What follows belongs to an exercise in optimizing a design on an open flow for small area; a production flow would make more cautious choices.
RTL that was checked went through simulation tests only; none was proved equivalent to the original.
Some runs may be left out. An edit can pass the tests and still lose a function that they never use.
For runs 3, 4, 9 to 11 and 14, only the layout was checked, not whether the RTL still works.

==> flow/design.v <==
module rst_synch(RST_n, clk, rst_n);
input RST_n, clk;
output reg rst_n;
logic q1;  
always_ff @(negedge clk, negedge RST_n) begin
	if(!RST_n) begin
		q1 <= 1'b0;
		rst_n <= 1'b0;
	end
	else	begin
	    q1 <= 1'b1;
		rst_n <= q1;
	end
end
endmodule
module UART_rx(clk, rst_n, RX, clr_rdy, is_67, is_73, rdy);
input clk, rst_n, RX, clr_rdy;
output reg is_67, is_73;
output reg rdy;
logic start, shft;
logic [3:0] bit_cnt;
logic [11:0] baud_cnt;
logic IM_1, IM_2;
logic recieving;
logic state;			 
localparam [7:0] B67 = 8'h67;
localparam [7:0] B73 = 8'h73;
assign shft = (baud_cnt == 0);
always_ff @(posedge clk) begin
	IM_1 <= RX;
	IM_2 <= IM_1;
end
wire [2:0] bidx = bit_cnt[2:0] - 3'd1;
wire dbit = (bit_cnt != 0) && (bit_cnt <= 8);
always_ff @(posedge clk) begin
	if (start) begin
		is_67 <= 1'b1;
		is_73 <= 1'b1;
	end else if (shft && dbit) begin
		is_67 <= is_67 & (IM_2 == B67[bidx]);
		is_73 <= is_73 & (IM_2 == B73[bidx]);
	end
end
always_ff @(posedge clk) begin
	if(start)
		baud_cnt <= 1303;
	else if(shft)
		baud_cnt <= 2604;
	else if(recieving)
		baud_cnt <= baud_cnt -1;
end
always_ff @(posedge clk) begin
	if(start)
		bit_cnt <= 0;
	else if(shft)
		bit_cnt <= bit_cnt + 1;
end
assign start = !state & !IM_2;
assign recieving = state;
wire set_rdy = state & (bit_cnt == 10);
always_ff @ (posedge clk, negedge rst_n) begin
	if(!rst_n)
		state <= 1'b0;
	else if (start)
		state <= 1'b1;
	else if (set_rdy)
		state <= 1'b0;
end
always_ff @ (posedge clk, negedge rst_n) begin
	if(!rst_n) 
		rdy <= 1'b0;
	else if(clr_rdy)
		rdy <= 1'b0;
	else if(start)
		rdy <= 1'b0;
	else if(set_rdy)
		rdy <= 1'b1;
end
endmodule
module Auth_blk(clk, rst_n, RX, rider_off, pwr_up);
input clk, rst_n, RX, rider_off;
output reg pwr_up;
logic clr_rx_rdy, rx_rdy;
logic is_67, is_73;
UART_rx iUART(.clk, .rst_n, .RX, .clr_rdy(clr_rx_rdy), .is_67, .is_73, .rdy(rx_rdy));
typedef enum reg[1:0] {OFF,PWR1,PWR2} state_t;
state_t state, nxt_state;
always_ff @ (posedge clk, negedge rst_n) begin
	if(!rst_n)
		state <= OFF;
	else
		state <= nxt_state;
end
always_comb begin
	pwr_up = 0;
	clr_rx_rdy = 0;
	nxt_state = state;
	case(state)
		OFF:begin
			if(rx_rdy) begin
				if(is_67) begin
				    pwr_up = 1;
					nxt_state = PWR1;
				end
				clr_rx_rdy = 1;
			end
		end
		PWR1:begin
			pwr_up = 1;
			if(rx_rdy) begin
				if(is_73) 
					if(rider_off) begin
						nxt_state = OFF;
						pwr_up = 0;
					end
					else begin
						pwr_up = 1;
						nxt_state = PWR2;
					end
				clr_rx_rdy = 1;
			end
		end
		PWR2: begin 
			pwr_up = 1;
			if(rider_off) begin
				pwr_up = 0;
				nxt_state = OFF;
			end
			else if(rx_rdy) begin
				if(is_67) begin
					pwr_up = 1;
					nxt_state = PWR1;
				end
				clr_rx_rdy = 1;
			end
		end
		default: nxt_state = OFF;
	endcase 
end
endmodule
module SPI_mnrch #(parameter RW = 16) (clk, rst_n, MISO, wrt, SS_n, SCLK, done, rd_data, bit_cntr, init);
input clk, rst_n;
input MISO;
input wrt;
output reg SS_n;
output SCLK;
output reg done;
output reg [RW-1:0] rd_data;
output reg [3:0] bit_cntr;
output init;
logic shft, smpl, ld_SCLK, init, done15, set_done, shift_im;
logic [3:0] SCLK_div;
logic MISO_smpl;
typedef enum reg[1:0] {IDLE,FRONT_PORCH, WORKHORSE, BACK_PORCH} state_t;
state_t state, nxt_state;
always_ff @(posedge clk) begin
	if(ld_SCLK)
		SCLK_div <= 4'b1011;
	else
		SCLK_div <= SCLK_div + 1;
end
assign SCLK = SCLK_div[3];
assign smpl = (SCLK_div == 4'b0111);
assign shift_im = (SCLK_div == 4'b1111);
always_ff @(posedge clk) begin
	if(smpl)
		MISO_smpl <= MISO;
end
always_ff @(posedge clk) begin	
	if(shft)
		rd_data <= {rd_data[RW-2:0], MISO_smpl};
end
always_ff @(posedge clk) begin
	if(init)
		bit_cntr <= 4'h0;
	else if(shft)
		bit_cntr <= bit_cntr + 1;
end
assign done15 = &bit_cntr;
always_ff @ (posedge clk, negedge rst_n) begin
	if(!rst_n)
		state <= IDLE;
	else
		state <= nxt_state;
end
always_comb begin
	init = 1'b0;
	ld_SCLK = 1'b0;
	set_done = 1'b0;
	shft = 1'b0;
	nxt_state = state;
	case (state)
		IDLE: begin
		    ld_SCLK = 1'b1;
			if(wrt) begin
				init = 1'b1;
				nxt_state = FRONT_PORCH;
			end	
		end
		FRONT_PORCH: begin 
			if(shift_im)
				nxt_state = WORKHORSE;
		end
		WORKHORSE: begin
			shft = shift_im;
			if(done15) begin
				nxt_state = BACK_PORCH;
			end
		end
		BACK_PORCH: begin
			if(shift_im) begin
			    shft = 1'b1;
				ld_SCLK = 1'b1;
				set_done = 1'b1;
			    nxt_state = IDLE;
			end
		end
	endcase
end
always_ff @ (posedge clk, negedge rst_n) begin
	if(!rst_n)
		SS_n <= 1'b1;
	else if(init)
		SS_n <= 1'b0;
	else if(set_done)
		SS_n <= 1'b1;
end
always_ff @ (posedge clk, negedge rst_n) begin
	if(!rst_n)
		done <= 1'b0;
	else if(init)
		done <= 1'b0;
	else if(set_done)
		done <= 1'b1;
end
endmodule
module inertial_integrator(clk, rst_n, vld, ptch_rt, AZ, ptch, win, step);
input clk, rst_n, vld;
input signed [15:0]ptch_rt;
input signed [15:0]AZ;
output signed [15:0]ptch;
input win;			 
input [5:0] step;	 
localparam PTCH_RT_OFFSET = 16'h0050;
localparam [15:0] AZ_K = 16'hFF60;	 
reg signed [26:0]ptch_int;
logic signed [15:0]ptch_rt_comp;
assign ptch = ptch_int[26:11];
assign ptch_rt_comp = ptch_rt - PTCH_RT_OFFSET;
reg sc;				 
reg [8:1] d;		 
reg [2:0] cy;		 
reg ybit;			 
wire lo = (step < 6'd16);
wire az_b = AZ[step[3:0]];
wire k_b = AZ_K[step[3:0]];
wire cur = lo ? (az_b ^ k_b ^ sc) : d[1];
wire [5:0] pidx = step - 6'd13;
wire pb = (step < 6'd13) ? 1'b0 : (step > 6'd28) ? ~ptch[15] : ~ptch[pidx[3:0]];
wire [3:0] col = cur + d[1] + d[2] + d[6] + d[8] + pb + cy;
always_ff @(posedge clk) begin
	if (!win) begin
		sc <= 1'b0;
		d <= 8'h00;
		cy <= 3'b000;
	end else begin
		sc <= (az_b & k_b) | (az_b & sc) | (k_b & sc);
		d <= {d[7:1], cur};
		cy <= col[3:1];
	end
	ybit <= col[0];
end
wire fus_pos = ~ybit;
always @(posedge clk, negedge rst_n)
	if(!rst_n)
		ptch_int <= 0;
	else if(vld)
		ptch_int <= ptch_int - {{11{ptch_rt_comp[15]}},ptch_rt_comp} + (fus_pos ? 27'sd1024 : -27'sd1024);
endmodule
module inert_intf(clk,rst_n,ptch,ptch_rt,vld,SS_n,SCLK,
                  MOSI,MISO,INT);
  parameter fast_sim = 1;
  input clk, rst_n;
  input MISO;
  input INT;
  output signed [15:0] ptch;
  output signed [15:0] ptch_rt;
  output reg vld;
  output SS_n,SCLK,MOSI;
  reg [15:0] timer;
  reg [7:0] AZl;
  reg [7:0] ptch_rt_h,ptch_rt_l;
  reg INT_ff1,INT_ff2;
  reg [2:0] cmd_id;			 
  logic wrt;
  logic clr_tmr;
  logic capture_ptchl,capture_ptchh;
  logic capture_AZl;
  wire done, init;
  wire [7:0] inert_data;
  wire [3:0] bit_cntr;
  wire signed [15:0] AZ;
  typedef enum reg [3:0] {INIT1,INIT2,INIT3,INIT4,WAIT,PTCHL,PTCHH,
                          AZL,AZH} state_t;
  state_t state,nxt_state;
  SPI_mnrch #(8) iSPI(.clk(clk),.rst_n(rst_n),.SS_n(SS_n),.SCLK(SCLK),
                  .MISO(MISO),.wrt(wrt),.done(done),
				  .rd_data(inert_data),.bit_cntr(bit_cntr),.init(init));
  logic [15:0] cmd;
  always_comb
    case (cmd_id)
      3'd0: cmd = 16'h0D02;
      3'd1: cmd = 16'h1053;
      3'd2: cmd = 16'h1150;
      3'd3: cmd = 16'h1460;
      3'd4: cmd = 16'hA200;
      3'd5: cmd = 16'hA300;
      3'd6: cmd = 16'hAC00;
      default: cmd = 16'hAD00;
    endcase
  assign MOSI = cmd[~bit_cntr];
  always_ff @(posedge clk)
    if (init)
      cmd_id <= state[2:0];
  wire win = (state == AZH) && (&timer[9:6]);
  inertial_integrator iINT(.clk(clk), .rst_n(rst_n), .vld(vld),
                           .ptch_rt(ptch_rt), .AZ(AZ), .ptch(ptch),
                           .win(win), .step(timer[5:0]));
  always_ff @(posedge clk,negedge rst_n)
    if (!rst_n) begin
	  INT_ff1 <= 1'b0;
	  INT_ff2 <= 1'b0;
	end else begin
	  INT_ff1 <= INT;
	  INT_ff2 <= INT_ff1;
	end
  always_ff @(posedge clk,negedge rst_n)
    if (!rst_n)
	  state <= INIT1;
	else
	  state <= nxt_state;
  always_ff @(posedge clk, negedge rst_n)
    if (!rst_n)
	   timer <= 0;
	 else if (clr_tmr)
	   timer <= 0;
	 else
	   timer <= timer + 1;
  always_comb begin
    clr_tmr = 0;
    wrt = 0;
	capture_ptchl = 0;
	capture_ptchh = 0;
	capture_AZl = 0;
	vld = 0;
	nxt_state = INIT1;
	 case (state)
	   INIT1 : begin
		  if (&timer) begin
		    wrt = 1;
		    nxt_state = INIT2;
		  end
	   end
	   INIT2 : begin
		  if (&timer[9:0]) begin
		    wrt = 1;
		    nxt_state = INIT3;
		  end else
		    nxt_state = INIT2;
	   end
	   INIT3 : begin
		  if (&timer[9:0]) begin
		    wrt = 1;
		    nxt_state = INIT4;
		  end else
		    nxt_state = INIT3;
	   end
	   INIT4 : begin
		  if (&timer[9:0]) begin
		    wrt = 1;
		    nxt_state = WAIT;
		  end else 
		    nxt_state = INIT4;
	   end
	   WAIT : begin
	     if (INT_ff2) begin
		    wrt = 1;
		    clr_tmr = 1;
		    nxt_state = PTCHL;
		  end else
		    nxt_state = WAIT;
	   end
	   PTCHL : begin
		  capture_ptchl = done;
		  if (&timer[9:0]) begin
		    wrt = 1;
		    nxt_state = PTCHH;
		  end else
		    nxt_state = PTCHL;
      end
	   PTCHH : begin
		  capture_ptchh = done;
		  if (&timer[9:0]) begin
		    wrt = 1;
		    nxt_state = AZL;
		  end else
		    nxt_state = PTCHH;
      end
	   AZL : begin
		  capture_AZl = done;
		  if (&timer[9:0]) begin
		    wrt = 1;
		    nxt_state = AZH;
		  end else
		    nxt_state = AZL;
      end
	   AZH : begin
		  if (&timer[9:0]) begin
		    vld = 1;
		    nxt_state = WAIT;
		  end else
		    nxt_state = AZH;
      end
	   default : begin
	  	  clr_tmr = 1;
	     nxt_state = INIT1;
	   end
	 endcase
  end
  always_ff @(posedge clk, negedge rst_n)
    if (!rst_n)
	  ptch_rt_l <= 8'h00;
    else if (capture_ptchl)
	  ptch_rt_l <= inert_data;
  always_ff @(posedge clk, negedge rst_n)
    if (!rst_n)
	  ptch_rt_h <= 8'h00;
    else if (capture_ptchh)
	  ptch_rt_h <= inert_data;
  always_ff @(posedge clk)
    if (capture_AZl)
	  AZl <= inert_data;
  assign AZ = {inert_data,AZl};
  assign ptch_rt = {ptch_rt_h,ptch_rt_l};
endmodule
module PID(clk, rst_n, vld, pwr_up, rider_off, ptch, ptch_rt, PID_cntrl, ss_tmr);
	parameter fast_sim = 1;
	input clk, rst_n, vld, pwr_up, rider_off;
	input logic signed [15:0]ptch, ptch_rt;
	output logic signed [11:0]PID_cntrl;
	output [7:0]ss_tmr;
	logic signed [9:0] ptch_err_sat;
	localparam P_COEFF = 5'h0C; 
	logic signed [14:0] P_term;
	logic signed [14:0]I_term;
	reg signed [17:0] integrator;
	wire signed [17:0]ptch_err_sat_sext;
	wire signed [17:0]I_mux1_mux2;
	wire signed[17:0]ptch_err_sat_sext_sum;
	wire I_overflow;
	logic signed [12:0]D_term_temp;
	logic signed [12:0]D_term;
	logic signed [15:0] P_term_sext, I_term_sext, D_term_sext, PID_sum;
	reg [10:0] ss_pre;
	reg [7:0] ss_cnt;
	always_ff @(posedge clk, negedge rst_n)begin
		if(!rst_n)
			{ss_cnt, ss_pre} <= 19'h0;
		else if(!pwr_up)
			{ss_cnt, ss_pre} <= 19'h0;
		else if(!(&ss_cnt))
			{ss_cnt, ss_pre} <= {ss_cnt, ss_pre} + 1'b1;
	end
	assign ss_tmr = ss_cnt;
	assign ptch_err_sat = (~ptch[15] && (|ptch[14:9]))?10'h1ff:
								(ptch[15] && !(&ptch[14:9]))? 10'h200:
								{ptch[15], ptch[8:0]};
	assign P_term = ptch_err_sat * $signed(P_COEFF);
	assign ptch_err_sat_sext = {{8{ptch_err_sat[9]}},ptch_err_sat};
	assign ptch_err_sat_sext_sum = ptch_err_sat_sext + integrator;
	assign I_overflow = (ptch_err_sat_sext[17] == integrator[17] && ptch_err_sat_sext_sum[17] != integrator[17])? 1:0;
	always_ff @(posedge clk, negedge rst_n)begin
		if(!rst_n)
			integrator <= 0;
		else if(rider_off)
			integrator <= 0;
		else if(vld && !I_overflow)
			integrator <= ptch_err_sat_sext_sum;
	end
	generate if(fast_sim)begin
		assign I_term = (~integrator[17] && (|integrator[17:15]))? 15'h3fff:
						(integrator[17] && ~&integrator[17:15])? 15'h4000:
						integrator[15:1];
	end
	else begin
		assign I_term = {{3{integrator[17]}}, integrator[17:6]};
	end
	endgenerate
	assign D_term_temp = {{3{ptch_rt[15]}} ,ptch_rt[15:6]};
	assign D_term = ~D_term_temp;
	assign P_term_sext = {P_term[14],P_term};
	assign I_term_sext = {I_term[14],I_term};
	assign D_term_sext = {{3{D_term[12]}},D_term};
	assign PID_sum = P_term_sext + I_term_sext + D_term_sext;
	always_ff @(posedge clk)
		PID_cntrl <= (~PID_sum[15] && (|PID_sum[14:11]))? 12'h7ff:
							(PID_sum[15] && !(&PID_sum[14:11]))? 12'h800:
							{PID_sum[15],PID_sum[10:0]};
endmodule
module SegwayMath(clk, PID_cntrl, ss_tmr, steer_pot, en_steer, pwr_up, lft_spd, rght_spd, too_fast);
input clk;
input signed [11:0] PID_cntrl;
input [7:0] ss_tmr;
input [11:0] steer_pot;
input en_steer, pwr_up;
output signed [11:0]  lft_spd, rght_spd;
output reg too_fast;
localparam MIN_DUTY = 13'h3C0;
localparam LOW_TORQUE_BAND = 8'h3C;
localparam GAIN_MULT = 6'h10;
logic signed [19:0] prod_cntrl_ss;
logic signed [11:0] PID_ss;
logic [11:0] steer_pot_limited;
logic signed [11:0] steer_pot_signed;
logic signed [12:0] steer_pot_signed_eighth;
logic signed [12:0] steer_pot_signed_sixteenth;
logic signed [12:0] steer_pot_scaled;
logic signed [12:0] PID_ss_extended;
logic signed [12:0]  lft_torque, rght_torque;
logic signed [12:0] lft_torque_comp, rght_torque_comp;
logic signed [12:0]  abs_lft_torque, abs_rght_torque;
logic signed [12:0]  lft_torque_adj, rght_torque_adj;
logic signed [12:0]  lft_shaped, rght_shaped;
assign prod_cntrl_ss = PID_cntrl * $signed({1'b0,ss_tmr});
assign PID_ss = prod_cntrl_ss[19:8];
assign PID_ss_extended = {PID_ss[11], PID_ss};
assign steer_pot_limited = (steer_pot < 12'h200) ? 12'h200: 
							(steer_pot > 12'hE00) ? 12'hE00:
							 steer_pot;
assign steer_pot_signed = steer_pot_limited - 12'h7FF;
assign steer_pot_signed_eighth = {{4{steer_pot_signed[11]}}, steer_pot_signed[11:3]};
assign steer_pot_signed_sixteenth = {{5{steer_pot_signed[11]}}, steer_pot_signed[11:4]};
assign steer_pot_scaled = steer_pot_signed_eighth + steer_pot_signed_sixteenth;
assign lft_torque = (en_steer) ? (PID_ss_extended + steer_pot_scaled):
								 PID_ss_extended;
assign rght_torque = (en_steer) ? (PID_ss_extended - steer_pot_scaled):
								  PID_ss_extended;
assign lft_torque_comp = (lft_torque[12]) ? (lft_torque - MIN_DUTY):
											lft_torque + MIN_DUTY;
assign rght_torque_comp = (rght_torque[12]) ? (rght_torque - MIN_DUTY):
											rght_torque + MIN_DUTY;
assign abs_lft_torque = (lft_torque[12]) ? ~lft_torque + 1:
                         lft_torque;
assign abs_rght_torque = (rght_torque[12]) ? ~rght_torque + 1:
                         rght_torque;
assign lft_torque_adj = (abs_lft_torque > LOW_TORQUE_BAND) ? lft_torque_comp:
															  ( lft_torque*$signed(GAIN_MULT));
assign rght_torque_adj = (abs_rght_torque > LOW_TORQUE_BAND) ? rght_torque_comp:
															  ( rght_torque*$signed(GAIN_MULT));
assign lft_shaped = (pwr_up) ? lft_torque_adj: 13'h0000;
assign rght_shaped = (pwr_up) ? rght_torque_adj: 13'h0000;
always_ff @(posedge clk)
	too_fast <= (lft_shaped > $signed(12'd1792) || rght_shaped > $signed(12'd1792));
assign lft_spd = (~lft_shaped[12] && (lft_shaped[11])) ? 12'h7FF: 
                              (lft_shaped[12] && !(lft_shaped[11])) ? 12'h800:
						      {lft_shaped[12], lft_shaped[10:0]};
assign rght_spd = (~rght_shaped[12] && (rght_shaped[11])) ? 12'h7FF: 
                              (rght_shaped[12] && !(rght_shaped[11])) ? 12'h800:
						      {rght_shaped[12], rght_shaped[10:0]};
endmodule
module balance_cntrl(clk,rst_n,vld,ptch,ptch_rt,pwr_up,rider_off,steer_pot,en_steer,lft_spd,rght_spd,too_fast);
parameter fast_sim = 1'b1;
input clk,rst_n;   
input vld;   
input [15:0] ptch;   
input [15:0] ptch_rt;   
input pwr_up;   
input rider_off;   
input [11:0] steer_pot;   
input en_steer;  
output signed [11:0] lft_spd;   
output signed [11:0] rght_spd;   
output too_fast;   
logic [11:0] PID_cntrl;
logic [7:0] ss_tmr;
PID #(fast_sim) iPID(.clk(clk),.rst_n(rst_n),.vld(vld),.ptch(ptch),.ptch_rt(ptch_rt), .pwr_up(pwr_up),
					.rider_off(rider_off),.PID_cntrl(PID_cntrl), .ss_tmr(ss_tmr));
SegwayMath iSegwayMath(.clk(clk), .PID_cntrl(PID_cntrl), .ss_tmr(ss_tmr),.steer_pot(steer_pot), .en_steer(en_steer), 
						.pwr_up(pwr_up), .lft_spd(lft_spd), .rght_spd(rght_spd), .too_fast(too_fast));
endmodule
module steer_en_SM(clk,rst_n,tmr_full,sum_gt_min,sum_lt_min,diff_gt_1_4,
                   diff_gt_15_16,clr_tmr,en_steer,rider_off,steer_st);
 input clk;				 
  input rst_n;				 
  input tmr_full;			 
  input sum_gt_min;			 
  input sum_lt_min;			 
  input diff_gt_1_4;		 
  input diff_gt_15_16;		 
  output logic clr_tmr;		 
  output logic en_steer;	 
  output logic rider_off;	 
  output logic steer_st;	 
  typedef enum reg[1:0] {IDLE, RIDER_ON, STEER_ENABLED} state_t;
	state_t state, nxt_state;
	assign steer_st = (state == STEER_ENABLED);
  always_ff @(posedge clk, negedge rst_n) begin  
		if(!rst_n)
			state <= IDLE;
		else
			state <= nxt_state;
	end
  always_comb begin  
	nxt_state = state;
	clr_tmr = 1'b0;
	en_steer = 1'b0;
	rider_off = 1'b1;
	case(state)
		IDLE: begin 
				if(sum_gt_min) begin  
					rider_off = 1'b0;
					nxt_state = RIDER_ON;
					clr_tmr = 1'b1;
				end
			end	
		RIDER_ON: begin 
					if(sum_lt_min) begin  
						nxt_state = IDLE;
					end
					else if(~diff_gt_1_4 && tmr_full) begin 
						nxt_state = STEER_ENABLED;
						rider_off = 1'b0;
						en_steer = 1'b1;
						clr_tmr = 1'b1;
					end
					else if(~diff_gt_1_4) begin
						rider_off = 1'b0;
					end
					else if(tmr_full) begin
						rider_off = 1'b0;
						clr_tmr = 1'b1;
					end
					else begin  
						clr_tmr = 1'b0;
						rider_off = 1'b0;
					end
				end	
		STEER_ENABLED: begin
				if(sum_lt_min) begin  
					nxt_state = IDLE;
				end
				else if(diff_gt_15_16) begin
					nxt_state = RIDER_ON;
					clr_tmr = 1'b1;
					rider_off = 1'b0;
				end
				else begin  
					en_steer = 1'b1;
					rider_off = 1'b0;
				end
			end
		endcase
	end
endmodule
module steer_en(clk, rst_n, lft_ld, rght_ld, en_steer, rider_off);
	parameter fast_sim = 1;
	input clk, rst_n;
	input [11:0] lft_ld, rght_ld;
	output en_steer, rider_off;
	localparam MIN_RIDER_WT = 12'h200;
	localparam WT_HYSTERESIS = 8'h40;
	logic [12:0]sum;
	logic [11:0]diff;
	logic [11:0]abs_diff;
	logic [11:0]sum_15_16;
	logic [11:0]thr;
	logic clr, full, steer_st, diff_gt;
	logic sum_lt_min, sum_gt_min;
	reg [14:0]tmr;
	assign sum = lft_ld + rght_ld;
	assign diff = lft_ld - rght_ld;
	assign abs_diff = (diff[11] == 1)? 1 + ~diff : diff;
	assign sum_lt_min = (sum < MIN_RIDER_WT - WT_HYSTERESIS);
	assign sum_gt_min = (sum > MIN_RIDER_WT + WT_HYSTERESIS);
	assign sum_15_16 = (sum[12:1] + sum[12:2] + sum[12:3] + sum[12:4]);
	assign thr = steer_st ? sum_15_16 : {1'b0, sum[12:2]};
	assign diff_gt = (abs_diff > thr);
	always @(posedge clk)
		if(clr)
			tmr <= '0;
		else
			tmr <= tmr + 1;
	assign full = &tmr;
	steer_en_SM SM(.clk, .rst_n, .clr_tmr(clr), .tmr_full(full), .sum_gt_min, .sum_lt_min,
	               .diff_gt_1_4(diff_gt), .diff_gt_15_16(diff_gt), .rider_off, .en_steer, .steer_st);
endmodule
module PWM11(clk, rst_n, cnt, duty, PWM_sig);
input clk, rst_n;
input [10:0] cnt;
input [10:0] duty;
output reg PWM_sig;
always_ff @(posedge clk, negedge rst_n) begin
	if(!rst_n)
		PWM_sig <= 1'b0;
	else
		PWM_sig <= (cnt < duty);
end
endmodule
module mtr_drv(clk,rst_n,lft_spd,rght_spd,OVR_I_lft,OVR_I_rght,PWM1_lft,
               PWM2_lft,PWM1_rght,PWM2_rght);
  input clk,rst_n;
  input [11:0] lft_spd, rght_spd;
  input OVR_I_lft, OVR_I_rght;
  output PWM1_lft, PWM2_lft, PWM1_rght, PWM2_rght;
  reg [10:0] cnt;
  reg [10:0] lft_mag, rght_mag;
  reg lft_sgn, rght_sgn, lft_sgn_nxt, rght_sgn_nxt;
  reg OVR_I_ff1,OVR_I_ff2,OVR_I_ff3;
  reg OVR_I_shtdwn;
  reg [6:0] OVR_I_cnt;
  reg [3:0] PWM_cycle_cnt;
  reg OVR_I_inc_blank_n;
  wire PWM_lft,PWM_rght;
  wire PWM_synch, pre_synch;
  wire OVR_I_rise;
  wire OVR_I_blank_n;
  always_ff @(posedge clk, negedge rst_n)
    if(!rst_n) 
      cnt <= 11'h000;
    else 
      cnt <= cnt + 1;
  assign PWM_synch = &cnt;
  assign pre_synch = (cnt == 11'h7FE);
  assign OVR_I_blank_n = |cnt[10:8];
  always_ff @(posedge clk, negedge rst_n)
    if (!rst_n) begin
	   lft_mag <= 11'h000;
	   rght_mag <= 11'h000;
	 end else if (pre_synch) begin
	   lft_mag <= lft_spd[11] ? ~lft_spd[10:0] : lft_spd[10:0];
	   rght_mag <= rght_spd[11] ? ~rght_spd[10:0] : rght_spd[10:0];
	 end
  always_ff @(posedge clk)
    if (pre_synch) begin
      lft_sgn_nxt <= lft_spd[11];
      rght_sgn_nxt <= rght_spd[11];
    end
  always_ff @(posedge clk, negedge rst_n)
    if (!rst_n) begin
	   lft_sgn <= 1'b0;
	   rght_sgn <= 1'b0;
	 end else if (PWM_synch) begin
	   lft_sgn <= lft_sgn_nxt;
	   rght_sgn <= rght_sgn_nxt;
	 end
  PWM11 iPWM_lft(.clk(clk), .rst_n(rst_n), .cnt(cnt), .duty(lft_mag), .PWM_sig(PWM_lft)); 
  PWM11 iPWM_rght(.clk(clk), .rst_n(rst_n), .cnt(cnt), .duty(rght_mag), .PWM_sig(PWM_rght));
  always_ff @(posedge clk, negedge rst_n)
    if (!rst_n) begin
	  OVR_I_ff1 <= 1'b0;
	  OVR_I_ff2 <= 1'b0;
	  OVR_I_ff3 <= 1'b0;
	end else begin
	  OVR_I_ff1 <= OVR_I_blank_n & (OVR_I_lft | OVR_I_rght);
	  OVR_I_ff2 <= OVR_I_ff1;
	  OVR_I_ff3 <= OVR_I_ff2;
	end
  assign OVR_I_rise = OVR_I_ff2 & ~OVR_I_ff3;
  always_ff @(posedge clk, negedge rst_n)
    if (!rst_n)
      OVR_I_cnt <= 7'h00;
    else if (OVR_I_rise & OVR_I_inc_blank_n)
      OVR_I_cnt <= OVR_I_cnt + 1;
    else if ((&PWM_cycle_cnt) & PWM_synch & (|OVR_I_cnt))
	  OVR_I_cnt <= OVR_I_cnt - 1;
  always_ff @(posedge clk)
    if (PWM_synch)
	  OVR_I_inc_blank_n <= 1'b1;
	else if (OVR_I_rise)
	  OVR_I_inc_blank_n <= 1'b0;
  always_ff @(posedge clk, negedge rst_n)
    if (!rst_n)
	  PWM_cycle_cnt <= 4'h0;
	else if (PWM_synch)
	  PWM_cycle_cnt <= PWM_cycle_cnt + 1;
  always_ff @(posedge clk, negedge rst_n)
    if (!rst_n)
	  OVR_I_shtdwn <= 1'b0;
	else if (&OVR_I_cnt)
	  OVR_I_shtdwn <= 1'b1;
  wire off = OVR_I_ff2 | ~OVR_I_inc_blank_n | OVR_I_shtdwn;
  assign PWM1_lft = ~off & ~lft_sgn & PWM_lft;
  assign PWM2_lft = ~off & lft_sgn & PWM_lft;
  assign PWM1_rght = ~off & ~rght_sgn & PWM_rght;
  assign PWM2_rght = ~off & rght_sgn & PWM_rght;
endmodule
module A2D_intf(input clk, rst_n, MISO, nxt, 
				output reg[11:0] lft_ld, rght_ld, steer_pot,
				output reg batt11,
				output SS_n, SCLK, MOSI);
logic wrt, done, update, init;
logic [11:0] rd_data;
logic [3:0] bit_cntr;
logic[1:0] counter;
SPI_mnrch #(12) iSPI(.clk, .rst_n, .MISO, .wrt, .SCLK, .SS_n, .done, .rd_data, .bit_cntr, .init);
always_ff @(posedge clk, negedge rst_n) begin
	if(!rst_n) lft_ld <= 12'h000;
	else if(counter == 0 && update) lft_ld <= rd_data;
end
always_ff @(posedge clk, negedge rst_n) begin
	if(!rst_n) rght_ld <= 12'h000;
	else if(counter == 1 && update) rght_ld <= rd_data;
end
always_ff @(posedge clk, negedge rst_n) begin
	if(!rst_n) steer_pot <= 12'h000;
	else if(counter == 2 && update) steer_pot <= rd_data;
end
always_ff @(posedge clk, negedge rst_n) begin
	if(!rst_n) batt11 <= 1'b0;
	else if(counter == 3 && update) batt11 <= rd_data[11];
end
always_ff @(posedge clk, negedge rst_n) begin
	if(!rst_n) counter <= 0;
	else if(update) counter <= counter + 1;
end
assign MOSI = (bit_cntr == 4'd2) ? (counter != 0) :
              (bit_cntr == 4'd3) ? (counter == 3) :
              (bit_cntr == 4'd4) ? (counter == 2) : 1'b0;
typedef enum reg[1:0] {IDLE, WRITE, READ, WAIT} state_t;
state_t state, nxt_state;
always_ff @(posedge clk, negedge rst_n) begin
	if(!rst_n) state <= IDLE;
	else state <= nxt_state;
end
always_comb begin
	wrt = 0;
	update = 0;
	nxt_state = state;
	case(state)
		IDLE: begin
			if(nxt) begin
				nxt_state = WRITE;
				wrt = 1;
			end
		end
		WRITE: begin
			if(done) begin
				nxt_state = WAIT;
			end
		end
		WAIT: begin
			wrt = 1;
			nxt_state = READ;
		end
		READ: begin
			if(done) begin
				update = 1;
				nxt_state = IDLE;
			end
		end
	endcase
end
endmodule
module piezo_drv(input clk, input rst_n, input en_steer, input too_fast, input batt_low, output piezo, output piezo_n);
parameter fast_sim = 1'b1;
logic [18:0] note_tmr;		 
logic [8:0] freq_tmr;		 
logic [21:0] repeat_tmr;	 
logic note_tmr_full, repeat_full, rst_note_dur;
logic freq_full;
logic [8:0] half;
typedef enum reg[2:0] {IDLE, NOTE1, NOTE2, NOTE3, NOTE4, NOTE5, NOTE6} state_nm;
state_nm state, nxt_state;
assign repeat_full = (repeat_tmr == 22'd2343750);	 
always_ff @(posedge clk, negedge rst_n) begin
	if(!rst_n)
		repeat_tmr <= '0;
	else if(repeat_full)
		repeat_tmr <= '0; 
	else
		repeat_tmr <= repeat_tmr + 1'b1;
end
always_ff @(posedge clk, negedge rst_n) begin
	if(!rst_n)
		note_tmr <= '0;
	else if(rst_note_dur | note_tmr_full)
		note_tmr <= '0;
	else
		note_tmr <= note_tmr + 1'b1;
end
always_ff @(posedge clk, negedge rst_n) begin
	if(!rst_n)
		freq_tmr <= '0;
	else if (freq_full || rst_note_dur)
		freq_tmr <= '0;
	else
		freq_tmr <= freq_tmr + 1'b1;	
end
assign piezo = (freq_tmr >= half);
assign piezo_n = ~piezo;
always_ff @(posedge clk, negedge rst_n) begin
	if(!rst_n) 
		state <= IDLE;
	else
		state <= nxt_state;
end
always_comb begin
	nxt_state = state;
	rst_note_dur = 1'b0;
	freq_full = (freq_tmr >= 9'd297);
	half = 9'd149;
	note_tmr_full = note_tmr[17];
	case(state)
		IDLE: begin
			if(too_fast)
				nxt_state = NOTE1;
			else if(repeat_full) begin
				if(batt_low)
					nxt_state = NOTE6;
				else if(en_steer)
					nxt_state = NOTE1;
			end
			rst_note_dur = 1'b1;
		end
		NOTE1: begin
			freq_full = (freq_tmr >= 9'd499);
			half = 9'd250;
			if(note_tmr_full) begin
				if(too_fast)
					nxt_state = NOTE2;
				else if(batt_low)
					nxt_state = IDLE;
				else if(en_steer)
					nxt_state = NOTE2;
				else 
					nxt_state = IDLE;
			end
		end
		NOTE2: begin
			freq_full = (freq_tmr >= 9'd374);
			half = 9'd187;
			if(note_tmr_full) begin
				if(too_fast)
					nxt_state = NOTE3;
				else if(batt_low)
					nxt_state = NOTE1;
				else if(en_steer)
					nxt_state = NOTE3;
				else 
					nxt_state = IDLE;
			end
		end
		NOTE3: begin
			if(note_tmr_full) begin
				if(too_fast)
					nxt_state = NOTE1;
				else if(batt_low)
					nxt_state = NOTE2;
				else if(en_steer)
					nxt_state = NOTE4;
				else 
					nxt_state = IDLE;
			end
		end
		NOTE4: begin
			freq_full = (freq_tmr >= 9'd250);
			half = 9'd125;
			note_tmr_full = note_tmr[17] & note_tmr[16];
			if(note_tmr_full) begin
				if(batt_low)
					nxt_state = NOTE3;
				else if(en_steer)
					nxt_state = NOTE5;
				else 
					nxt_state = IDLE;
			end
		end
		NOTE5: begin
			note_tmr_full = note_tmr[16];
			if(note_tmr_full) begin
				if(batt_low)
					nxt_state = NOTE4;
				else if(en_steer)
					nxt_state = NOTE6;
				else 
					nxt_state = IDLE;
			end
		end
		NOTE6: begin
			freq_full = (freq_tmr >= 9'd250);
			half = 9'd125;
			note_tmr_full = note_tmr[18];
			if(note_tmr_full) begin
				if(batt_low)
					nxt_state = NOTE5;
				else
					nxt_state = IDLE;
			end
		end
		default: ;
	endcase
end
endmodule
module Segway(clk,RST_n,INERT_SS_n,INERT_MOSI,INERT_SCLK,
              INERT_MISO,INERT_INT,A2D_SS_n,A2D_MOSI,A2D_SCLK,
			  A2D_MISO,PWM1_lft,PWM2_lft,PWM1_rght,PWM2_rght,
			  OVR_I_lft,OVR_I_rght,piezo_n,piezo,RX);
  input clk,RST_n;
  input INERT_MISO;						 
  input A2D_MISO;						 
  input INERT_INT;						 
  input OVR_I_lft,OVR_I_rght;			 
  input RX;								 
  output A2D_SS_n, INERT_SS_n;			 
  output A2D_MOSI, INERT_MOSI;			 
  output A2D_SCLK, INERT_SCLK;			 
  output PWM1_lft, PWM2_lft;  			 
  output PWM1_rght,PWM2_rght;			 
  output piezo_n,piezo;					 
  logic rst_n;							 
  logic vld;								 
  logic [15:0] ptch;						 
  logic [15:0] ptch_rt;
  logic signed [11:0] lft_spd, rght_spd;	 
  logic lft_rev, rght_rev;				 
  logic [11:0] lft_ld, rght_ld;		 
  logic batt11;							 
  logic [11:0] steer_pot;
  logic norm_mode;						 
  logic en_steer;						 
  logic rider_off;						 
  logic batt_low;
  logic too_fast;
  logic pwr_up;							 
  localparam BATT_THRES = 12'h800;
  localparam fast_sim = 1;
  Auth_blk iAuth(.clk(clk),.rst_n(rst_n),.RX(RX),.rider_off(rider_off),.pwr_up(pwr_up));
  inert_intf #(fast_sim) iNEMO(.clk(clk),.rst_n(rst_n),.ptch(ptch),.ptch_rt(ptch_rt),
                   .vld(vld),.SS_n(INERT_SS_n),.SCLK(INERT_SCLK),
				   .MOSI(INERT_MOSI),.MISO(INERT_MISO),
				   .INT(INERT_INT));
  balance_cntrl #(fast_sim) iBAL(.clk(clk),.rst_n(rst_n),.vld(vld),.ptch(ptch),
                     .ptch_rt(ptch_rt),.pwr_up(pwr_up),.rider_off(rider_off),
					 .steer_pot(steer_pot),.en_steer(en_steer),.lft_spd(lft_spd),
					 .rght_spd(rght_spd),.too_fast(too_fast));
  steer_en #(fast_sim) iSTR(.clk(clk),.rst_n(rst_n),.lft_ld(lft_ld),
                            .rght_ld(rght_ld),
							.en_steer(en_steer),.rider_off(rider_off));
  mtr_drv iDRV(.clk(clk),.rst_n(rst_n),.lft_spd(lft_spd),
               .rght_spd(rght_spd),.PWM1_lft(PWM1_lft),.PWM2_lft(PWM2_lft),
			   .PWM1_rght(PWM1_rght),.PWM2_rght(PWM2_rght),
			   .OVR_I_lft(OVR_I_lft),.OVR_I_rght(OVR_I_rght));
  A2D_intf iA2D(.clk(clk),.rst_n(rst_n),.nxt(vld),.lft_ld(lft_ld),.rght_ld(rght_ld),
                .batt11(batt11),.steer_pot(steer_pot),.SS_n(A2D_SS_n),.SCLK(A2D_SCLK),
				.MOSI(A2D_MOSI),.MISO(A2D_MISO));
  assign batt_low = ~batt11;		 
  piezo_drv #(fast_sim) iBUZZ(.clk(clk),.rst_n(rst_n),.en_steer(en_steer),.too_fast(too_fast),
              .batt_low(batt_low),.piezo(piezo),.piezo_n(piezo_n));
  rst_synch iRST(.clk(clk),.RST_n(RST_n),.rst_n(rst_n));
endmodule
==> flow/run.sh <==
#!/bin/bash
# synth_recipe.tcl (not shown) runs the flow's synth.tcl, then flattens the netlist and writes it again
# the make line also repeats each setting of config.mk as NAME=value (left out here)
make -C /OpenROAD-flow-scripts/flow DESIGN_CONFIG=/design/flow/config.mk WORK_HOME=/design/flow/orfs CLKGATE_MAP_FILE= SYNTH_SCRIPT=/design/flow/synth_recipe.tcl finish
==> flow/config.mk <==
export PLATFORM = sky130hd
export DESIGN_NAME = Segway
export DESIGN_NICKNAME = Segway
export VERILOG_FILES = /design/flow/design.v
export SDC_FILE = /design/flow/constraint.sdc
export NUM_CORES = 4
export LEC_CHECK = 0
export ABC_AREA = 1
export CAP_MARGIN = 20
export CORE_MARGIN = 2
export CORE_UTILIZATION = 40
export SLEW_MARGIN = 20
==> flow/constraint.sdc <==
create_clock -name core_clock -period 12.0 [get_ports {clk}]
set_input_delay 2.4000 -clock core_clock [delete_from_list [all_inputs] [get_ports {clk}]]
set_output_delay 2.4000 -clock core_clock [all_outputs]
set_load 0.01 [all_outputs]
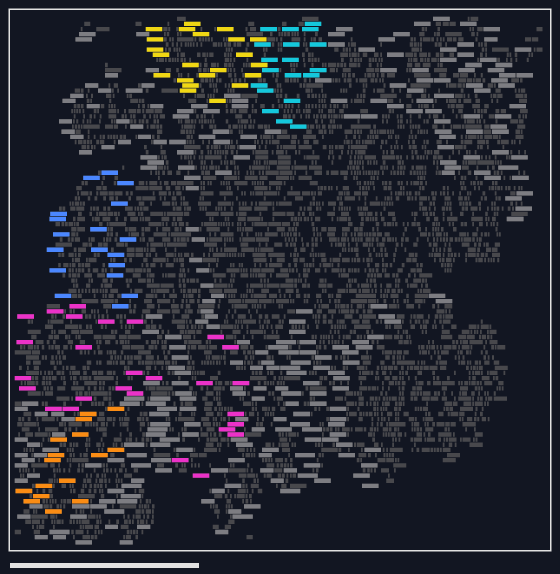
Fig. 1. Sequential cells grouped by signal name (run 1).
The bar under the picture is 100 um long.
legend:
  cyan:
    signal: `iBUZZ.note_tmr`
    placed_flops: 19
    where: top center
  orange:
    signal: `iNEMO.timer`
    placed_flops: 16
    where: lower left
  yellow:
    signal: `iBUZZ.repeat_tmr`
    placed_flops: 22
  magenta:
    signal: `iNEMO.iINT.ptch_int`
    placed_flops: 27
  blue:
    signal: `iBAL.iPID.integrator`
    placed_flops: 18
    where: middle left

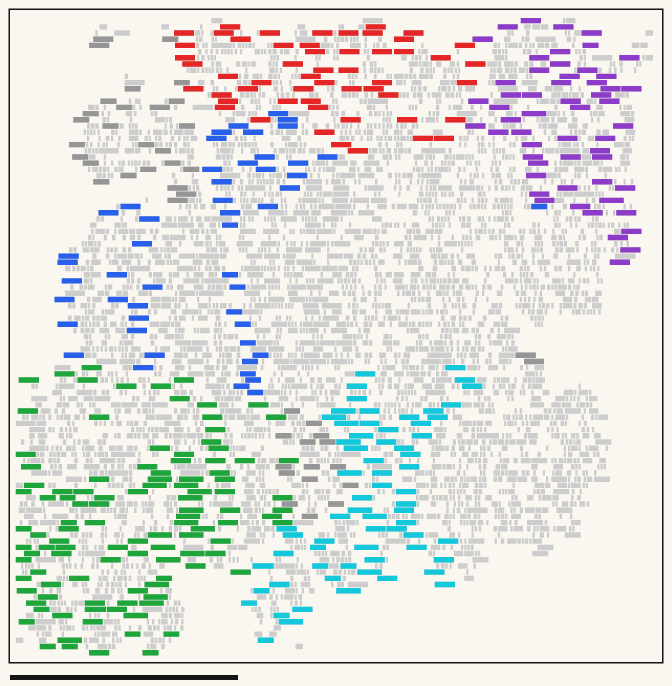
Fig. 2. Hierarchy map of the flops (run 1).
The bar under the picture is 100 um long.
legend:
  blue:
    scope: `iBAL`
    placed_flops: 50
  cyan:
    scope: `iA2D`
    placed_flops: 66
    where: bottom center
  red:
    scope: `iBUZZ`
    placed_flops: 53
    where: top center
  purple:
    scope: `iDRV`
    placed_flops: 55
    where: upper right
  green:
    scope: `iNEMO`
    placed_flops: 110
    where: lower left
Die ar.: 81900 um^2
final std cells w/o fill: 5332
Final Util: 44.0%

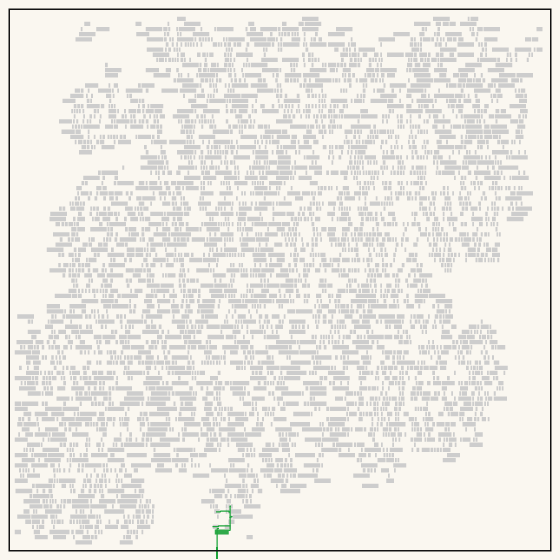
Fig. 3. Nets reached from selected ports (run 1).
legend:
  green:
    port: `A2D_SCLK`
    bits: 1
    direction: output
    edge: bottom
    end_cells: 1
    buffers: 1
    wire: 45.6 um
Buffers on Ports: 19
Boundary Pins: 20

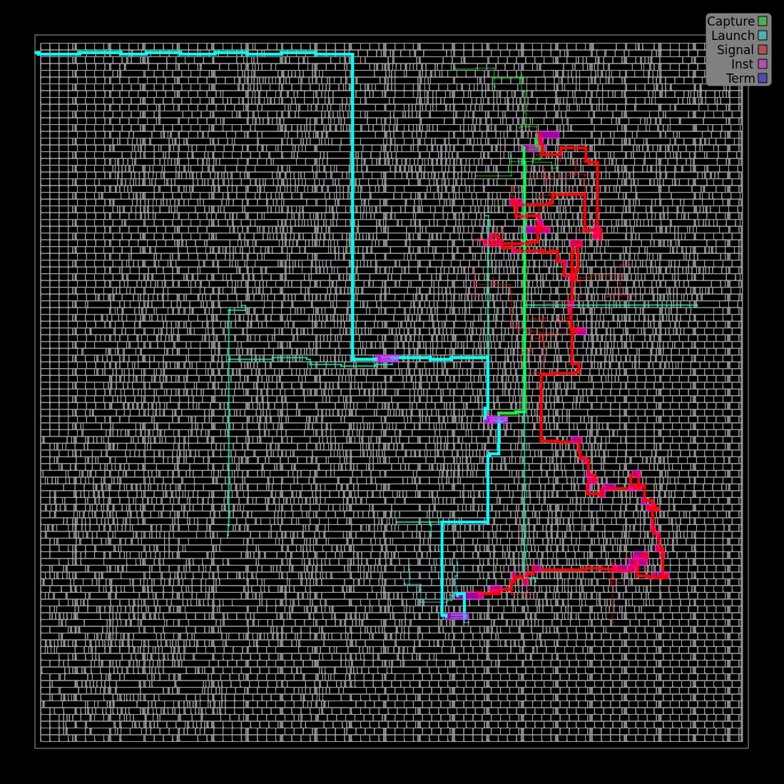
Fig. 4. Path with the least slack (run 1).
Final WS setup: 3.31 ns
Setup Total Neg Slack: 0 ns
minimum clock period: 8.69 ns

-- run 1: layout make-up --
cell class	instances	share of cell area [%]
sequential	377	26.6
inverter	797	8.62
timing repair buffer	37	0.974
tap	1050	3.79
clock inverter	28	0.865
clock buffer	58	3.62
multi-input combinational	2985	55.6
-- run 1: kinds of logic after synthesis --
logic type,synth area share [%]
compound gates,12.3
xor+xnor,5.31
fa+ha+maj,20.0
buf+inv,10.6
flops,28.9
mux,0.208
other cells,0.0118
simple gates,22.6
-- run 1: per-layer routing --
layer	GRT usage, %	up-vias	part of all wire, %
met5	0	-	0
met4	4.11	0	1.9
met3	1.72	79	2.3
met2	28.8	250	46
met1	23.0	11800	50
li1	-	13600	-
-- run 1: stage by stage --
step                utilization [%]  hold WS [ns]
finish                         44.0         0.303
global route                   44.0         0.312
CTS                            44.0         0.310
detailed placement             42.0         0.297
global placement               42.0         0.303
floorplan                         -         0.292
==> reports/metrics.yaml, run 1 <==
yosysSeqAreaShare_pct: 28.9
cts_made_buffers: 46
h-tree-depth: 2
hold_violations: 0
postCtsHoldBufs: 0
final_max_slew_viol_count: 0
slowest_delay_ns: 0.53
finalSetupViolations: 0
required_ns: 12.46
n_antenna_cell: 0
grt_pass1_wl_mm: 119
nNetsFinal: 4685
path_depth: 54
synth_area_um2: 31900
final_cell_mix: "nand2_1 (824), inv_1 (782), nor2_1 (387), ha_1 (304), o21ai_0 (270)"
dieHeight_um: 286
area.growth.synth_to_final_pct: 8.94
worst_slew_pin_slew_ns: 1.06
dr_total_vias: 25700
dp.cells: 5246
multi_input_area_um2: 19300
antenna_found_initial: 0
drtPass1Iterations: 5
finalClockSkew_ns: 0.0656
top_regs: "iNEMO.iINT.ptch_int: 27 flops, iBUZZ.repeat_tmr: 22 flops, iBUZZ.note_tmr: 19 flops"
timing.fmax_mhz: 115
coreArea_um2: 78900
holdPathEnd: "iRST.rst_n"
r2r_start: "iA2D.rght_ld[3]"
fp.dieW_um: 286
critPathTopFamily: "simple AND/OR/NAND/NOR gates"
min_path_cells: 0
cts_sinks: 377
cts-resized-gates: 0
grt_pass1_vias: 25300
rows: 103
clock_latency_ns: 0.64
largest_reg_flops: 27
syn-instance-count: 4239
crit_path_frequent_cell: "nand2_1"
fillers: 8047
placedInstanceArea_um2: 33100
design_area_um2: 34700
place_ws_ns: 3.28
crit_slowest_cell: "xor2_1"
grt_setup_unrepaired: "false"
largest-register: "iNEMO.iINT.ptch_int"
ys.flop_type: "dfrtp_1"
hold_start: "iRST.q1"
crit_fanout: 19
synth_edf_count: 35
yosys_warnings: 15
synthArstFlopShare_pct: 70.0
postCtsSetupBuffers: 0
drc_errors: 0
cp-startpoint: "iA2D.rght_ld[3]"
postRouteAntennaNets: 0
reg2regPathDepth: 54
critPathCaptureType: "register"
yosysMostFrequentCell: "nand2_1"
r2r-end: "iDRV.rght_mag[10]"
netlist_top_cells_count: "nand2_1 (824), inv_1 (782), nor2_1 (387)"
avgSynthCellArea_um2: 7.51
grt_max_degree: 138
overflow: 0
final_layout_size_suffix_gt1_share_pct: 4.86
cts.path.max_buffers: 3
post_drt_wl_per_cell_um: 12.7
cts_tree: "done"
hold_path.class: "reg -> reg"
period_share_pct: 72.4
cp.arrival_ns: 9.15
startpoint_type: "register"
clockRootBuffer: "clkbuf_16"
crit_path_end: "iDRV.rght_mag[10]"
grt_usage_pct: 16.9
synth_area_leaders: "dfrtp_1 (20%), ha_1 (12%), nand2_1 (9.7%), inv_1 (9.2%), fa_1 (8.1%)"
yosysUniqueCellTypes: 69
synthDominantCellAreaShare_pct: 20.4
cp_num_buf_inv: 5
viasPerCell: 4.82
gp_congestion: 0.869
syn_nets: 4680
drv_cap: 0
drtIter0Drc: 1284
ys_ff_latch: 377
wirelength_mm: 67.6
initial_core_util_pct: 40.4
crit_type: "reg -> reg"
slew_headroom_pct: 28.8
regArea_um2: 9220
ff2ff_setup_slack_ns: 3.31
yosys.area.top_type: "dfrtp_1"
dp_hpwl_mm: 52.4
status: "timing/DRC/antenna clean"
clkTransAtPathRegs_ns: 0.06
final_common_cell: "nand2_1"
Fig. 5: run 1, routed clock nets over the placement
The bar under the picture is 100 um long.
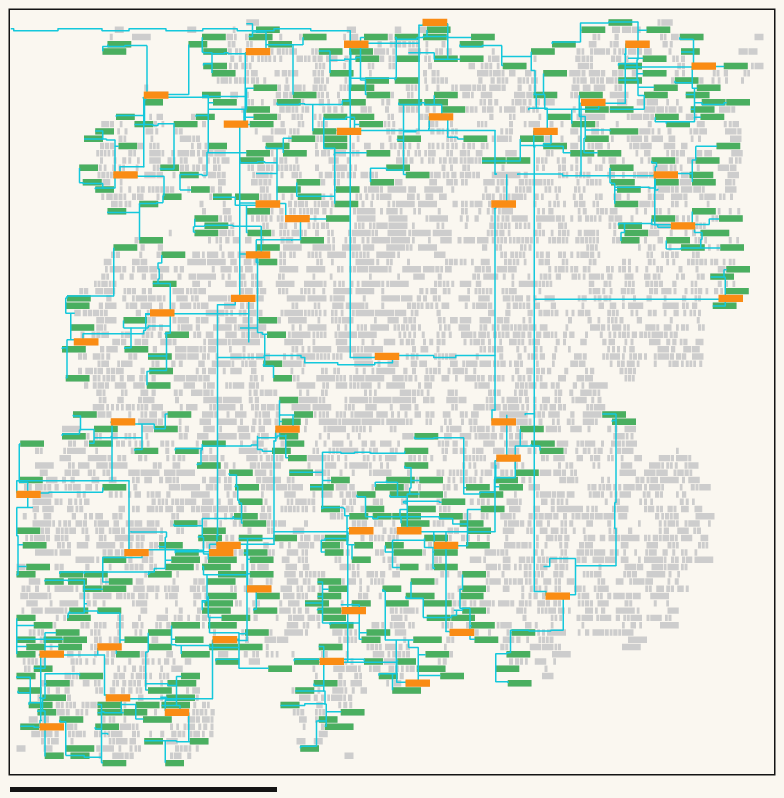

==> run 2: changes to the inputs <==
==> flow/flow/run.sh (new file) <==
#!/bin/bash
set -euo pipefail
export FLOW_FLOW_DIR=$(cd "$(dirname "${BASH_SOURCE[0]}")" && pwd)
{ cat "$FLOW_FLOW_DIR/abc_override.tcl"; cat synth_recipe.tcl; } > my_synth.tcl
bash standard.sh SYNTH_SCRIPT=$PWD/my_synth.tcl \
  "SYNTH_OPERATIONS_ARGS=-extra-map $FLOW_FLOW_DIR/lcu_ripple.v" \
  ADDER_MAP_FILE= finish > flow.log 2>&1
==> flow/flow/abc_override.tcl (new file) <==
# Map with an area-oriented ABC script instead of the flow's default one.
# Only the combinational mapping changes; the registers are mapped before.
proc abc {args} {
  set i [lsearch -exact $args -script]
  if { $i >= 0 } {
    set args [lreplace $args [expr {$i + 1}] [expr {$i + 1}] $::env(FLOW_FLOW_DIR)/area.abc]
  }
  yosys abc {*}$args
}
==> flow/flow/area.abc (new file) <==
strash
dc2
dch -f
amap
topo
==> flow/flow/lcu_ripple.v (new file) <==
(* techmap_celltype = "$lcu" *)
module _80_lcu_ripple (P, G, CI, CO);
	parameter WIDTH = 2;
	(* force_downto *)
	input [WIDTH-1:0] P, G;
	input CI;
	(* force_downto *)
	output [WIDTH-1:0] CO;
	genvar i;
	generate for (i = 0; i < WIDTH; i = i + 1) begin : g
		if (i == 0)
			assign CO[i] = G[i] | (P[i] & CI);
		else
			assign CO[i] = G[i] | (P[i] & CO[i-1]);
	end endgenerate
endmodule
==> flow/standard.sh (new file) <==
#!/bin/bash
# synth_recipe.tcl (not shown) runs the flow's synth.tcl, then flattens the netlist and writes it again
# the make line also repeats each setting of config.mk as NAME=value (left out here)
make -C /OpenROAD-flow-scripts/flow DESIGN_CONFIG=/design/flow/config.mk WORK_HOME=/design/flow/orfs CLKGATE_MAP_FILE= SYNTH_SCRIPT=/design/flow/synth_recipe.tcl "${@:-finish}"
removed: flow/run.sh
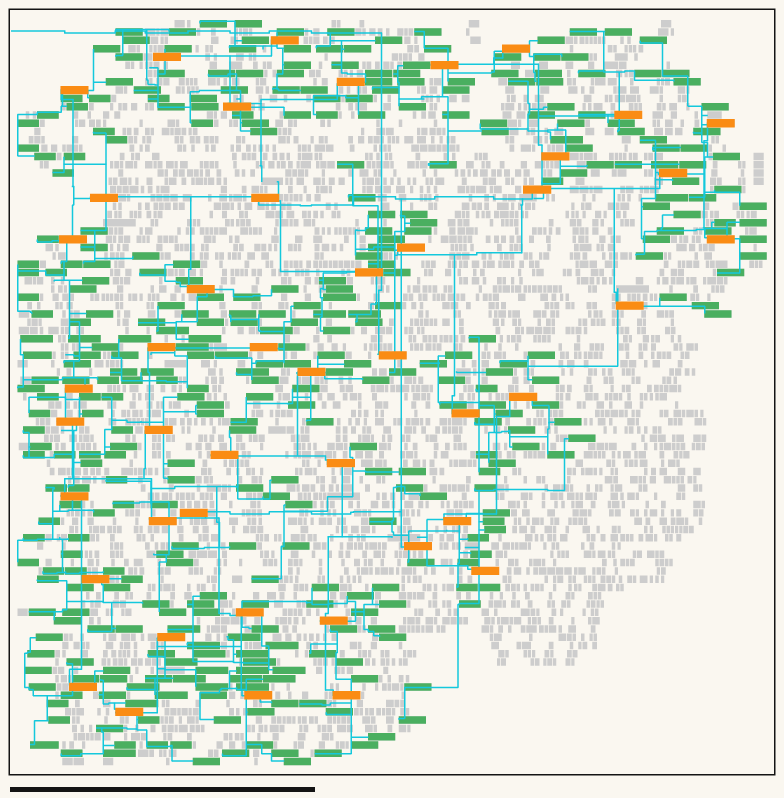
Fig. 6. Routed clock nets over the placement (run 2).
The bar under the picture is 100 um long.
legend:
  cyan:
    item: clock wires
    length: 5770 um
  orange:
    item: clock drivers
    count: 45
  green:
    item: flip-flops
    count: 377
flops lie: all over the die
routed clock nets: 46
Skew-Pair Late Insertion Delay: 0.60 ns
skew final: 0.0273 ns

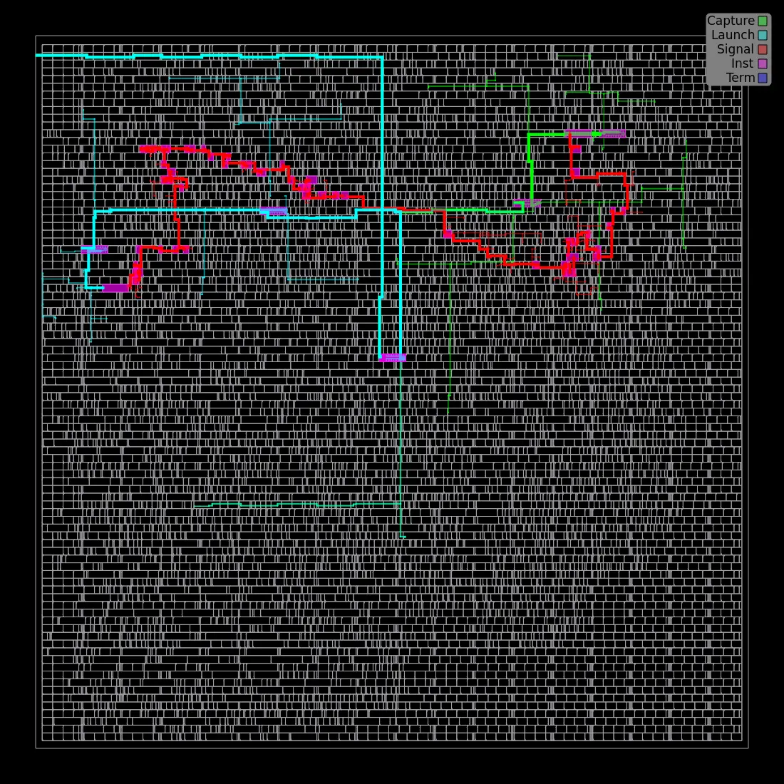
Fig. 7. Path with the least slack (run 2).
final std cells w/o fill: 4366
Final Util: 45.3%

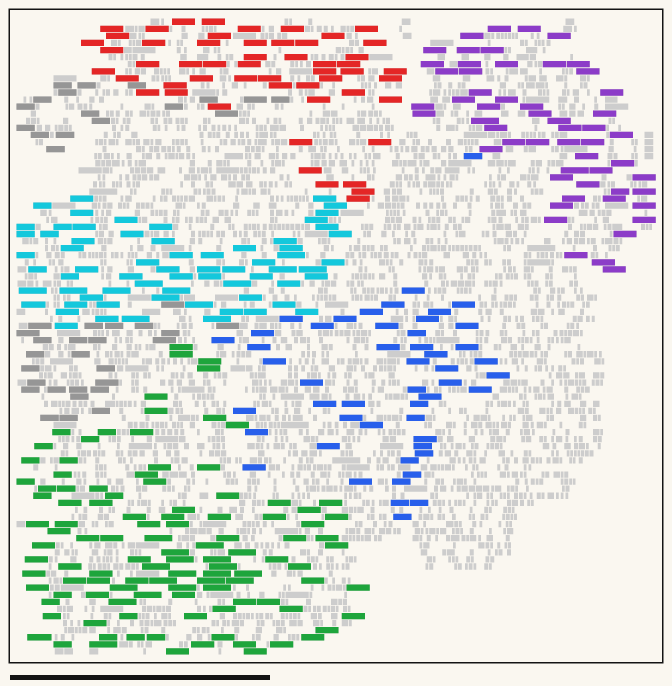
Fig. 8. Hierarchy map of the flops (run 2).
The bar under the picture is 100 um long.
legend:
  purple:
    scope: `iDRV`
    placed_flops: 55
    where: upper right
  green:
    scope: `iNEMO`
    placed_flops: 110
  red:
    scope: `iBUZZ`
    placed_flops: 53
  cyan:
    scope: `iA2D`
    placed_flops: 66
  blue:
    scope: `iBAL`
    placed_flops: 50
not colored: 43

==> run 2 against run 1 <==
Effect of this change:
- hold slack worse by 0.0052 ns
- die area is 23% lower
- still clean
- clock skew is 0.038 ns lower
- via count is 9.3% lower
==> reports/metrics.yaml, run 2 <==
area.growth.synth_to_final_pct: 12.2
post_drt_wl_per_cell_um: 13.5
grt_max_degree: 141
required_ns: 12.52
io_pins: 20
placedInstanceArea_um2: 25800
antenna_found_initial: 0
dieHeight_um: 251
synth_edf_count: 35
grt_pass1_wl_mm: 101
drtPass1Iterations: 8
n_antenna_cell: 0
dr_wl_met3_mm: 2.11
fillers: 6131
crit_type: "reg -> reg"
fp.dieW_um: 251
dr_total_vias: 23300
viasPerCell: 5.34
grt_pass1_vias: 21300
drv_cap: 0
hold_path.class: "reg -> reg"
dr.max_layer_used: "met4"
synthSimpleGateAreaFrac_pct: 22.8
yosysSeqAreaShare_pct: 37.9
hold_slack_ns: 0.298
dp_hpwl_mm: 43.4
avgSynthCellArea_um2: 7.06
design_area_um2: 27300
syn-instance-count: 3447
yosys.area.top_type: "dfrtp_1"
initial_core_util_pct: 40.4
grt_setup_unrepaired: "false"
largest_reg_flops: 27
largest-register: "iNEMO.iINT.ptch_int"
tns_ns: 0
place_ws_ns: 1.09
ff2ff_setup_slack_ns: 1.53
cts_sinks: 377
synthArstFlopShare_pct: 70.0
top_regs: "iNEMO.iINT.ptch_int: 27 flops, iBUZZ.repeat_tmr: 22 flops, iBUZZ.note_tmr: 19 flops"
fin_crit_ns: 10.47
h-tree-depth: 2
crit_path_end: "iDRV.rght_mag[1]"
synthAdderAreaFrac_pct: 0
hold_violations: 0
synthDominantCellAreaShare_pct: 26.7
dp.cells: 4281
final_common_cell: "nor2_1"
nNetsFinal: 3555
crit_slowest_cell: "o21ai_0"
grt_usage_pct: 18.8
critPathCaptureType: "register"
final_max_slew_viol_count: 0
ys_ff_latch: 377
drc_errors: 0
finalSetupViolations: 0
rows: 90
synth_top_family_by_area: "compound AO/OA/AOI/OAI gates"
wl_met1_mm: 29.7
slew_headroom_pct: 25.8
hold_start: "iRST.q1"
synthMuxAreaShare_pct: 0
crit_path_frequent_cell: "nor2_1"
status: "timing/DRC/antenna clean"
synth_compound_area_share_pct: 32.8
yosysUniqueCellTypes: 61
synth_area_leaders: "dfrtp_1 (27%), nor2_1 (10%), o21ai_0 (9.2%), dfxtp_1 (6.4%), clkinv_1 (6.4%)"
worst_slew_pin_slew_ns: 1.11
cp.arrival_ns: 11.00
gp_congestion: 0.881
netlist_top_cells_count: "nor2_1 (666), o21ai_0 (447), clkinv_1 (414)"
cts-resized-gates: 0
crit_fanout: 18
reg2regPathDepth: 53
die-area_um2: 62800
r2r-end: "iDRV.rght_mag[1]"
clockRootBuffer: "clkbuf_16"
holdPathEnd: "iRST.rst_n"
r2r_start: "iA2D.rght_ld[1]"
final_cell_mix: "nor2_1 (664), o21ai_0 (442), clkinv_1 (419), nand2_1 (402), a21oi_1 (298)"
period_share_pct: 87.3
synth_area_um2: 24300
overflow: 0
portBuffers: 19
final_layout_size_suffix_gt1_share_pct: 2.93
min_path_cells: 0
ys.flop_type: "dfrtp_1"
cts_tree: "done"
cts_made_buffers: 45
slowest_delay_ns: 0.66
postRouteAntennaNets: 0
syn_nets: 3455
startpoint_type: "register"
wirelength_mm: 58.7
drtIter0Drc: 1439
clkTransAtPathRegs_ns: 0.06
coreArea_um2: 60200
yosysMostFrequentCell: "nor2_1"
cp-startpoint: "iA2D.rght_ld[1]"
timing.fmax_mhz: 95.5
fin_ws_ns: 1.53
synth-xor-area-share_pct: 0.0720
cts.path.max_buffers: 3
postCtsHoldBufs: 0
postCtsSetupBuffers: 0
yosys_warnings: 15
wl_met2_mm: 25.6
run 2: changes by cell type after synthesis, sizes merged, moves of 65 or more:
cell    previous run  this run
a22oi              6        71
clkbuf            65         0
clkinv             2       414
fa               129         0
ha               304         0
inv              795         0
nand2            852       402
nand3            211        18
nor2             403       666
o21a              13       130
o21ai            282       447
o22ai              9       150
xor2             149         1
run 2: metal layers:
layer  track usage [%]  vias up
met5                 0        -
met4              5.00        0
met3              2.33       88
met2              30.2      359
met1              26.7    10300
li1                  -    12600
run 2: final cells by class:
| class | count | area [um^2] | area share (%) |
|---|---|---|---|
| clock buffers | 68 | 1280 | 4.70 |
| clock inverters | 16 | 203 | 0.742 |
| inverters | 414 | 1560 | 5.70 |
| multi-input cells | 2656 | 13600 | 49.8 |
| flip-flops and latches | 377 | 9220 | 33.8 |
| well taps | 782 | 978 | 3.58 |
| repair buffers | 52 | 454 | 1.66 |
| repair inverters | 1 | 5.00 | 0.0183 |
run 2: critical path: cells and delay by family, from the launching register on:
| family | cells | cell delay, ns |
|---|---|---|
| and+or+nand+nor | 19 | 2.58 |
| buffers and inverters | 7 | 1.70 |
| AOI/OAI and AO/OA | 27 | 5.70 |
| DFF | 1 | 0.37 |
Fig. 9: run 2, placement view
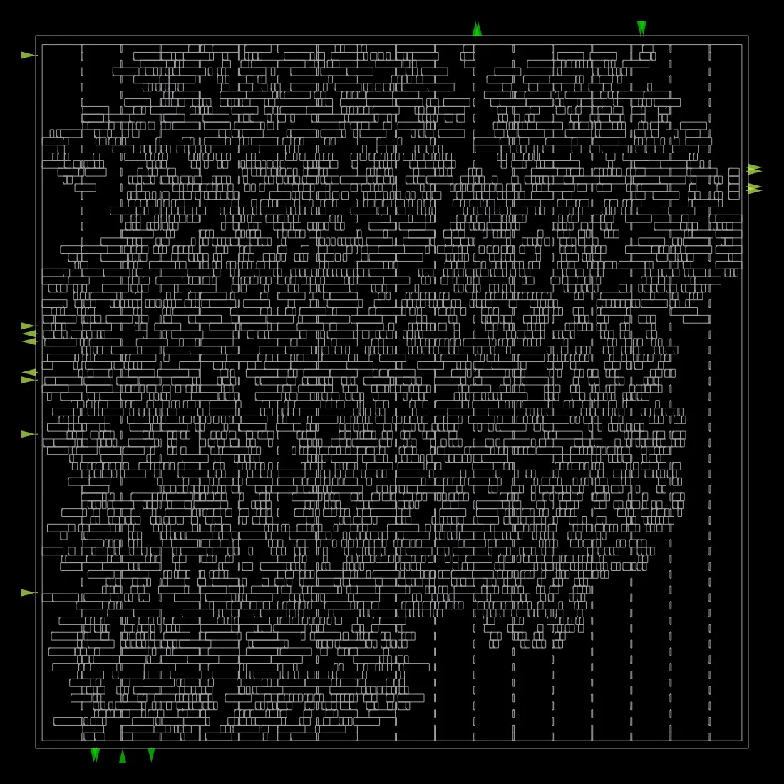

==> run 3: changes to the inputs <==
--- a/flow/design.v
+++ b/flow/design.v
@@ -278,16 +278,17 @@
 		ptch_int <= ptch_int - {{11{ptch_rt_comp[15]}},ptch_rt_comp} + (fus_pos ? 27'sd1024 : -27'sd1024);
 endmodule
 module inert_intf(clk,rst_n,ptch,ptch_rt,vld,SS_n,SCLK,
-                  MOSI,MISO,INT);
+                  MOSI,MISO,INT,boot_hi);
   parameter fast_sim = 1;
   input clk, rst_n;
   input MISO;
   input INT;
+  input boot_hi;			 
   output signed [15:0] ptch;
   output signed [15:0] ptch_rt;
   output reg vld;
   output SS_n,SCLK,MOSI;
-  reg [15:0] timer;
+  reg [9:0] timer;			 
   reg [7:0] AZl;
   reg [7:0] ptch_rt_h,ptch_rt_l;
   reg INT_ff1,INT_ff2;
@@ -356,27 +357,27 @@
 	nxt_state = INIT1;
 	 case (state)
 	   INIT1 : begin
-		  if (&timer) begin
+		  if (&timer && boot_hi) begin
 		    wrt = 1;
 		    nxt_state = INIT2;
 		  end
 	   end
 	   INIT2 : begin
-		  if (&timer[9:0]) begin
+		  if (&timer) begin
 		    wrt = 1;
 		    nxt_state = INIT3;
 		  end else
 		    nxt_state = INIT2;
 	   end
 	   INIT3 : begin
-		  if (&timer[9:0]) begin
+		  if (&timer) begin
 		    wrt = 1;
 		    nxt_state = INIT4;
 		  end else
 		    nxt_state = INIT3;
 	   end
 	   INIT4 : begin
-		  if (&timer[9:0]) begin
+		  if (&timer) begin
 		    wrt = 1;
 		    nxt_state = WAIT;
 		  end else 
@@ -392,7 +393,7 @@
 	   end
 	   PTCHL : begin
 		  capture_ptchl = done;
-		  if (&timer[9:0]) begin
+		  if (&timer) begin
 		    wrt = 1;
 		    nxt_state = PTCHH;
 		  end else
@@ -400,7 +401,7 @@
       end
 	   PTCHH : begin
 		  capture_ptchh = done;
-		  if (&timer[9:0]) begin
+		  if (&timer) begin
 		    wrt = 1;
 		    nxt_state = AZL;
 		  end else
@@ -408,14 +409,14 @@
       end
 	   AZL : begin
 		  capture_AZl = done;
-		  if (&timer[9:0]) begin
+		  if (&timer) begin
 		    wrt = 1;
 		    nxt_state = AZH;
 		  end else
 		    nxt_state = AZL;
       end
 	   AZH : begin
-		  if (&timer[9:0]) begin
+		  if (&timer) begin
 		    vld = 1;
 		    nxt_state = WAIT;
 		  end else
@@ -507,68 +508,51 @@
 							(PID_sum[15] && !(&PID_sum[14:11]))? 12'h800:
 							{PID_sum[15],PID_sum[10:0]};
 endmodule
-module SegwayMath(clk, PID_cntrl, ss_tmr, steer_pot, en_steer, pwr_up, lft_spd, rght_spd, too_fast);
+module SegwayMath(clk, PID_cntrl, ss_tmr, steer_pot, en_steer, pwr_up, lft_mag, lft_sgn, rght_mag, rght_sgn, too_fast);
 input clk;
 input signed [11:0] PID_cntrl;
 input [7:0] ss_tmr;
 input [11:0] steer_pot;
 input en_steer, pwr_up;
-output signed [11:0]  lft_spd, rght_spd;
+output [10:0] lft_mag, rght_mag;
+output lft_sgn, rght_sgn;
 output reg too_fast;
-localparam MIN_DUTY = 13'h3C0;
-localparam LOW_TORQUE_BAND = 8'h3C;
-localparam GAIN_MULT = 6'h10;
 logic signed [19:0] prod_cntrl_ss;
 logic signed [11:0] PID_ss;
 logic [11:0] steer_pot_limited;
-logic signed [11:0] steer_pot_signed;
-logic signed [12:0] steer_pot_signed_eighth;
-logic signed [12:0] steer_pot_signed_sixteenth;
-logic signed [12:0] steer_pot_scaled;
-logic signed [12:0] PID_ss_extended;
-logic signed [12:0]  lft_torque, rght_torque;
-logic signed [12:0] lft_torque_comp, rght_torque_comp;
-logic signed [12:0]  abs_lft_torque, abs_rght_torque;
-logic signed [12:0]  lft_torque_adj, rght_torque_adj;
-logic signed [12:0]  lft_shaped, rght_shaped;
+logic [11:0] m;
+logic signed [7:0] q;
+logic signed [9:0] steer_pot_scaled;
+logic signed [12:0] lft_torque, rght_torque;
+logic lft_fast, rght_fast;
 assign prod_cntrl_ss = PID_cntrl * $signed({1'b0,ss_tmr});
 assign PID_ss = prod_cntrl_ss[19:8];
-assign PID_ss_extended = {PID_ss[11], PID_ss};
-assign steer_pot_limited = (steer_pot < 12'h200) ? 12'h200: 
-							(steer_pot > 12'hE00) ? 12'hE00:
-							 steer_pot;
-assign steer_pot_signed = steer_pot_limited - 12'h7FF;
-assign steer_pot_signed_eighth = {{4{steer_pot_signed[11]}}, steer_pot_signed[11:3]};
-assign steer_pot_signed_sixteenth = {{5{steer_pot_signed[11]}}, steer_pot_signed[11:4]};
-assign steer_pot_scaled = steer_pot_signed_eighth + steer_pot_signed_sixteenth;
-assign lft_torque = (en_steer) ? (PID_ss_extended + steer_pot_scaled):
-								 PID_ss_extended;
-assign rght_torque = (en_steer) ? (PID_ss_extended - steer_pot_scaled):
-								  PID_ss_extended;
-assign lft_torque_comp = (lft_torque[12]) ? (lft_torque - MIN_DUTY):
-											lft_torque + MIN_DUTY;
-assign rght_torque_comp = (rght_torque[12]) ? (rght_torque - MIN_DUTY):
-											rght_torque + MIN_DUTY;
-assign abs_lft_torque = (lft_torque[12]) ? ~lft_torque + 1:
-                         lft_torque;
-assign abs_rght_torque = (rght_torque[12]) ? ~rght_torque + 1:
-                         rght_torque;
-assign lft_torque_adj = (abs_lft_torque > LOW_TORQUE_BAND) ? lft_torque_comp:
-															  ( lft_torque*$signed(GAIN_MULT));
-assign rght_torque_adj = (abs_rght_torque > LOW_TORQUE_BAND) ? rght_torque_comp:
-															  ( rght_torque*$signed(GAIN_MULT));
-assign lft_shaped = (pwr_up) ? lft_torque_adj: 13'h0000;
-assign rght_shaped = (pwr_up) ? rght_torque_adj: 13'h0000;
+assign steer_pot_limited = (steer_pot < 12'h200) ? 12'h200 :
+                           (steer_pot > 12'hE00) ? 12'hE00 :
+                           steer_pot;
+assign m = steer_pot_limited + 12'd1;
+assign q = {~m[11], m[10:4]};
+assign steer_pot_scaled = {q[7], q, 1'b0} + {{2{q[7]}}, q} + m[3];
+wire signed [9:0] sp = en_steer ? steer_pot_scaled : 10'sd0;
+assign lft_torque = PID_ss + sp;
+assign rght_torque = PID_ss - sp;
+shape iSL(.t(lft_torque), .pwr_up(pwr_up), .mag(lft_mag), .sgn(lft_sgn), .fast(lft_fast));
+shape iSR(.t(rght_torque), .pwr_up(pwr_up), .mag(rght_mag), .sgn(rght_sgn), .fast(rght_fast));
 always_ff @(posedge clk)
-	too_fast <= (lft_shaped > $signed(12'd1792) || rght_shaped > $signed(12'd1792));
-assign lft_spd = (~lft_shaped[12] && (lft_shaped[11])) ? 12'h7FF: 
-                              (lft_shaped[12] && !(lft_shaped[11])) ? 12'h800:
-						      {lft_shaped[12], lft_shaped[10:0]};
-assign rght_spd = (~rght_shaped[12] && (rght_shaped[11])) ? 12'h7FF: 
-                              (rght_shaped[12] && !(rght_shaped[11])) ? 12'h800:
-						      {rght_shaped[12], rght_shaped[10:0]};
+	too_fast <= lft_fast | rght_fast;
+endmodule
+module shape(input signed [12:0] t, input pwr_up, output [10:0] mag, output sgn, output fast);
+	wire neg = t[12];
+	wire [11:0] u = t[11:0] ^ {12{neg}};
+	wire big = (u[11:6] != 6'd0) | (u[5:0] > (neg ? 6'd59 : 6'd60));
+	wire [5:0] hi = u[11:6] + 6'd15;
+	wire [10:0] mbig = (u[11:6] >= 6'd17) ? 11'h7FF : {hi[4:0], u[5:0]};
+	wire [10:0] msmall = {u[6:0], {4{neg}}};
+	assign mag = !pwr_up ? 11'h000 : big ? mbig : msmall;
+	assign sgn = pwr_up & neg;
+	assign fast = pwr_up & ~neg & (u > 12'd832);
 endmodule
-module balance_cntrl(clk,rst_n,vld,ptch,ptch_rt,pwr_up,rider_off,steer_pot,en_steer,lft_spd,rght_spd,too_fast);
+module balance_cntrl(clk,rst_n,vld,ptch,ptch_rt,pwr_up,rider_off,steer_pot,en_steer,lft_mag,lft_sgn,rght_mag,rght_sgn,too_fast);
 parameter fast_sim = 1'b1;
 input clk,rst_n;   
 input vld;   
@@ -578,15 +562,15 @@
 input rider_off;   
 input [11:0] steer_pot;   
 input en_steer;  
-output signed [11:0] lft_spd;   
-output signed [11:0] rght_spd;   
+output [10:0] lft_mag, rght_mag;   
+output lft_sgn, rght_sgn;   
 output too_fast;   
 logic [11:0] PID_cntrl;
 logic [7:0] ss_tmr;
 PID #(fast_sim) iPID(.clk(clk),.rst_n(rst_n),.vld(vld),.ptch(ptch),.ptch_rt(ptch_rt), .pwr_up(pwr_up),
 					.rider_off(rider_off),.PID_cntrl(PID_cntrl), .ss_tmr(ss_tmr));
 SegwayMath iSegwayMath(.clk(clk), .PID_cntrl(PID_cntrl), .ss_tmr(ss_tmr),.steer_pot(steer_pot), .en_steer(en_steer), 
-						.pwr_up(pwr_up), .lft_spd(lft_spd), .rght_spd(rght_spd), .too_fast(too_fast));
+						.pwr_up(pwr_up), .lft_mag, .lft_sgn, .rght_mag, .rght_sgn, .too_fast(too_fast));
 endmodule
 module steer_en_SM(clk,rst_n,tmr_full,sum_gt_min,sum_lt_min,diff_gt_1_4,
                    diff_gt_15_16,clr_tmr,en_steer,rider_off,steer_st);
@@ -671,7 +655,6 @@
 	localparam WT_HYSTERESIS = 8'h40;
 	logic [12:0]sum;
 	logic [11:0]diff;
-	logic [11:0]abs_diff;
 	logic [11:0]sum_15_16;
 	logic [11:0]thr;
 	logic clr, full, steer_st, diff_gt;
@@ -679,12 +662,15 @@
 	reg [14:0]tmr;
 	assign sum = lft_ld + rght_ld;
 	assign diff = lft_ld - rght_ld;
-	assign abs_diff = (diff[11] == 1)? 1 + ~diff : diff;
 	assign sum_lt_min = (sum < MIN_RIDER_WT - WT_HYSTERESIS);
 	assign sum_gt_min = (sum > MIN_RIDER_WT + WT_HYSTERESIS);
-	assign sum_15_16 = (sum[12:1] + sum[12:2] + sum[12:3] + sum[12:4]);
+	wire [3:0] g = sum[3:1] + sum[3:2] + sum[3];
+	assign sum_15_16 = {sum[11:4], g} - {3'b000, sum[12:4]};
 	assign thr = steer_st ? sum_15_16 : {1'b0, sum[12:2]};
-	assign diff_gt = (abs_diff > thr);
+	wire neg = diff[11];
+	wire [11:0] x = diff ^ {12{neg}};
+	wire [12:0] cmp = {1'b0, x} + {1'b0, ~thr} + neg;
+	assign diff_gt = cmp[12];
 	always @(posedge clk)
 		if(clr)
 			tmr <= '0;
@@ -706,10 +692,11 @@
 		PWM_sig <= (cnt < duty);
 end
 endmodule
-module mtr_drv(clk,rst_n,lft_spd,rght_spd,OVR_I_lft,OVR_I_rght,PWM1_lft,
+module mtr_drv(clk,rst_n,lft_mag_in,lft_sgn_in,rght_mag_in,rght_sgn_in,OVR_I_lft,OVR_I_rght,PWM1_lft,
                PWM2_lft,PWM1_rght,PWM2_rght);
   input clk,rst_n;
-  input [11:0] lft_spd, rght_spd;
+  input [10:0] lft_mag_in, rght_mag_in;
+  input lft_sgn_in, rght_sgn_in;
   input OVR_I_lft, OVR_I_rght;
   output PWM1_lft, PWM2_lft, PWM1_rght, PWM2_rght;
   reg [10:0] cnt;
@@ -737,13 +724,13 @@
 	   lft_mag <= 11'h000;
 	   rght_mag <= 11'h000;
 	 end else if (pre_synch) begin
-	   lft_mag <= lft_spd[11] ? ~lft_spd[10:0] : lft_spd[10:0];
-	   rght_mag <= rght_spd[11] ? ~rght_spd[10:0] : rght_spd[10:0];
+	   lft_mag <= lft_mag_in;
+	   rght_mag <= rght_mag_in;
 	 end
   always_ff @(posedge clk)
     if (pre_synch) begin
-      lft_sgn_nxt <= lft_spd[11];
-      rght_sgn_nxt <= rght_spd[11];
+      lft_sgn_nxt <= lft_sgn_in;
+      rght_sgn_nxt <= rght_sgn_in;
     end
   always_ff @(posedge clk, negedge rst_n)
     if (!rst_n) begin
@@ -861,7 +848,7 @@
 	endcase
 end
 endmodule
-module piezo_drv(input clk, input rst_n, input en_steer, input too_fast, input batt_low, output piezo, output piezo_n);
+module piezo_drv(input clk, input rst_n, input en_steer, input too_fast, input batt_low, output piezo, output piezo_n, output boot_hi);
 parameter fast_sim = 1'b1;
 logic [18:0] note_tmr;		 
 logic [8:0] freq_tmr;		 
@@ -872,6 +859,7 @@
 typedef enum reg[2:0] {IDLE, NOTE1, NOTE2, NOTE3, NOTE4, NOTE5, NOTE6} state_nm;
 state_nm state, nxt_state;
 assign repeat_full = (repeat_tmr == 22'd2343750);	 
+assign boot_hi = &repeat_tmr[15:10];
 always_ff @(posedge clk, negedge rst_n) begin
 	if(!rst_n)
 		repeat_tmr <= '0;
@@ -1021,7 +1009,8 @@
   logic vld;								 
   logic [15:0] ptch;						 
   logic [15:0] ptch_rt;
-  logic signed [11:0] lft_spd, rght_spd;	 
+  logic [10:0] lft_mag, rght_mag;		 
+  logic lft_sgn, rght_sgn;				 
   logic lft_rev, rght_rev;				 
   logic [11:0] lft_ld, rght_ld;		 
   logic batt11;							 
@@ -1031,6 +1020,7 @@
   logic rider_off;						 
   logic batt_low;
   logic too_fast;
+  logic boot_hi;						 
   logic pwr_up;							 
   localparam BATT_THRES = 12'h800;
   localparam fast_sim = 1;
@@ -1038,16 +1028,16 @@
   inert_intf #(fast_sim) iNEMO(.clk(clk),.rst_n(rst_n),.ptch(ptch),.ptch_rt(ptch_rt),
                    .vld(vld),.SS_n(INERT_SS_n),.SCLK(INERT_SCLK),
 				   .MOSI(INERT_MOSI),.MISO(INERT_MISO),
-				   .INT(INERT_INT));
+				   .INT(INERT_INT),.boot_hi(boot_hi));
   balance_cntrl #(fast_sim) iBAL(.clk(clk),.rst_n(rst_n),.vld(vld),.ptch(ptch),
                      .ptch_rt(ptch_rt),.pwr_up(pwr_up),.rider_off(rider_off),
-					 .steer_pot(steer_pot),.en_steer(en_steer),.lft_spd(lft_spd),
-					 .rght_spd(rght_spd),.too_fast(too_fast));
+					 .steer_pot(steer_pot),.en_steer(en_steer),.lft_mag(lft_mag),.lft_sgn(lft_sgn),
+					 .rght_mag(rght_mag),.rght_sgn(rght_sgn),.too_fast(too_fast));
   steer_en #(fast_sim) iSTR(.clk(clk),.rst_n(rst_n),.lft_ld(lft_ld),
                             .rght_ld(rght_ld),
 							.en_steer(en_steer),.rider_off(rider_off));
-  mtr_drv iDRV(.clk(clk),.rst_n(rst_n),.lft_spd(lft_spd),
-               .rght_spd(rght_spd),.PWM1_lft(PWM1_lft),.PWM2_lft(PWM2_lft),
+  mtr_drv iDRV(.clk(clk),.rst_n(rst_n),.lft_mag_in(lft_mag),.lft_sgn_in(lft_sgn),
+               .rght_mag_in(rght_mag),.rght_sgn_in(rght_sgn),.PWM1_lft(PWM1_lft),.PWM2_lft(PWM2_lft),
 			   .PWM1_rght(PWM1_rght),.PWM2_rght(PWM2_rght),
 			   .OVR_I_lft(OVR_I_lft),.OVR_I_rght(OVR_I_rght));
   A2D_intf iA2D(.clk(clk),.rst_n(rst_n),.nxt(vld),.lft_ld(lft_ld),.rght_ld(rght_ld),
@@ -1055,6 +1045,6 @@
 				.MOSI(A2D_MOSI),.MISO(A2D_MISO));
   assign batt_low = ~batt11;		 
   piezo_drv #(fast_sim) iBUZZ(.clk(clk),.rst_n(rst_n),.en_steer(en_steer),.too_fast(too_fast),
-              .batt_low(batt_low),.piezo(piezo),.piezo_n(piezo_n));
+              .batt_low(batt_low),.piezo(piezo),.piezo_n(piezo_n),.boot_hi(boot_hi));
   rst_synch iRST(.clk(clk),.RST_n(RST_n),.rst_n(rst_n));
 endmodule
==> flow/flow/run.sh (replaced) <==
#!/bin/bash
set -euo pipefail
export FLOW_FLOW_DIR=$(cd "$(dirname "${BASH_SOURCE[0]}")" && pwd)
{ cat "$FLOW_FLOW_DIR/abc_override.tcl"; cat synth_recipe.tcl; } > my_synth.tcl
bash standard.sh SYNTH_SCRIPT=$PWD/my_synth.tcl \
  "SYNTH_OPERATIONS_ARGS=-booth -extra-map $FLOW_FLOW_DIR/lcu_ripple.v" \
  ADDER_MAP_FILE= finish > flow.log 2>&1
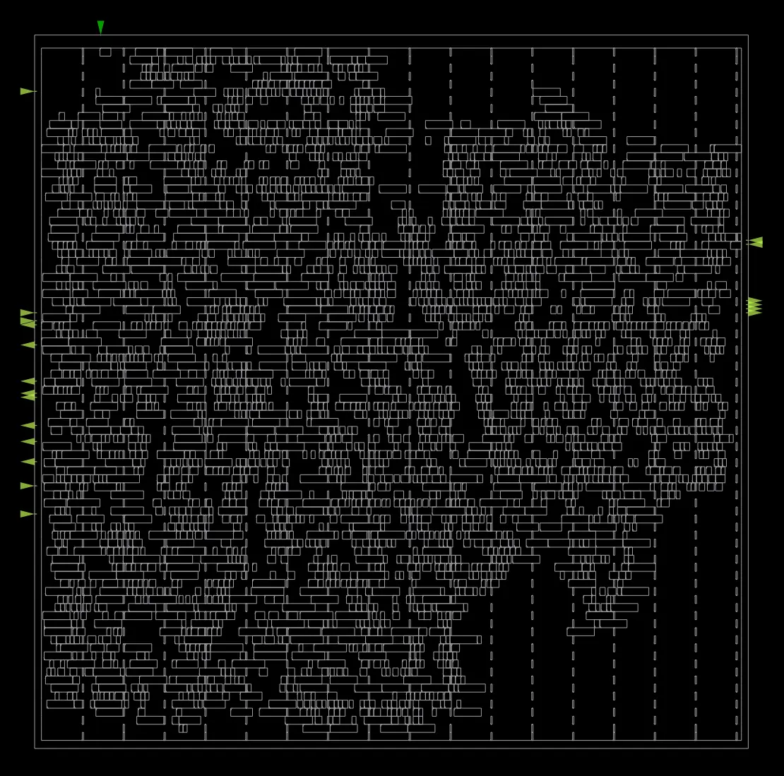
Fig. 10. Placement view (run 3).
final std cells w/o fill: 3970
Final Util: 46.0%
tap cell count: 748
Placeable Area: 55300 um^2

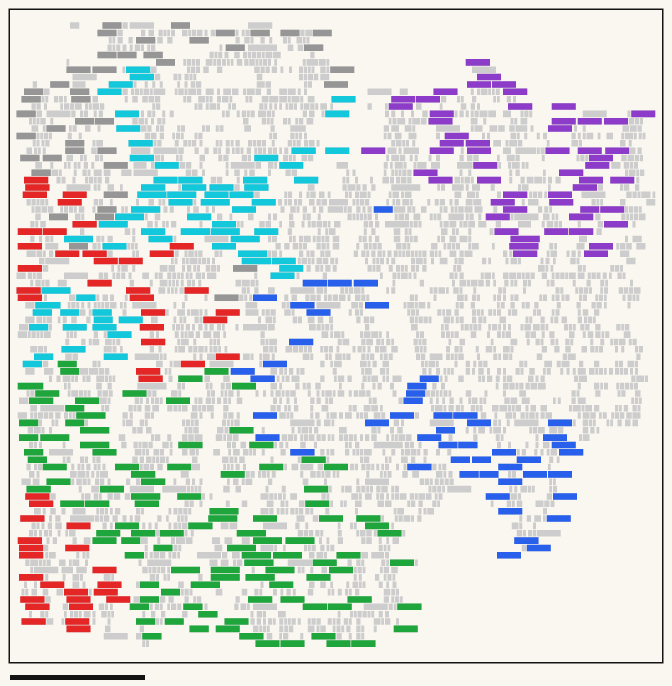
Fig. 11. Hierarchy map of the flops (run 3).
The bar under the picture is 50 um long.
legend:
  red:
    scope: `iBUZZ`
    placed_flops: 53
  blue:
    scope: `iBAL`
    placed_flops: 50
  green:
    scope: `iNEMO`
    placed_flops: 104
  purple:
    scope: `iDRV`
    placed_flops: 55
    where: upper right
  cyan:
    scope: `iA2D`
    placed_flops: 66

==> run 3 against run 2 <==
Effect of this change:
- critical path depth is 15 higher
- sequential cell count is 6 lower
- clock-buffer cell count is 3 lower
- critical path type unchanged
==> reports/metrics.yaml, run 3 <==
regArea_um2: 9070
clock_latency_ns: 0.59
wl_met1_mm: 26.6
grt_setup_unrepaired: "true"
io_pins: 20
fin_ws_ns: 1.10
portBuffers: 19
worst_slew_pin_slew_ns: 1.06
yosysSeqAreaShare_pct: 40.4
startpoint_type: "register"
yosysUniqueCellTypes: 55
cts_made_buffers: 43
grt_usage_pct: 18.9
synthDominantCellAreaShare_pct: 28.3
fillers: 5489
wl_met2_mm: 24.8
yosys_warnings: 15
final_max_slew_viol_count: 0
antenna_found_initial: 0
tns_ns: 0
required_ns: 12.46
final_common_cell: "nor2_1"
synth_area_leaders: "dfrtp_1 (28%), nor2_1 (9.3%), o21ai_0 (8.5%), dfxtp_1 (6.9%), clkinv_1 (6.7%)"
ff2ff_setup_slack_ns: 1.10
synth_area_um2: 22500
wirelength_mm: 54.6
largest-register: "iNEMO.iINT.ptch_int"
r2r-end: "iDRV.lft_mag[7]"
grt_pass1_vias: 19900
critPathTopFamily: "compound AO/OA/AOI/OAI gates"
critPathCaptureType: "register"
cp-startpoint: "iA2D.lft_ld[1]"
r2r_start: "iA2D.lft_ld[1]"
design_area_um2: 25500
placedInstanceArea_um2: 23800
clockRootBuffer: "clkbuf_16"
yosys.area.top_type: "dfrtp_1"
drc_errors: 0
fp.dieW_um: 241
min_path_cells: 0
synth_edf_count: 35
dr_total_vias: 21500
h-tree-depth: 2
hold_slack_ns: 0.297
holdPathEnd: "iRST.rst_n"
crit_type: "reg -> reg"
ys.flop_type: "dfrtp_1"
gr-usage-met3_pct: 2.87
gr-usage-met2_pct: 31.5
syn-instance-count: 3092
top_usage_layer: "met2"
area.growth.synth_to_final_pct: 13.2
grt_pass1_wl_mm: 92.8
netlist_top_cells_count: "nor2_1 (558), clkinv_1 (402), o21ai_0 (382)"
drtIter0Drc: 1349
rows: 86
dp.cells: 3884
hold_start: "iRST.q1"
cts_sinks: 371
dr_wl_met3_mm: 2.15
hold_path.class: "reg -> reg"
drv_cap: 0
die-area_um2: 58100
multi_input_area_um2: 12000
top_regs: "iNEMO.iINT.ptch_int: 27 flops, iBUZZ.repeat_tmr: 22 flops, iBUZZ.note_tmr: 19 flops"
cp.arrival_ns: 11.36
drtPass1Iterations: 6
synthArstFlopShare_pct: 69.5
finalClockSkew_ns: 0.0226
nNetsFinal: 3196
status: "timing/DRC/antenna clean"
cp_num_buf_inv: 10
final_cell_mix: "nor2_1 (555), clkinv_1 (397), o21ai_0 (375), nand2_1 (308), a21oi_1 (273)"
clkTransAtPathRegs_ns: 0.06
dp_hpwl_mm: 40.2
finalSetupViolations: 0
place_ws_ns: -0.238
grt_max_degree: 167
avgSynthCellArea_um2: 7.27
viasPerCell: 5.42
final_layout_size_suffix_gt1_share_pct: 4.00
fin_crit_ns: 10.90
n_antenna_cell: 0
crit_slowest_cell: "o21ai_0"
crit_path_end: "iDRV.lft_mag[7]"
cts.path.max_buffers: 3
postCtsHoldBufs: 0
gp_congestion: 0.878
overflow: 0
timing.fmax_mhz: 91.7
largest_reg_flops: 27
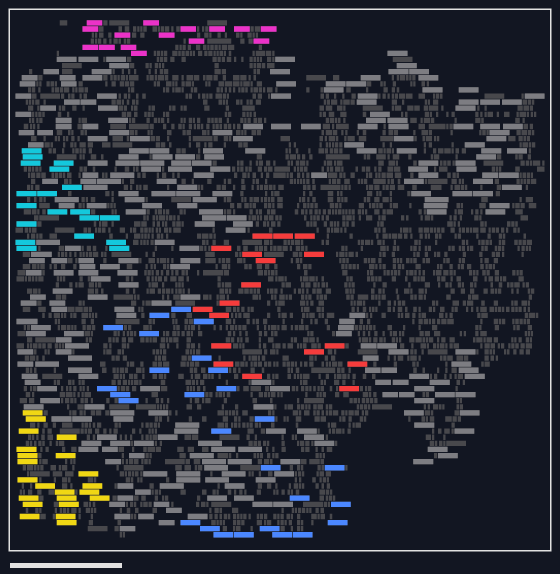
Fig. 12. Sequential cells grouped by signal name (run 3).
The bar under the picture is 50 um long.
legend:
  red:
    signal: `iBAL.iPID.integrator`
    placed_flops: 18
    where: center
  blue:
    signal: `iNEMO.iINT.ptch_int`
    placed_flops: 27
  yellow:
    signal: `iBUZZ.repeat_tmr`
    placed_flops: 22
    where: lower left
  magenta:
    signal: `iSTR.tmr`
    placed_flops: 15
  cyan:
    signal: `iBUZZ.note_tmr`
    placed_flops: 19

[run 3: changes by cell type after synthesis, sizes merged, moves of 8 or more]
cell and delta:
nand2 -93, a221oi +15, a21oi -24, o21a -65, a22oi -35, o22a -22
o221ai +8, o22ai +69, clkinv -12, nor2 -108, o21ai -65, nor3 +10
[run 3: cells by family (layout without fill, tap and decap cells)]
family / after synthesis / after routing / synth area share, %
and+or+nand+nor: 1130 / 1130 / 21.2
other: 1 / 1 / 0.0167
buffers and inverters: 402 / 532 / 6.71
xor gates and xnor gates: 2 / 2 / 0.0779
AOI/OAI and AO/OA: 1186 / 1186 / 31.6
DFF: 371 / 371 / 40.4
[run 3: worst reg2reg max path: cells and delay by family, from the launching register on]
kind | cells | cell delay (ns)
buffers and inverters | 10 | 1.55
flip-flops | 1 | 0.36
AO/OA/AOI/OAI | 35 | 6.74
AND/OR/NAND/NOR | 23 | 2.13
[run 3: what timing repair did]
action	CTS	global route
setup buffers	0	7
pin swaps	0	1
setup endpoints to repair	19	23
resized for setup	2	32
[run 3: layout make-up]
type	instances	area share, %
multi-input cells	2319	47.3
flip-flops and latches	371	35.6
inverters	402	5.98
clock buffers	65	4.94
well taps	748	3.68
repair buffers	51	1.75
clock inverters	14	0.673
Fig. 13: run 3, path with the least slack
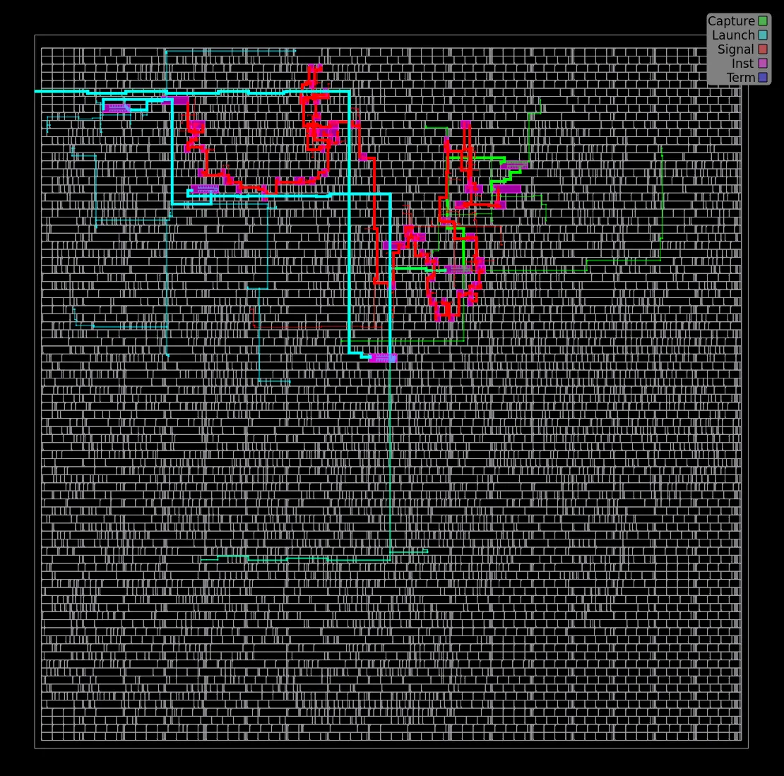

==> run 4: changes to the inputs <==
--- a/flow/design.v
+++ b/flow/design.v
@@ -19,13 +19,13 @@
 output reg rdy;
 logic start, shft;
 logic [3:0] bit_cnt;
-logic [11:0] baud_cnt;
+logic [11:0] baud_cnt;	 
 logic IM_1, IM_2;
 logic recieving;
 logic state;			 
 localparam [7:0] B67 = 8'h67;
 localparam [7:0] B73 = 8'h73;
-assign shft = (baud_cnt == 0);
+assign shft = (baud_cnt == 12'h1B1);
 always_ff @(posedge clk) begin
 	IM_1 <= RX;
 	IM_2 <= IM_1;
@@ -43,11 +43,11 @@
 end
 always_ff @(posedge clk) begin
 	if(start)
-		baud_cnt <= 1303;
+		baud_cnt <= 12'hE77;
 	else if(shft)
-		baud_cnt <= 2604;
+		baud_cnt <= 12'h000;
 	else if(recieving)
-		baud_cnt <= baud_cnt -1;
+		baud_cnt <= {baud_cnt[10:0], ~(baud_cnt[11] ^ baud_cnt[5] ^ baud_cnt[3] ^ baud_cnt[0])};
 end
 always_ff @(posedge clk) begin
 	if(start)
@@ -278,12 +278,12 @@
 		ptch_int <= ptch_int - {{11{ptch_rt_comp[15]}},ptch_rt_comp} + (fus_pos ? 27'sd1024 : -27'sd1024);
 endmodule
 module inert_intf(clk,rst_n,ptch,ptch_rt,vld,SS_n,SCLK,
-                  MOSI,MISO,INT,boot_hi);
+                  MOSI,MISO,INT,boot);
   parameter fast_sim = 1;
   input clk, rst_n;
   input MISO;
   input INT;
-  input boot_hi;			 
+  input boot;				 
   output signed [15:0] ptch;
   output signed [15:0] ptch_rt;
   output reg vld;
@@ -327,11 +327,7 @@
   inertial_integrator iINT(.clk(clk), .rst_n(rst_n), .vld(vld),
                            .ptch_rt(ptch_rt), .AZ(AZ), .ptch(ptch),
                            .win(win), .step(timer[5:0]));
-  always_ff @(posedge clk,negedge rst_n)
-    if (!rst_n) begin
-	  INT_ff1 <= 1'b0;
-	  INT_ff2 <= 1'b0;
-	end else begin
+  always_ff @(posedge clk) begin
 	  INT_ff1 <= INT;
 	  INT_ff2 <= INT_ff1;
 	end
@@ -357,7 +353,7 @@
 	nxt_state = INIT1;
 	 case (state)
 	   INIT1 : begin
-		  if (&timer && boot_hi) begin
+		  if (boot) begin
 		    wrt = 1;
 		    nxt_state = INIT2;
 		  end
@@ -462,15 +458,18 @@
 	logic signed [12:0]D_term_temp;
 	logic signed [12:0]D_term;
 	logic signed [15:0] P_term_sext, I_term_sext, D_term_sext, PID_sum;
-	reg [10:0] ss_pre;
+	reg [11:0] ss_pre;
 	reg [7:0] ss_cnt;
-	always_ff @(posedge clk, negedge rst_n)begin
-		if(!rst_n)
-			{ss_cnt, ss_pre} <= 19'h0;
-		else if(!pwr_up)
-			{ss_cnt, ss_pre} <= 19'h0;
-		else if(!(&ss_cnt))
-			{ss_cnt, ss_pre} <= {ss_cnt, ss_pre} + 1'b1;
+	wire pre_wrap = (ss_pre == 12'h23F);
+	always_ff @(posedge clk)begin
+		if(!pwr_up) begin
+			ss_cnt <= 8'h00;
+			ss_pre <= 12'h000;
+		end else if(!(&ss_cnt)) begin
+			ss_pre <= pre_wrap ? 12'h000 : {ss_pre[10:0], ~(ss_pre[11] ^ ss_pre[5] ^ ss_pre[3] ^ ss_pre[0])};
+			if (pre_wrap)
+				ss_cnt <= ss_cnt + 1'b1;
+		end
 	end
 	assign ss_tmr = ss_cnt;
 	assign ptch_err_sat = (~ptch[15] && (|ptch[14:9]))?10'h1ff:
@@ -480,10 +479,8 @@
 	assign ptch_err_sat_sext = {{8{ptch_err_sat[9]}},ptch_err_sat};
 	assign ptch_err_sat_sext_sum = ptch_err_sat_sext + integrator;
 	assign I_overflow = (ptch_err_sat_sext[17] == integrator[17] && ptch_err_sat_sext_sum[17] != integrator[17])? 1:0;
-	always_ff @(posedge clk, negedge rst_n)begin
-		if(!rst_n)
-			integrator <= 0;
-		else if(rider_off)
+	always_ff @(posedge clk)begin
+		if(rider_off)
 			integrator <= 0;
 		else if(vld && !I_overflow)
 			integrator <= ptch_err_sat_sext_sum;
@@ -659,7 +656,7 @@
 	logic [11:0]thr;
 	logic clr, full, steer_st, diff_gt;
 	logic sum_lt_min, sum_gt_min;
-	reg [14:0]tmr;
+	reg [15:0]tmr;		 
 	assign sum = lft_ld + rght_ld;
 	assign diff = lft_ld - rght_ld;
 	assign sum_lt_min = (sum < MIN_RIDER_WT - WT_HYSTERESIS);
@@ -675,8 +672,8 @@
 		if(clr)
 			tmr <= '0;
 		else
-			tmr <= tmr + 1;
-	assign full = &tmr;
+			tmr <= {tmr[14:0], ~(tmr[15] ^ tmr[14] ^ tmr[12] ^ tmr[3])};
+	assign full = (tmr == 16'hD577);
 	steer_en_SM SM(.clk, .rst_n, .clr_tmr(clr), .tmr_full(full), .sum_gt_min, .sum_lt_min,
 	               .diff_gt_1_4(diff_gt), .diff_gt_15_16(diff_gt), .rider_off, .en_steer, .steer_st);
 endmodule
@@ -685,12 +682,8 @@
 input [10:0] cnt;
 input [10:0] duty;
 output reg PWM_sig;
-always_ff @(posedge clk, negedge rst_n) begin
-	if(!rst_n)
-		PWM_sig <= 1'b0;
-	else
-		PWM_sig <= (cnt < duty);
-end
+always_ff @(posedge clk)
+	PWM_sig <= (cnt < duty);
 endmodule
 module mtr_drv(clk,rst_n,lft_mag_in,lft_sgn_in,rght_mag_in,rght_sgn_in,OVR_I_lft,OVR_I_rght,PWM1_lft,
                PWM2_lft,PWM1_rght,PWM2_rght);
@@ -848,7 +841,7 @@
 	endcase
 end
 endmodule
-module piezo_drv(input clk, input rst_n, input en_steer, input too_fast, input batt_low, output piezo, output piezo_n, output boot_hi);
+module piezo_drv(input clk, input rst_n, input en_steer, input too_fast, input batt_low, output piezo, output piezo_n, output boot);
 parameter fast_sim = 1'b1;
 logic [18:0] note_tmr;		 
 logic [8:0] freq_tmr;		 
@@ -858,28 +851,25 @@
 logic [8:0] half;
 typedef enum reg[2:0] {IDLE, NOTE1, NOTE2, NOTE3, NOTE4, NOTE5, NOTE6} state_nm;
 state_nm state, nxt_state;
-assign repeat_full = (repeat_tmr == 22'd2343750);	 
-assign boot_hi = &repeat_tmr[15:10];
+wire [21:0] repeat_nxt = {repeat_tmr[20:0], ~(repeat_tmr[21] ^ repeat_tmr[20])};
+assign repeat_full = (repeat_tmr == 22'h38C82B);
+assign boot = (repeat_tmr == 22'h3878F7);
 always_ff @(posedge clk, negedge rst_n) begin
 	if(!rst_n)
 		repeat_tmr <= '0;
 	else if(repeat_full)
 		repeat_tmr <= '0; 
 	else
-		repeat_tmr <= repeat_tmr + 1'b1;
+		repeat_tmr <= repeat_nxt;
 end
-always_ff @(posedge clk, negedge rst_n) begin
-	if(!rst_n)
-		note_tmr <= '0;
-	else if(rst_note_dur | note_tmr_full)
+always_ff @(posedge clk) begin
+	if(rst_note_dur | note_tmr_full)
 		note_tmr <= '0;
 	else
 		note_tmr <= note_tmr + 1'b1;
 end
-always_ff @(posedge clk, negedge rst_n) begin
-	if(!rst_n)
-		freq_tmr <= '0;
-	else if (freq_full || rst_note_dur)
+always_ff @(posedge clk) begin
+	if (freq_full || rst_note_dur)
 		freq_tmr <= '0;
 	else
 		freq_tmr <= freq_tmr + 1'b1;	
@@ -1020,7 +1010,7 @@
   logic rider_off;						 
   logic batt_low;
   logic too_fast;
-  logic boot_hi;						 
+  logic boot;							 
   logic pwr_up;							 
   localparam BATT_THRES = 12'h800;
   localparam fast_sim = 1;
@@ -1028,7 +1018,7 @@
   inert_intf #(fast_sim) iNEMO(.clk(clk),.rst_n(rst_n),.ptch(ptch),.ptch_rt(ptch_rt),
                    .vld(vld),.SS_n(INERT_SS_n),.SCLK(INERT_SCLK),
 				   .MOSI(INERT_MOSI),.MISO(INERT_MISO),
-				   .INT(INERT_INT),.boot_hi(boot_hi));
+				   .INT(INERT_INT),.boot(boot));
   balance_cntrl #(fast_sim) iBAL(.clk(clk),.rst_n(rst_n),.vld(vld),.ptch(ptch),
                      .ptch_rt(ptch_rt),.pwr_up(pwr_up),.rider_off(rider_off),
 					 .steer_pot(steer_pot),.en_steer(en_steer),.lft_mag(lft_mag),.lft_sgn(lft_sgn),
@@ -1045,6 +1035,6 @@
 				.MOSI(A2D_MOSI),.MISO(A2D_MISO));
   assign batt_low = ~batt11;		 
   piezo_drv #(fast_sim) iBUZZ(.clk(clk),.rst_n(rst_n),.en_steer(en_steer),.too_fast(too_fast),
-              .batt_low(batt_low),.piezo(piezo),.piezo_n(piezo_n),.boot_hi(boot_hi));
+              .batt_low(batt_low),.piezo(piezo),.piezo_n(piezo_n),.boot(boot));
   rst_synch iRST(.clk(clk),.RST_n(RST_n),.rst_n(rst_n));
 endmodule
--- a/flow/config.mk
+++ b/flow/config.mk
@@ -8,5 +8,7 @@
 export ABC_AREA = 1
 export CAP_MARGIN = 20
 export CORE_MARGIN = 2
-export CORE_UTILIZATION = 40
+export CORE_UTILIZATION = 60
+export CTS_BUF_LIST = sky130_fd_sc_hd__clkbuf_8
+export CTS_CLUSTER_SIZE = 20
 export SLEW_MARGIN = 20
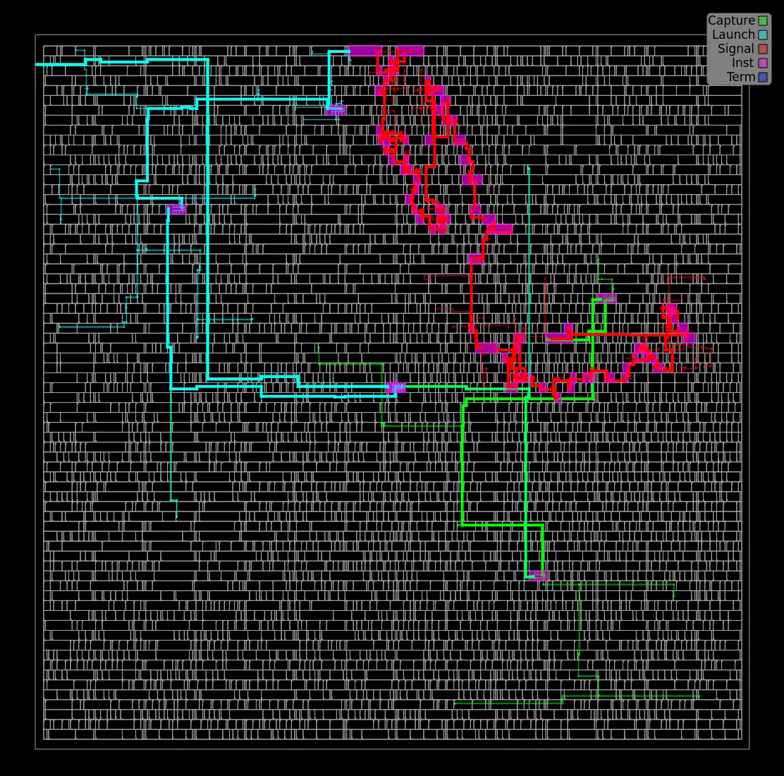
Fig. 14. Path with the least slack (run 4).
Final Util: 67.4%
final std cells w/o fill: 3700
Final WS setup: 1.41 ns
minimum clock period: 10.59 ns

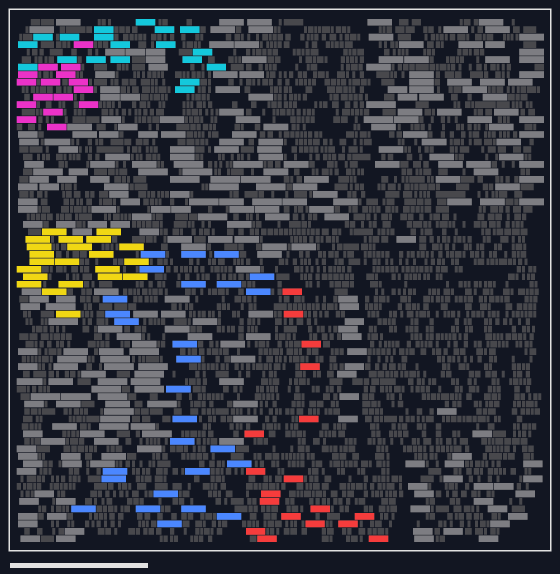
Fig. 15. Sequential cells grouped by signal name (run 4).
The bar under the picture is 50 um long.
legend:
  cyan:
    signal: `iBUZZ.note_tmr`
    placed_flops: 19
    where: upper left
  yellow:
    signal: `iBUZZ.repeat_tmr`
    placed_flops: 22
    where: middle left
  red:
    signal: `iBAL.iPID.integrator`
    placed_flops: 18
  blue:
    signal: `iNEMO.iINT.ptch_int`
    placed_flops: 27
  magenta:
    signal: `iSTR.tmr`
    placed_flops: 16
    where: upper left
not colored: 271

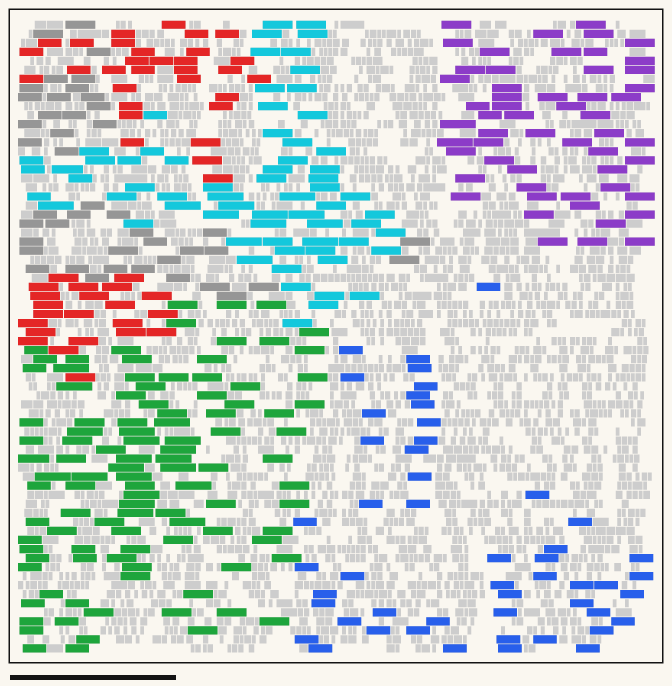
Fig. 16. Hierarchy map of the flops (run 4).
The bar under the picture is 50 um long.
legend:
  purple:
    scope: `iDRV`
    placed_flops: 55
    where: upper right
  cyan:
    scope: `iA2D`
    placed_flops: 66
  green:
    scope: `iNEMO`
    placed_flops: 104
  red:
    scope: `iBUZZ`
    placed_flops: 53
    where: upper left
  blue:
    scope: `iBAL`
    placed_flops: 51
not colored: 44
Die ar.: 38500 um^2

==> run 4 against run 3 <==
Effect of this change:
- still clean on timing, DRC and antenna
- sequential cell count grew 2
- critical path depth rose by 2
- core utilization is 21 points higher
- cell count fell by 6.8%
- design area decreased by 3.2%
- critical path type unchanged
- highest routed layer unchanged
==> reports/metrics.yaml, run 4 <==
netlist_top_cells_count: "nor2_1 (552), clkinv_1 (410), o21ai_0 (367)"
viasPerCell: 5.88
cts-resized-gates: 0
regArea_um2: 8770
cts_made_buffers: 61
crit_path_end: "iBAL.iSegwayMath.too_fast"
n_all_buffers: 48
hold_path.class: "reg -> reg"
clkTransAtPathRegs_ns: 0.06
dr.max_layer_used: "met4"
hold_start: "iRST.q1"
clock_area_share_pct: 5.34
multi_input_area_share_pct: 48.6
postCtsHoldBufs: 0
overflow: 0
final_cell_mix: "nor2_1 (549), clkinv_1 (403), o21ai_0 (364), nand2_1 (293), a21oi_1 (263)"
fillers: 3115
worst_slew_pin_slew_ns: 1.09
design_area_um2: 24600
met1_usage_pct: 38.1
dr_wl_met3_mm: 2.67
ys.flop_type: "dfrtp_1"
syn-instance-count: 3080
final_common_cell: "nor2_1"
post_drt_wl_per_cell_um: 14.4
slew_headroom_pct: 27.2
drtIter0Drc: 1406
grt_pass1_vias: 19600
r2r-end: "iBAL.iSegwayMath.too_fast"
tap_cells: 468
grt_max_degree: 188
avgSynthCellArea_um2: 7.20
synthArstFlopShare_pct: 50.7
h-tree-depth: 2
dp.cells: 3573
clock_buffers: 82
clockRootBuffer: "clkbuf_8"
ys_ff_latch: 373
crit_fanout: 16
synth_edf_count: 35
tns_ns: 0
yosysMostFrequentCell: "nor2_1"
critPathCaptureType: "register"
dieHeight_um: 196
crit_path_frequent_cell: "o21ai_0"
grt_usage_pct: 27.5
cts_sinks: 373
synth_area_um2: 22200
area.growth.synth_to_final_pct: 11.1
postCtsSetupBuffers: 0
syn_nets: 3088
final_max_slew_viol_count: 0
startpoint_type: "register"
finalClockSkew_ns: 0.0706
holdPathEnd: "iRST.rst_n"
multi_input_area_um2: 12000
gr-usage-met2_pct: 44.5
ff2ff_setup_slack_ns: 1.41
hold_violations: 0
drv_cap: 0
placedInstanceArea_um2: 23100
largest_class: "multi-input gates"
io_pins: 20
yosys.area.top_type: "dfrtp_1"
wl_met1_mm: 25.2
yosys_warnings: 15
gp_congestion: 0.867
cp.arrival_ns: 11.11
crit_slowest_cell: "or4_1"
hold_slack_ns: 0.298
seq_cell_count: 373
cts.path.max_buffers: 3
crit_type: "reg -> reg"
final_layout_size_suffix_gt1_share_pct: 4.76
largest-register: "iNEMO.iINT.ptch_int"
antenna_found_initial: 0
coreArea_um2: 36500
largest_reg_flops: 27
nNetsFinal: 3187
place_ws_ns: 0.397
wl_met2_mm: 24.1
drtPass1Iterations: 6
timing.fmax_mhz: 94.4
required_ns: 12.51
reg2regPathDepth: 70
finalSetupViolations: 0
bufAreaShareNonClock_pct: 1.79
multi_input_cells: 2285
seq_share_pct: 35.6
dr_total_vias: 21800
yosysSeqAreaShare_pct: 39.5
fp.dieW_um: 196
cts_tree: "done"
wirelength_mm: 53.3
synthDominantCellAreaShare_pct: 20.9
yosysUniqueCellTypes: 58
gr-usage-met3_pct: 3.78
grt_pass1_wl_mm: 89.6
portBuffers: 19
initial_core_util_pct: 60.7
status: "timing/DRC/antenna clean"
top_usage_layer: "met2"
drc_errors: 0
postRouteAntennaNets: 0
period_share_pct: 88.3
dp_hpwl_mm: 38.9
inverters: 410
clock_latency_ns: 0.66
min_path_cells: 0
slowest_delay_ns: 0.50
cp-startpoint: "iA2D.lft_ld[1]"
n_antenna_cell: 0
rows: 70
synth_area_leaders: "dfrtp_1 (21%), dfxtp_1 (13%), nor2_1 (9.3%), o21ai_0 (8.3%), clkinv_1 (6.9%)"
r2r_start: "iA2D.lft_ld[1]"
top_regs: "iNEMO.iINT.ptch_int: 27 flops, iBUZZ.repeat_tmr: 22 flops, iBUZZ.note_tmr: 19 flops"
run 4: changes by cell type in the layout (fill, tap and decap cells not counted), moves of 10 or more:
| cell | before | now |
|---|---|---|
| nor2b_1 | 21 | 32 |
| clkbuf_8 | 10 | 82 |
| inv_1 | 0 | 24 |
| o21ai_0 | 375 | 364 |
| dfxtp_1 | 78 | 149 |
| a21oi_1 | 273 | 263 |
| and3_1 | 29 | 11 |
| or3_1 | 3 | 13 |
| clkbuf_1 | 12 | 0 |
| dfrtp_1 | 254 | 185 |
| nand2_1 | 308 | 293 |
| clkbuf_16 | 43 | 0 |
| o21a_1 | 65 | 84 |
| a22oi_1 | 35 | 50 |
run 4: logic make-up (layout without fill, tap and decap cells):
logic type      Yosys count  count (layout)  share of synthesized area, %
other cells               1               1                        0.0169
flops                   373             373                          39.5
compound gates         1180            1180                          32.2
simple gates           1101            1101                          21.0
buf+inv                 422             574                          7.15
xor+xnor                  3               3                         0.119
run 4: worst max-delay path, delay by kind of cell, from the launching register on:
family                 cells  cell delay (ns)
AOI/OAI and AO/OA         37             5.75
and+or+nand+nor           25             2.97
buffers and inverters      8             1.32
DFF                        1             0.41
Fig. 17: run 4, placement view
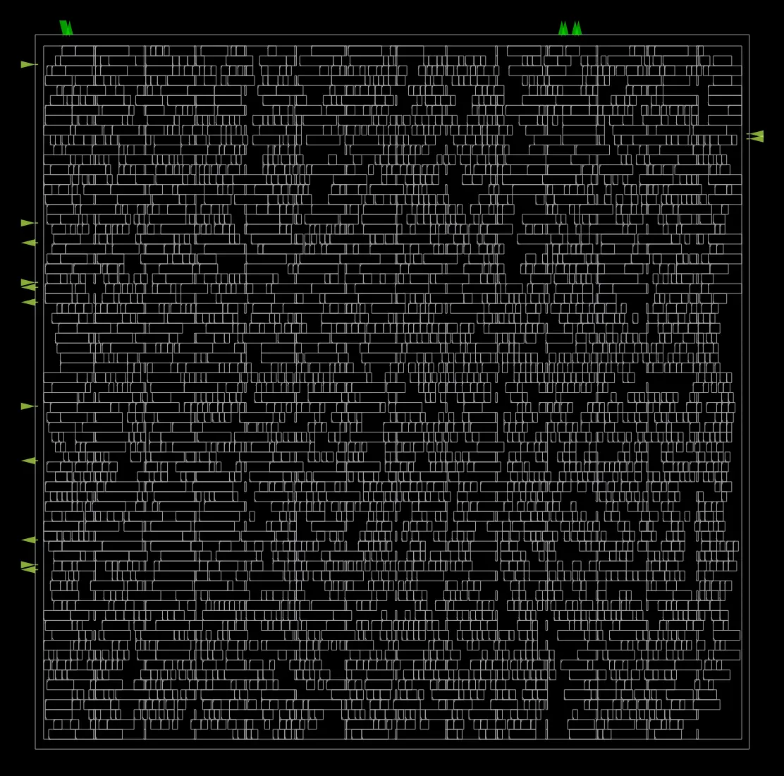

==> run 5: changes to the inputs <==
--- a/flow/design.v
+++ b/flow/design.v
@@ -241,12 +241,9 @@
 output signed [15:0]ptch;
 input win;			 
 input [5:0] step;	 
-localparam PTCH_RT_OFFSET = 16'h0050;
 localparam [15:0] AZ_K = 16'hFF60;	 
 reg signed [26:0]ptch_int;
-logic signed [15:0]ptch_rt_comp;
 assign ptch = ptch_int[26:11];
-assign ptch_rt_comp = ptch_rt - PTCH_RT_OFFSET;
 reg sc;				 
 reg [8:1] d;		 
 reg [2:0] cy;		 
@@ -271,11 +268,14 @@
 	ybit <= col[0];
 end
 wire fus_pos = ~ybit;
+wire w = ptch_rt[15] & ~|ptch_rt[14:7] & (ptch_rt[6:0] < 7'h50);
+wire [26:0] nb = ~{{11{ptch_rt[15]}}, ptch_rt};
+wire [26:0] kk = {{10{~fus_pos | w}}, ~fus_pos ^ w, {5{~fus_pos}}, 11'h451};
 always @(posedge clk, negedge rst_n)
 	if(!rst_n)
 		ptch_int <= 0;
 	else if(vld)
-		ptch_int <= ptch_int - {{11{ptch_rt_comp[15]}},ptch_rt_comp} + (fus_pos ? 27'sd1024 : -27'sd1024);
+		ptch_int <= ptch_int + nb + kk;
 endmodule
 module inert_intf(clk,rst_n,ptch,ptch_rt,vld,SS_n,SCLK,
                   MOSI,MISO,INT,boot);
@@ -677,13 +677,14 @@
 	steer_en_SM SM(.clk, .rst_n, .clr_tmr(clr), .tmr_full(full), .sum_gt_min, .sum_lt_min,
 	               .diff_gt_1_4(diff_gt), .diff_gt_15_16(diff_gt), .rider_off, .en_steer, .steer_st);
 endmodule
-module PWM11(clk, rst_n, cnt, duty, PWM_sig);
+module PWM11(clk, rst_n, cnt, duty, en, PWM_sig);
 input clk, rst_n;
 input [10:0] cnt;
 input [10:0] duty;
+input en;			 
 output reg PWM_sig;
 always_ff @(posedge clk)
-	PWM_sig <= (cnt < duty);
+	PWM_sig <= en & (cnt < duty);
 endmodule
 module mtr_drv(clk,rst_n,lft_mag_in,lft_sgn_in,rght_mag_in,rght_sgn_in,OVR_I_lft,OVR_I_rght,PWM1_lft,
                PWM2_lft,PWM1_rght,PWM2_rght);
@@ -695,6 +696,7 @@
   reg [10:0] cnt;
   reg [10:0] lft_mag, rght_mag;
   reg lft_sgn, rght_sgn, lft_sgn_nxt, rght_sgn_nxt;
+  reg spd_vld;
   reg OVR_I_ff1,OVR_I_ff2,OVR_I_ff3;
   reg OVR_I_shtdwn;
   reg [6:0] OVR_I_cnt;
@@ -713,28 +715,24 @@
   assign pre_synch = (cnt == 11'h7FE);
   assign OVR_I_blank_n = |cnt[10:8];
   always_ff @(posedge clk, negedge rst_n)
-    if (!rst_n) begin
-	   lft_mag <= 11'h000;
-	   rght_mag <= 11'h000;
-	 end else if (pre_synch) begin
-	   lft_mag <= lft_mag_in;
-	   rght_mag <= rght_mag_in;
-	 end
+    if (!rst_n)
+      spd_vld <= 1'b0;
+    else if (pre_synch)
+      spd_vld <= 1'b1;
   always_ff @(posedge clk)
     if (pre_synch) begin
+	   lft_mag <= lft_mag_in;
+	   rght_mag <= rght_mag_in;
       lft_sgn_nxt <= lft_sgn_in;
       rght_sgn_nxt <= rght_sgn_in;
     end
-  always_ff @(posedge clk, negedge rst_n)
-    if (!rst_n) begin
-	   lft_sgn <= 1'b0;
-	   rght_sgn <= 1'b0;
-	 end else if (PWM_synch) begin
+  always_ff @(posedge clk)
+    if (PWM_synch) begin
 	   lft_sgn <= lft_sgn_nxt;
 	   rght_sgn <= rght_sgn_nxt;
 	 end
-  PWM11 iPWM_lft(.clk(clk), .rst_n(rst_n), .cnt(cnt), .duty(lft_mag), .PWM_sig(PWM_lft)); 
-  PWM11 iPWM_rght(.clk(clk), .rst_n(rst_n), .cnt(cnt), .duty(rght_mag), .PWM_sig(PWM_rght));
+  PWM11 iPWM_lft(.clk(clk), .rst_n(rst_n), .cnt(cnt), .duty(lft_mag), .en(spd_vld), .PWM_sig(PWM_lft)); 
+  PWM11 iPWM_rght(.clk(clk), .rst_n(rst_n), .cnt(cnt), .duty(rght_mag), .en(spd_vld), .PWM_sig(PWM_rght));
   always_ff @(posedge clk, negedge rst_n)
     if (!rst_n) begin
 	  OVR_I_ff1 <= 1'b0;
--- a/flow/config.mk
+++ b/flow/config.mk
@@ -8,7 +8,8 @@
 export ABC_AREA = 1
 export CAP_MARGIN = 20
 export CORE_MARGIN = 2
-export CORE_UTILIZATION = 60
+export CORE_UTILIZATION = 40
 export CTS_BUF_LIST = sky130_fd_sc_hd__clkbuf_8
-export CTS_CLUSTER_SIZE = 20
+export CTS_CLUSTER_DIAMETER = 50
+export CTS_CLUSTER_SIZE = 12
 export SLEW_MARGIN = 20
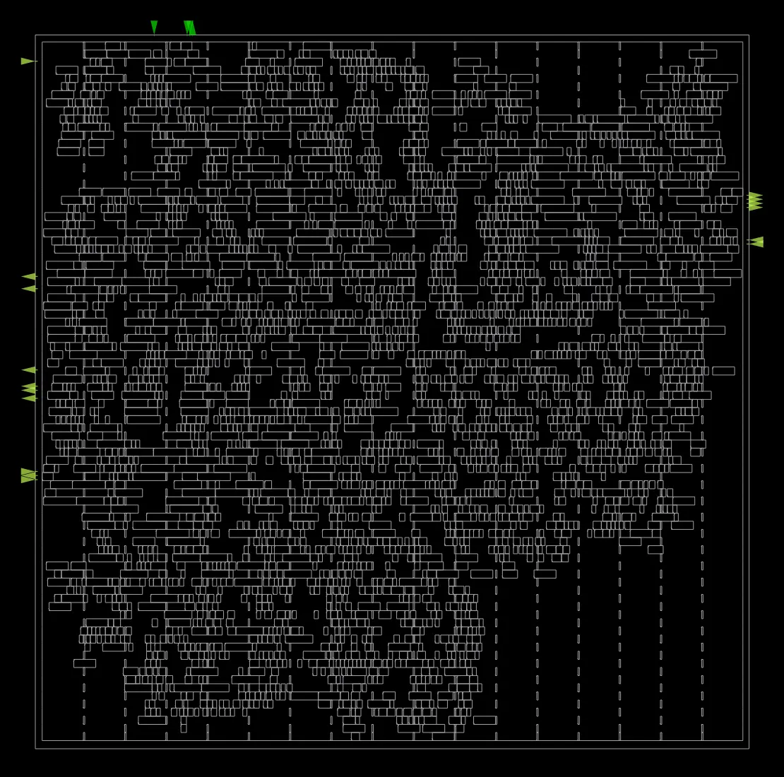
Fig. 18. Placement view (run 5).
final std cells w/o fill: 3887
sequential share of cell area: 36.3%
Seq Cell Count: 374
Cell Rows: 86
FILL cells: 5493

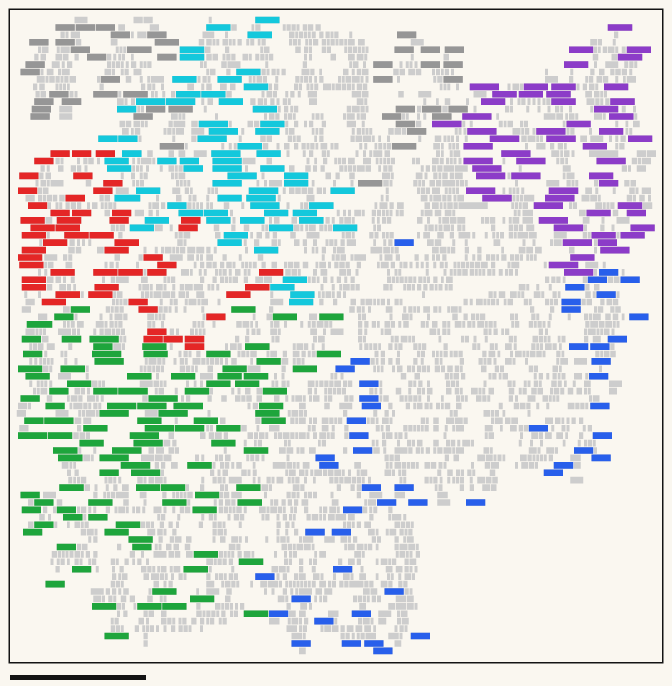
Fig. 19. Hierarchy map of the flops (run 5).
The bar under the picture is 50 um long.
legend:
  blue:
    scope: `iBAL`
    placed_flops: 51
  green:
    scope: `iNEMO`
    placed_flops: 104
  purple:
    scope: `iDRV`
    placed_flops: 56
    where: upper right
  red:
    scope: `iBUZZ`
    placed_flops: 53
  cyan:
    scope: `iA2D`
    placed_flops: 66
not colored: 44

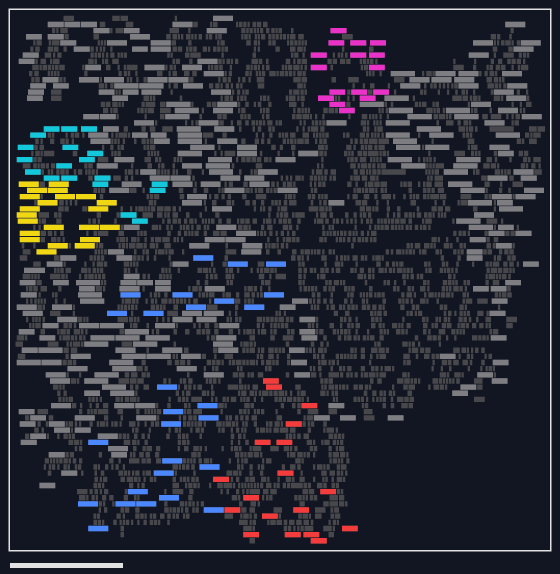
Fig. 20. Sequential cells grouped by signal name (run 5).
The bar under the picture is 50 um long.
legend:
  blue:
    signal: `iNEMO.iINT.ptch_int`
    placed_flops: 27
  yellow:
    signal: `iBUZZ.repeat_tmr`
    placed_flops: 22
  magenta:
    signal: `iSTR.tmr`
    placed_flops: 16
  red:
    signal: `iBAL.iPID.integrator`
    placed_flops: 18
    where: bottom center
  cyan:
    signal: `iBUZZ.note_tmr`
    placed_flops: 19

==> run 5 against run 4 <==
Effect of this change:
- still clean
- cell count rose by 5.1%
- core utilization fell by 23 points
- area after synthesis fell by 0.37%
- register-to-register slack got worse by 0.02 ns
- design area fell by 0.42%
- hold slack barely moved
- sequential cell count rose by 1
- wire length rose by 0.72%
- fmax fell by 0.23%
- global-route usage fell by 8.7 points
- non-clock buffer count rose by 9
==> reports/metrics.yaml, run 5 <==
dr.max_layer_used: "met4"
yosysSeqAreaShare_pct: 40.4
final_max_slew_viol_count: 0
cts_tree: "done"
synth_edf_count: 59
yosysUniqueCellTypes: 59
met1_usage_pct: 25.2
synthSimpleGateAreaFrac_pct: 21.7
cp.arrival_ns: 11.11
wirelength_mm: 53.7
placedInstanceArea_um2: 23300
final_common_cell: "nor2_1"
ff2ff_setup_slack_ns: 1.38
largest_reg_flops: 27
crit_slowest_cell: "or4_1"
finalSetupViolations: 0
clockRootBuffer: "clkbuf_8"
cp_num_buf_inv: 8
fp.dieW_um: 239
gr-usage-met2_pct: 31.3
tns_ns: 0
status: "timing/DRC/antenna clean"
synth-xor-area-share_pct: 0.159
timing.fmax_mhz: 94.2
dp_hpwl_mm: 39.5
postRouteAntennaNets: 0
cts_made_buffers: 51
grt_pass1_wl_mm: 91.0
critPathTopFamily: "compound AO/OA/AOI/OAI gates"
cts_sinks: 374
design_area_um2: 24500
synth_area_um2: 22100
syn-instance-count: 3042
die-area_um2: 57100
cts.path.max_buffers: 3
synth_top_family_by_area: "compound AO/OA/AOI/OAI gates"
dr_wl_met3_mm: 1.97
drc_errors: 0
crit_path_end: "iBAL.iSegwayMath.too_fast"
grt_usage_pct: 18.8
slowest_delay_ns: 0.53
critPathCaptureType: "register"
initial_core_util_pct: 40.2
grt_max_degree: 69
gp_congestion: 0.878
final_cell_mix: "nor2_1 (555), clkinv_1 (372), o21ai_0 (348), nand2_1 (330), a21oi_1 (267)"
ys.flop_type: "dfrtp_1"
crit_fanout: 14
yosys.area.top_type: "dfrtp_1"
final_layout_size_suffix_gt1_share_pct: 4.37
crit_type: "reg -> reg"
hold_start: "iRST.q1"
area.growth.synth_to_final_pct: 11.1
reg2regPathDepth: 68
multi_input_area_um2: 11800
h-tree-depth: 2
wl_met1_mm: 25.9
synth_area_leaders: "dfrtp_1 (18%), dfxtp_1 (14%), nor2_1 (9.5%), o21ai_0 (8.1%), edfxtp_1 (8.0%)"
dr_total_vias: 21300
top_usage_layer: "met2"
yosysMostFrequentCell: "nor2_1"
dieHeight_um: 239
synthArstFlopShare_pct: 44.4
r2r-end: "iBAL.iSegwayMath.too_fast"
largest-register: "iNEMO.iINT.ptch_int"
regArea_um2: 8910
min_path_cells: 0
hold_path.class: "reg -> reg"
drtPass1Iterations: 7
coreArea_um2: 54900
io_pins: 20
viasPerCell: 5.49
fin_crit_ns: 10.62
yosys_warnings: 15
synth_compound_area_share_pct: 31.3
holdPathEnd: "iRST.rst_n"
grt_pass1_vias: 19500
clock_latency_ns: 0.65
gr-usage-met3_pct: 2.96
postCtsHoldBufs: 0
overflow: 0
place_ws_ns: 0.476
antenna_found_initial: 1
slew_headroom_pct: 32.0
synthAdderAreaFrac_pct: 0
nNetsFinal: 3148
drv_cap: 0
cp-startpoint: "iA2D.lft_ld[1]"
avgSynthCellArea_um2: 7.26
worst_slew_pin_slew_ns: 1.02
required_ns: 12.50
synthDominantCellAreaShare_pct: 18.4
r2r_start: "iA2D.lft_ld[1]"
crit_path_frequent_cell: "o21ai_0"
finalClockSkew_ns: 0.0608
netlist_top_cells_count: "nor2_1 (558), clkinv_1 (371), o21ai_0 (358)"
path_depth: 68
period_share_pct: 88.5
fin_util_pct: 44.7
portBuffers: 19
top_regs: "iNEMO.iINT.ptch_int: 27 flops, iBUZZ.repeat_tmr: 22 flops, iBUZZ.note_tmr: 19 flops"
drtIter0Drc: 1191
hold_violations: 0
post_drt_wl_per_cell_um: 13.8
syn_nets: 3050
hold_slack_ns: 0.298
dp.cells: 3780
startpoint_type: "register"
clkTransAtPathRegs_ns: 0.08
ys_ff_latch: 374
wl_met2_mm: 24.9
synthMuxAreaShare_pct: 0
fin_ws_ns: 1.38
[run 5: cell types whose count changed in the layout (fill, tap and decap cells not counted), sizes merged, moves of 8 or more]
cell,previous run,this run
edfxtp,35,59
o22ai,213,194
nand2,293,330
dfrtp,185,162
clkinv,410,379
nor3,99,91
a21o,34,19
buf,29,38
o221a,0,18
o21ai,367,358
clkbuf,82,53
[run 5: timing repair]
item,4_1_cts,5_1_grt
hold endpoints to repair,0,0
setup buffers,0,11
gates resized for setup,0,25
endpoints found under the setup margin,0,23
[run 5: layout make-up]
type | instances | area share, %
Multi-Input combinational cell | 2285 | 48.2
Timing Repair Buffer | 57 | 1.94
Tap cell | 704 | 3.59
Clock buffer | 53 | 2.97
Clock inverter | 42 | 1.28
Antenna cell | 1 | 0.0102
Inverter | 371 | 5.71
Sequential cell | 374 | 36.3
[run 5: cell families (layout without fill, tap and decap cells)]
group / Yosys count / count (layout)
and+or+nand+nor: 1140 / 1140
buffers and inverters: 383 / 523
xor gates and xnor gates: 4 / 4
other: 1 / 2
DFF: 374 / 374
AOI/OAI and AO/OA: 1140 / 1140
Fig. 21: run 5, nets reached from selected ports
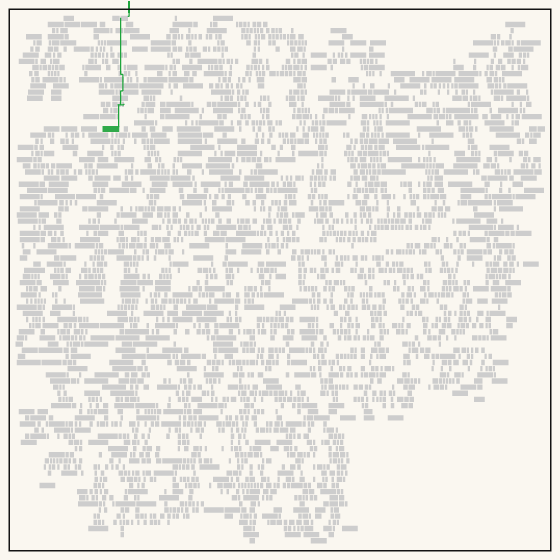

==> run 6: changes to the inputs <==
--- a/flow/config.mk
+++ b/flow/config.mk
@@ -10,6 +10,6 @@
 export CORE_MARGIN = 2
 export CORE_UTILIZATION = 40
 export CTS_BUF_LIST = sky130_fd_sc_hd__clkbuf_8
-export CTS_CLUSTER_DIAMETER = 50
-export CTS_CLUSTER_SIZE = 12
+export CTS_CLUSTER_DIAMETER = 60
+export CTS_CLUSTER_SIZE = 15
 export SLEW_MARGIN = 20
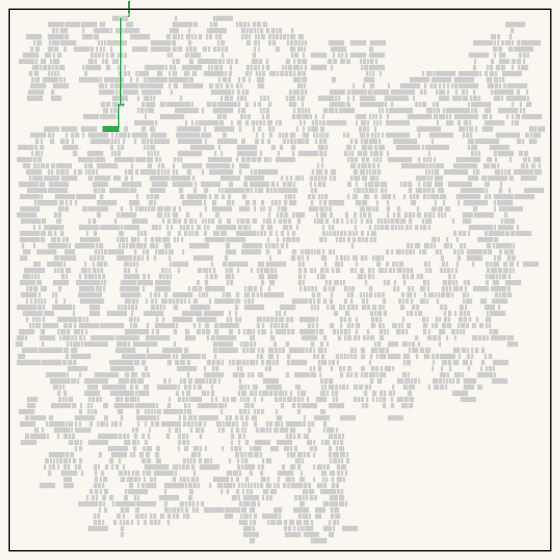
Fig. 22. Nets reached from selected ports (run 6).
legend:
  green:
    port: `A2D_SCLK`
    bits: 1
    direction: output
    edge: top
    end_cells: 1
    buffers: 1
    wire: 54.4 um

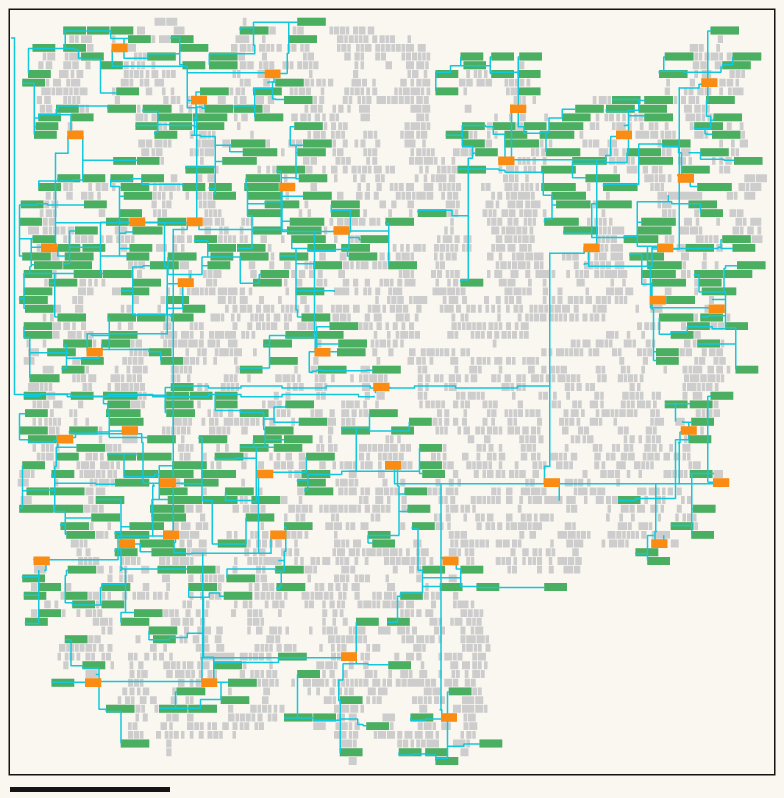
Fig. 23. Routed clock nets over the placement (run 6).
The bar under the picture is 50 um long.
legend:
  orange:
    item: clock drivers
    count: 40
  green:
    item: flip-flops
    count: 374
  cyan:
    item: clock wires
    length: 5090 um
flops lie: all over the die
Skew-Pair Late Insertion Delay: 0.64 ns
skew final: 0.0635 ns

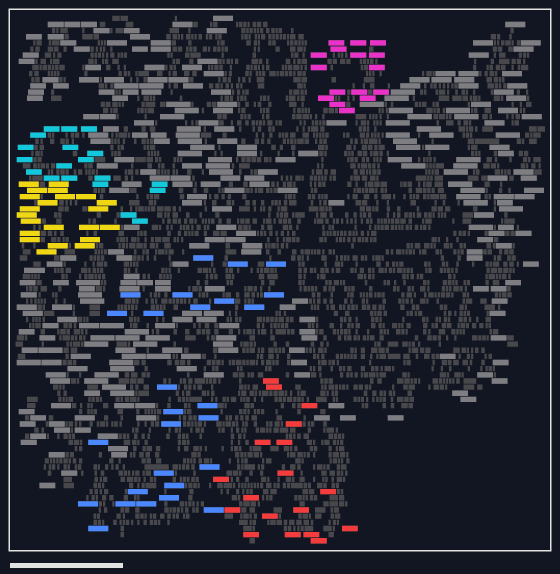
Fig. 24. Sequential cells grouped by signal name (run 6).
The bar under the picture is 50 um long.
legend:
  magenta:
    signal: `iSTR.tmr`
    placed_flops: 16
  red:
    signal: `iBAL.iPID.integrator`
    placed_flops: 18
    where: bottom center
  blue:
    signal: `iNEMO.iINT.ptch_int`
    placed_flops: 27
  cyan:
    signal: `iBUZZ.note_tmr`
    placed_flops: 19
  yellow:
    signal: `iBUZZ.repeat_tmr`
    placed_flops: 22

==> run 6 against run 5 <==
Effect of this change:
- clock-buffer cell count down 10
- wire length down 0.50%
- die area unchanged
- highest routed layer unchanged
- fmax down 0.25%
- critical path type unchanged
==> reports/metrics.yaml, run 6 <==
status: "timing/DRC/antenna clean"
hold_start: "iRST.q1"
coreArea_um2: 54900
largest_reg_flops: 27
drv_cap: 0
drtIter0Drc: 1219
design_area_um2: 24400
synth_area_um2: 22100
final_cell_mix: "nor2_1 (555), clkinv_1 (368), o21ai_0 (349), nand2_1 (330), a21oi_1 (267)"
grt_pass1_vias: 19400
r2r_start: "iA2D.lft_ld[1]"
hold_violations: 0
hold_path.class: "reg -> reg"
worst_slew_pin_slew_ns: 0.989
yosysSeqAreaShare_pct: 40.4
grt_max_degree: 69
yosys.area.top_type: "dfrtp_1"
antenna_found_initial: 1
synthArstFlopShare_pct: 44.4
reg2regPathDepth: 68
period_share_pct: 88.7
cp-startpoint: "iA2D.lft_ld[1]"
drtPass1Iterations: 5
rows: 86
clkTransAtPathRegs_ns: 0.10
clockRootBuffer: "clkbuf_8"
cts.path.max_buffers: 3
crit_slowest_cell: "or4_1"
critPathTopFamily: "compound AO/OA/AOI/OAI gates"
synthSimpleGateAreaFrac_pct: 21.7
synthMuxAreaShare_pct: 0
wirelength_mm: 53.4
syn_nets: 3050
slew_headroom_pct: 33.8
cp_num_buf_inv: 8
viasPerCell: 5.49
r2r-end: "iBAL.iSegwayMath.too_fast"
area.growth.synth_to_final_pct: 10.3
finalSetupViolations: 0
cts_tree: "done"
postRouteAntennaNets: 0
synth_top_family_by_area: "compound AO/OA/AOI/OAI gates"
grt_usage_pct: 18.6
yosysMostFrequentCell: "nor2_1"
drc_errors: 0
netlist_top_cells_count: "nor2_1 (558), clkinv_1 (371), o21ai_0 (358)"
crit_path_end: "iBAL.iSegwayMath.too_fast"
holdPathEnd: "iRST.rst_n"
dr_total_vias: 21200
postCtsHoldBufs: 0
crit_type: "reg -> reg"
io_pins: 20
largest-register: "iNEMO.iINT.ptch_int"
startpoint_type: "register"
placedInstanceArea_um2: 23300
avgSynthCellArea_um2: 7.26
cts_made_buffers: 40
ff2ff_setup_slack_ns: 1.35
synth_compound_area_share_pct: 31.3
crit_path_frequent_cell: "o21ai_0"
synth_edf_count: 59
dieHeight_um: 239
final_layout_size_suffix_gt1_share_pct: 3.95
critPathCaptureType: "register"
grt_pass1_wl_mm: 90.3
gp_congestion: 0.878
regArea_um2: 8910
dp_hpwl_mm: 39.5
yosysUniqueCellTypes: 59
post_drt_wl_per_cell_um: 13.8
synth-xor-area-share_pct: 0.159
synthAdderAreaFrac_pct: 0
nNetsFinal: 3137
ys_ff_latch: 374
overflow: 0
path_depth: 68
final_common_cell: "nor2_1"
slowest_delay_ns: 0.52
timing.fmax_mhz: 93.9
portBuffers: 19
syn-instance-count: 3042
multi_input_area_um2: 11800
h-tree-depth: 2
fin_crit_ns: 10.65
hold_slack_ns: 0.298
initial_core_util_pct: 40.2
crit_fanout: 14
min_path_cells: 0
cp.arrival_ns: 11.15
final_max_slew_viol_count: 0
top_regs: "iNEMO.iINT.ptch_int: 27 flops, iBUZZ.repeat_tmr: 22 flops, iBUZZ.note_tmr: 19 flops"
fin_ws_ns: 1.35
synth_area_leaders: "dfrtp_1 (18%), dfxtp_1 (14%), nor2_1 (9.5%), o21ai_0 (8.1%), edfxtp_1 (8.0%)"
yosys_warnings: 15
fp.dieW_um: 239
synthDominantCellAreaShare_pct: 18.4
ys.flop_type: "dfrtp_1"
## run 6: cell counts after synthesis
Identical to the previous run, type by type.
## run 6: per-layer routing
metal  track usage (%)  wire, um  vias to the layer above
li1                  -         -                    11100
met1              25.1     25800                     9670
met2              31.2     24600                      366
met3              2.34      1880                       68
met4              5.55      1150                        0
met5                 0         0                        -
## run 6: timing repair
item	in CTS	in global routing
setup buffers	0	11
setup endpoints to repair	0	23
gates resized for setup	0	23
## run 6: final cells by class
class,count,share of cell area (%)
well taps,704,3.62
multi-input cells,2285,48.5
flip-flops and latches,374,36.6
inverters,371,5.75
repair buffers,57,1.95
clock buffers,43,2.43
diodes,1,0.0103
clock inverters,31,1.16
## run 6: through the flow
step                TNS, ns  instances  util [%]
finish                    0       3866      44.4
global route        -0.0193       3866      44.4
CTS                       0       3854      44.1
detailed placement        0       3780      42.5
global placement          0       3780      42.5
floorplan                 0       3042         -
Fig. 25: run 6, placement view
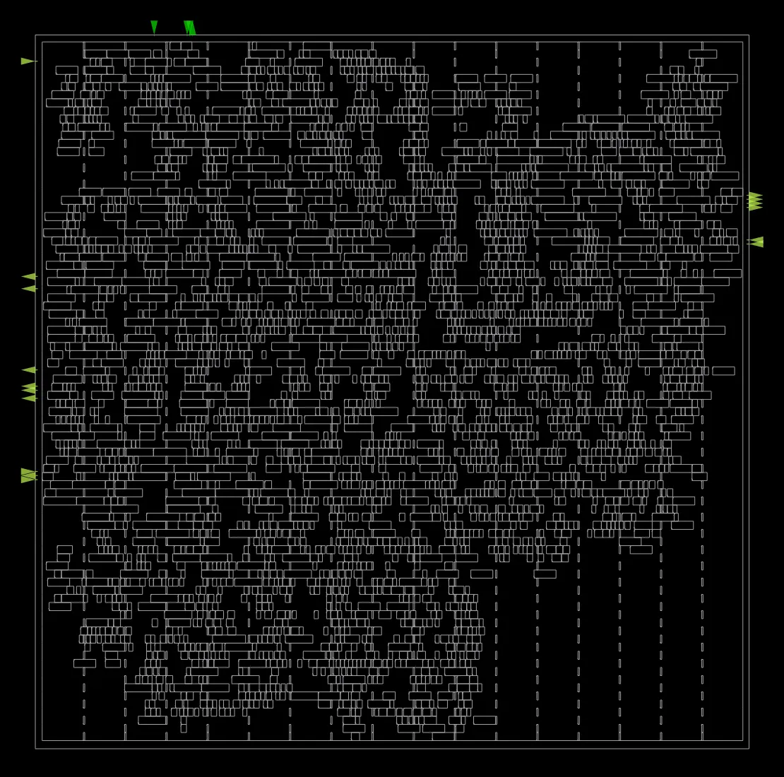

==> run 7: changes to the inputs <==
==> flow/flow/run.sh (replaced) <==
#!/bin/bash
set -euo pipefail
export FLOW_FLOW_DIR=$(cd "$(dirname "${BASH_SOURCE[0]}")" && pwd)
CTS_SIZE=${CTS_SIZE:-18}
CTS_DIAM=${CTS_DIAM:-70}
{ cat "$FLOW_FLOW_DIR/abc_override.tcl"; cat synth_recipe.tcl; } > my_synth.tcl
bash standard.sh SYNTH_SCRIPT=$PWD/my_synth.tcl \
  "SYNTH_OPERATIONS_ARGS=-booth -extra-map $FLOW_FLOW_DIR/lcu_ripple.v" \
  ADDER_MAP_FILE= \
  "CTS_ARGS=-sink_clustering_enable -repair_clock_nets -sink_clustering_size $CTS_SIZE -sink_clustering_max_diameter $CTS_DIAM -buf_list sky130_fd_sc_hd__clkbuf_8 -dont_use_dummy_load" \
  finish > flow.log 2>&1
==> flow/flow/area.abc (replaced) <==
strash
dc2
dch -f
amap
strash
dc2
dch -f
amap
topo
--- a/flow/config.mk
+++ b/flow/config.mk
@@ -9,7 +9,5 @@
 export CAP_MARGIN = 20
 export CORE_MARGIN = 2
 export CORE_UTILIZATION = 40
-export CTS_BUF_LIST = sky130_fd_sc_hd__clkbuf_8
-export CTS_CLUSTER_DIAMETER = 60
-export CTS_CLUSTER_SIZE = 15
+export GPL_TIMING_DRIVEN = 0
 export SLEW_MARGIN = 20
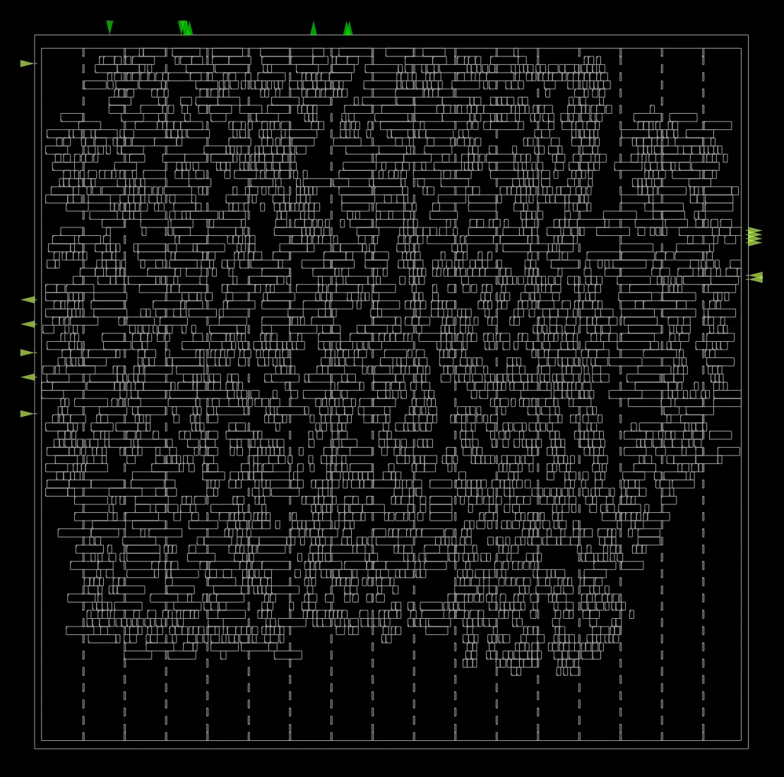
Fig. 26. Placement view (run 7).
Final Util: 44.4%
Cell Rows: 85
FILL cells: 5422

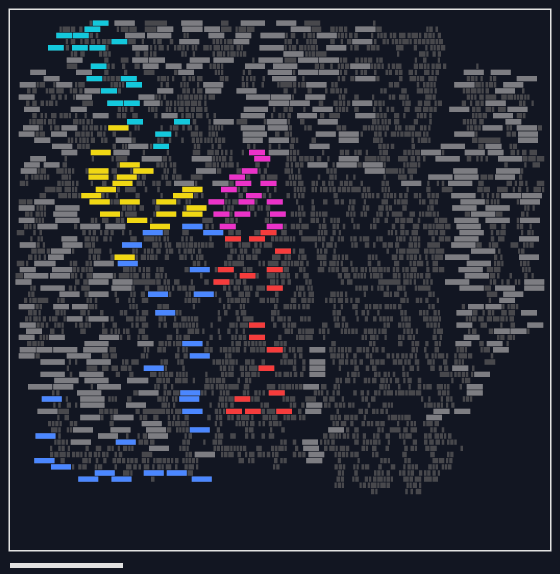
Fig. 27. Sequential cells grouped by signal name (run 7).
The bar under the picture is 50 um long.
legend:
  yellow:
    signal: `iBUZZ.repeat_tmr`
    placed_flops: 22
  blue:
    signal: `iNEMO.iINT.ptch_int`
    placed_flops: 27
  cyan:
    signal: `iBUZZ.note_tmr`
    placed_flops: 19
    where: upper left
  magenta:
    signal: `iSTR.tmr`
    placed_flops: 16
  red:
    signal: `iBAL.iPID.integrator`
    placed_flops: 18
    where: center
not colored: 272

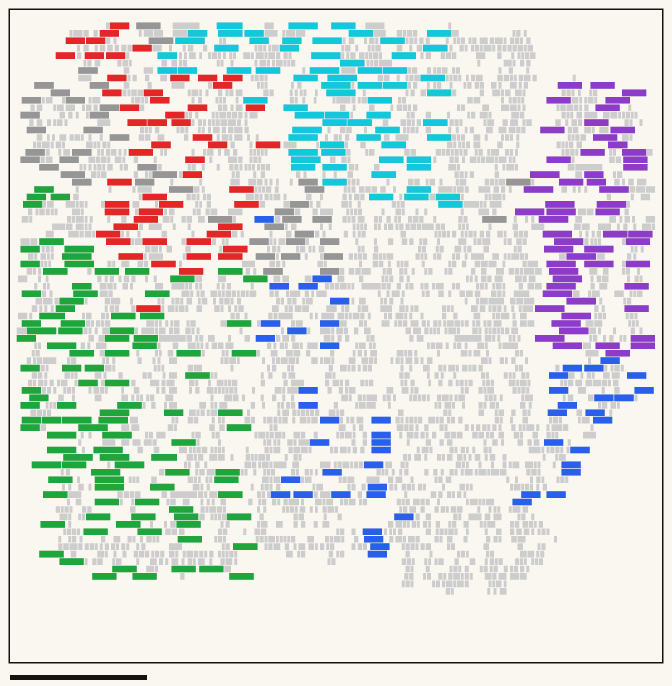
Fig. 28. Hierarchy map of the flops (run 7).
The bar under the picture is 50 um long.
legend:
  green:
    scope: `iNEMO`
    placed_flops: 104
  cyan:
    scope: `iA2D`
    placed_flops: 66
    where: top center
  blue:
    scope: `iBAL`
    placed_flops: 51
  purple:
    scope: `iDRV`
    placed_flops: 56
  red:
    scope: `iBUZZ`
    placed_flops: 53
    where: upper left

==> run 7 against run 6 <==
Effect of this change:
- still clean
- wire length decreased by 2.2%
- area after synthesis down 0.51%
- critical path depth is 6 higher
- first-iteration DRC count is 2.4% lower
- sequential cell count did not move
- clock skew increased by 0.087 ns
- critical path type unchanged
- highest routed layer unchanged
==> reports/metrics.yaml, run 7 <==
ys.flop_type: "dfrtp_1"
fin_ws_ns: 1.03
grt_usage_pct: 18.2
timing.fmax_mhz: 91.2
synth_area_um2: 22000
startpoint_type: "register"
n_antenna_cell: 0
period_share_pct: 91.4
grt_max_degree: 38
synth_area_leaders: "dfrtp_1 (18%), dfxtp_1 (14%), nor2_1 (9.0%), edfxtp_1 (8.1%), o21ai_0 (7.6%)"
dr_wl_met3_mm: 2.16
status: "timing/DRC/antenna clean"
worst_slew_pin_slew_ns: 1.08
die-area_um2: 56800
critPathTopFamily: "compound AO/OA/AOI/OAI gates"
grt_pass1_vias: 19000
postCtsHoldBufs: 0
final_cell_mix: "nor2_1 (522), clkinv_1 (371), nand2_1 (332), o21ai_0 (324), a21oi_1 (234)"
postRouteAntennaNets: 0
cts_tree: "done"
cts.path.max_buffers: 3
netlist_top_cells_count: "nor2_1 (529), clkinv_1 (378), o21ai_0 (335)"
crit_slowest_cell: "dfrtp_1"
hold_path.class: "reg -> reg"
wl_met2_mm: 23.8
hold_slack_ns: 0.304
ys_ff_latch: 374
dp.cells: 3732
place_ws_ns: -1.14
fin_crit_ns: 10.97
clockRootBuffer: "clkbuf_8"
drtIter0Drc: 1190
drtPass1Iterations: 5
syn-instance-count: 2998
dr.max_layer_used: "met4"
final_layout_size_suffix_gt1_share_pct: 3.32
finalClockSkew_ns: 0.151
postCtsSetupBuffers: 0
slowest_delay_ns: 0.44
initial_core_util_pct: 40.7
tns_ns: 0
synthArstFlopShare_pct: 44.4
design_area_um2: 24000
cts-resized-gates: 10
portBuffers: 19
yosysUniqueCellTypes: 62
nNetsFinal: 3084
wirelength_mm: 52.2
grt_pass1_wl_mm: 88.5
clock_latency_ns: 0.70
wl_met1_mm: 25.2
crit_fanout: 12
cp.arrival_ns: 11.33
gp_congestion: 0.869
placedInstanceArea_um2: 23300
overflow: 0
hold_violations: 0
min_path_cells: 0
reg2regPathDepth: 74
largest-register: "iNEMO.iINT.ptch_int"
top_regs: "iNEMO.iINT.ptch_int: 27 flops, iBUZZ.repeat_tmr: 22 flops, iBUZZ.note_tmr: 19 flops"
dr_total_vias: 20700
yosys.area.top_type: "dfrtp_1"
cp_num_buf_inv: 8
syn_nets: 3006
antenna_found_initial: 0
dp_hpwl_mm: 39.2
required_ns: 12.36
crit_type: "reg -> reg"
critPathCaptureType: "register"
viasPerCell: 5.50
area.growth.synth_to_final_pct: 9.18
yosysSeqAreaShare_pct: 40.6
io_pins: 20
synthDominantCellAreaShare_pct: 18.5
final_max_slew_viol_count: 0
crit_path_frequent_cell: "nand2_1"
synth_edf_count: 59
fp.dieW_um: 238
clkTransAtPathRegs_ns: 0.10
path_depth: 74
cts_made_buffers: 28
cts_sinks: 374
dieHeight_um: 238
finalSetupViolations: 0
drv_cap: 0
h-tree-depth: 1
yosysMostFrequentCell: "nor2_1"
final_common_cell: "nor2_1"
largest_reg_flops: 27
drc_errors: 0
slew_headroom_pct: 27.9
coreArea_um2: 54000
fin_cells: 3770
avgSynthCellArea_um2: 7.33
yosys_warnings: 15
post_drt_wl_per_cell_um: 13.9
run 7: logic make-up after synthesis:
group	share of synthesized area [%]
other	0.0171
buffers and inverters	6.66
AND/OR/NAND/NOR	21.4
AO/OA/AOI/OAI	31.3
flip-flops	40.6
XOR/XNOR	0.0399
run 7: area by class of cell:
class,instances,area (um^2)
clock buffer,28,385
timing repair buffer,48,542
tap,696,871
fill,5422,30000
sequential,374,8910
inverter,378,1430
buffer,12,45.0
multi-input combinational,2234,11800
run 7: routing by layer:
layer | vias up | GRT usage [%]
met5 | - | 0
li1 | 10900 | -
met4 | 0 | 4.49
met3 | 79 | 2.08
met1 | 9314 | 25.1
met2 | 408 | 30.5
run 7: path summary, 6_finish.rpt:
check / endpoint / slack [ns] / start
max in group asynchronous: iRST.q1 / 4.03 / RST_n
min in group asynchronous: iA2D.iSPI.done / 6.16 / iRST.rst_n
worst min-delay path: iRST.rst_n / 0.30 / iRST.q1
worst max-delay path: iDRV.lft_mag[2] / 1.03 / iA2D.rght_ld[1]
worst min register to register: iRST.rst_n / 0.30 / iRST.q1
worst max register to register: iDRV.lft_mag[2] / 1.03 / iA2D.rght_ld[1]
Fig. 29: run 7, path with the least slack
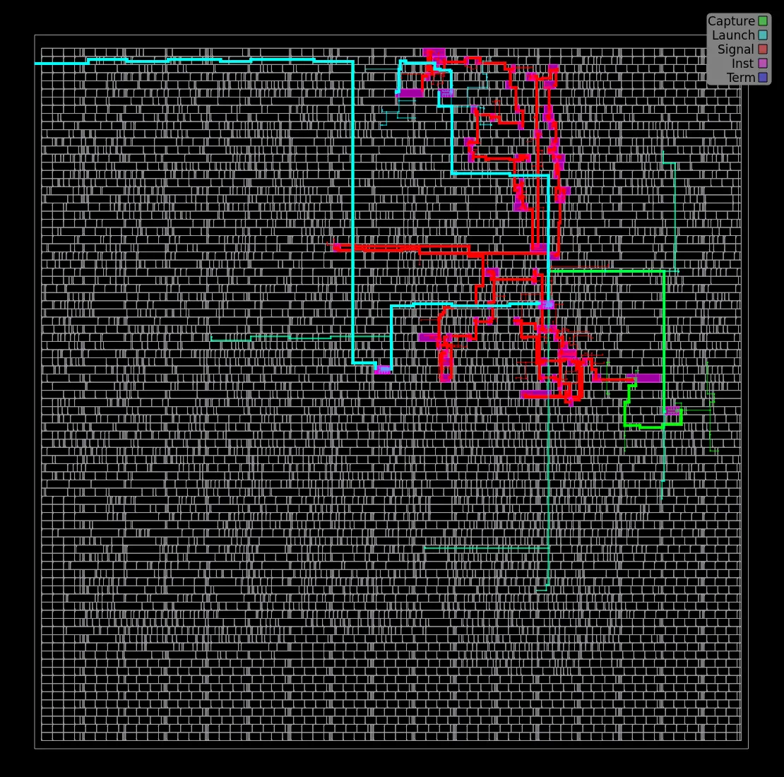

==> run 8: changes to the inputs <==
--- a/flow/config.mk
+++ b/flow/config.mk
@@ -9,5 +9,4 @@
 export CAP_MARGIN = 20
 export CORE_MARGIN = 2
 export CORE_UTILIZATION = 40
-export GPL_TIMING_DRIVEN = 0
 export SLEW_MARGIN = 20
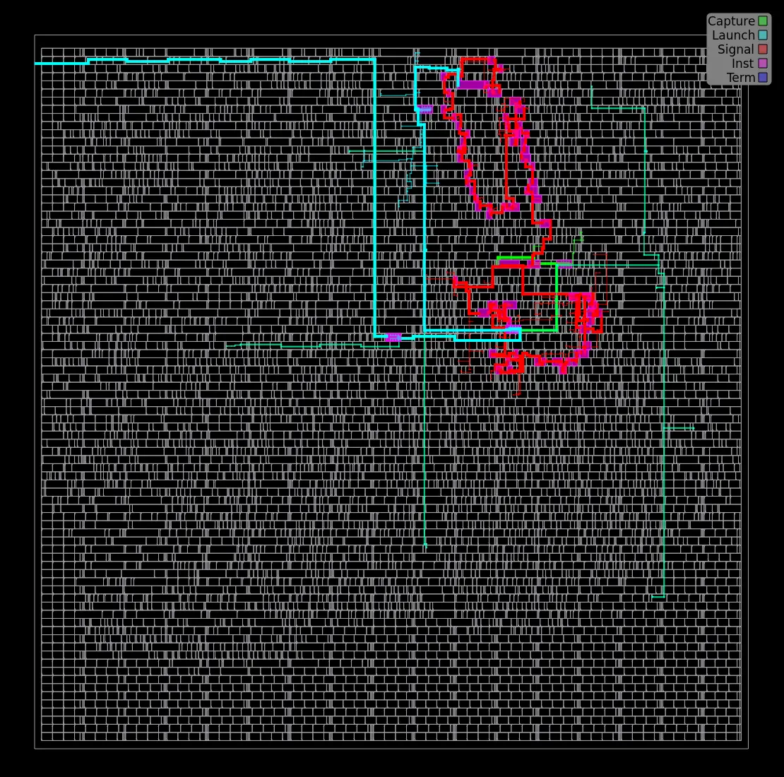
Fig. 30. Path with the least slack (run 8).
Final Util: 44.0%
Final WS setup: 1.38 ns
minimum clock period: 10.62 ns
final std cells w/o fill: 3761

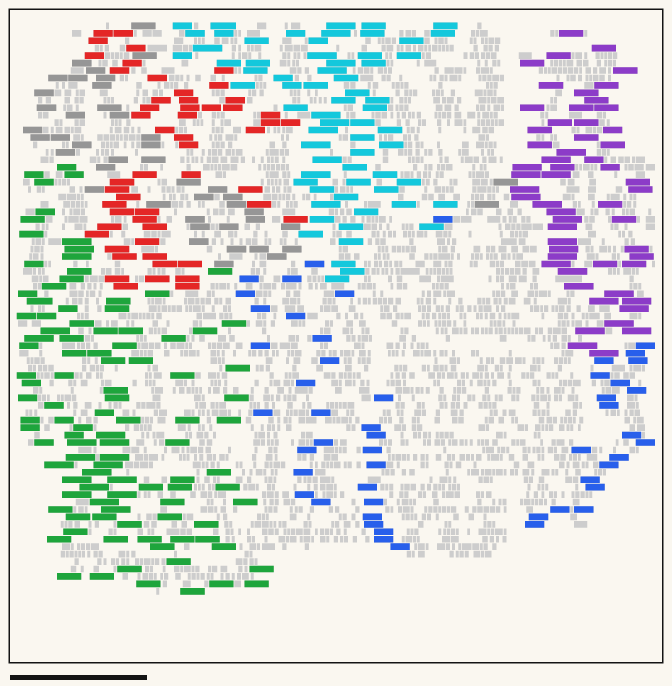
Fig. 31. Hierarchy map of the flops (run 8).
The bar under the picture is 50 um long.
legend:
  cyan:
    scope: `iA2D`
    placed_flops: 66
    where: top center
  blue:
    scope: `iBAL`
    placed_flops: 51
  red:
    scope: `iBUZZ`
    placed_flops: 53
    where: upper left
  green:
    scope: `iNEMO`
    placed_flops: 104
  purple:
    scope: `iDRV`
    placed_flops: 56
not colored: 44
Die ar.: 56800 um^2

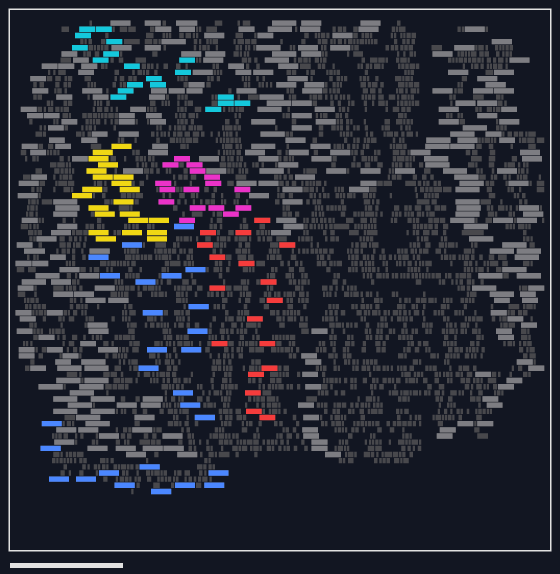
Fig. 32. Sequential cells grouped by signal name (run 8).
The bar under the picture is 50 um long.
legend:
  red:
    signal: `iBAL.iPID.integrator`
    placed_flops: 18
    where: center
  blue:
    signal: `iNEMO.iINT.ptch_int`
    placed_flops: 27
  cyan:
    signal: `iBUZZ.note_tmr`
    placed_flops: 19
    where: upper left
  yellow:
    signal: `iBUZZ.repeat_tmr`
    placed_flops: 22
  magenta:
    signal: `iSTR.tmr`
    placed_flops: 16
not colored: 272
Seq. cell area: 8910 um^2

==> run 8 against run 7 <==
Effect of this change:
- register-to-register slack gained 0.35 ns
- non-clock buffer count shrank 10
- core utilization shrank 0.42 points
- clock skew shrank 0.055 ns
- setup slack gained 0.35 ns
- fmax grew 3.3%
- critical path depth shrank 3
- still clean
- cell count shrank 0.24%
- critical endpoint is now iBAL.iSegwayMath.too_fast
==> reports/metrics.yaml, run 8 <==
status: "timing/DRC/antenna clean"
required_ns: 12.40
gp_congestion: 0.885
largest-register: "iNEMO.iINT.ptch_int"
hold_slack_ns: 0.315
clock_latency_ns: 0.66
critPathTopFamily: "compound AO/OA/AOI/OAI gates"
overflow: 0
synth_edf_count: 59
wl_met1_mm: 25.5
io_pins: 20
syn_nets: 3006
synth_area_leaders: "dfrtp_1 (18%), dfxtp_1 (14%), nor2_1 (9.0%), edfxtp_1 (8.1%), o21ai_0 (7.6%)"
drc_errors: 0
dr_wl_met3_mm: 1.84
final_cell_mix: "nor2_1 (524), clkinv_1 (374), o21ai_0 (333), nand2_1 (332), a21oi_1 (236)"
n_antenna_cell: 0
cp_num_buf_inv: 10
period_share_pct: 88.5
synth_area_um2: 22000
grt_pass1_wl_mm: 90.5
top_regs: "iNEMO.iINT.ptch_int: 27 flops, iBUZZ.repeat_tmr: 22 flops, iBUZZ.note_tmr: 19 flops"
crit_fanout: 13
slowest_delay_ns: 0.50
design_area_um2: 23800
yosys_warnings: 15
yosysSeqAreaShare_pct: 40.6
hold_path.class: "reg -> reg"
drtPass1Iterations: 6
dr.max_layer_used: "met4"
placedInstanceArea_um2: 23200
grt_pass1_vias: 19300
antenna_found_initial: 0
synthAdderAreaFrac_pct: 0
crit_path_frequent_cell: "o21ai_0"
dp.cells: 3725
crit_slowest_cell: "or4_1"
synth-xor-area-share_pct: 0.0399
netlist_top_cells_count: "nor2_1 (529), clkinv_1 (378), o21ai_0 (335)"
gr-usage-met3_pct: 1.75
place_ws_ns: 0.207
grt_max_degree: 165
worst_slew_pin_slew_ns: 1.08
dp_hpwl_mm: 39.5
grt_usage_pct: 18.6
synthMuxAreaShare_pct: 0
tns_ns: 0
syn-instance-count: 2998
final_max_slew_viol_count: 0
cts_sinks: 374
coreArea_um2: 54000
area.growth.synth_to_final_pct: 8.14
met1_usage_pct: 25.6
cp.arrival_ns: 11.03
gr-usage-met2_pct: 31.7
final_common_cell: "nor2_1"
drv_cap: 0
yosysUniqueCellTypes: 62
cts.path.max_buffers: 3
cts_made_buffers: 29
==> run 8: cell count changes in the layout (fill, tap and decap cells not counted), moves of 4 or more <==
cell | before | now
buf_4 | 16 | 30
buf_1 | 12 | 0
o21ai_0 | 324 | 333
buf_8 | 7 | 0
o21ai_1 | 8 | 2
buf_16 | 4 | 0
==> run 8: worst paths after layout <==
kind                                     start                         to  slack, ns  cells after the start
worst min register to register         iRST.q1                 iRST.rst_n       0.32                      0
min in group asynchronous           iRST.rst_n          iAuth.iUART.state       6.48                      1
max in group asynchronous                RST_n                 iRST.rst_n       4.01                      1
worst min-delay path                   iRST.q1                 iRST.rst_n       0.32                      0
worst max-delay path            iA2D.lft_ld[1]  iBAL.iSegwayMath.too_fast       1.38                     71
worst max register to register  iA2D.lft_ld[1]  iBAL.iSegwayMath.too_fast       1.38                     71
==> run 8: worst register-to-register path: cells and delay by family (launching register included) <==
kind                   cells  cell delay [ns]
buffers and inverters     10             1.57
AOI/OAI and AO/OA         39             5.70
DFF                        1             0.38
and+or+nand+nor           22             2.75
==> run 8: final cells by class <==
cell class,count,area (um^2)
inverter,378,1430
multi-input combinational,2234,11700
clock buffer,29,399
tap,696,871
timing repair buffer,50,435
fill,5446,30300
sequential,374,8910
Fig. 33: run 8, nets reached from selected ports
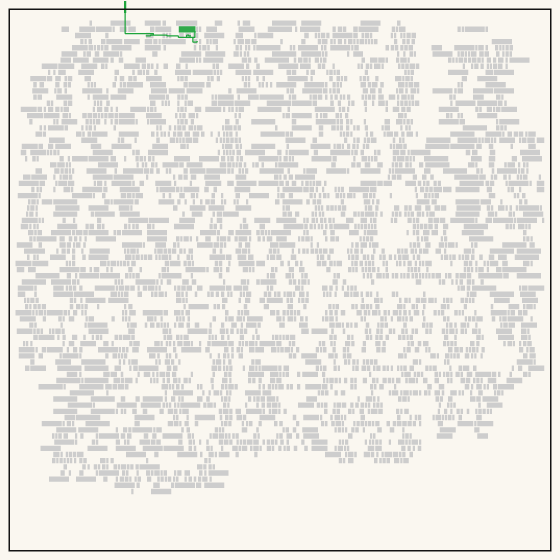

==> run 9: changes to the inputs <==
--- a/flow/design.v
+++ b/flow/design.v
@@ -254,12 +254,12 @@
 wire cur = lo ? (az_b ^ k_b ^ sc) : d[1];
 wire [5:0] pidx = step - 6'd13;
 wire pb = (step < 6'd13) ? 1'b0 : (step > 6'd28) ? ~ptch[15] : ~ptch[pidx[3:0]];
-wire [3:0] col = cur + d[1] + d[2] + d[6] + d[8] + pb + cy;
+wire [3:0] col = !cur + d[3] + d[6] + d[8] + pb + cy;
 always_ff @(posedge clk) begin
 	if (!win) begin
 		sc <= 1'b0;
 		d <= 8'h00;
-		cy <= 3'b000;
+		cy <= 3'b001;
 	end else begin
 		sc <= (az_b & k_b) | (az_b & sc) | (k_b & sc);
 		d <= {d[7:1], cur};
@@ -447,8 +447,6 @@
 	output logic signed [11:0]PID_cntrl;
 	output [7:0]ss_tmr;
 	logic signed [9:0] ptch_err_sat;
-	localparam P_COEFF = 5'h0C; 
-	logic signed [14:0] P_term;
 	logic signed [14:0]I_term;
 	reg signed [17:0] integrator;
 	wire signed [17:0]ptch_err_sat_sext;
@@ -457,7 +455,7 @@
 	wire I_overflow;
 	logic signed [12:0]D_term_temp;
 	logic signed [12:0]D_term;
-	logic signed [15:0] P_term_sext, I_term_sext, D_term_sext, PID_sum;
+	logic signed [15:0] I_term_sext, D_term_sext, PID_sum;
 	reg [11:0] ss_pre;
 	reg [7:0] ss_cnt;
 	wire pre_wrap = (ss_pre == 12'h23F);
@@ -475,7 +473,6 @@
 	assign ptch_err_sat = (~ptch[15] && (|ptch[14:9]))?10'h1ff:
 								(ptch[15] && !(&ptch[14:9]))? 10'h200:
 								{ptch[15], ptch[8:0]};
-	assign P_term = ptch_err_sat * $signed(P_COEFF);
 	assign ptch_err_sat_sext = {{8{ptch_err_sat[9]}},ptch_err_sat};
 	assign ptch_err_sat_sext_sum = ptch_err_sat_sext + integrator;
 	assign I_overflow = (ptch_err_sat_sext[17] == integrator[17] && ptch_err_sat_sext_sum[17] != integrator[17])? 1:0;
@@ -496,10 +493,9 @@
 	endgenerate
 	assign D_term_temp = {{3{ptch_rt[15]}} ,ptch_rt[15:6]};
 	assign D_term = ~D_term_temp;
-	assign P_term_sext = {P_term[14],P_term};
 	assign I_term_sext = {I_term[14],I_term};
 	assign D_term_sext = {{3{D_term[12]}},D_term};
-	assign PID_sum = P_term_sext + I_term_sext + D_term_sext;
+	assign PID_sum = {{6{ptch_err_sat[9]}}, ptch_err_sat} * 16'sd12 + I_term_sext + D_term_sext;
 	always_ff @(posedge clk)
 		PID_cntrl <= (~PID_sum[15] && (|PID_sum[14:11]))? 12'h7ff:
 							(PID_sum[15] && !(&PID_sum[14:11]))? 12'h800:
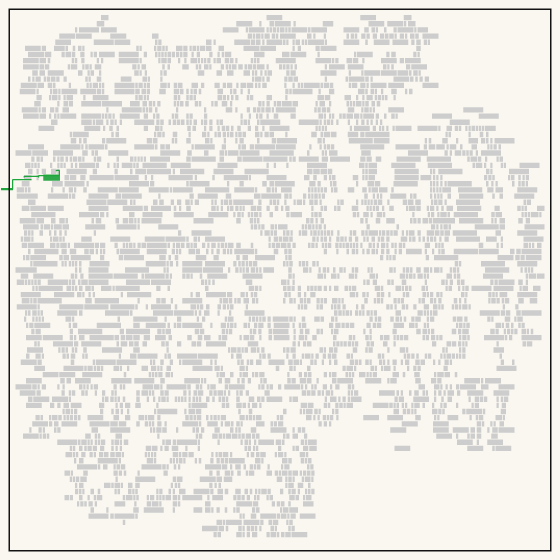
Fig. 34. Nets reached from selected ports (run 9).
legend:
  green:
    port: `A2D_SCLK`
    bits: 1
    direction: output
    edge: left
    end_cells: 1
    buffers: 1
    wire: 34.0 um

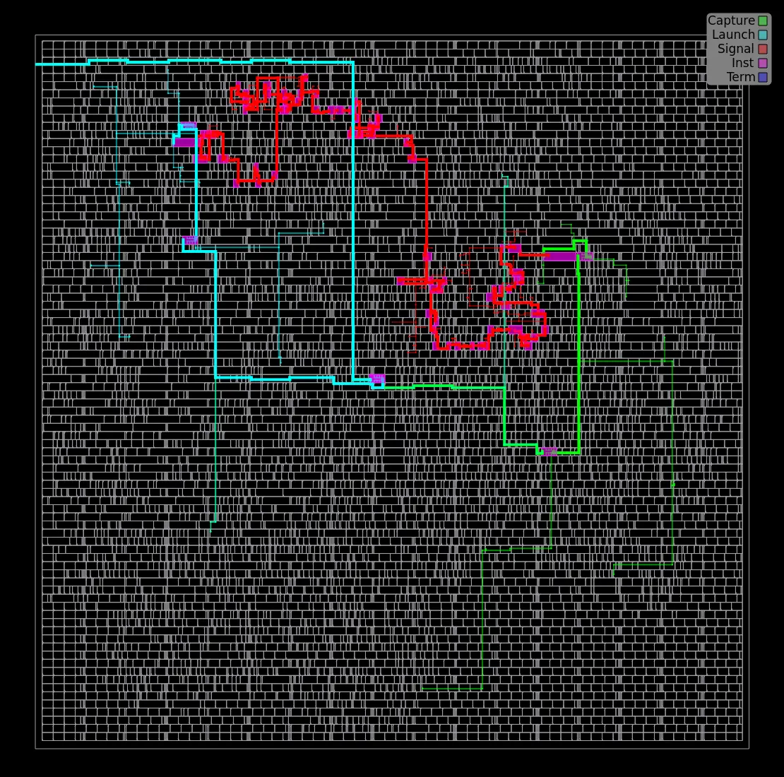
Fig. 35. Path with the least slack (run 9).
minimum clock period: 10.79 ns
Final WS setup: 1.21 ns
final std cells w/o fill: 3798

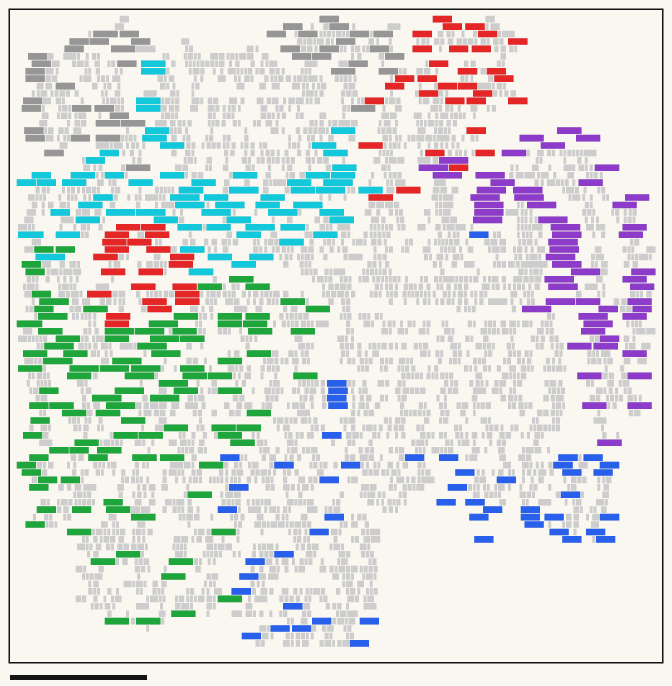
Fig. 36. Hierarchy map of the flops (run 9).
The bar under the picture is 50 um long.
legend:
  purple:
    scope: `iDRV`
    placed_flops: 56
  red:
    scope: `iBUZZ`
    placed_flops: 53
  cyan:
    scope: `iA2D`
    placed_flops: 66
  green:
    scope: `iNEMO`
    placed_flops: 104
  blue:
    scope: `iBAL`
    placed_flops: 51
not colored: 44
Die ar.: 56900 um^2
Final Util: 43.5%

==> run 9 against run 8 <==
Effect of this change:
- still clean
- core utilization down 0.48 points
- fmax down 1.5%
- global-route usage down 0.18 points
- wire length down 0.62%
- synthesized cell count up 1.0%
- first-iteration DRC count up 5.0%
- largest cell class unchanged
==> reports/metrics.yaml, run 9 <==
finalSetupViolations: 0
drc_errors: 0
area.growth.synth_to_final_pct: 8.19
crit_slowest_cell: "or3_1"
yosysUniqueCellTypes: 59
dr_total_vias: 20900
drtPass1Iterations: 8
crit_fanout: 17
postRouteAntennaNets: 0
hold_slack_ns: 0.298
top_regs: "iNEMO.iINT.ptch_int: 27 flops, iBUZZ.repeat_tmr: 22 flops, iBUZZ.note_tmr: 19 flops"
critPathCaptureType: "register"
yosysSeqAreaShare_pct: 40.5
cts_sinks: 374
fp.dieW_um: 239
final_common_cell: "nor2_1"
fillers: 5456
yosysMostFrequentCell: "nor2_1"
cp.arrival_ns: 11.12
cts_made_buffers: 34
ff2ff_setup_slack_ns: 1.21
cts.path.max_buffers: 3
status: "timing/DRC/antenna clean"
final_cell_mix: "nor2_1 (533), clkinv_1 (395), nand2_1 (367), o21ai_0 (348), a21oi_1 (209)"
placedInstanceArea_um2: 23200
slew_headroom_pct: 31.0
synth_area_um2: 22000
design_area_um2: 23800
ys.flop_type: "dfrtp_1"
clkTransAtPathRegs_ns: 0.06
overflow: 0
dieHeight_um: 239
holdPathEnd: "iRST.rst_n"
hold_start: "iRST.q1"
syn_nets: 3036
slowest_delay_ns: 0.45
avgSynthCellArea_um2: 7.27
antenna_found_initial: 1
hold_path.class: "reg -> reg"
worst_slew_pin_slew_ns: 1.03
crit_type: "reg -> reg"
synth_area_leaders: "dfrtp_1 (18%), dfxtp_1 (14%), nor2_1 (9.1%), edfxtp_1 (8.0%), o21ai_0 (8.0%)"
grt_setup_unrepaired: "true"
largest-register: "iNEMO.iINT.ptch_int"
reg2regPathDepth: 70
cp-startpoint: "iA2D.rght_ld[1]"
ys_ff_latch: 374
io_pins: 20
synth_edf_count: 59
clockRootBuffer: "clkbuf_8"
wirelength_mm: 52.8
largest_reg_flops: 27
crit_path_end: "iDRV.rght_mag[4]"
final_max_slew_viol_count: 0
yosys.area.top_type: "dfrtp_1"
synthArstFlopShare_pct: 44.4
dp.cells: 3761
rows: 86
cts_tree: "done"
grt_usage_pct: 18.4
tns_ns: 0
synthDominantCellAreaShare_pct: 18.4
netlist_top_cells_count: "nor2_1 (536), clkinv_1 (398), nand2_1 (367)"
yosys_warnings: 15
grt_pass1_vias: 19100
syn-instance-count: 3028
drtIter0Drc: 1422
h-tree-depth: 2
place_ws_ns: 0.157
gp_congestion: 0.877
drv_cap: 0
post_drt_wl_per_cell_um: 13.9
required_ns: 12.33
dp_hpwl_mm: 38.6
portBuffers: 19
final_layout_size_suffix_gt1_share_pct: 2.55
r2r-end: "iDRV.rght_mag[4]"
timing.fmax_mhz: 92.7
crit_path_frequent_cell: "nand2_1"
initial_core_util_pct: 40.2
grt_max_degree: 165
r2r_start: "iA2D.rght_ld[1]"
clock_latency_ns: 0.63
min_path_cells: 0
coreArea_um2: 54800
viasPerCell: 5.50
period_share_pct: 89.9
finalClockSkew_ns: 0.0766
grt_pass1_wl_mm: 89.2
hold_violations: 0
startpoint_type: "register"
nNetsFinal: 3103
postCtsHoldBufs: 0
run 9: final cells by class:
class,count,area (um^2),area share [%]
Sequential cell,374,8910,37.4
Clock buffer,34,468,1.96
Antenna cell,1,2.50,0.0105
Tap cell,704,881,3.70
Inverter,398,1500,6.31
Multi-Input combinational cell,2244,11700,49.0
Timing Repair Buffer,43,387,1.62
run 9: kinds of logic (layout without fill, tap and decap cells):
group                     after synthesis  in the layout  share of synthesized area (%)
xor gates and xnor gates                1              1                         0.0398
and+or+nand+nor                      1139           1139                           21.6
DFF                                   374            374                           40.5
AOI/OAI and AO/OA                    1103           1103                           30.9
buffers and inverters                 410            475                           6.99
other                                   1              2                         0.0170
run 9: layer usage:
layer	track usage, %	part of all wire [%]
met1	24.8	49
met2	30.5	45
met3	2.51	4.1
met4	5.76	2.2
met5	0	0
run 9: worst max-delay path: cells and delay by family (launching register included):
family          cells  cell delay (ns)
compound gates     29             4.31
simple gates       33             4.54
flops               1             0.38
buf+inv             8             1.27
run 9: timing repair:
item                                    in CTS  in global routing
gates resized for setup                      0                 27
endpoints found under the setup margin       0                 23
setup buffers                                0                  2
Fig. 37: run 9, placement view
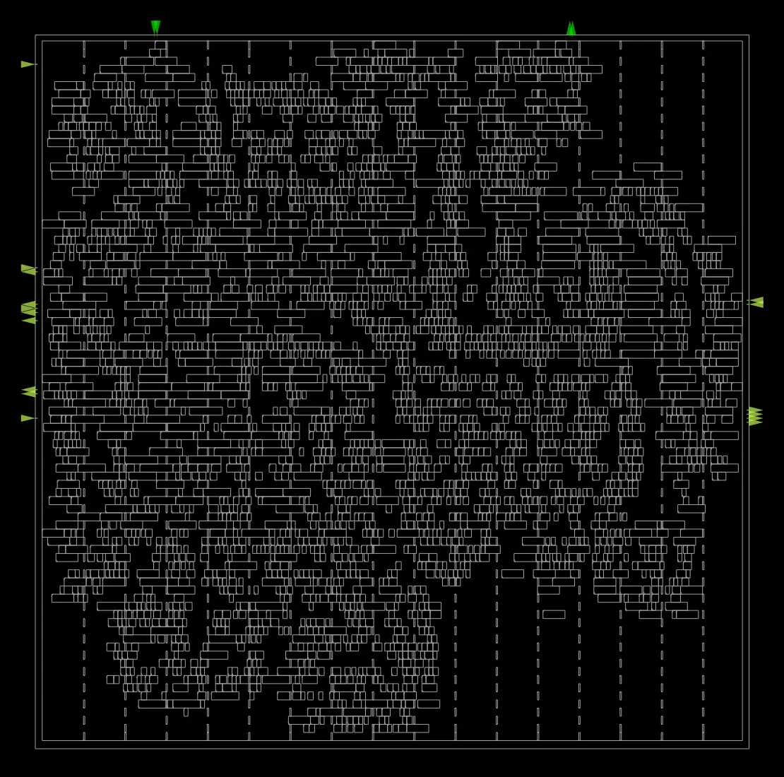

==> run 10: changes to the inputs <==
--- a/flow/design.v
+++ b/flow/design.v
@@ -501,32 +501,22 @@
 							(PID_sum[15] && !(&PID_sum[14:11]))? 12'h800:
 							{PID_sum[15],PID_sum[10:0]};
 endmodule
-module SegwayMath(clk, PID_cntrl, ss_tmr, steer_pot, en_steer, pwr_up, lft_mag, lft_sgn, rght_mag, rght_sgn, too_fast);
+module SegwayMath(clk, PID_cntrl, ss_tmr, steer_sc, en_steer, pwr_up, lft_mag, lft_sgn, rght_mag, rght_sgn, too_fast);
 input clk;
 input signed [11:0] PID_cntrl;
 input [7:0] ss_tmr;
-input [11:0] steer_pot;
+input signed [9:0] steer_sc;	 
 input en_steer, pwr_up;
 output [10:0] lft_mag, rght_mag;
 output lft_sgn, rght_sgn;
 output reg too_fast;
 logic signed [19:0] prod_cntrl_ss;
 logic signed [11:0] PID_ss;
-logic [11:0] steer_pot_limited;
-logic [11:0] m;
-logic signed [7:0] q;
-logic signed [9:0] steer_pot_scaled;
 logic signed [12:0] lft_torque, rght_torque;
 logic lft_fast, rght_fast;
 assign prod_cntrl_ss = PID_cntrl * $signed({1'b0,ss_tmr});
 assign PID_ss = prod_cntrl_ss[19:8];
-assign steer_pot_limited = (steer_pot < 12'h200) ? 12'h200 :
-                           (steer_pot > 12'hE00) ? 12'hE00 :
-                           steer_pot;
-assign m = steer_pot_limited + 12'd1;
-assign q = {~m[11], m[10:4]};
-assign steer_pot_scaled = {q[7], q, 1'b0} + {{2{q[7]}}, q} + m[3];
-wire signed [9:0] sp = en_steer ? steer_pot_scaled : 10'sd0;
+wire signed [9:0] sp = en_steer ? steer_sc : 10'sd0;
 assign lft_torque = PID_ss + sp;
 assign rght_torque = PID_ss - sp;
 shape iSL(.t(lft_torque), .pwr_up(pwr_up), .mag(lft_mag), .sgn(lft_sgn), .fast(lft_fast));
@@ -545,7 +535,7 @@
 	assign sgn = pwr_up & neg;
 	assign fast = pwr_up & ~neg & (u > 12'd832);
 endmodule
-module balance_cntrl(clk,rst_n,vld,ptch,ptch_rt,pwr_up,rider_off,steer_pot,en_steer,lft_mag,lft_sgn,rght_mag,rght_sgn,too_fast);
+module balance_cntrl(clk,rst_n,vld,ptch,ptch_rt,pwr_up,rider_off,steer_sc,en_steer,lft_mag,lft_sgn,rght_mag,rght_sgn,too_fast);
 parameter fast_sim = 1'b1;
 input clk,rst_n;   
 input vld;   
@@ -553,7 +543,7 @@
 input [15:0] ptch_rt;   
 input pwr_up;   
 input rider_off;   
-input [11:0] steer_pot;   
+input signed [9:0] steer_sc;   
 input en_steer;  
 output [10:0] lft_mag, rght_mag;   
 output lft_sgn, rght_sgn;   
@@ -562,7 +552,7 @@
 logic [7:0] ss_tmr;
 PID #(fast_sim) iPID(.clk(clk),.rst_n(rst_n),.vld(vld),.ptch(ptch),.ptch_rt(ptch_rt), .pwr_up(pwr_up),
 					.rider_off(rider_off),.PID_cntrl(PID_cntrl), .ss_tmr(ss_tmr));
-SegwayMath iSegwayMath(.clk(clk), .PID_cntrl(PID_cntrl), .ss_tmr(ss_tmr),.steer_pot(steer_pot), .en_steer(en_steer), 
+SegwayMath iSegwayMath(.clk(clk), .PID_cntrl(PID_cntrl), .ss_tmr(ss_tmr),.steer_sc(steer_sc), .en_steer(en_steer), 
 						.pwr_up(pwr_up), .lft_mag, .lft_sgn, .rght_mag, .rght_sgn, .too_fast(too_fast));
 endmodule
 module steer_en_SM(clk,rst_n,tmr_full,sum_gt_min,sum_lt_min,diff_gt_1_4,
@@ -769,13 +759,23 @@
   assign PWM2_rght = ~off & rght_sgn & PWM_rght;
 endmodule
 module A2D_intf(input clk, rst_n, MISO, nxt, 
-				output reg[11:0] lft_ld, rght_ld, steer_pot,
+				output reg[11:0] lft_ld, rght_ld,
+				output reg signed [9:0] steer_sc,
 				output reg batt11,
 				output SS_n, SCLK, MOSI);
 logic wrt, done, update, init;
 logic [11:0] rd_data;
 logic [3:0] bit_cntr;
 logic[1:0] counter;
+logic [11:0] steer_pot_limited, m;
+logic signed [7:0] q;
+logic signed [9:0] steer_scaled;
+assign steer_pot_limited = (rd_data < 12'h200) ? 12'h200 :
+                           (rd_data > 12'hE00) ? 12'hE00 :
+                           rd_data;
+assign m = steer_pot_limited + 12'd1;
+assign q = {~m[11], m[10:4]};
+assign steer_scaled = {q[7], q, 1'b0} + {{2{q[7]}}, q} + m[3];
 SPI_mnrch #(12) iSPI(.clk, .rst_n, .MISO, .wrt, .SCLK, .SS_n, .done, .rd_data, .bit_cntr, .init);
 always_ff @(posedge clk, negedge rst_n) begin
 	if(!rst_n) lft_ld <= 12'h000;
@@ -786,8 +786,8 @@
 	else if(counter == 1 && update) rght_ld <= rd_data;
 end
 always_ff @(posedge clk, negedge rst_n) begin
-	if(!rst_n) steer_pot <= 12'h000;
-	else if(counter == 2 && update) steer_pot <= rd_data;
+	if(!rst_n) steer_sc <= -10'sd288;		 
+	else if(counter == 2 && update) steer_sc <= steer_scaled;
 end
 always_ff @(posedge clk, negedge rst_n) begin
 	if(!rst_n) batt11 <= 1'b0;
@@ -998,7 +998,7 @@
   logic lft_rev, rght_rev;				 
   logic [11:0] lft_ld, rght_ld;		 
   logic batt11;							 
-  logic [11:0] steer_pot;
+  logic signed [9:0] steer_sc;			 
   logic norm_mode;						 
   logic en_steer;						 
   logic rider_off;						 
@@ -1015,7 +1015,7 @@
 				   .INT(INERT_INT),.boot(boot));
   balance_cntrl #(fast_sim) iBAL(.clk(clk),.rst_n(rst_n),.vld(vld),.ptch(ptch),
                      .ptch_rt(ptch_rt),.pwr_up(pwr_up),.rider_off(rider_off),
-					 .steer_pot(steer_pot),.en_steer(en_steer),.lft_mag(lft_mag),.lft_sgn(lft_sgn),
+					 .steer_sc(steer_sc),.en_steer(en_steer),.lft_mag(lft_mag),.lft_sgn(lft_sgn),
 					 .rght_mag(rght_mag),.rght_sgn(rght_sgn),.too_fast(too_fast));
   steer_en #(fast_sim) iSTR(.clk(clk),.rst_n(rst_n),.lft_ld(lft_ld),
                             .rght_ld(rght_ld),
@@ -1025,7 +1025,7 @@
 			   .PWM1_rght(PWM1_rght),.PWM2_rght(PWM2_rght),
 			   .OVR_I_lft(OVR_I_lft),.OVR_I_rght(OVR_I_rght));
   A2D_intf iA2D(.clk(clk),.rst_n(rst_n),.nxt(vld),.lft_ld(lft_ld),.rght_ld(rght_ld),
-                .batt11(batt11),.steer_pot(steer_pot),.SS_n(A2D_SS_n),.SCLK(A2D_SCLK),
+                .batt11(batt11),.steer_sc(steer_sc),.SS_n(A2D_SS_n),.SCLK(A2D_SCLK),
 				.MOSI(A2D_MOSI),.MISO(A2D_MISO));
   assign batt_low = ~batt11;		 
   piezo_drv #(fast_sim) iBUZZ(.clk(clk),.rst_n(rst_n),.en_steer(en_steer),.too_fast(too_fast),
--- a/flow/config.mk
+++ b/flow/config.mk
@@ -8,5 +8,5 @@
 export ABC_AREA = 1
 export CAP_MARGIN = 20
 export CORE_MARGIN = 2
-export CORE_UTILIZATION = 40
+export CORE_UTILIZATION = 55
 export SLEW_MARGIN = 20
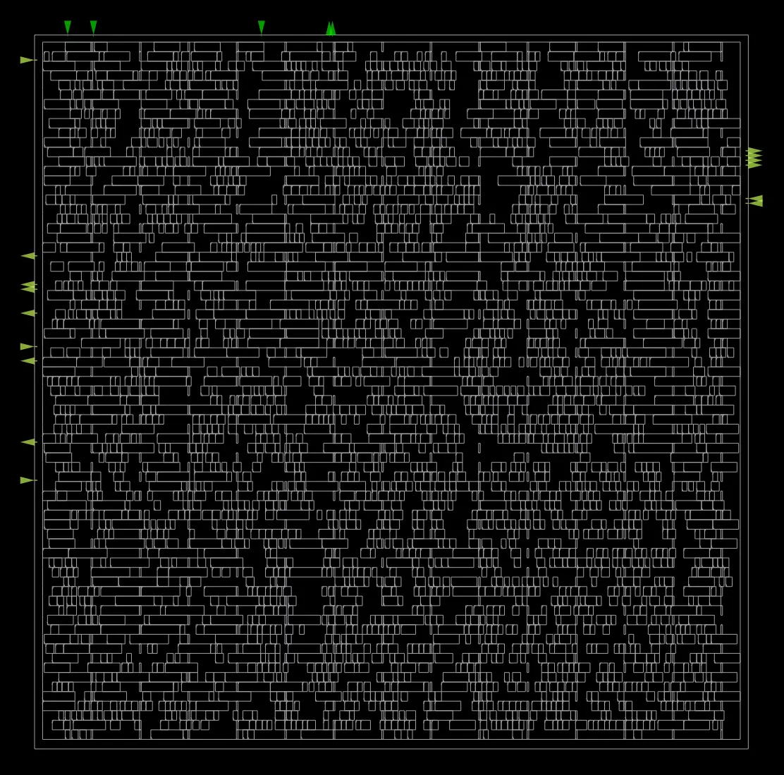
Fig. 38. Placement view (run 10).
final std cells w/o fill: 3575
Seq Cell Count: 372
Cell Rows: 73
Placeable Area: 39500 um^2
sequential share of cell area: 37.8%

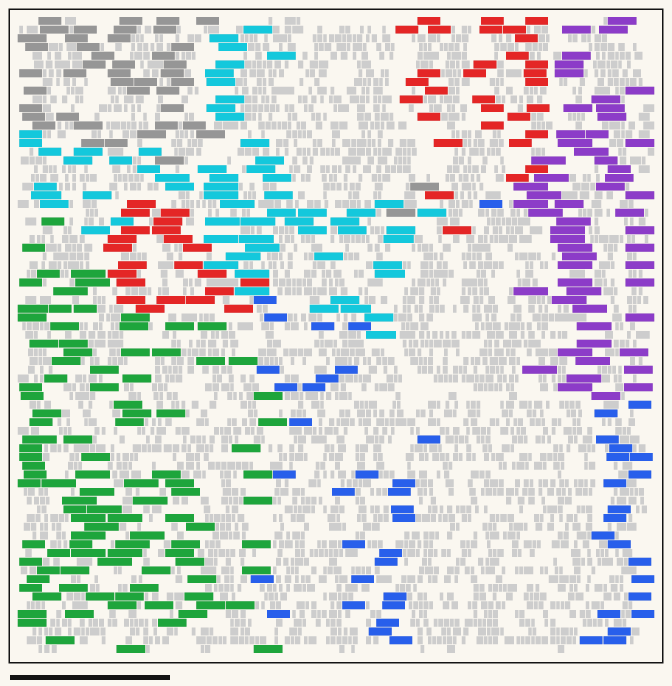
Fig. 39. Hierarchy map of the flops (run 10).
The bar under the picture is 50 um long.
legend:
  cyan:
    scope: `iA2D`
    placed_flops: 64
  red:
    scope: `iBUZZ`
    placed_flops: 53
  purple:
    scope: `iDRV`
    placed_flops: 56
  blue:
    scope: `iBAL`
    placed_flops: 51
  green:
    scope: `iNEMO`
    placed_flops: 104

==> run 10 against run 9 <==
Effect of this change:
- still clean on timing, DRC and antenna
- critical path depth grew 1
- non-clock buffer count grew 14
- fmax grew 1.0%
- first-iteration DRC count shrank 3.9%
- cell count shrank 5.9%
- clock-buffer cell count shrank 6
- core utilization grew 16 points
- hold slack lost 0.0022 ns
- register-to-register slack gained 0.11 ns
- critical path type unchanged
==> reports/metrics.yaml, run 10 <==
drc_errors: 0
yosysMostFrequentCell: "nor2_1"
yosys_warnings: 15
clkTransAtPathRegs_ns: 0.10
critPathTopFamily: "compound AO/OA/AOI/OAI gates"
dp_hpwl_mm: 37.6
area.growth.synth_to_final_pct: 7.38
hold_violations: 0
dieHeight_um: 203
crit_slowest_cell: "o21ai_0"
gp_congestion: 0.886
netlist_top_cells_count: "nor2_1 (517), o21ai_0 (362), clkinv_1 (360)"
drtIter0Drc: 1366
placedInstanceArea_um2: 22900
grt_pass1_wl_mm: 87.1
die-area_um2: 41300
startpoint_type: "register"
drv_cap: 0
cts_tree: "done"
yosysUniqueCellTypes: 57
timing.fmax_mhz: 93.7
finalClockSkew_ns: 0.109
syn_nets: 2985
final_max_slew_viol_count: 0
fp.dieW_um: 203
hold_path.class: "reg -> reg"
grt_max_degree: 76
slowest_delay_ns: 0.47
synthArstFlopShare_pct: 44.1
postRouteAntennaNets: 0
h-tree-depth: 1
n_antenna_cell: 0
yosysSeqAreaShare_pct: 40.6
grt_pass1_vias: 18800
worst_slew_pin_slew_ns: 1.08
slew_headroom_pct: 27.6
dr_total_vias: 20800
finalSetupViolations: 0
ys_ff_latch: 372
synth_area_leaders: "dfrtp_1 (18%), dfxtp_1 (14%), nor2_1 (8.9%), o21ai_0 (8.3%), edfxtp_1 (8.1%)"
synth_edf_count: 59
cp.arrival_ns: 11.02
critPathCaptureType: "register"
wirelength_mm: 50.8
postCtsSetupBuffers: 0
crit_type: "reg -> reg"
ys.flop_type: "dfrtp_1"
synth_area_um2: 21800
dp.cells: 3534
top_regs: "iNEMO.iINT.ptch_int: 27 flops, iBUZZ.repeat_tmr: 22 flops, iBUZZ.note_tmr: 19 flops"
clock_latency_ns: 0.65
tns_ns: 0
cts_made_buffers: 28
final_layout_size_suffix_gt1_share_pct: 3.02
required_ns: 12.34
final_cell_mix: "nor2_1 (513), o21ai_0 (357), clkinv_1 (354), nand2_1 (343), a21oi_1 (219)"
fin_crit_ns: 10.68
largest-register: "iNEMO.iINT.ptch_int"
clockRootBuffer: "clkbuf_8"
post_drt_wl_per_cell_um: 14.2
crit_fanout: 15
place_ws_ns: -0.0599
cts.path.max_buffers: 3
initial_core_util_pct: 55.4
avgSynthCellArea_um2: 7.34
design_area_um2: 23500
antenna_found_initial: 0
portBuffers: 19
synthDominantCellAreaShare_pct: 17.9
viasPerCell: 5.81
nNetsFinal: 3060
crit_path_frequent_cell: "nand2_1"
status: "timing/DRC/antenna clean"
period_share_pct: 89.0
overflow: 0
grt_usage_pct: 24.6
drtPass1Iterations: 6
yosys.area.top_type: "dfrtp_1"
io_pins: 20
largest_reg_flops: 27
final_common_cell: "nor2_1"
hold_slack_ns: 0.296
syn-instance-count: 2977
cp_num_buf_inv: 6
postCtsHoldBufs: 0
cts-resized-gates: 2
cts_sinks: 372
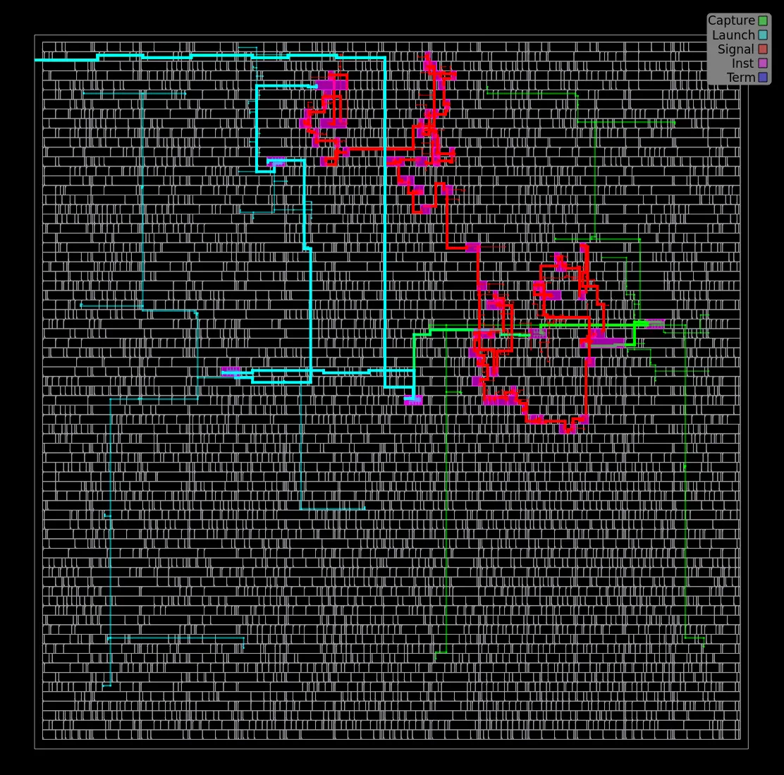
Fig. 40. Path with the least slack (run 10).
Final Util: 59.5%
Final WS setup: 1.32 ns

-- run 10: area by class of cell --
cell class                 instances  area (um^2)
tap                              525          657
clock buffer                      28          385
sequential                       372         8870
multi-input combinational       2233        11700
timing repair buffer              57          515
fill                            3688        16000
inverter                         360         1370
-- run 10: cells by family after synthesis --
logic type / share of synthesized area [%]
AOI/OAI and AO/OA: 32.2
and+or+nand+nor: 20.8
DFF: 40.6
buffers and inverters: 6.39
other: 0.0172
-- run 10: worst paths after layout --
check                           slack [ns]              end            start  cells after the start
max in group asynchronous             4.00       iRST.rst_n            RST_n                      1
worst max-delay path                  1.32  iDRV.lft_mag[0]  iA2D.rght_ld[1]                     71
min in group asynchronous             6.36   iA2D.iSPI.done       iRST.rst_n                      0
worst max register to register        1.32  iDRV.lft_mag[0]  iA2D.rght_ld[1]                     71
worst min-delay path                  0.30       iRST.rst_n          iRST.q1                      0
worst min register to register        0.30       iRST.rst_n          iRST.q1                      0
-- run 10: metal layers --
metal  global-route usage, %  wire (um)
met1                    33.4      24100
met2                    42.1      23600
met3                    2.38       1710
met4                    6.57       1330
met5                       0          0
Fig. 41: run 10, routed clock nets over the placement
The bar under the picture is 50 um long.
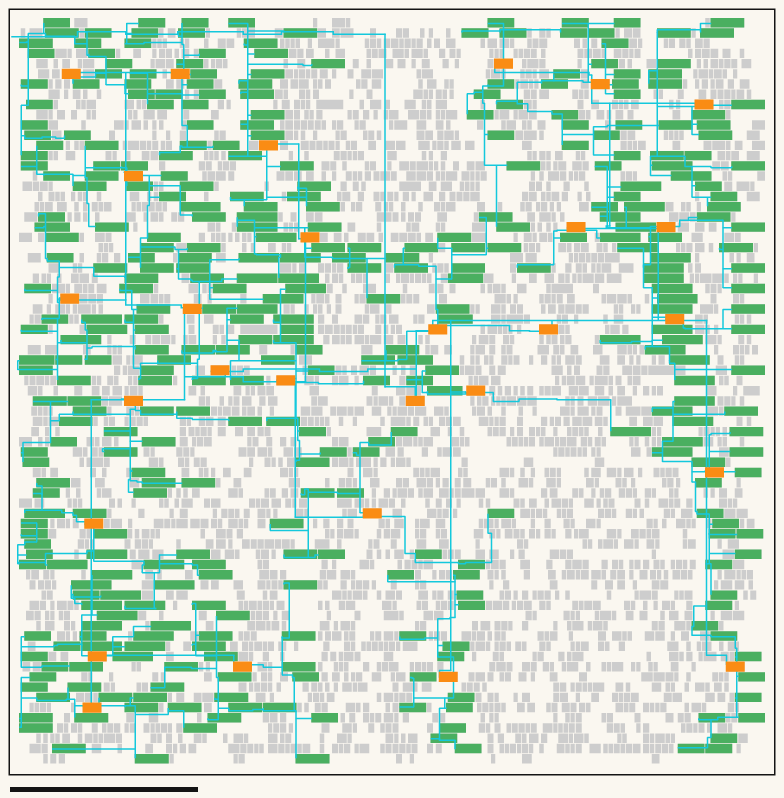

==> run 11: changes to the inputs <==
--- a/flow/flow/run.sh
+++ b/flow/flow/run.sh
@@ -8,4 +8,5 @@
   "SYNTH_OPERATIONS_ARGS=-booth -extra-map $FLOW_FLOW_DIR/lcu_ripple.v" \
   ADDER_MAP_FILE= \
   "CTS_ARGS=-sink_clustering_enable -repair_clock_nets -sink_clustering_size $CTS_SIZE -sink_clustering_max_diameter $CTS_DIAM -buf_list sky130_fd_sc_hd__clkbuf_8 -dont_use_dummy_load" \
+  "BUFFER_PORTS_ARGS=-buffer_cell sky130_fd_sc_hd__buf_1" \
   finish > flow.log 2>&1
--- a/flow/config.mk
+++ b/flow/config.mk
@@ -8,5 +8,5 @@
 export ABC_AREA = 1
 export CAP_MARGIN = 20
 export CORE_MARGIN = 2
-export CORE_UTILIZATION = 55
+export CORE_UTILIZATION = 40
 export SLEW_MARGIN = 20
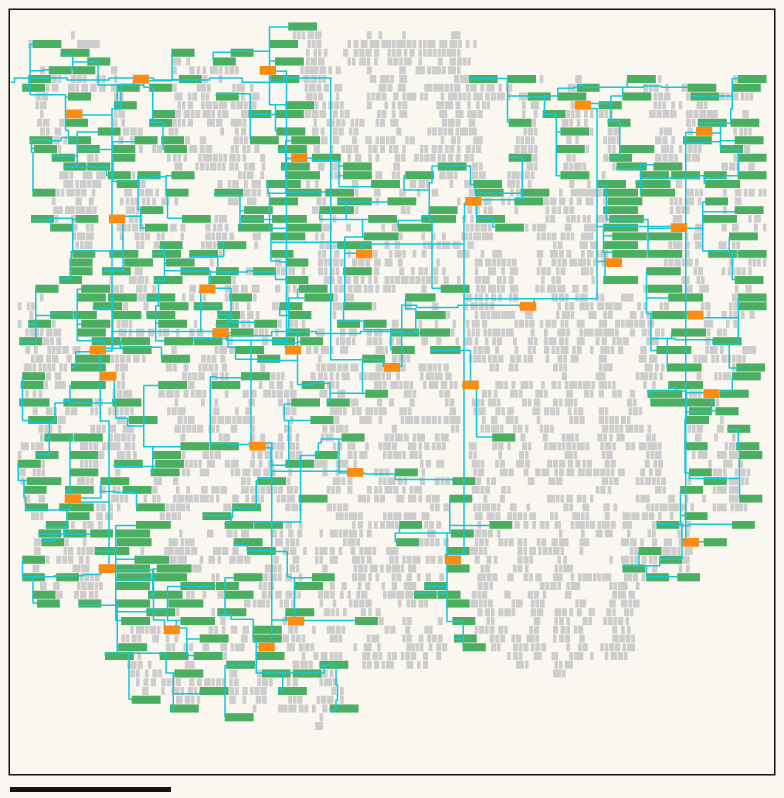
Fig. 42. Routed clock nets over the placement (run 11).
The bar under the picture is 50 um long.
legend:
  cyan:
    item: clock wires
    length: 4620 um
  orange:
    item: clock drivers
    count: 30
  green:
    item: flip-flops
    count: 372
routed clock nets: 31

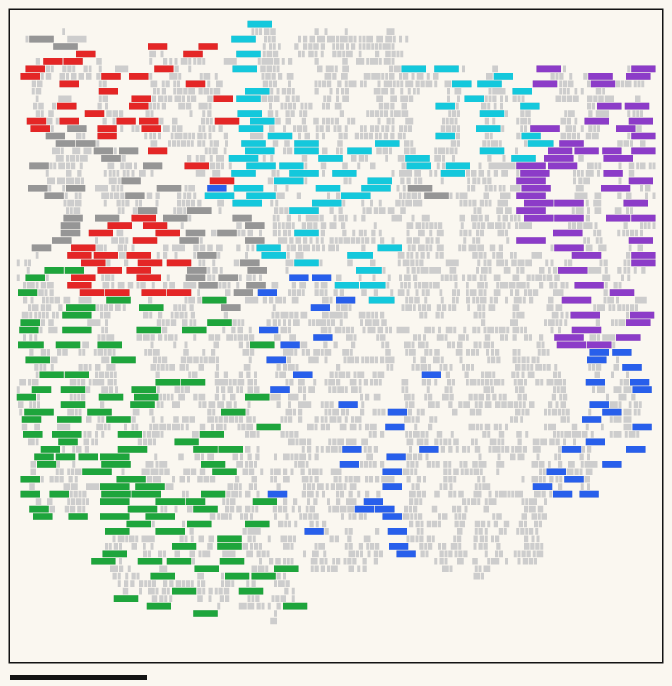
Fig. 43. Hierarchy map of the flops (run 11).
The bar under the picture is 50 um long.
legend:
  blue:
    scope: `iBAL`
    placed_flops: 51
  purple:
    scope: `iDRV`
    placed_flops: 56
  cyan:
    scope: `iA2D`
    placed_flops: 64
    where: top center
  red:
    scope: `iBUZZ`
    placed_flops: 53
    where: upper left
  green:
    scope: `iNEMO`
    placed_flops: 104
not colored: 44

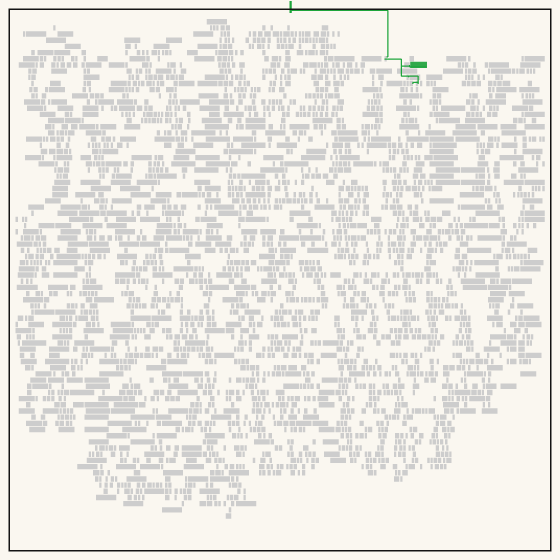
Fig. 44. Nets reached from selected ports (run 11).
legend:
  green:
    port: `A2D_SCLK`
    bits: 1
    direction: output
    edge: top
    end_cells: 1
    buffers: 1
    wire: 105 um

==> run 11 against run 10 <==
Effect of this change:
- still clean
- via count fell by 0.85%
- clock-buffer cell count is 2 higher
- register-to-register slack improved by 0.15 ns
- clock skew is 0.018 ns higher
- global-route usage fell by 6.5 points
- synthesized cell count unchanged
- largest cell class unchanged
==> reports/metrics.yaml, run 11 <==
status: "timing/DRC/antenna clean"
synthArstFlopShare_pct: 44.1
top_regs: "iNEMO.iINT.ptch_int: 27 flops, iBUZZ.repeat_tmr: 22 flops, iBUZZ.note_tmr: 19 flops"
r2r-end: "iDRV.lft_mag[2]"
final_layout_size_suffix_gt1_share_pct: 3.24
worst_slew_pin_slew_ns: 0.968
cts_sinks: 372
synth_area_leaders: "dfrtp_1 (18%), dfxtp_1 (14%), nor2_1 (8.9%), o21ai_0 (8.3%), edfxtp_1 (8.1%)"
rows: 85
grt_max_degree: 163
io_pins: 20
yosysSeqAreaShare_pct: 40.6
n_antenna_cell: 0
fin_crit_ns: 10.52
min_path_cells: 0
postRouteAntennaNets: 0
h-tree-depth: 1
yosys.area.top_type: "dfrtp_1"
wirelength_mm: 52.1
drv_cap: 0
area.growth.synth_to_final_pct: 7.89
yosysUniqueCellTypes: 57
clock_latency_ns: 0.68
gr-usage-met2_pct: 30.6
crit_type: "reg -> reg"
slowest_delay_ns: 0.40
dp.cells: 3709
ff2ff_setup_slack_ns: 1.48
netlist_top_cells_count: "nor2_1 (517), o21ai_0 (362), clkinv_1 (360)"
fin_ws_ns: 1.48
crit_path_end: "iDRV.lft_mag[2]"
dieHeight_um: 238
startpoint_type: "register"
cts_tree: "done"
synthDominantCellAreaShare_pct: 17.9
hold_start: "iRST.q1"
hold_path.class: "reg -> reg"
fin_cells: 3750
overflow: 0
crit_path_frequent_cell: "nand2_1"
design_area_um2: 23600
finalClockSkew_ns: 0.128
yosys_warnings: 15
clockRootBuffer: "clkbuf_8"
yosysMostFrequentCell: "nor2_1"
fp.dieW_um: 238
slew_headroom_pct: 35.0
gp_congestion: 0.873
placedInstanceArea_um2: 23000
coreArea_um2: 53900
period_share_pct: 87.7
largest_reg_flops: 27
finalSetupViolations: 0
hold_violations: 0
cp.arrival_ns: 10.81
largest-register: "iNEMO.iINT.ptch_int"
viasPerCell: 5.49
drtPass1Iterations: 5
dr.max_layer_used: "met5"
hold_slack_ns: 0.318
wl_met1_mm: 25.1
required_ns: 12.28
ys.flop_type: "dfrtp_1"
clkTransAtPathRegs_ns: 0.08
drc_errors: 0
reg2regPathDepth: 79
antenna_found_initial: 1
synth_edf_count: 59
fin_util_pct: 43.7
tns_ns: 0
grt_pass1_vias: 18600
final_cell_mix: "nor2_1 (512), o21ai_0 (356), clkinv_1 (354), nand2_1 (343), a21oi_1 (218)"
cts_made_buffers: 30
final_max_slew_viol_count: 0
regArea_um2: 8870
ys_ff_latch: 372
top_usage_layer: "met2"
r2r_start: "iA2D.rght_ld[1]"
cp-startpoint: "iA2D.rght_ld[1]"
dr_wl_met3_mm: 1.90
timing.fmax_mhz: 95.0
portBuffers: 19
final_common_cell: "nor2_1"
avgSynthCellArea_um2: 7.34
initial_core_util_pct: 40.5
critPathCaptureType: "register"
syn_nets: 2985
holdPathEnd: "iRST.rst_n"
crit_fanout: 15
wl_met2_mm: 23.7
fillers: 5403
met1_usage_pct: 24.7
drtIter0Drc: 1040
nNetsFinal: 3064
gr-usage-met3_pct: 2.13
grt_pass1_wl_mm: 87.9
post_drt_wl_per_cell_um: 13.9
cts.path.max_buffers: 3
syn-instance-count: 2977
multi_input_area_um2: 11700
dp_hpwl_mm: 38.9
synth_area_um2: 21800
crit_slowest_cell: "dfrtp_1"
place_ws_ns: 0.271
dr_total_vias: 20600
grt_usage_pct: 18.2
die-area_um2: 56500
[run 11: area by class of cell]
class / instances / area share [%]
Tap cell: 696 / 3.69
Clock buffer: 30 / 1.75
Timing Repair Buffer: 59 / 1.63
Sequential cell: 372 / 37.6
Inverter: 360 / 5.80
Multi-Input combinational cell: 2233 / 49.5
[run 11: worst max-delay path, delay by kind of cell (launching register included)]
kind	cells	cell delay (ns)
AO/OA/AOI/OAI	39	5.01
buffers and inverters	7	1.17
AND/OR/NAND/NOR	33	3.54
flip-flops	1	0.40
[run 11: what timing repair did]
item                                    CTS  global route
resized for setup                         0            26
hold buffers                              0             0
buffers inserted                          0            11
endpoints found under the setup margin    0            23
[run 11: logic make-up after synthesis]
logic type,after synthesis,share of synthesized area [%]
and+or+nand+nor,1088,20.8
other,1,0.0172
AOI/OAI and AO/OA,1144,32.2
DFF,372,40.6
buffers and inverters,372,6.39
Fig. 45: run 11, placement view
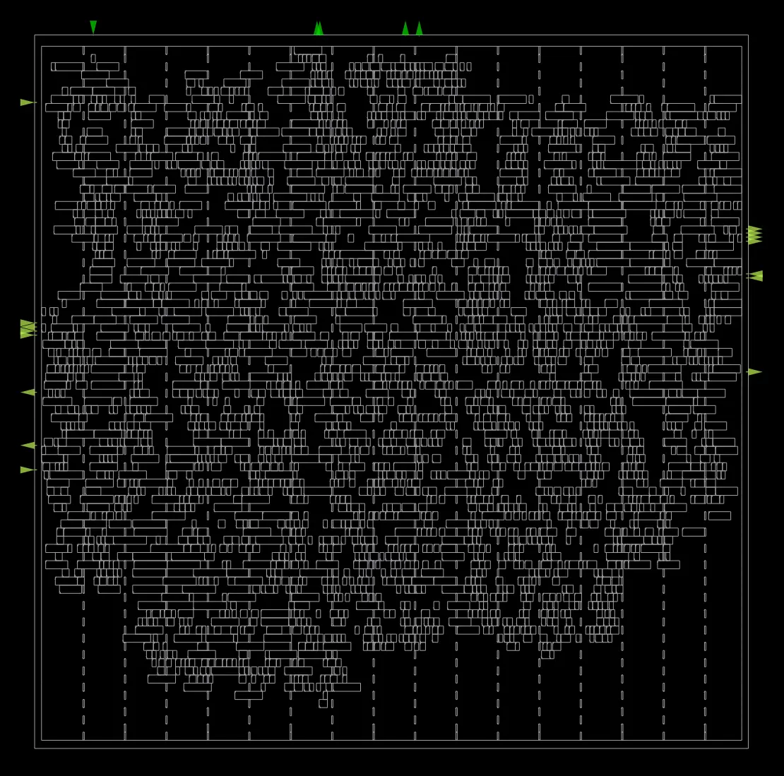

==> run 12: changes to the inputs <==
--- a/flow/design.v
+++ b/flow/design.v
@@ -514,7 +514,23 @@
 logic signed [11:0] PID_ss;
 logic signed [12:0] lft_torque, rght_torque;
 logic lft_fast, rght_fast;
-assign prod_cntrl_ss = PID_cntrl * $signed({1'b0,ss_tmr});
+wire [10:0] bx = {2'b00, ss_tmr, 1'b0};
+wire [12:0] a1 = {PID_cntrl[11], PID_cntrl};
+wire [12:0] a2 = {PID_cntrl, 1'b0};
+wire [19:0] pp [0:4];
+wire [4:0] ng;
+genvar k;
+generate for (k = 0; k < 5; k = k + 1) begin : booth
+	wire b2 = bx[2*k+2], b1 = bx[2*k+1], b0 = bx[2*k];
+	wire one = b1 ^ b0;
+	wire two = (b2 & ~b1 & ~b0) | (~b2 & b1 & b0);
+	assign ng[k] = b2 & ~(b1 & b0);
+	wire [12:0] m = ({13{one}} & a1) | ({13{two}} & a2);
+	wire [12:0] x = m ^ {13{ng[k]}};
+	assign pp[k] = {{7{x[12]}}, x} << (2*k);
+end endgenerate
+wire [19:0] negs = {11'd0, ng[4], 1'b0, ng[3], 1'b0, ng[2], 1'b0, ng[1], 1'b0, ng[0]};
+assign prod_cntrl_ss = pp[0] + pp[1] + pp[2] + pp[3] + pp[4] + negs;
 assign PID_ss = prod_cntrl_ss[19:8];
 wire signed [9:0] sp = en_steer ? steer_sc : 10'sd0;
 assign lft_torque = PID_ss + sp;
--- a/flow/flow/run.sh
+++ b/flow/flow/run.sh
@@ -5,7 +5,7 @@
 CTS_DIAM=${CTS_DIAM:-70}
 { cat "$FLOW_FLOW_DIR/abc_override.tcl"; cat synth_recipe.tcl; } > my_synth.tcl
 bash standard.sh SYNTH_SCRIPT=$PWD/my_synth.tcl \
-  "SYNTH_OPERATIONS_ARGS=-booth -extra-map $FLOW_FLOW_DIR/lcu_ripple.v" \
+  "SYNTH_OPERATIONS_ARGS=-extra-map $FLOW_FLOW_DIR/lcu_ripple.v" \
   ADDER_MAP_FILE= \
   "CTS_ARGS=-sink_clustering_enable -repair_clock_nets -sink_clustering_size $CTS_SIZE -sink_clustering_max_diameter $CTS_DIAM -buf_list sky130_fd_sc_hd__clkbuf_8 -dont_use_dummy_load" \
   "BUFFER_PORTS_ARGS=-buffer_cell sky130_fd_sc_hd__buf_1" \
--- a/flow/config.mk
+++ b/flow/config.mk
@@ -8,5 +8,5 @@
 export ABC_AREA = 1
 export CAP_MARGIN = 20
 export CORE_MARGIN = 2
-export CORE_UTILIZATION = 40
+export CORE_UTILIZATION = 55
 export SLEW_MARGIN = 20
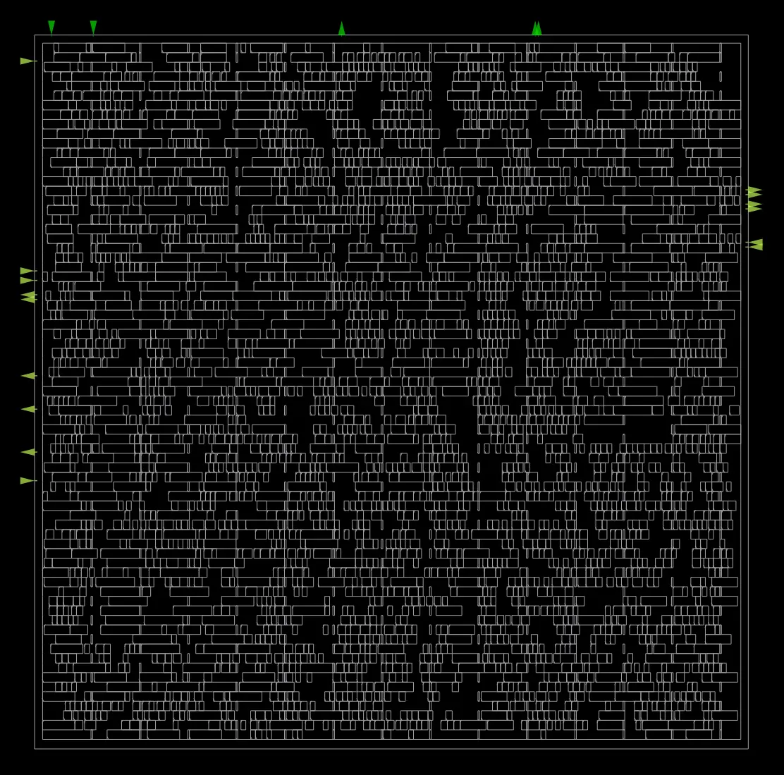
Fig. 46. Placement view (run 12).
tap cell count: 525
Placeable Area: 39500 um^2
final std cells w/o fill: 3619
FILL cells: 3661

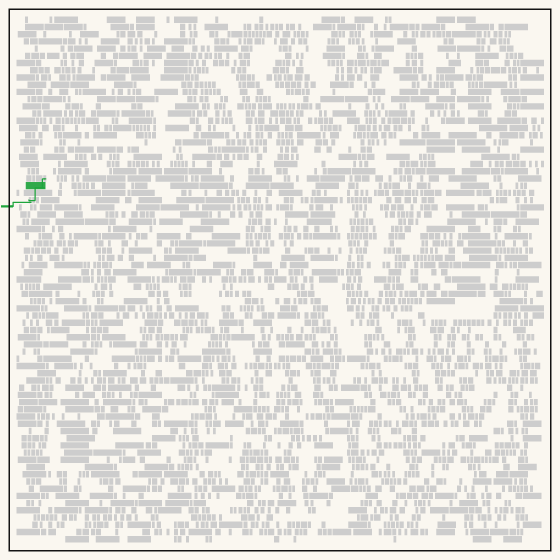
Fig. 47. Nets reached from selected ports (run 12).
legend:
  green:
    port: `A2D_SCLK`
    bits: 1
    direction: output
    edge: left
    end_cells: 1
    buffers: 1
    wire: 25.0 um

==> run 12 against run 11 <==
Effect of this change:
- wire length fell by 3.3%
- design area down 0.74%
- hold slack lost 0.015 ns
- die area down 27%
- sequential share of layout area is 0.28 points higher
==> reports/metrics.yaml, run 12 <==
status: "timing/DRC/antenna clean"
avgSynthCellArea_um2: 7.25
startpoint_type: "register"
seq_cell_count: 372
n_all_buffers: 55
crit_type: "reg -> reg"
final_max_slew_viol_count: 0
cts_sinks: 372
place_ws_ns: 0.231
postCtsSetupBuffers: 0
io_pins: 20
drtIter0Drc: 1386
final_layout_size_suffix_gt1_share_pct: 3.04
cts_made_buffers: 30
synthArstFlopShare_pct: 44.1
final_cell_mix: "nor2_1 (533), clkinv_1 (385), nand2_1 (370), o21ai_0 (332), a21oi_1 (224)"
fin_util_pct: 59.2
syn_nets: 3029
clock_buffers: 30
inverters: 389
cp.arrival_ns: 11.10
synth_edf_count: 59
final_common_cell: "nor2_1"
ys.flop_type: "dfrtp_1"
largest_reg_flops: 27
cts.path.max_buffers: 3
initial_core_util_pct: 55.4
design_area_um2: 23400
synthSimpleGateAreaFrac_pct: 22.1
fin_ws_ns: 1.35
synth-xor-area-share_pct: 0.0400
critPathCaptureType: "register"
dp.cells: 3580
placedInstanceArea_um2: 22800
area.growth.synth_to_final_pct: 6.77
synthDominantCellAreaShare_pct: 17.8
cp_num_buf_inv: 11
slowest_delay_ns: 0.40
drc_errors: 0
h-tree-depth: 1
ys_ff_latch: 372
die-area_um2: 41500
timing.fmax_mhz: 93.9
synth_top_family_by_area: "compound AO/OA/AOI/OAI gates"
yosys_warnings: 15
grt_pass1_wl_mm: 86.4
top_regs: "iNEMO.iINT.ptch_int: 27 flops, iBUZZ.repeat_tmr: 22 flops, iBUZZ.note_tmr: 19 flops"
syn-instance-count: 3021
cts-resized-gates: 0
worst_slew_pin_slew_ns: 1.01
postRouteAntennaNets: 0
seq_share_pct: 37.9
drv_cap: 0
nNetsFinal: 3104
portBuffers: 19
largest_class: "multi-input gates"
hold_path.class: "reg -> reg"
bufAreaShareNonClock_pct: 1.53
clkTransAtPathRegs_ns: 0.08
n_antenna_cell: 0
min_path_cells: 0
path_depth: 73
post_drt_wl_per_cell_um: 13.9
reg2regPathDepth: 73
required_ns: 12.45
overflow: 0
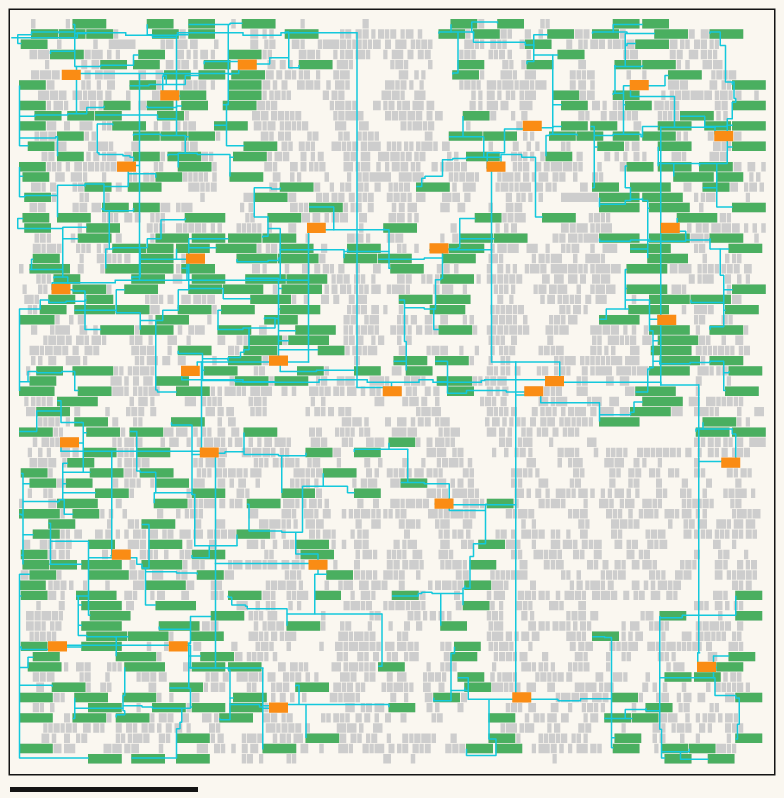
Fig. 48. Routed clock nets over the placement (run 12).
The bar under the picture is 50 um long.
legend:
  cyan:
    item: clock wires
    length: 4570 um
  green:
    item: flip-flops
    count: 372
  orange:
    item: clock drivers
    count: 30
flops lie: all over the die
routed clock nets: 31
Skew-Pair Late Insertion Delay: 0.65 ns
skew final: 0.0737 ns

[run 12: cell types whose count changed after synthesis, sizes merged, moves of 9 or more]
cell | before | now
a21o | 41 | 16
nand2 | 343 | 370
nor2 | 517 | 538
o21a | 96 | 120
o21ai | 362 | 340
a31oi | 28 | 15
o31ai | 14 | 3
nor3 | 83 | 92
clkinv | 360 | 389
or2 | 10 | 25
o221ai | 19 | 8
[run 12: per-layer routing]
metal | global-route usage [%] | vias to the layer above | routed length [um]
li1 | - | 10900 | -
met1 | 33.3 | 9345 | 24400
met2 | 42.0 | 351 | 23200
met3 | 2.49 | 59 | 1820
met4 | 5.34 | 0 | 988
met5 | 0 | - | 0
[run 12: worst paths after layout]
check	slack [ns]	endpoint	startpoint
setup / recovery	1.35	iDRV.rght_mag[2]	iA2D.rght_ld[1]
min in group asynchronous	6.43	iAuth.iUART.state	iRST.rst_n
hold reg to reg	0.30	iRST.rst_n	iRST.q1
max in group asynchronous	4.37	iRST.q1	RST_n
hold / removal	0.30	iRST.rst_n	iRST.q1
setup reg to reg	1.35	iDRV.rght_mag[2]	iA2D.rght_ld[1]
Fig. 49: run 12, path with the least slack
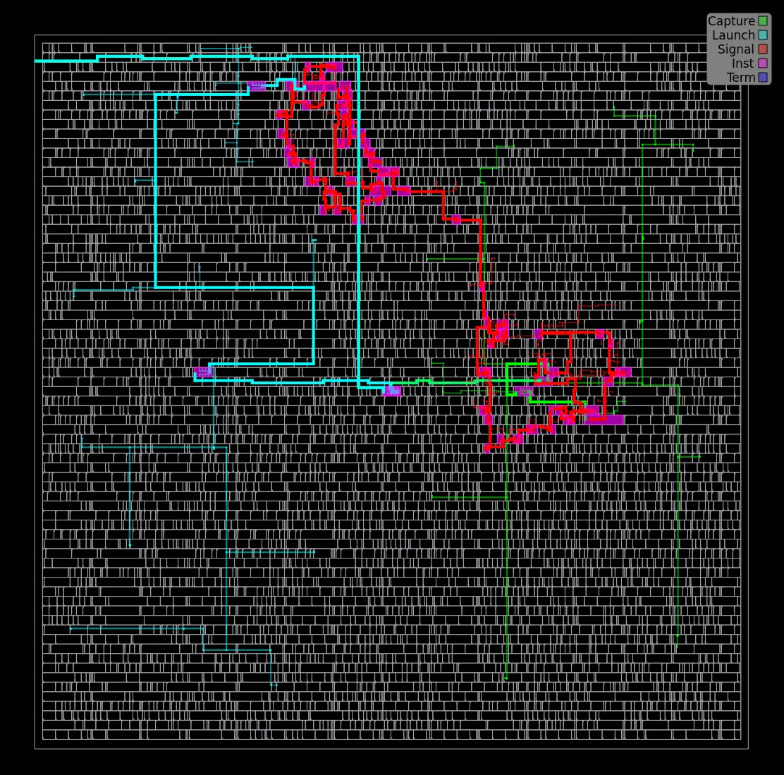

==> run 13: changes to the inputs <==
--- a/flow/config.mk
+++ b/flow/config.mk
@@ -8,5 +8,5 @@
 export ABC_AREA = 1
 export CAP_MARGIN = 20
 export CORE_MARGIN = 2
-export CORE_UTILIZATION = 55
+export CORE_UTILIZATION = 40
 export SLEW_MARGIN = 20
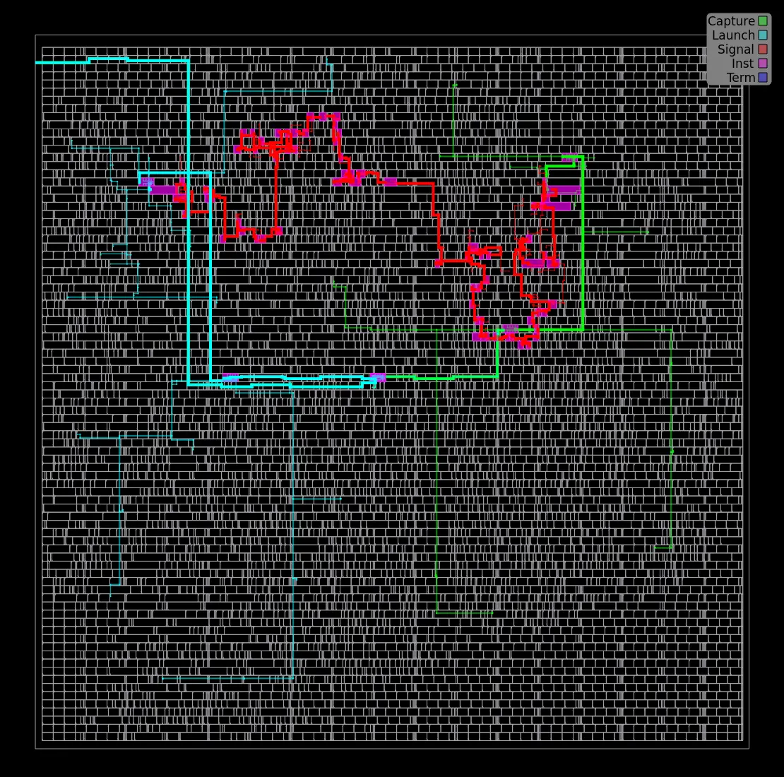
Fig. 50. Path with the least slack (run 13).
final std cells w/o fill: 3792
Final Util: 43.8%
minimum clock period: 10.39 ns

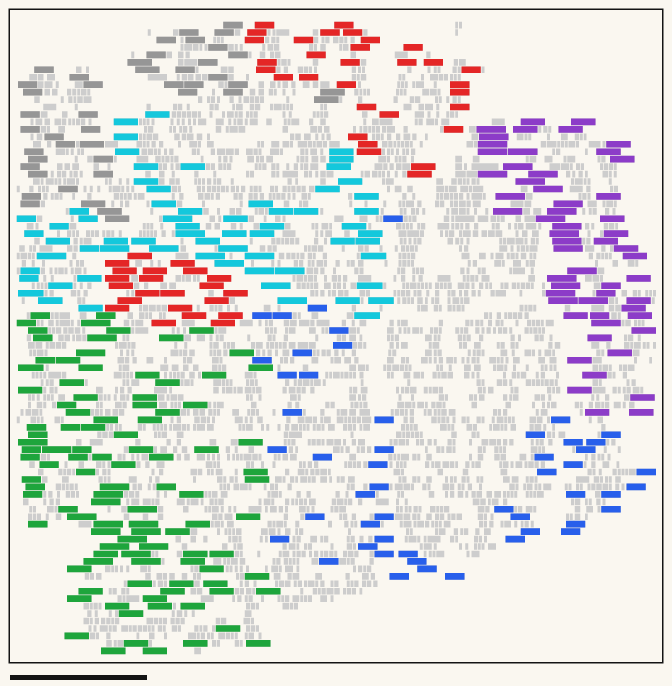
Fig. 51. Hierarchy map of the flops (run 13).
The bar under the picture is 50 um long.
legend:
  purple:
    scope: `iDRV`
    placed_flops: 56
  cyan:
    scope: `iA2D`
    placed_flops: 64
  blue:
    scope: `iBAL`
    placed_flops: 51
  green:
    scope: `iNEMO`
    placed_flops: 104
  red:
    scope: `iBUZZ`
    placed_flops: 53
not colored: 44
Die ar.: 56700 um^2

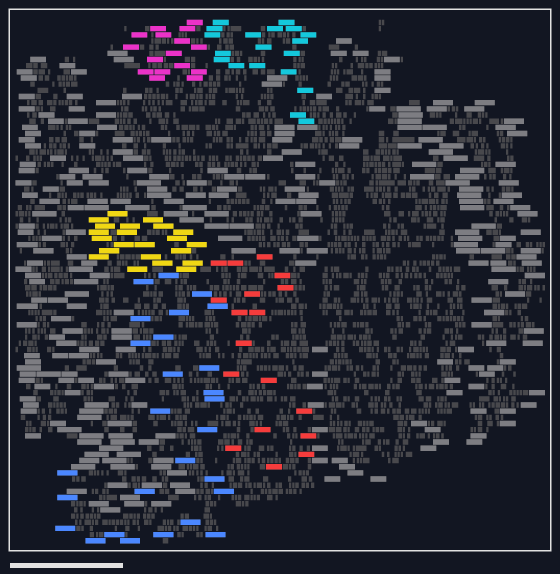
Fig. 52. Sequential cells grouped by signal name (run 13).
The bar under the picture is 50 um long.
legend:
  cyan:
    signal: `iBUZZ.note_tmr`
    placed_flops: 19
    where: top center
  yellow:
    signal: `iBUZZ.repeat_tmr`
    placed_flops: 22
    where: middle left
  blue:
    signal: `iNEMO.iINT.ptch_int`
    placed_flops: 27
  red:
    signal: `iBAL.iPID.integrator`
    placed_flops: 18
  magenta:
    signal: `iSTR.tmr`
    placed_flops: 16
sequential share of cell area: 37.4%

==> run 13 against run 12 <==
Effect of this change:
- sequential cell count unchanged
- design area increased by 1.2%
- core utilization decreased by 15 points
- still clean on timing, DRC and antenna
- critical path type unchanged
- synthesized cell count unchanged
==> reports/metrics.yaml, run 13 <==
final_layout_size_suffix_gt1_share_pct: 3.42
yosysMostFrequentCell: "nor2_1"
drv_cap: 0
top_regs: "iNEMO.iINT.ptch_int: 27 flops, iBUZZ.repeat_tmr: 22 flops, iBUZZ.note_tmr: 19 flops"
final_max_slew_viol_count: 0
syn-instance-count: 3021
dp_hpwl_mm: 37.8
antenna_found_initial: 1
coreArea_um2: 54000
dieHeight_um: 238
regArea_um2: 8870
wl_met2_mm: 23.7
synth_area_um2: 21900
grt_pass1_wl_mm: 87.1
finalClockSkew_ns: 0.126
ff2ff_setup_slack_ns: 1.61
synthDominantCellAreaShare_pct: 17.8
design_area_um2: 23700
area.growth.synth_to_final_pct: 8.06
clockRootBuffer: "clkbuf_8"
postCtsSetupBuffers: 0
worst_slew_pin_slew_ns: 1.02
min_path_cells: 0
yosys.area.top_type: "dfrtp_1"
nNetsFinal: 3105
cp_num_buf_inv: 8
gp_congestion: 0.858
critPathTopFamily: "simple AND/OR/NAND/NOR gates"
crit_type: "reg -> reg"
hold_violations: 0
overflow: 0
finalSetupViolations: 0
placedInstanceArea_um2: 23000
fp.dieW_um: 238
initial_core_util_pct: 40.6
r2r-end: "iDRV.lft_mag[3]"
hold_path.class: "reg -> reg"
clkTransAtPathRegs_ns: 0.10
cts_made_buffers: 31
dr.max_layer_used: "met4"
h-tree-depth: 1
n_all_buffers: 54
timing.fmax_mhz: 96.2
io_pins: 20
final_common_cell: "nor2_1"
grt_pass1_vias: 18900
synth_edf_count: 59
hold_start: "iRST.q1"
largest-register: "iNEMO.iINT.ptch_int"
period_share_pct: 86.6
bufAreaShareNonClock_pct: 1.48
seq_cell_count: 372
reg2regPathDepth: 70
critPathCaptureType: "register"
dr_wl_met3_mm: 1.72
cts-resized-gates: 0
viasPerCell: 5.43
clock_area_share_pct: 1.80
yosysUniqueCellTypes: 61
post_drt_wl_per_cell_um: 13.6
required_ns: 12.35
final_cell_mix: "nor2_1 (530), clkinv_1 (384), nand2_1 (369), o21ai_0 (331), a21oi_1 (223)"
holdPathEnd: "iRST.rst_n"
n_antenna_cell: 1
fillers: 5376
multi_input_cells: 2248
synth_area_leaders: "dfrtp_1 (18%), dfxtp_1 (14%), nor2_1 (9.2%), edfxtp_1 (8.1%), o21ai_0 (7.8%)"
fin_ws_ns: 1.61
largest_class: "multi-input gates"
largest_reg_flops: 27
avgSynthCellArea_um2: 7.25
netlist_top_cells_count: "nor2_1 (538), clkinv_1 (389), nand2_1 (370)"
drtPass1Iterations: 5
inverters: 390
wirelength_mm: 51.4
r2r_start: "iA2D.lft_ld[1]"
cp.arrival_ns: 10.74
ys.flop_type: "dfrtp_1"
status: "timing/DRC/antenna clean"
crit_slowest_cell: "o21ai_0"
syn_nets: 3029
place_ws_ns: 0.205
cts_tree: "done"
ys_ff_latch: 372
drtIter0Drc: 1124
cts_sinks: 372
drc_errors: 0
dr_total_vias: 20600
yosysSeqAreaShare_pct: 40.5
startpoint_type: "register"
tap_cells: 696
wl_met1_mm: 25.0
synthArstFlopShare_pct: 44.1
grt_max_degree: 163
crit_path_frequent_cell: "nand2_1"
multi_input_area_um2: 11700
yosys_warnings: 15
slowest_delay_ns: 0.40
tns_ns: 0
portBuffers: 19
clock_latency_ns: 0.69
slew_headroom_pct: 31.6
dp.cells: 3753
postCtsHoldBufs: 0
rows: 85
hold_slack_ns: 0.303
crit_fanout: 14
multi_input_area_share_pct: 49.4
grt_usage_pct: 17.9
cp-startpoint: "iA2D.lft_ld[1]"
postRouteAntennaNets: 0
clock_buffers: 31
cts.path.max_buffers: 3
==> run 13: cell counts after synthesis <==
Identical to the previous run, type by type.
==> run 13: worst register-to-register path: cells and delay by family (launching register included) <==
| kind | cells | cell delay, ns |
|---|---|---|
| compound gates | 25 | 3.81 |
| buf+inv | 8 | 1.60 |
| flops | 1 | 0.38 |
| simple gates | 37 | 4.28 |
==> run 13: kinds of logic after synthesis <==
kind of cell / Yosys count / share of synthesized area [%]
buffers and inverters: 401 / 6.87
and+or+nand+nor: 1155 / 22.1
other: 1 / 0.0171
AOI/OAI and AO/OA: 1091 / 30.5
xor gates and xnor gates: 1 / 0.0400
DFF: 372 / 40.5
==> run 13: per-layer routing <==
metal	up-vias	track usage, %
li1	10900	-
met1	9288	24.1
met2	321	30.7
met3	66	2.08
met4	0	4.24
met5	-	0
==> run 13: worst max path at each step <==
stage	depth (start not counted)	slack, ns	end
after floorplan	0	1.03	iA2D.batt11
after global placement	73	0.75	iDRV.lft_mag[4]
after detailed placement	73	0.20	iDRV.lft_mag[4]
after CTS	73	0.07	iDRV.lft_mag[4]
after global routing	76	-0.08	iDRV.lft_mag[3]
final	70	1.61	iDRV.lft_mag[3]
Fig. 53: run 13, nets reached from selected ports
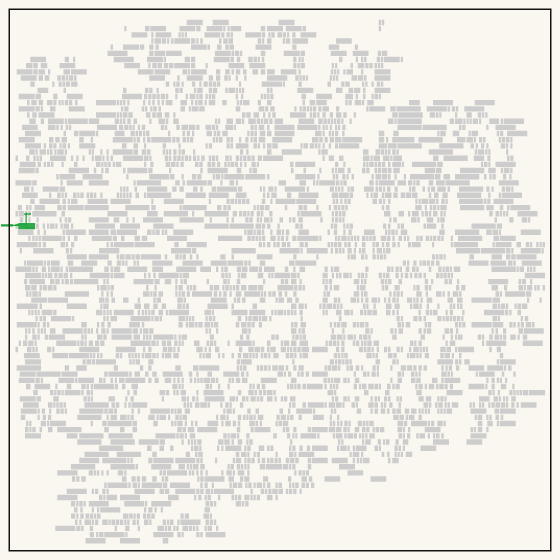

==> run 14: changes to the inputs <==
--- a/flow/design.v
+++ b/flow/design.v
@@ -138,10 +138,11 @@
 	endcase 
 end
 endmodule
-module SPI_mnrch #(parameter RW = 16) (clk, rst_n, MISO, wrt, SS_n, SCLK, done, rd_data, bit_cntr, init);
+module SPI_mnrch #(parameter RW = 16) (clk, rst_n, MISO, wrt, SS_n, SCLK, done, rd_data, bit_cntr, init, bw, bin);
 input clk, rst_n;
 input MISO;
 input wrt;
+input bw, bin;
 output reg SS_n;
 output SCLK;
 output reg done;
@@ -167,8 +168,8 @@
 		MISO_smpl <= MISO;
 end
 always_ff @(posedge clk) begin	
-	if(shft)
-		rd_data <= {rd_data[RW-2:0], MISO_smpl};
+	if(shft | bw)
+		rd_data <= {rd_data[RW-2:0], bw ? bin : MISO_smpl};
 end
 always_ff @(posedge clk) begin
 	if(init)
@@ -234,35 +235,38 @@
 		done <= 1'b1;
 end
 endmodule
-module inertial_integrator(clk, rst_n, vld, ptch_rt, AZ, ptch, win, step);
+module inertial_integrator(clk, rst_n, vld, ptch_rt, AZ, ptch, win, step, cur, dl);
 input clk, rst_n, vld;
 input signed [15:0]ptch_rt;
 input signed [15:0]AZ;
 output signed [15:0]ptch;
 input win;			 
 input [5:0] step;	 
+output cur;			 
+input [7:0] dl;		 
 localparam [15:0] AZ_K = 16'hFF60;	 
 reg signed [26:0]ptch_int;
 assign ptch = ptch_int[26:11];
 reg sc;				 
-reg [8:1] d;		 
 reg [2:0] cy;		 
 reg ybit;			 
 wire lo = (step < 6'd16);
 wire az_b = AZ[step[3:0]];
 wire k_b = AZ_K[step[3:0]];
-wire cur = lo ? (az_b ^ k_b ^ sc) : d[1];
+wire d1 = dl[0];
+wire d3 = dl[2] & ((|step[5:2]) | (step[1] & step[0]));
+wire d6 = dl[5] & ((|step[5:3]) | (step[2] & step[1]));
+wire d8 = dl[7] & (|step[5:3]);
+assign cur = lo ? (az_b ^ k_b ^ sc) : d1;
 wire [5:0] pidx = step - 6'd13;
 wire pb = (step < 6'd13) ? 1'b0 : (step > 6'd28) ? ~ptch[15] : ~ptch[pidx[3:0]];
-wire [3:0] col = !cur + d[3] + d[6] + d[8] + pb + cy;
+wire [3:0] col = !cur + d3 + d6 + d8 + pb + cy;
 always_ff @(posedge clk) begin
 	if (!win) begin
 		sc <= 1'b0;
-		d <= 8'h00;
 		cy <= 3'b001;
 	end else begin
 		sc <= (az_b & k_b) | (az_b & sc) | (k_b & sc);
-		d <= {d[7:1], cur};
 		cy <= col[3:1];
 	end
 	ybit <= col[0];
@@ -278,11 +282,14 @@
 		ptch_int <= ptch_int + nb + kk;
 endmodule
 module inert_intf(clk,rst_n,ptch,ptch_rt,vld,SS_n,SCLK,
-                  MOSI,MISO,INT,boot);
+                  MOSI,MISO,INT,boot,win,dl_in,dl);
   parameter fast_sim = 1;
   input clk, rst_n;
   input MISO;
   input INT;
+  output win;				 
+  output dl_in;			 
+  input [7:0] dl;			 
   input boot;				 
   output signed [15:0] ptch;
   output signed [15:0] ptch_rt;
@@ -306,7 +313,8 @@
   state_t state,nxt_state;
   SPI_mnrch #(8) iSPI(.clk(clk),.rst_n(rst_n),.SS_n(SS_n),.SCLK(SCLK),
                   .MISO(MISO),.wrt(wrt),.done(done),
-				  .rd_data(inert_data),.bit_cntr(bit_cntr),.init(init));
+				  .rd_data(inert_data),.bit_cntr(bit_cntr),.init(init),
+				  .bw(1'b0),.bin(1'b0));
   logic [15:0] cmd;
   always_comb
     case (cmd_id)
@@ -323,10 +331,10 @@
   always_ff @(posedge clk)
     if (init)
       cmd_id <= state[2:0];
-  wire win = (state == AZH) && (&timer[9:6]);
+  assign win = (state == AZH) && (&timer[9:6]);
   inertial_integrator iINT(.clk(clk), .rst_n(rst_n), .vld(vld),
                            .ptch_rt(ptch_rt), .AZ(AZ), .ptch(ptch),
-                           .win(win), .step(timer[5:0]));
+                           .win(win), .step(timer[5:0]), .cur(dl_in), .dl(dl));
   always_ff @(posedge clk) begin
 	  INT_ff1 <= INT;
 	  INT_ff2 <= INT_ff1;
@@ -774,7 +782,8 @@
   assign PWM1_rght = ~off & ~rght_sgn & PWM_rght;
   assign PWM2_rght = ~off & rght_sgn & PWM_rght;
 endmodule
-module A2D_intf(input clk, rst_n, MISO, nxt, 
+module A2D_intf(input clk, rst_n, MISO, nxt, dl_en, dl_in,
+				output [7:0] dl,
 				output reg[11:0] lft_ld, rght_ld,
 				output reg signed [9:0] steer_sc,
 				output reg batt11,
@@ -792,7 +801,9 @@
 assign m = steer_pot_limited + 12'd1;
 assign q = {~m[11], m[10:4]};
 assign steer_scaled = {q[7], q, 1'b0} + {{2{q[7]}}, q} + m[3];
-SPI_mnrch #(12) iSPI(.clk, .rst_n, .MISO, .wrt, .SCLK, .SS_n, .done, .rd_data, .bit_cntr, .init);
+SPI_mnrch #(12) iSPI(.clk, .rst_n, .MISO, .wrt, .SCLK, .SS_n, .done, .rd_data, .bit_cntr, .init,
+                     .bw(dl_en), .bin(dl_in));
+assign dl = rd_data[7:0];
 always_ff @(posedge clk, negedge rst_n) begin
 	if(!rst_n) lft_ld <= 12'h000;
 	else if(counter == 0 && update) lft_ld <= rd_data;
@@ -1020,6 +1031,8 @@
   logic rider_off;						 
   logic batt_low;
   logic too_fast;
+  logic fus_win, fus_bit;				 
+  logic [7:0] fus_dl;					 
   logic boot;							 
   logic pwr_up;							 
   localparam BATT_THRES = 12'h800;
@@ -1028,7 +1041,7 @@
   inert_intf #(fast_sim) iNEMO(.clk(clk),.rst_n(rst_n),.ptch(ptch),.ptch_rt(ptch_rt),
                    .vld(vld),.SS_n(INERT_SS_n),.SCLK(INERT_SCLK),
 				   .MOSI(INERT_MOSI),.MISO(INERT_MISO),
-				   .INT(INERT_INT),.boot(boot));
+				   .INT(INERT_INT),.boot(boot),.win(fus_win),.dl_in(fus_bit),.dl(fus_dl));
   balance_cntrl #(fast_sim) iBAL(.clk(clk),.rst_n(rst_n),.vld(vld),.ptch(ptch),
                      .ptch_rt(ptch_rt),.pwr_up(pwr_up),.rider_off(rider_off),
 					 .steer_sc(steer_sc),.en_steer(en_steer),.lft_mag(lft_mag),.lft_sgn(lft_sgn),
@@ -1040,7 +1053,7 @@
                .rght_mag_in(rght_mag),.rght_sgn_in(rght_sgn),.PWM1_lft(PWM1_lft),.PWM2_lft(PWM2_lft),
 			   .PWM1_rght(PWM1_rght),.PWM2_rght(PWM2_rght),
 			   .OVR_I_lft(OVR_I_lft),.OVR_I_rght(OVR_I_rght));
-  A2D_intf iA2D(.clk(clk),.rst_n(rst_n),.nxt(vld),.lft_ld(lft_ld),.rght_ld(rght_ld),
+  A2D_intf iA2D(.clk(clk),.rst_n(rst_n),.nxt(vld),.dl_en(fus_win),.dl_in(fus_bit),.dl(fus_dl),.lft_ld(lft_ld),.rght_ld(rght_ld),
                 .batt11(batt11),.steer_sc(steer_sc),.SS_n(A2D_SS_n),.SCLK(A2D_SCLK),
 				.MOSI(A2D_MOSI),.MISO(A2D_MISO));
   assign batt_low = ~batt11;		 
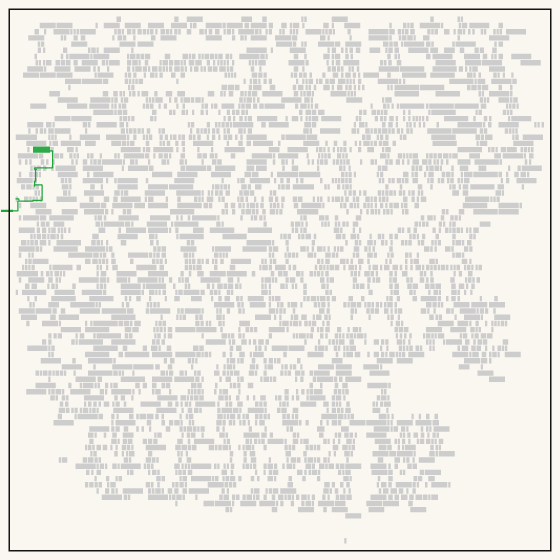
Fig. 54. Nets reached from selected ports (run 14).
legend:
  green:
    port: `A2D_SCLK`
    bits: 1
    direction: output
    edge: left
    end_cells: 1
    buffers: 1
    wire: 56.7 um

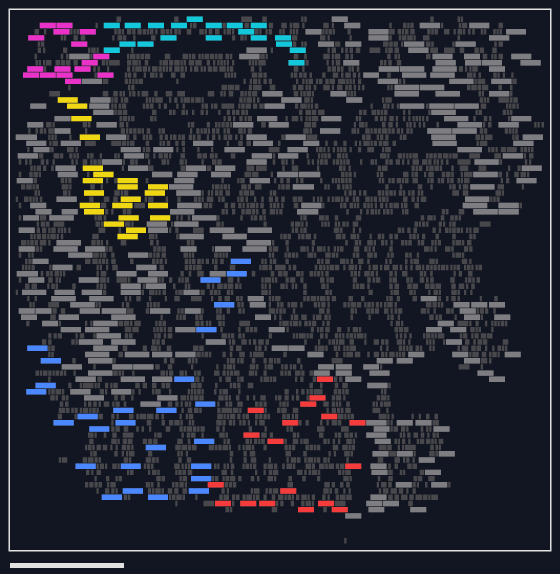
Fig. 55. Sequential cells grouped by signal name (run 14).
The bar under the picture is 50 um long.
legend:
  blue:
    signal: `iNEMO.iINT.ptch_int`
    placed_flops: 27
  magenta:
    signal: `iSTR.tmr`
    placed_flops: 16
    where: upper left
  yellow:
    signal: `iBUZZ.repeat_tmr`
    placed_flops: 22
  cyan:
    signal: `iBUZZ.note_tmr`
    placed_flops: 19
  red:
    signal: `iBAL.iPID.integrator`
    placed_flops: 18
    where: bottom center
Seq. cell area: 8710 um^2

==> run 14 against run 13 <==
Effect of this change:
- still clean
- fmax fell by 0.51%
- hold slack better by 0.015 ns
- clock-buffer cell count shrank 1
- critical path type unchanged
==> reports/metrics.yaml, run 14 <==
status: "timing/DRC/antenna clean"
final_max_slew_viol_count: 0
post_drt_wl_per_cell_um: 13.9
antenna_found_initial: 1
final_layout_size_suffix_gt1_share_pct: 2.39
hold_violations: 0
crit_fanout: 12
portBuffers: 19
r2r-end: "iDRV.rght_mag[0]"
rows: 85
synth_edf_count: 59
synth_area_leaders: "dfrtp_1 (18%), dfxtp_1 (13%), nor2_1 (9.2%), o21ai_0 (8.4%), edfxtp_1 (8.2%)"
fin_crit_ns: 10.44
ys_ff_latch: 364
startpoint_type: "register"
fin_util_pct: 43.2
crit_type: "reg -> reg"
synth_area_um2: 21600
grt_setup_unrepaired: "false"
grt_max_degree: 68
grt_usage_pct: 18.5
drtIter0Drc: 1324
period_share_pct: 87.0
postCtsHoldBufs: 0
hold_start: "iRST.q1"
yosys.area.top_type: "dfrtp_1"
clkTransAtPathRegs_ns: 0.11
n_antenna_cell: 1
dieHeight_um: 237
required_ns: 12.34
finalSetupViolations: 0
top_regs: "iNEMO.iINT.ptch_int: 27 flops, iBUZZ.repeat_tmr: 22 flops, iBUZZ.note_tmr: 19 flops"
grt_pass1_vias: 18700
multi_input_area_share_pct: 50.0
timing.fmax_mhz: 95.8
seq_cell_count: 364
yosysMostFrequentCell: "nor2_1"
fillers: 5486
dp_hpwl_mm: 39.1
drtPass1Iterations: 5
gp_congestion: 0.860
hold_path.class: "reg -> reg"
crit_slowest_cell: "dfrtp_1"
finalClockSkew_ns: 0.0805
avgSynthCellArea_um2: 7.24
yosysSeqAreaShare_pct: 40.2
inverters: 356
holdPathEnd: "iRST.rst_n"
drc_errors: 0
crit_path_end: "iDRV.rght_mag[0]"
place_ws_ns: 0.424
synthDominantCellAreaShare_pct: 18.0
final_cell_mix: "nor2_1 (531), nand2_1 (366), clkinv_1 (354), o21ai_0 (353), a21oi_1 (220)"
largest_class: "multi-input gates"
nNetsFinal: 3066
grt_pass1_wl_mm: 89.1
h-tree-depth: 1
dr_wl_met3_mm: 1.74
largest-register: "iNEMO.iINT.ptch_int"
multi_input_area_um2: 11600
cts.path.max_buffers: 3
gr-usage-met3_pct: 1.68
postRouteAntennaNets: 0
ff2ff_setup_slack_ns: 1.56
slew_headroom_pct: 32.7
overflow: 0
fin_ws_ns: 1.56
io_pins: 20
dr.max_layer_used: "met4"
largest_reg_flops: 27
seq_share_pct: 37.5
met1_usage_pct: 25.7
cts_made_buffers: 30
syn_nets: 2999
dp.cells: 3718
fp.dieW_um: 237
multi_input_cells: 2259
bufAreaShareNonClock_pct: 1.21
wirelength_mm: 52.1
ys.flop_type: "dfrtp_1"
reg2regPathDepth: 70
die-area_um2: 56000
min_path_cells: 0
coreArea_um2: 53700
clockRootBuffer: "clkbuf_8"
netlist_top_cells_count: "nor2_1 (533), nand2_1 (367), o21ai_0 (362)"
final_common_cell: "nor2_1"
wl_met1_mm: 25.5
r2r_start: "iA2D.rght_ld[1]"
syn-instance-count: 2991
drv_cap: 0
gr-usage-met2_pct: 31.3
area.growth.synth_to_final_pct: 7.25
n_all_buffers: 47
worst_slew_pin_slew_ns: 0.998
clock_buffers: 30
wl_met2_mm: 24.0
yosys_warnings: 15
tns_ns: 0
fin_cells: 3753
cts_sinks: 364
synthArstFlopShare_pct: 45.1
crit_path_frequent_cell: "nand2_1"
cts_tree: "done"
clock_area_share_pct: 1.78
tap_cells: 696
clock_latency_ns: 0.65
cp-startpoint: "iA2D.rght_ld[1]"
slowest_delay_ns: 0.41
critPathCaptureType: "register"
yosysUniqueCellTypes: 55
dr_total_vias: 20800
cp.arrival_ns: 10.78
initial_core_util_pct: 40.3
top_usage_layer: "met2"
viasPerCell: 5.53
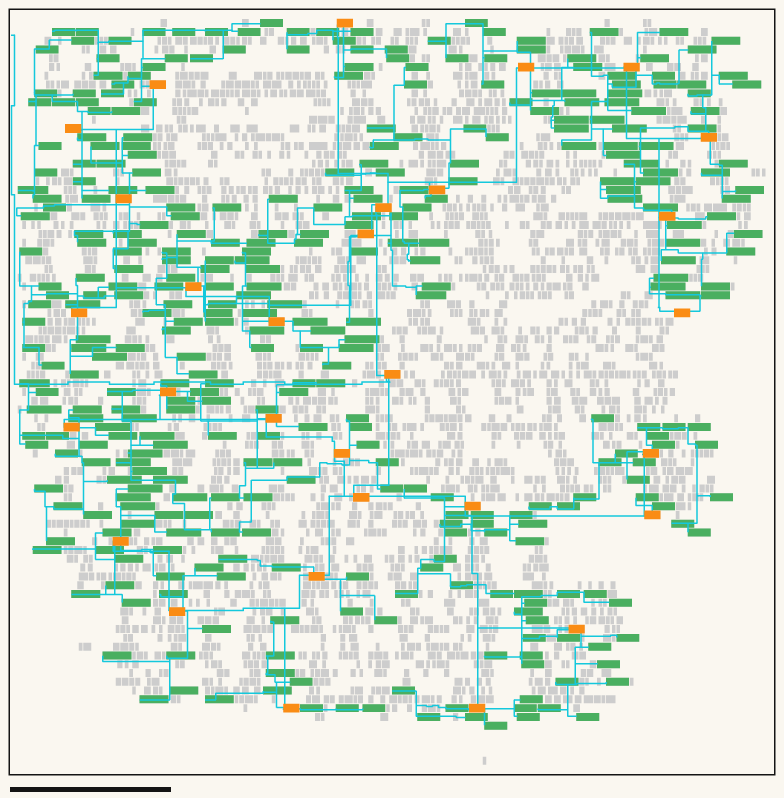
Fig. 56. Routed clock nets over the placement (run 14).
The bar under the picture is 50 um long.
legend:
  orange:
    item: clock drivers
    count: 30
  cyan:
    item: clock wires
    length: 4690 um
  green:
    item: flip-flops
    count: 364
flops lie: all over the die
routed clock nets: 31

-- run 14: cells by family after synthesis --
group,synth area share [%]
xor+xnor,0.0809
simple gates,22.3
compound gates,31.0
other cells,0.0173
flops,40.2
buf+inv,6.38
-- run 14: what timing repair did --
item | in CTS | in global routing
hold endpoints to repair | 0 | 0
gates resized for setup | 0 | 17
setup buffers | 0 | 3
setup endpoints to repair | 0 | 22
-- run 14: critical path: cells and delay by family, from the launching register on --
family	cells	cell delay, ns
flops	1	0.41
buf+inv	6	0.98
compound gates	29	4.10
simple gates	35	4.63
-- run 14: metrics by stage --
stage	cell area (um^2)	hold WS, ns
floorplan	21600	0.292
global placement	22700	0.297
detailed placement	22700	0.311
CTS	23100	0.318
global route	23200	0.334
finish	23200	0.318
Fig. 57: run 14, hierarchy map of the flops
The bar under the picture is 50 um long.
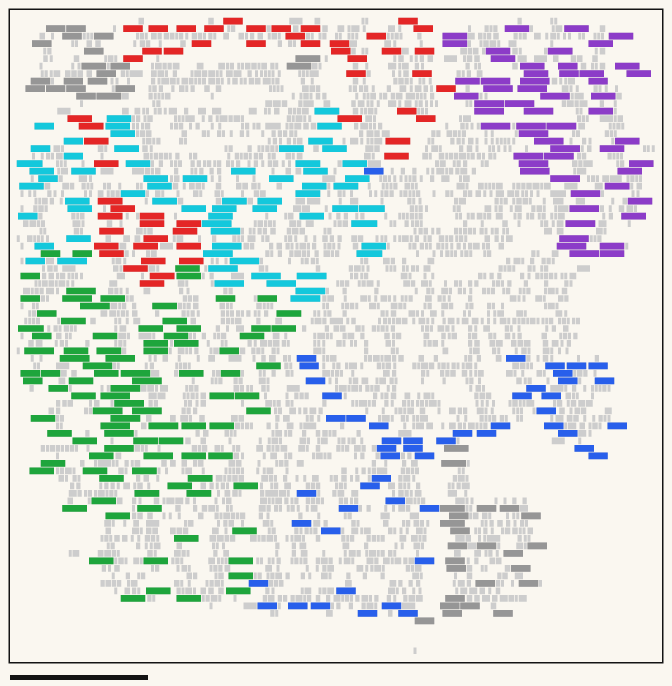

--- run 15: outline of the changes from run 14 ---
flow/design.v: 1063 -> 1079 lines; modules unchanged: 13
  SPI_mnrch: edited, 97 -> 105 lines
  inert_intf: edited, 167 -> 168 lines
  A2D_intf: edited, 80 -> 82 lines
  Segway: edited, 61 -> 66 lines
--- a/flow/config.mk
+++ b/flow/config.mk
@@ -7,6 +7,6 @@
 export LEC_CHECK = 0
 export ABC_AREA = 1
-export CAP_MARGIN = 20
+export CAP_MARGIN = 5
 export CORE_MARGIN = 2
-export CORE_UTILIZATION = 40
-export SLEW_MARGIN = 20
+export CORE_UTILIZATION = 55
+export SLEW_MARGIN = 5
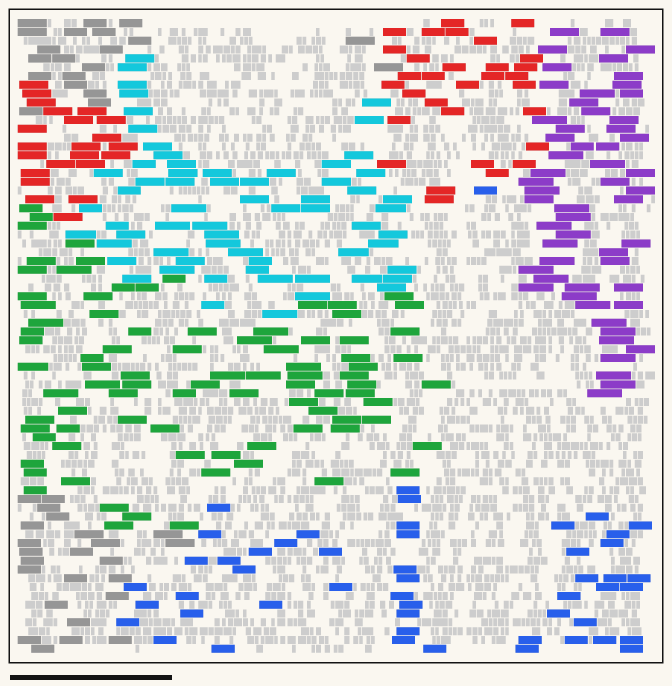
Fig. 58. Hierarchy map of the flops (run 15).
The bar under the picture is 50 um long.
legend:
  purple:
    scope: `iDRV`
    placed_flops: 56
  blue:
    scope: `iBAL`
    placed_flops: 51
    where: a band across the bottom
  cyan:
    scope: `iA2D`
    placed_flops: 64
  green:
    scope: `iNEMO`
    placed_flops: 88
  red:
    scope: `iBUZZ`
    placed_flops: 53
    where: a band across the top
Final Util: 59.1%
Die ar.: 40500 um^2
final std cells w/o fill: 3549

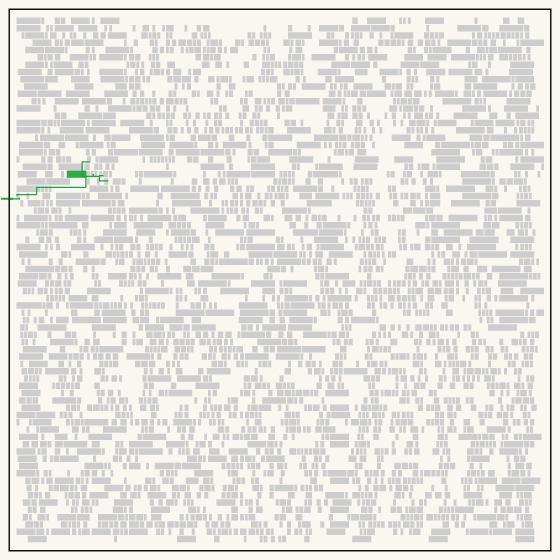
Fig. 59. Nets reached from selected ports (run 15).
legend:
  green:
    port: `A2D_SCLK`
    bits: 1
    direction: output
    edge: left
    end_cells: 1
    buffers: 1
    wire: 58.1 um

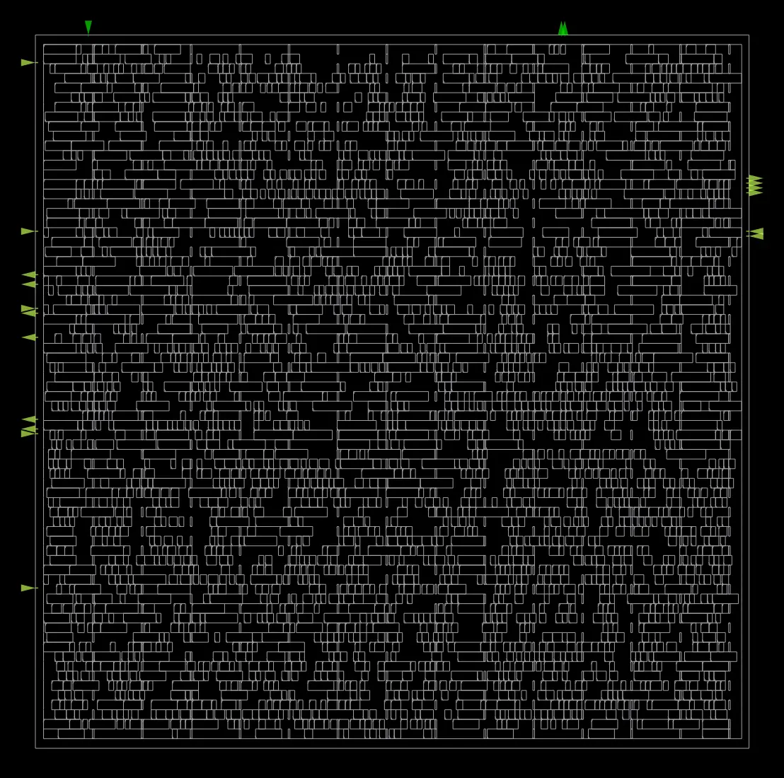
Fig. 60. Placement view (run 15).
Seq Cell Count: 356
FILL cells: 3706
Cell Rows: 72
Placeable Area: 38600 um^2

==> run 15 against run 14 <==
Effect of this change:
- non-clock buffer count grew 5
- clock skew shrank 0.012 ns
- core utilization grew 16 points
- sequential cell count decreased by 8
- die area fell by 28%
- hold slack got worse by 0.0078 ns
- synthesized cell count decreased by 0.97%
- critical path depth increased by 4
- critical path type unchanged
- setup slack got worse by 0.34 ns
==> reports/metrics.yaml, run 15 <==
top_usage_layer: "met2"
largest_reg_flops: 27
n_all_buffers: 52
crit_slowest_cell: "dfrtp_1"
dr_total_vias: 20700
status: "timing/DRC/antenna clean"
dieHeight_um: 201
seq_share_pct: 37.2
hold_start: "iRST.q1"
wl_met1_mm: 24.2
initial_core_util_pct: 55.5
drc_errors: 0
yosys_warnings: 15
crit_fanout: 12
multi_input_area_share_pct: 50.9
min_path_cells: 0
hold_violations: 0
cp.arrival_ns: 11.09
dr.max_layer_used: "met4"
met1_usage_pct: 33.7
netlist_top_cells_count: "nor2_1 (535), o21ai_0 (356), clkinv_1 (355)"
io_pins: 20
postRouteAntennaNets: 0
grt_pass1_vias: 19000
drv_cap: 0
yosysSeqAreaShare_pct: 39.6
critPathCaptureType: "register"
dr_wl_met3_mm: 2.27
tap_cells: 518
finalSetupViolations: 0
fin_ws_ns: 1.22
r2r_start: "iA2D.rght_ld[1]"
required_ns: 12.30
slew_headroom_pct: 32.4
## run 15: kinds of logic after synthesis
| kind of cell | after synthesis | share of synthesized area (%) |
|---|---|---|
| AOI/OAI and AO/OA | 1135 | 32.5 |
| and+or+nand+nor | 1099 | 21.3 |
| buffers and inverters | 367 | 6.44 |
| DFF | 356 | 39.6 |
| xor gates and xnor gates | 4 | 0.164 |
| other | 1 | 0.0175 |
## run 15: worst max-delay path by stage
stage,startpoint,to,slack (ns),depth (start not counted)
after global placement,iA2D.lft_ld[1],iDRV.rght_mag[3],0.63,71
after floorplan,iRST.rst_n,iA2D.batt11,1.03,0
final,iA2D.rght_ld[1],iDRV.rght_mag[4],1.22,74
after CTS,iA2D.rght_ld[1],iDRV.rght_mag[3],0.25,71
after global routing,iA2D.lft_ld[1],iDRV.rght_mag[4],-0.07,74
after detailed placement,iA2D.rght_ld[1],iDRV.rght_mag[3],0.005,71
## run 15: what timing repair did
| item | in CTS | in global routing |
|---|---|---|
| endpoints found under the setup margin | 6 | 22 |
| gates resized for setup | 1 | 13 |
| setup buffers | 0 | 5 |
| cloned | 0 | 1 |
| pin swaps | 0 | 1 |

==> gallery <==
Nets reached from selected ports.
panel A
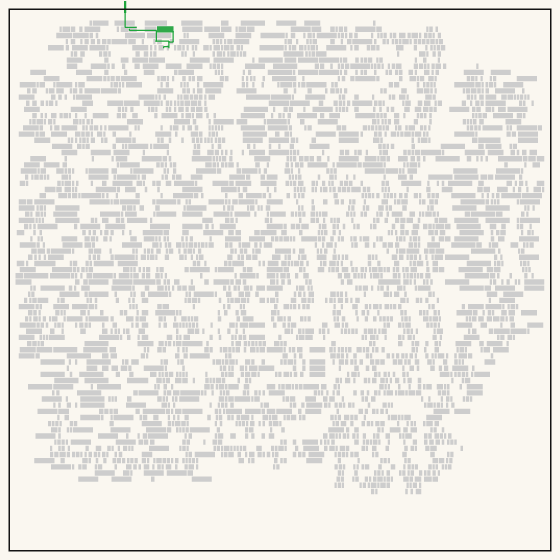
panel B
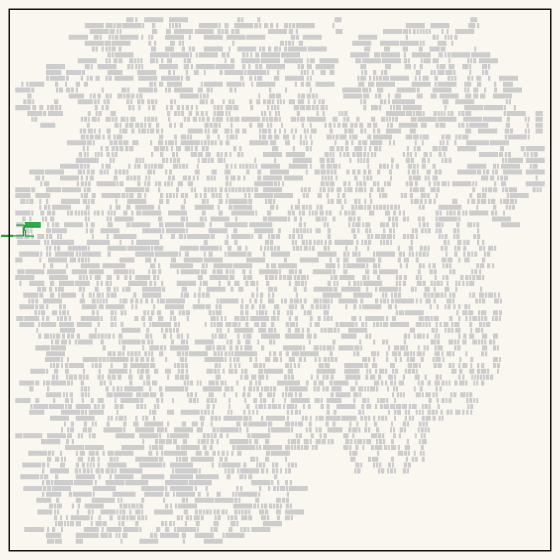
panel C
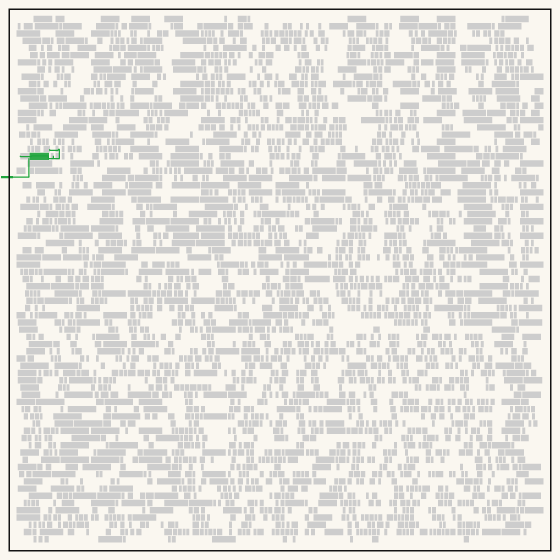
panel D
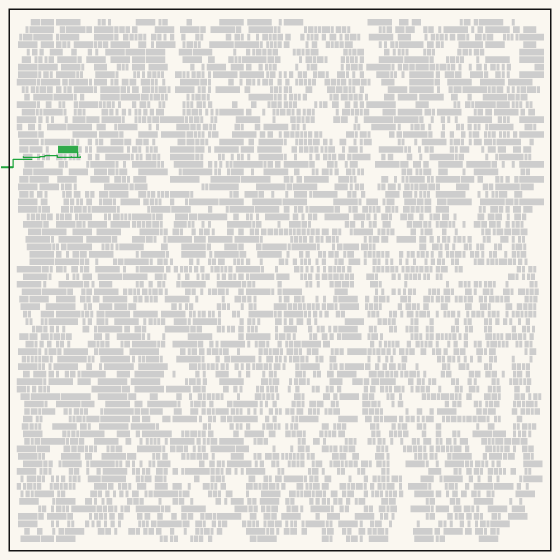
panel E
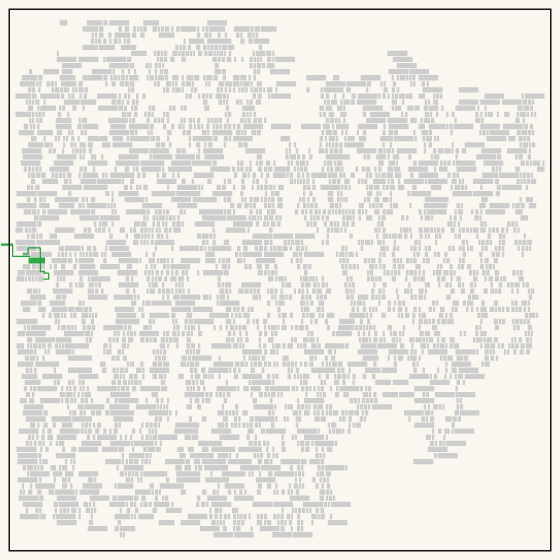
run 7: panel A
run 2: panel B
run 10: panel C
run 4: panel D
run 3: panel E

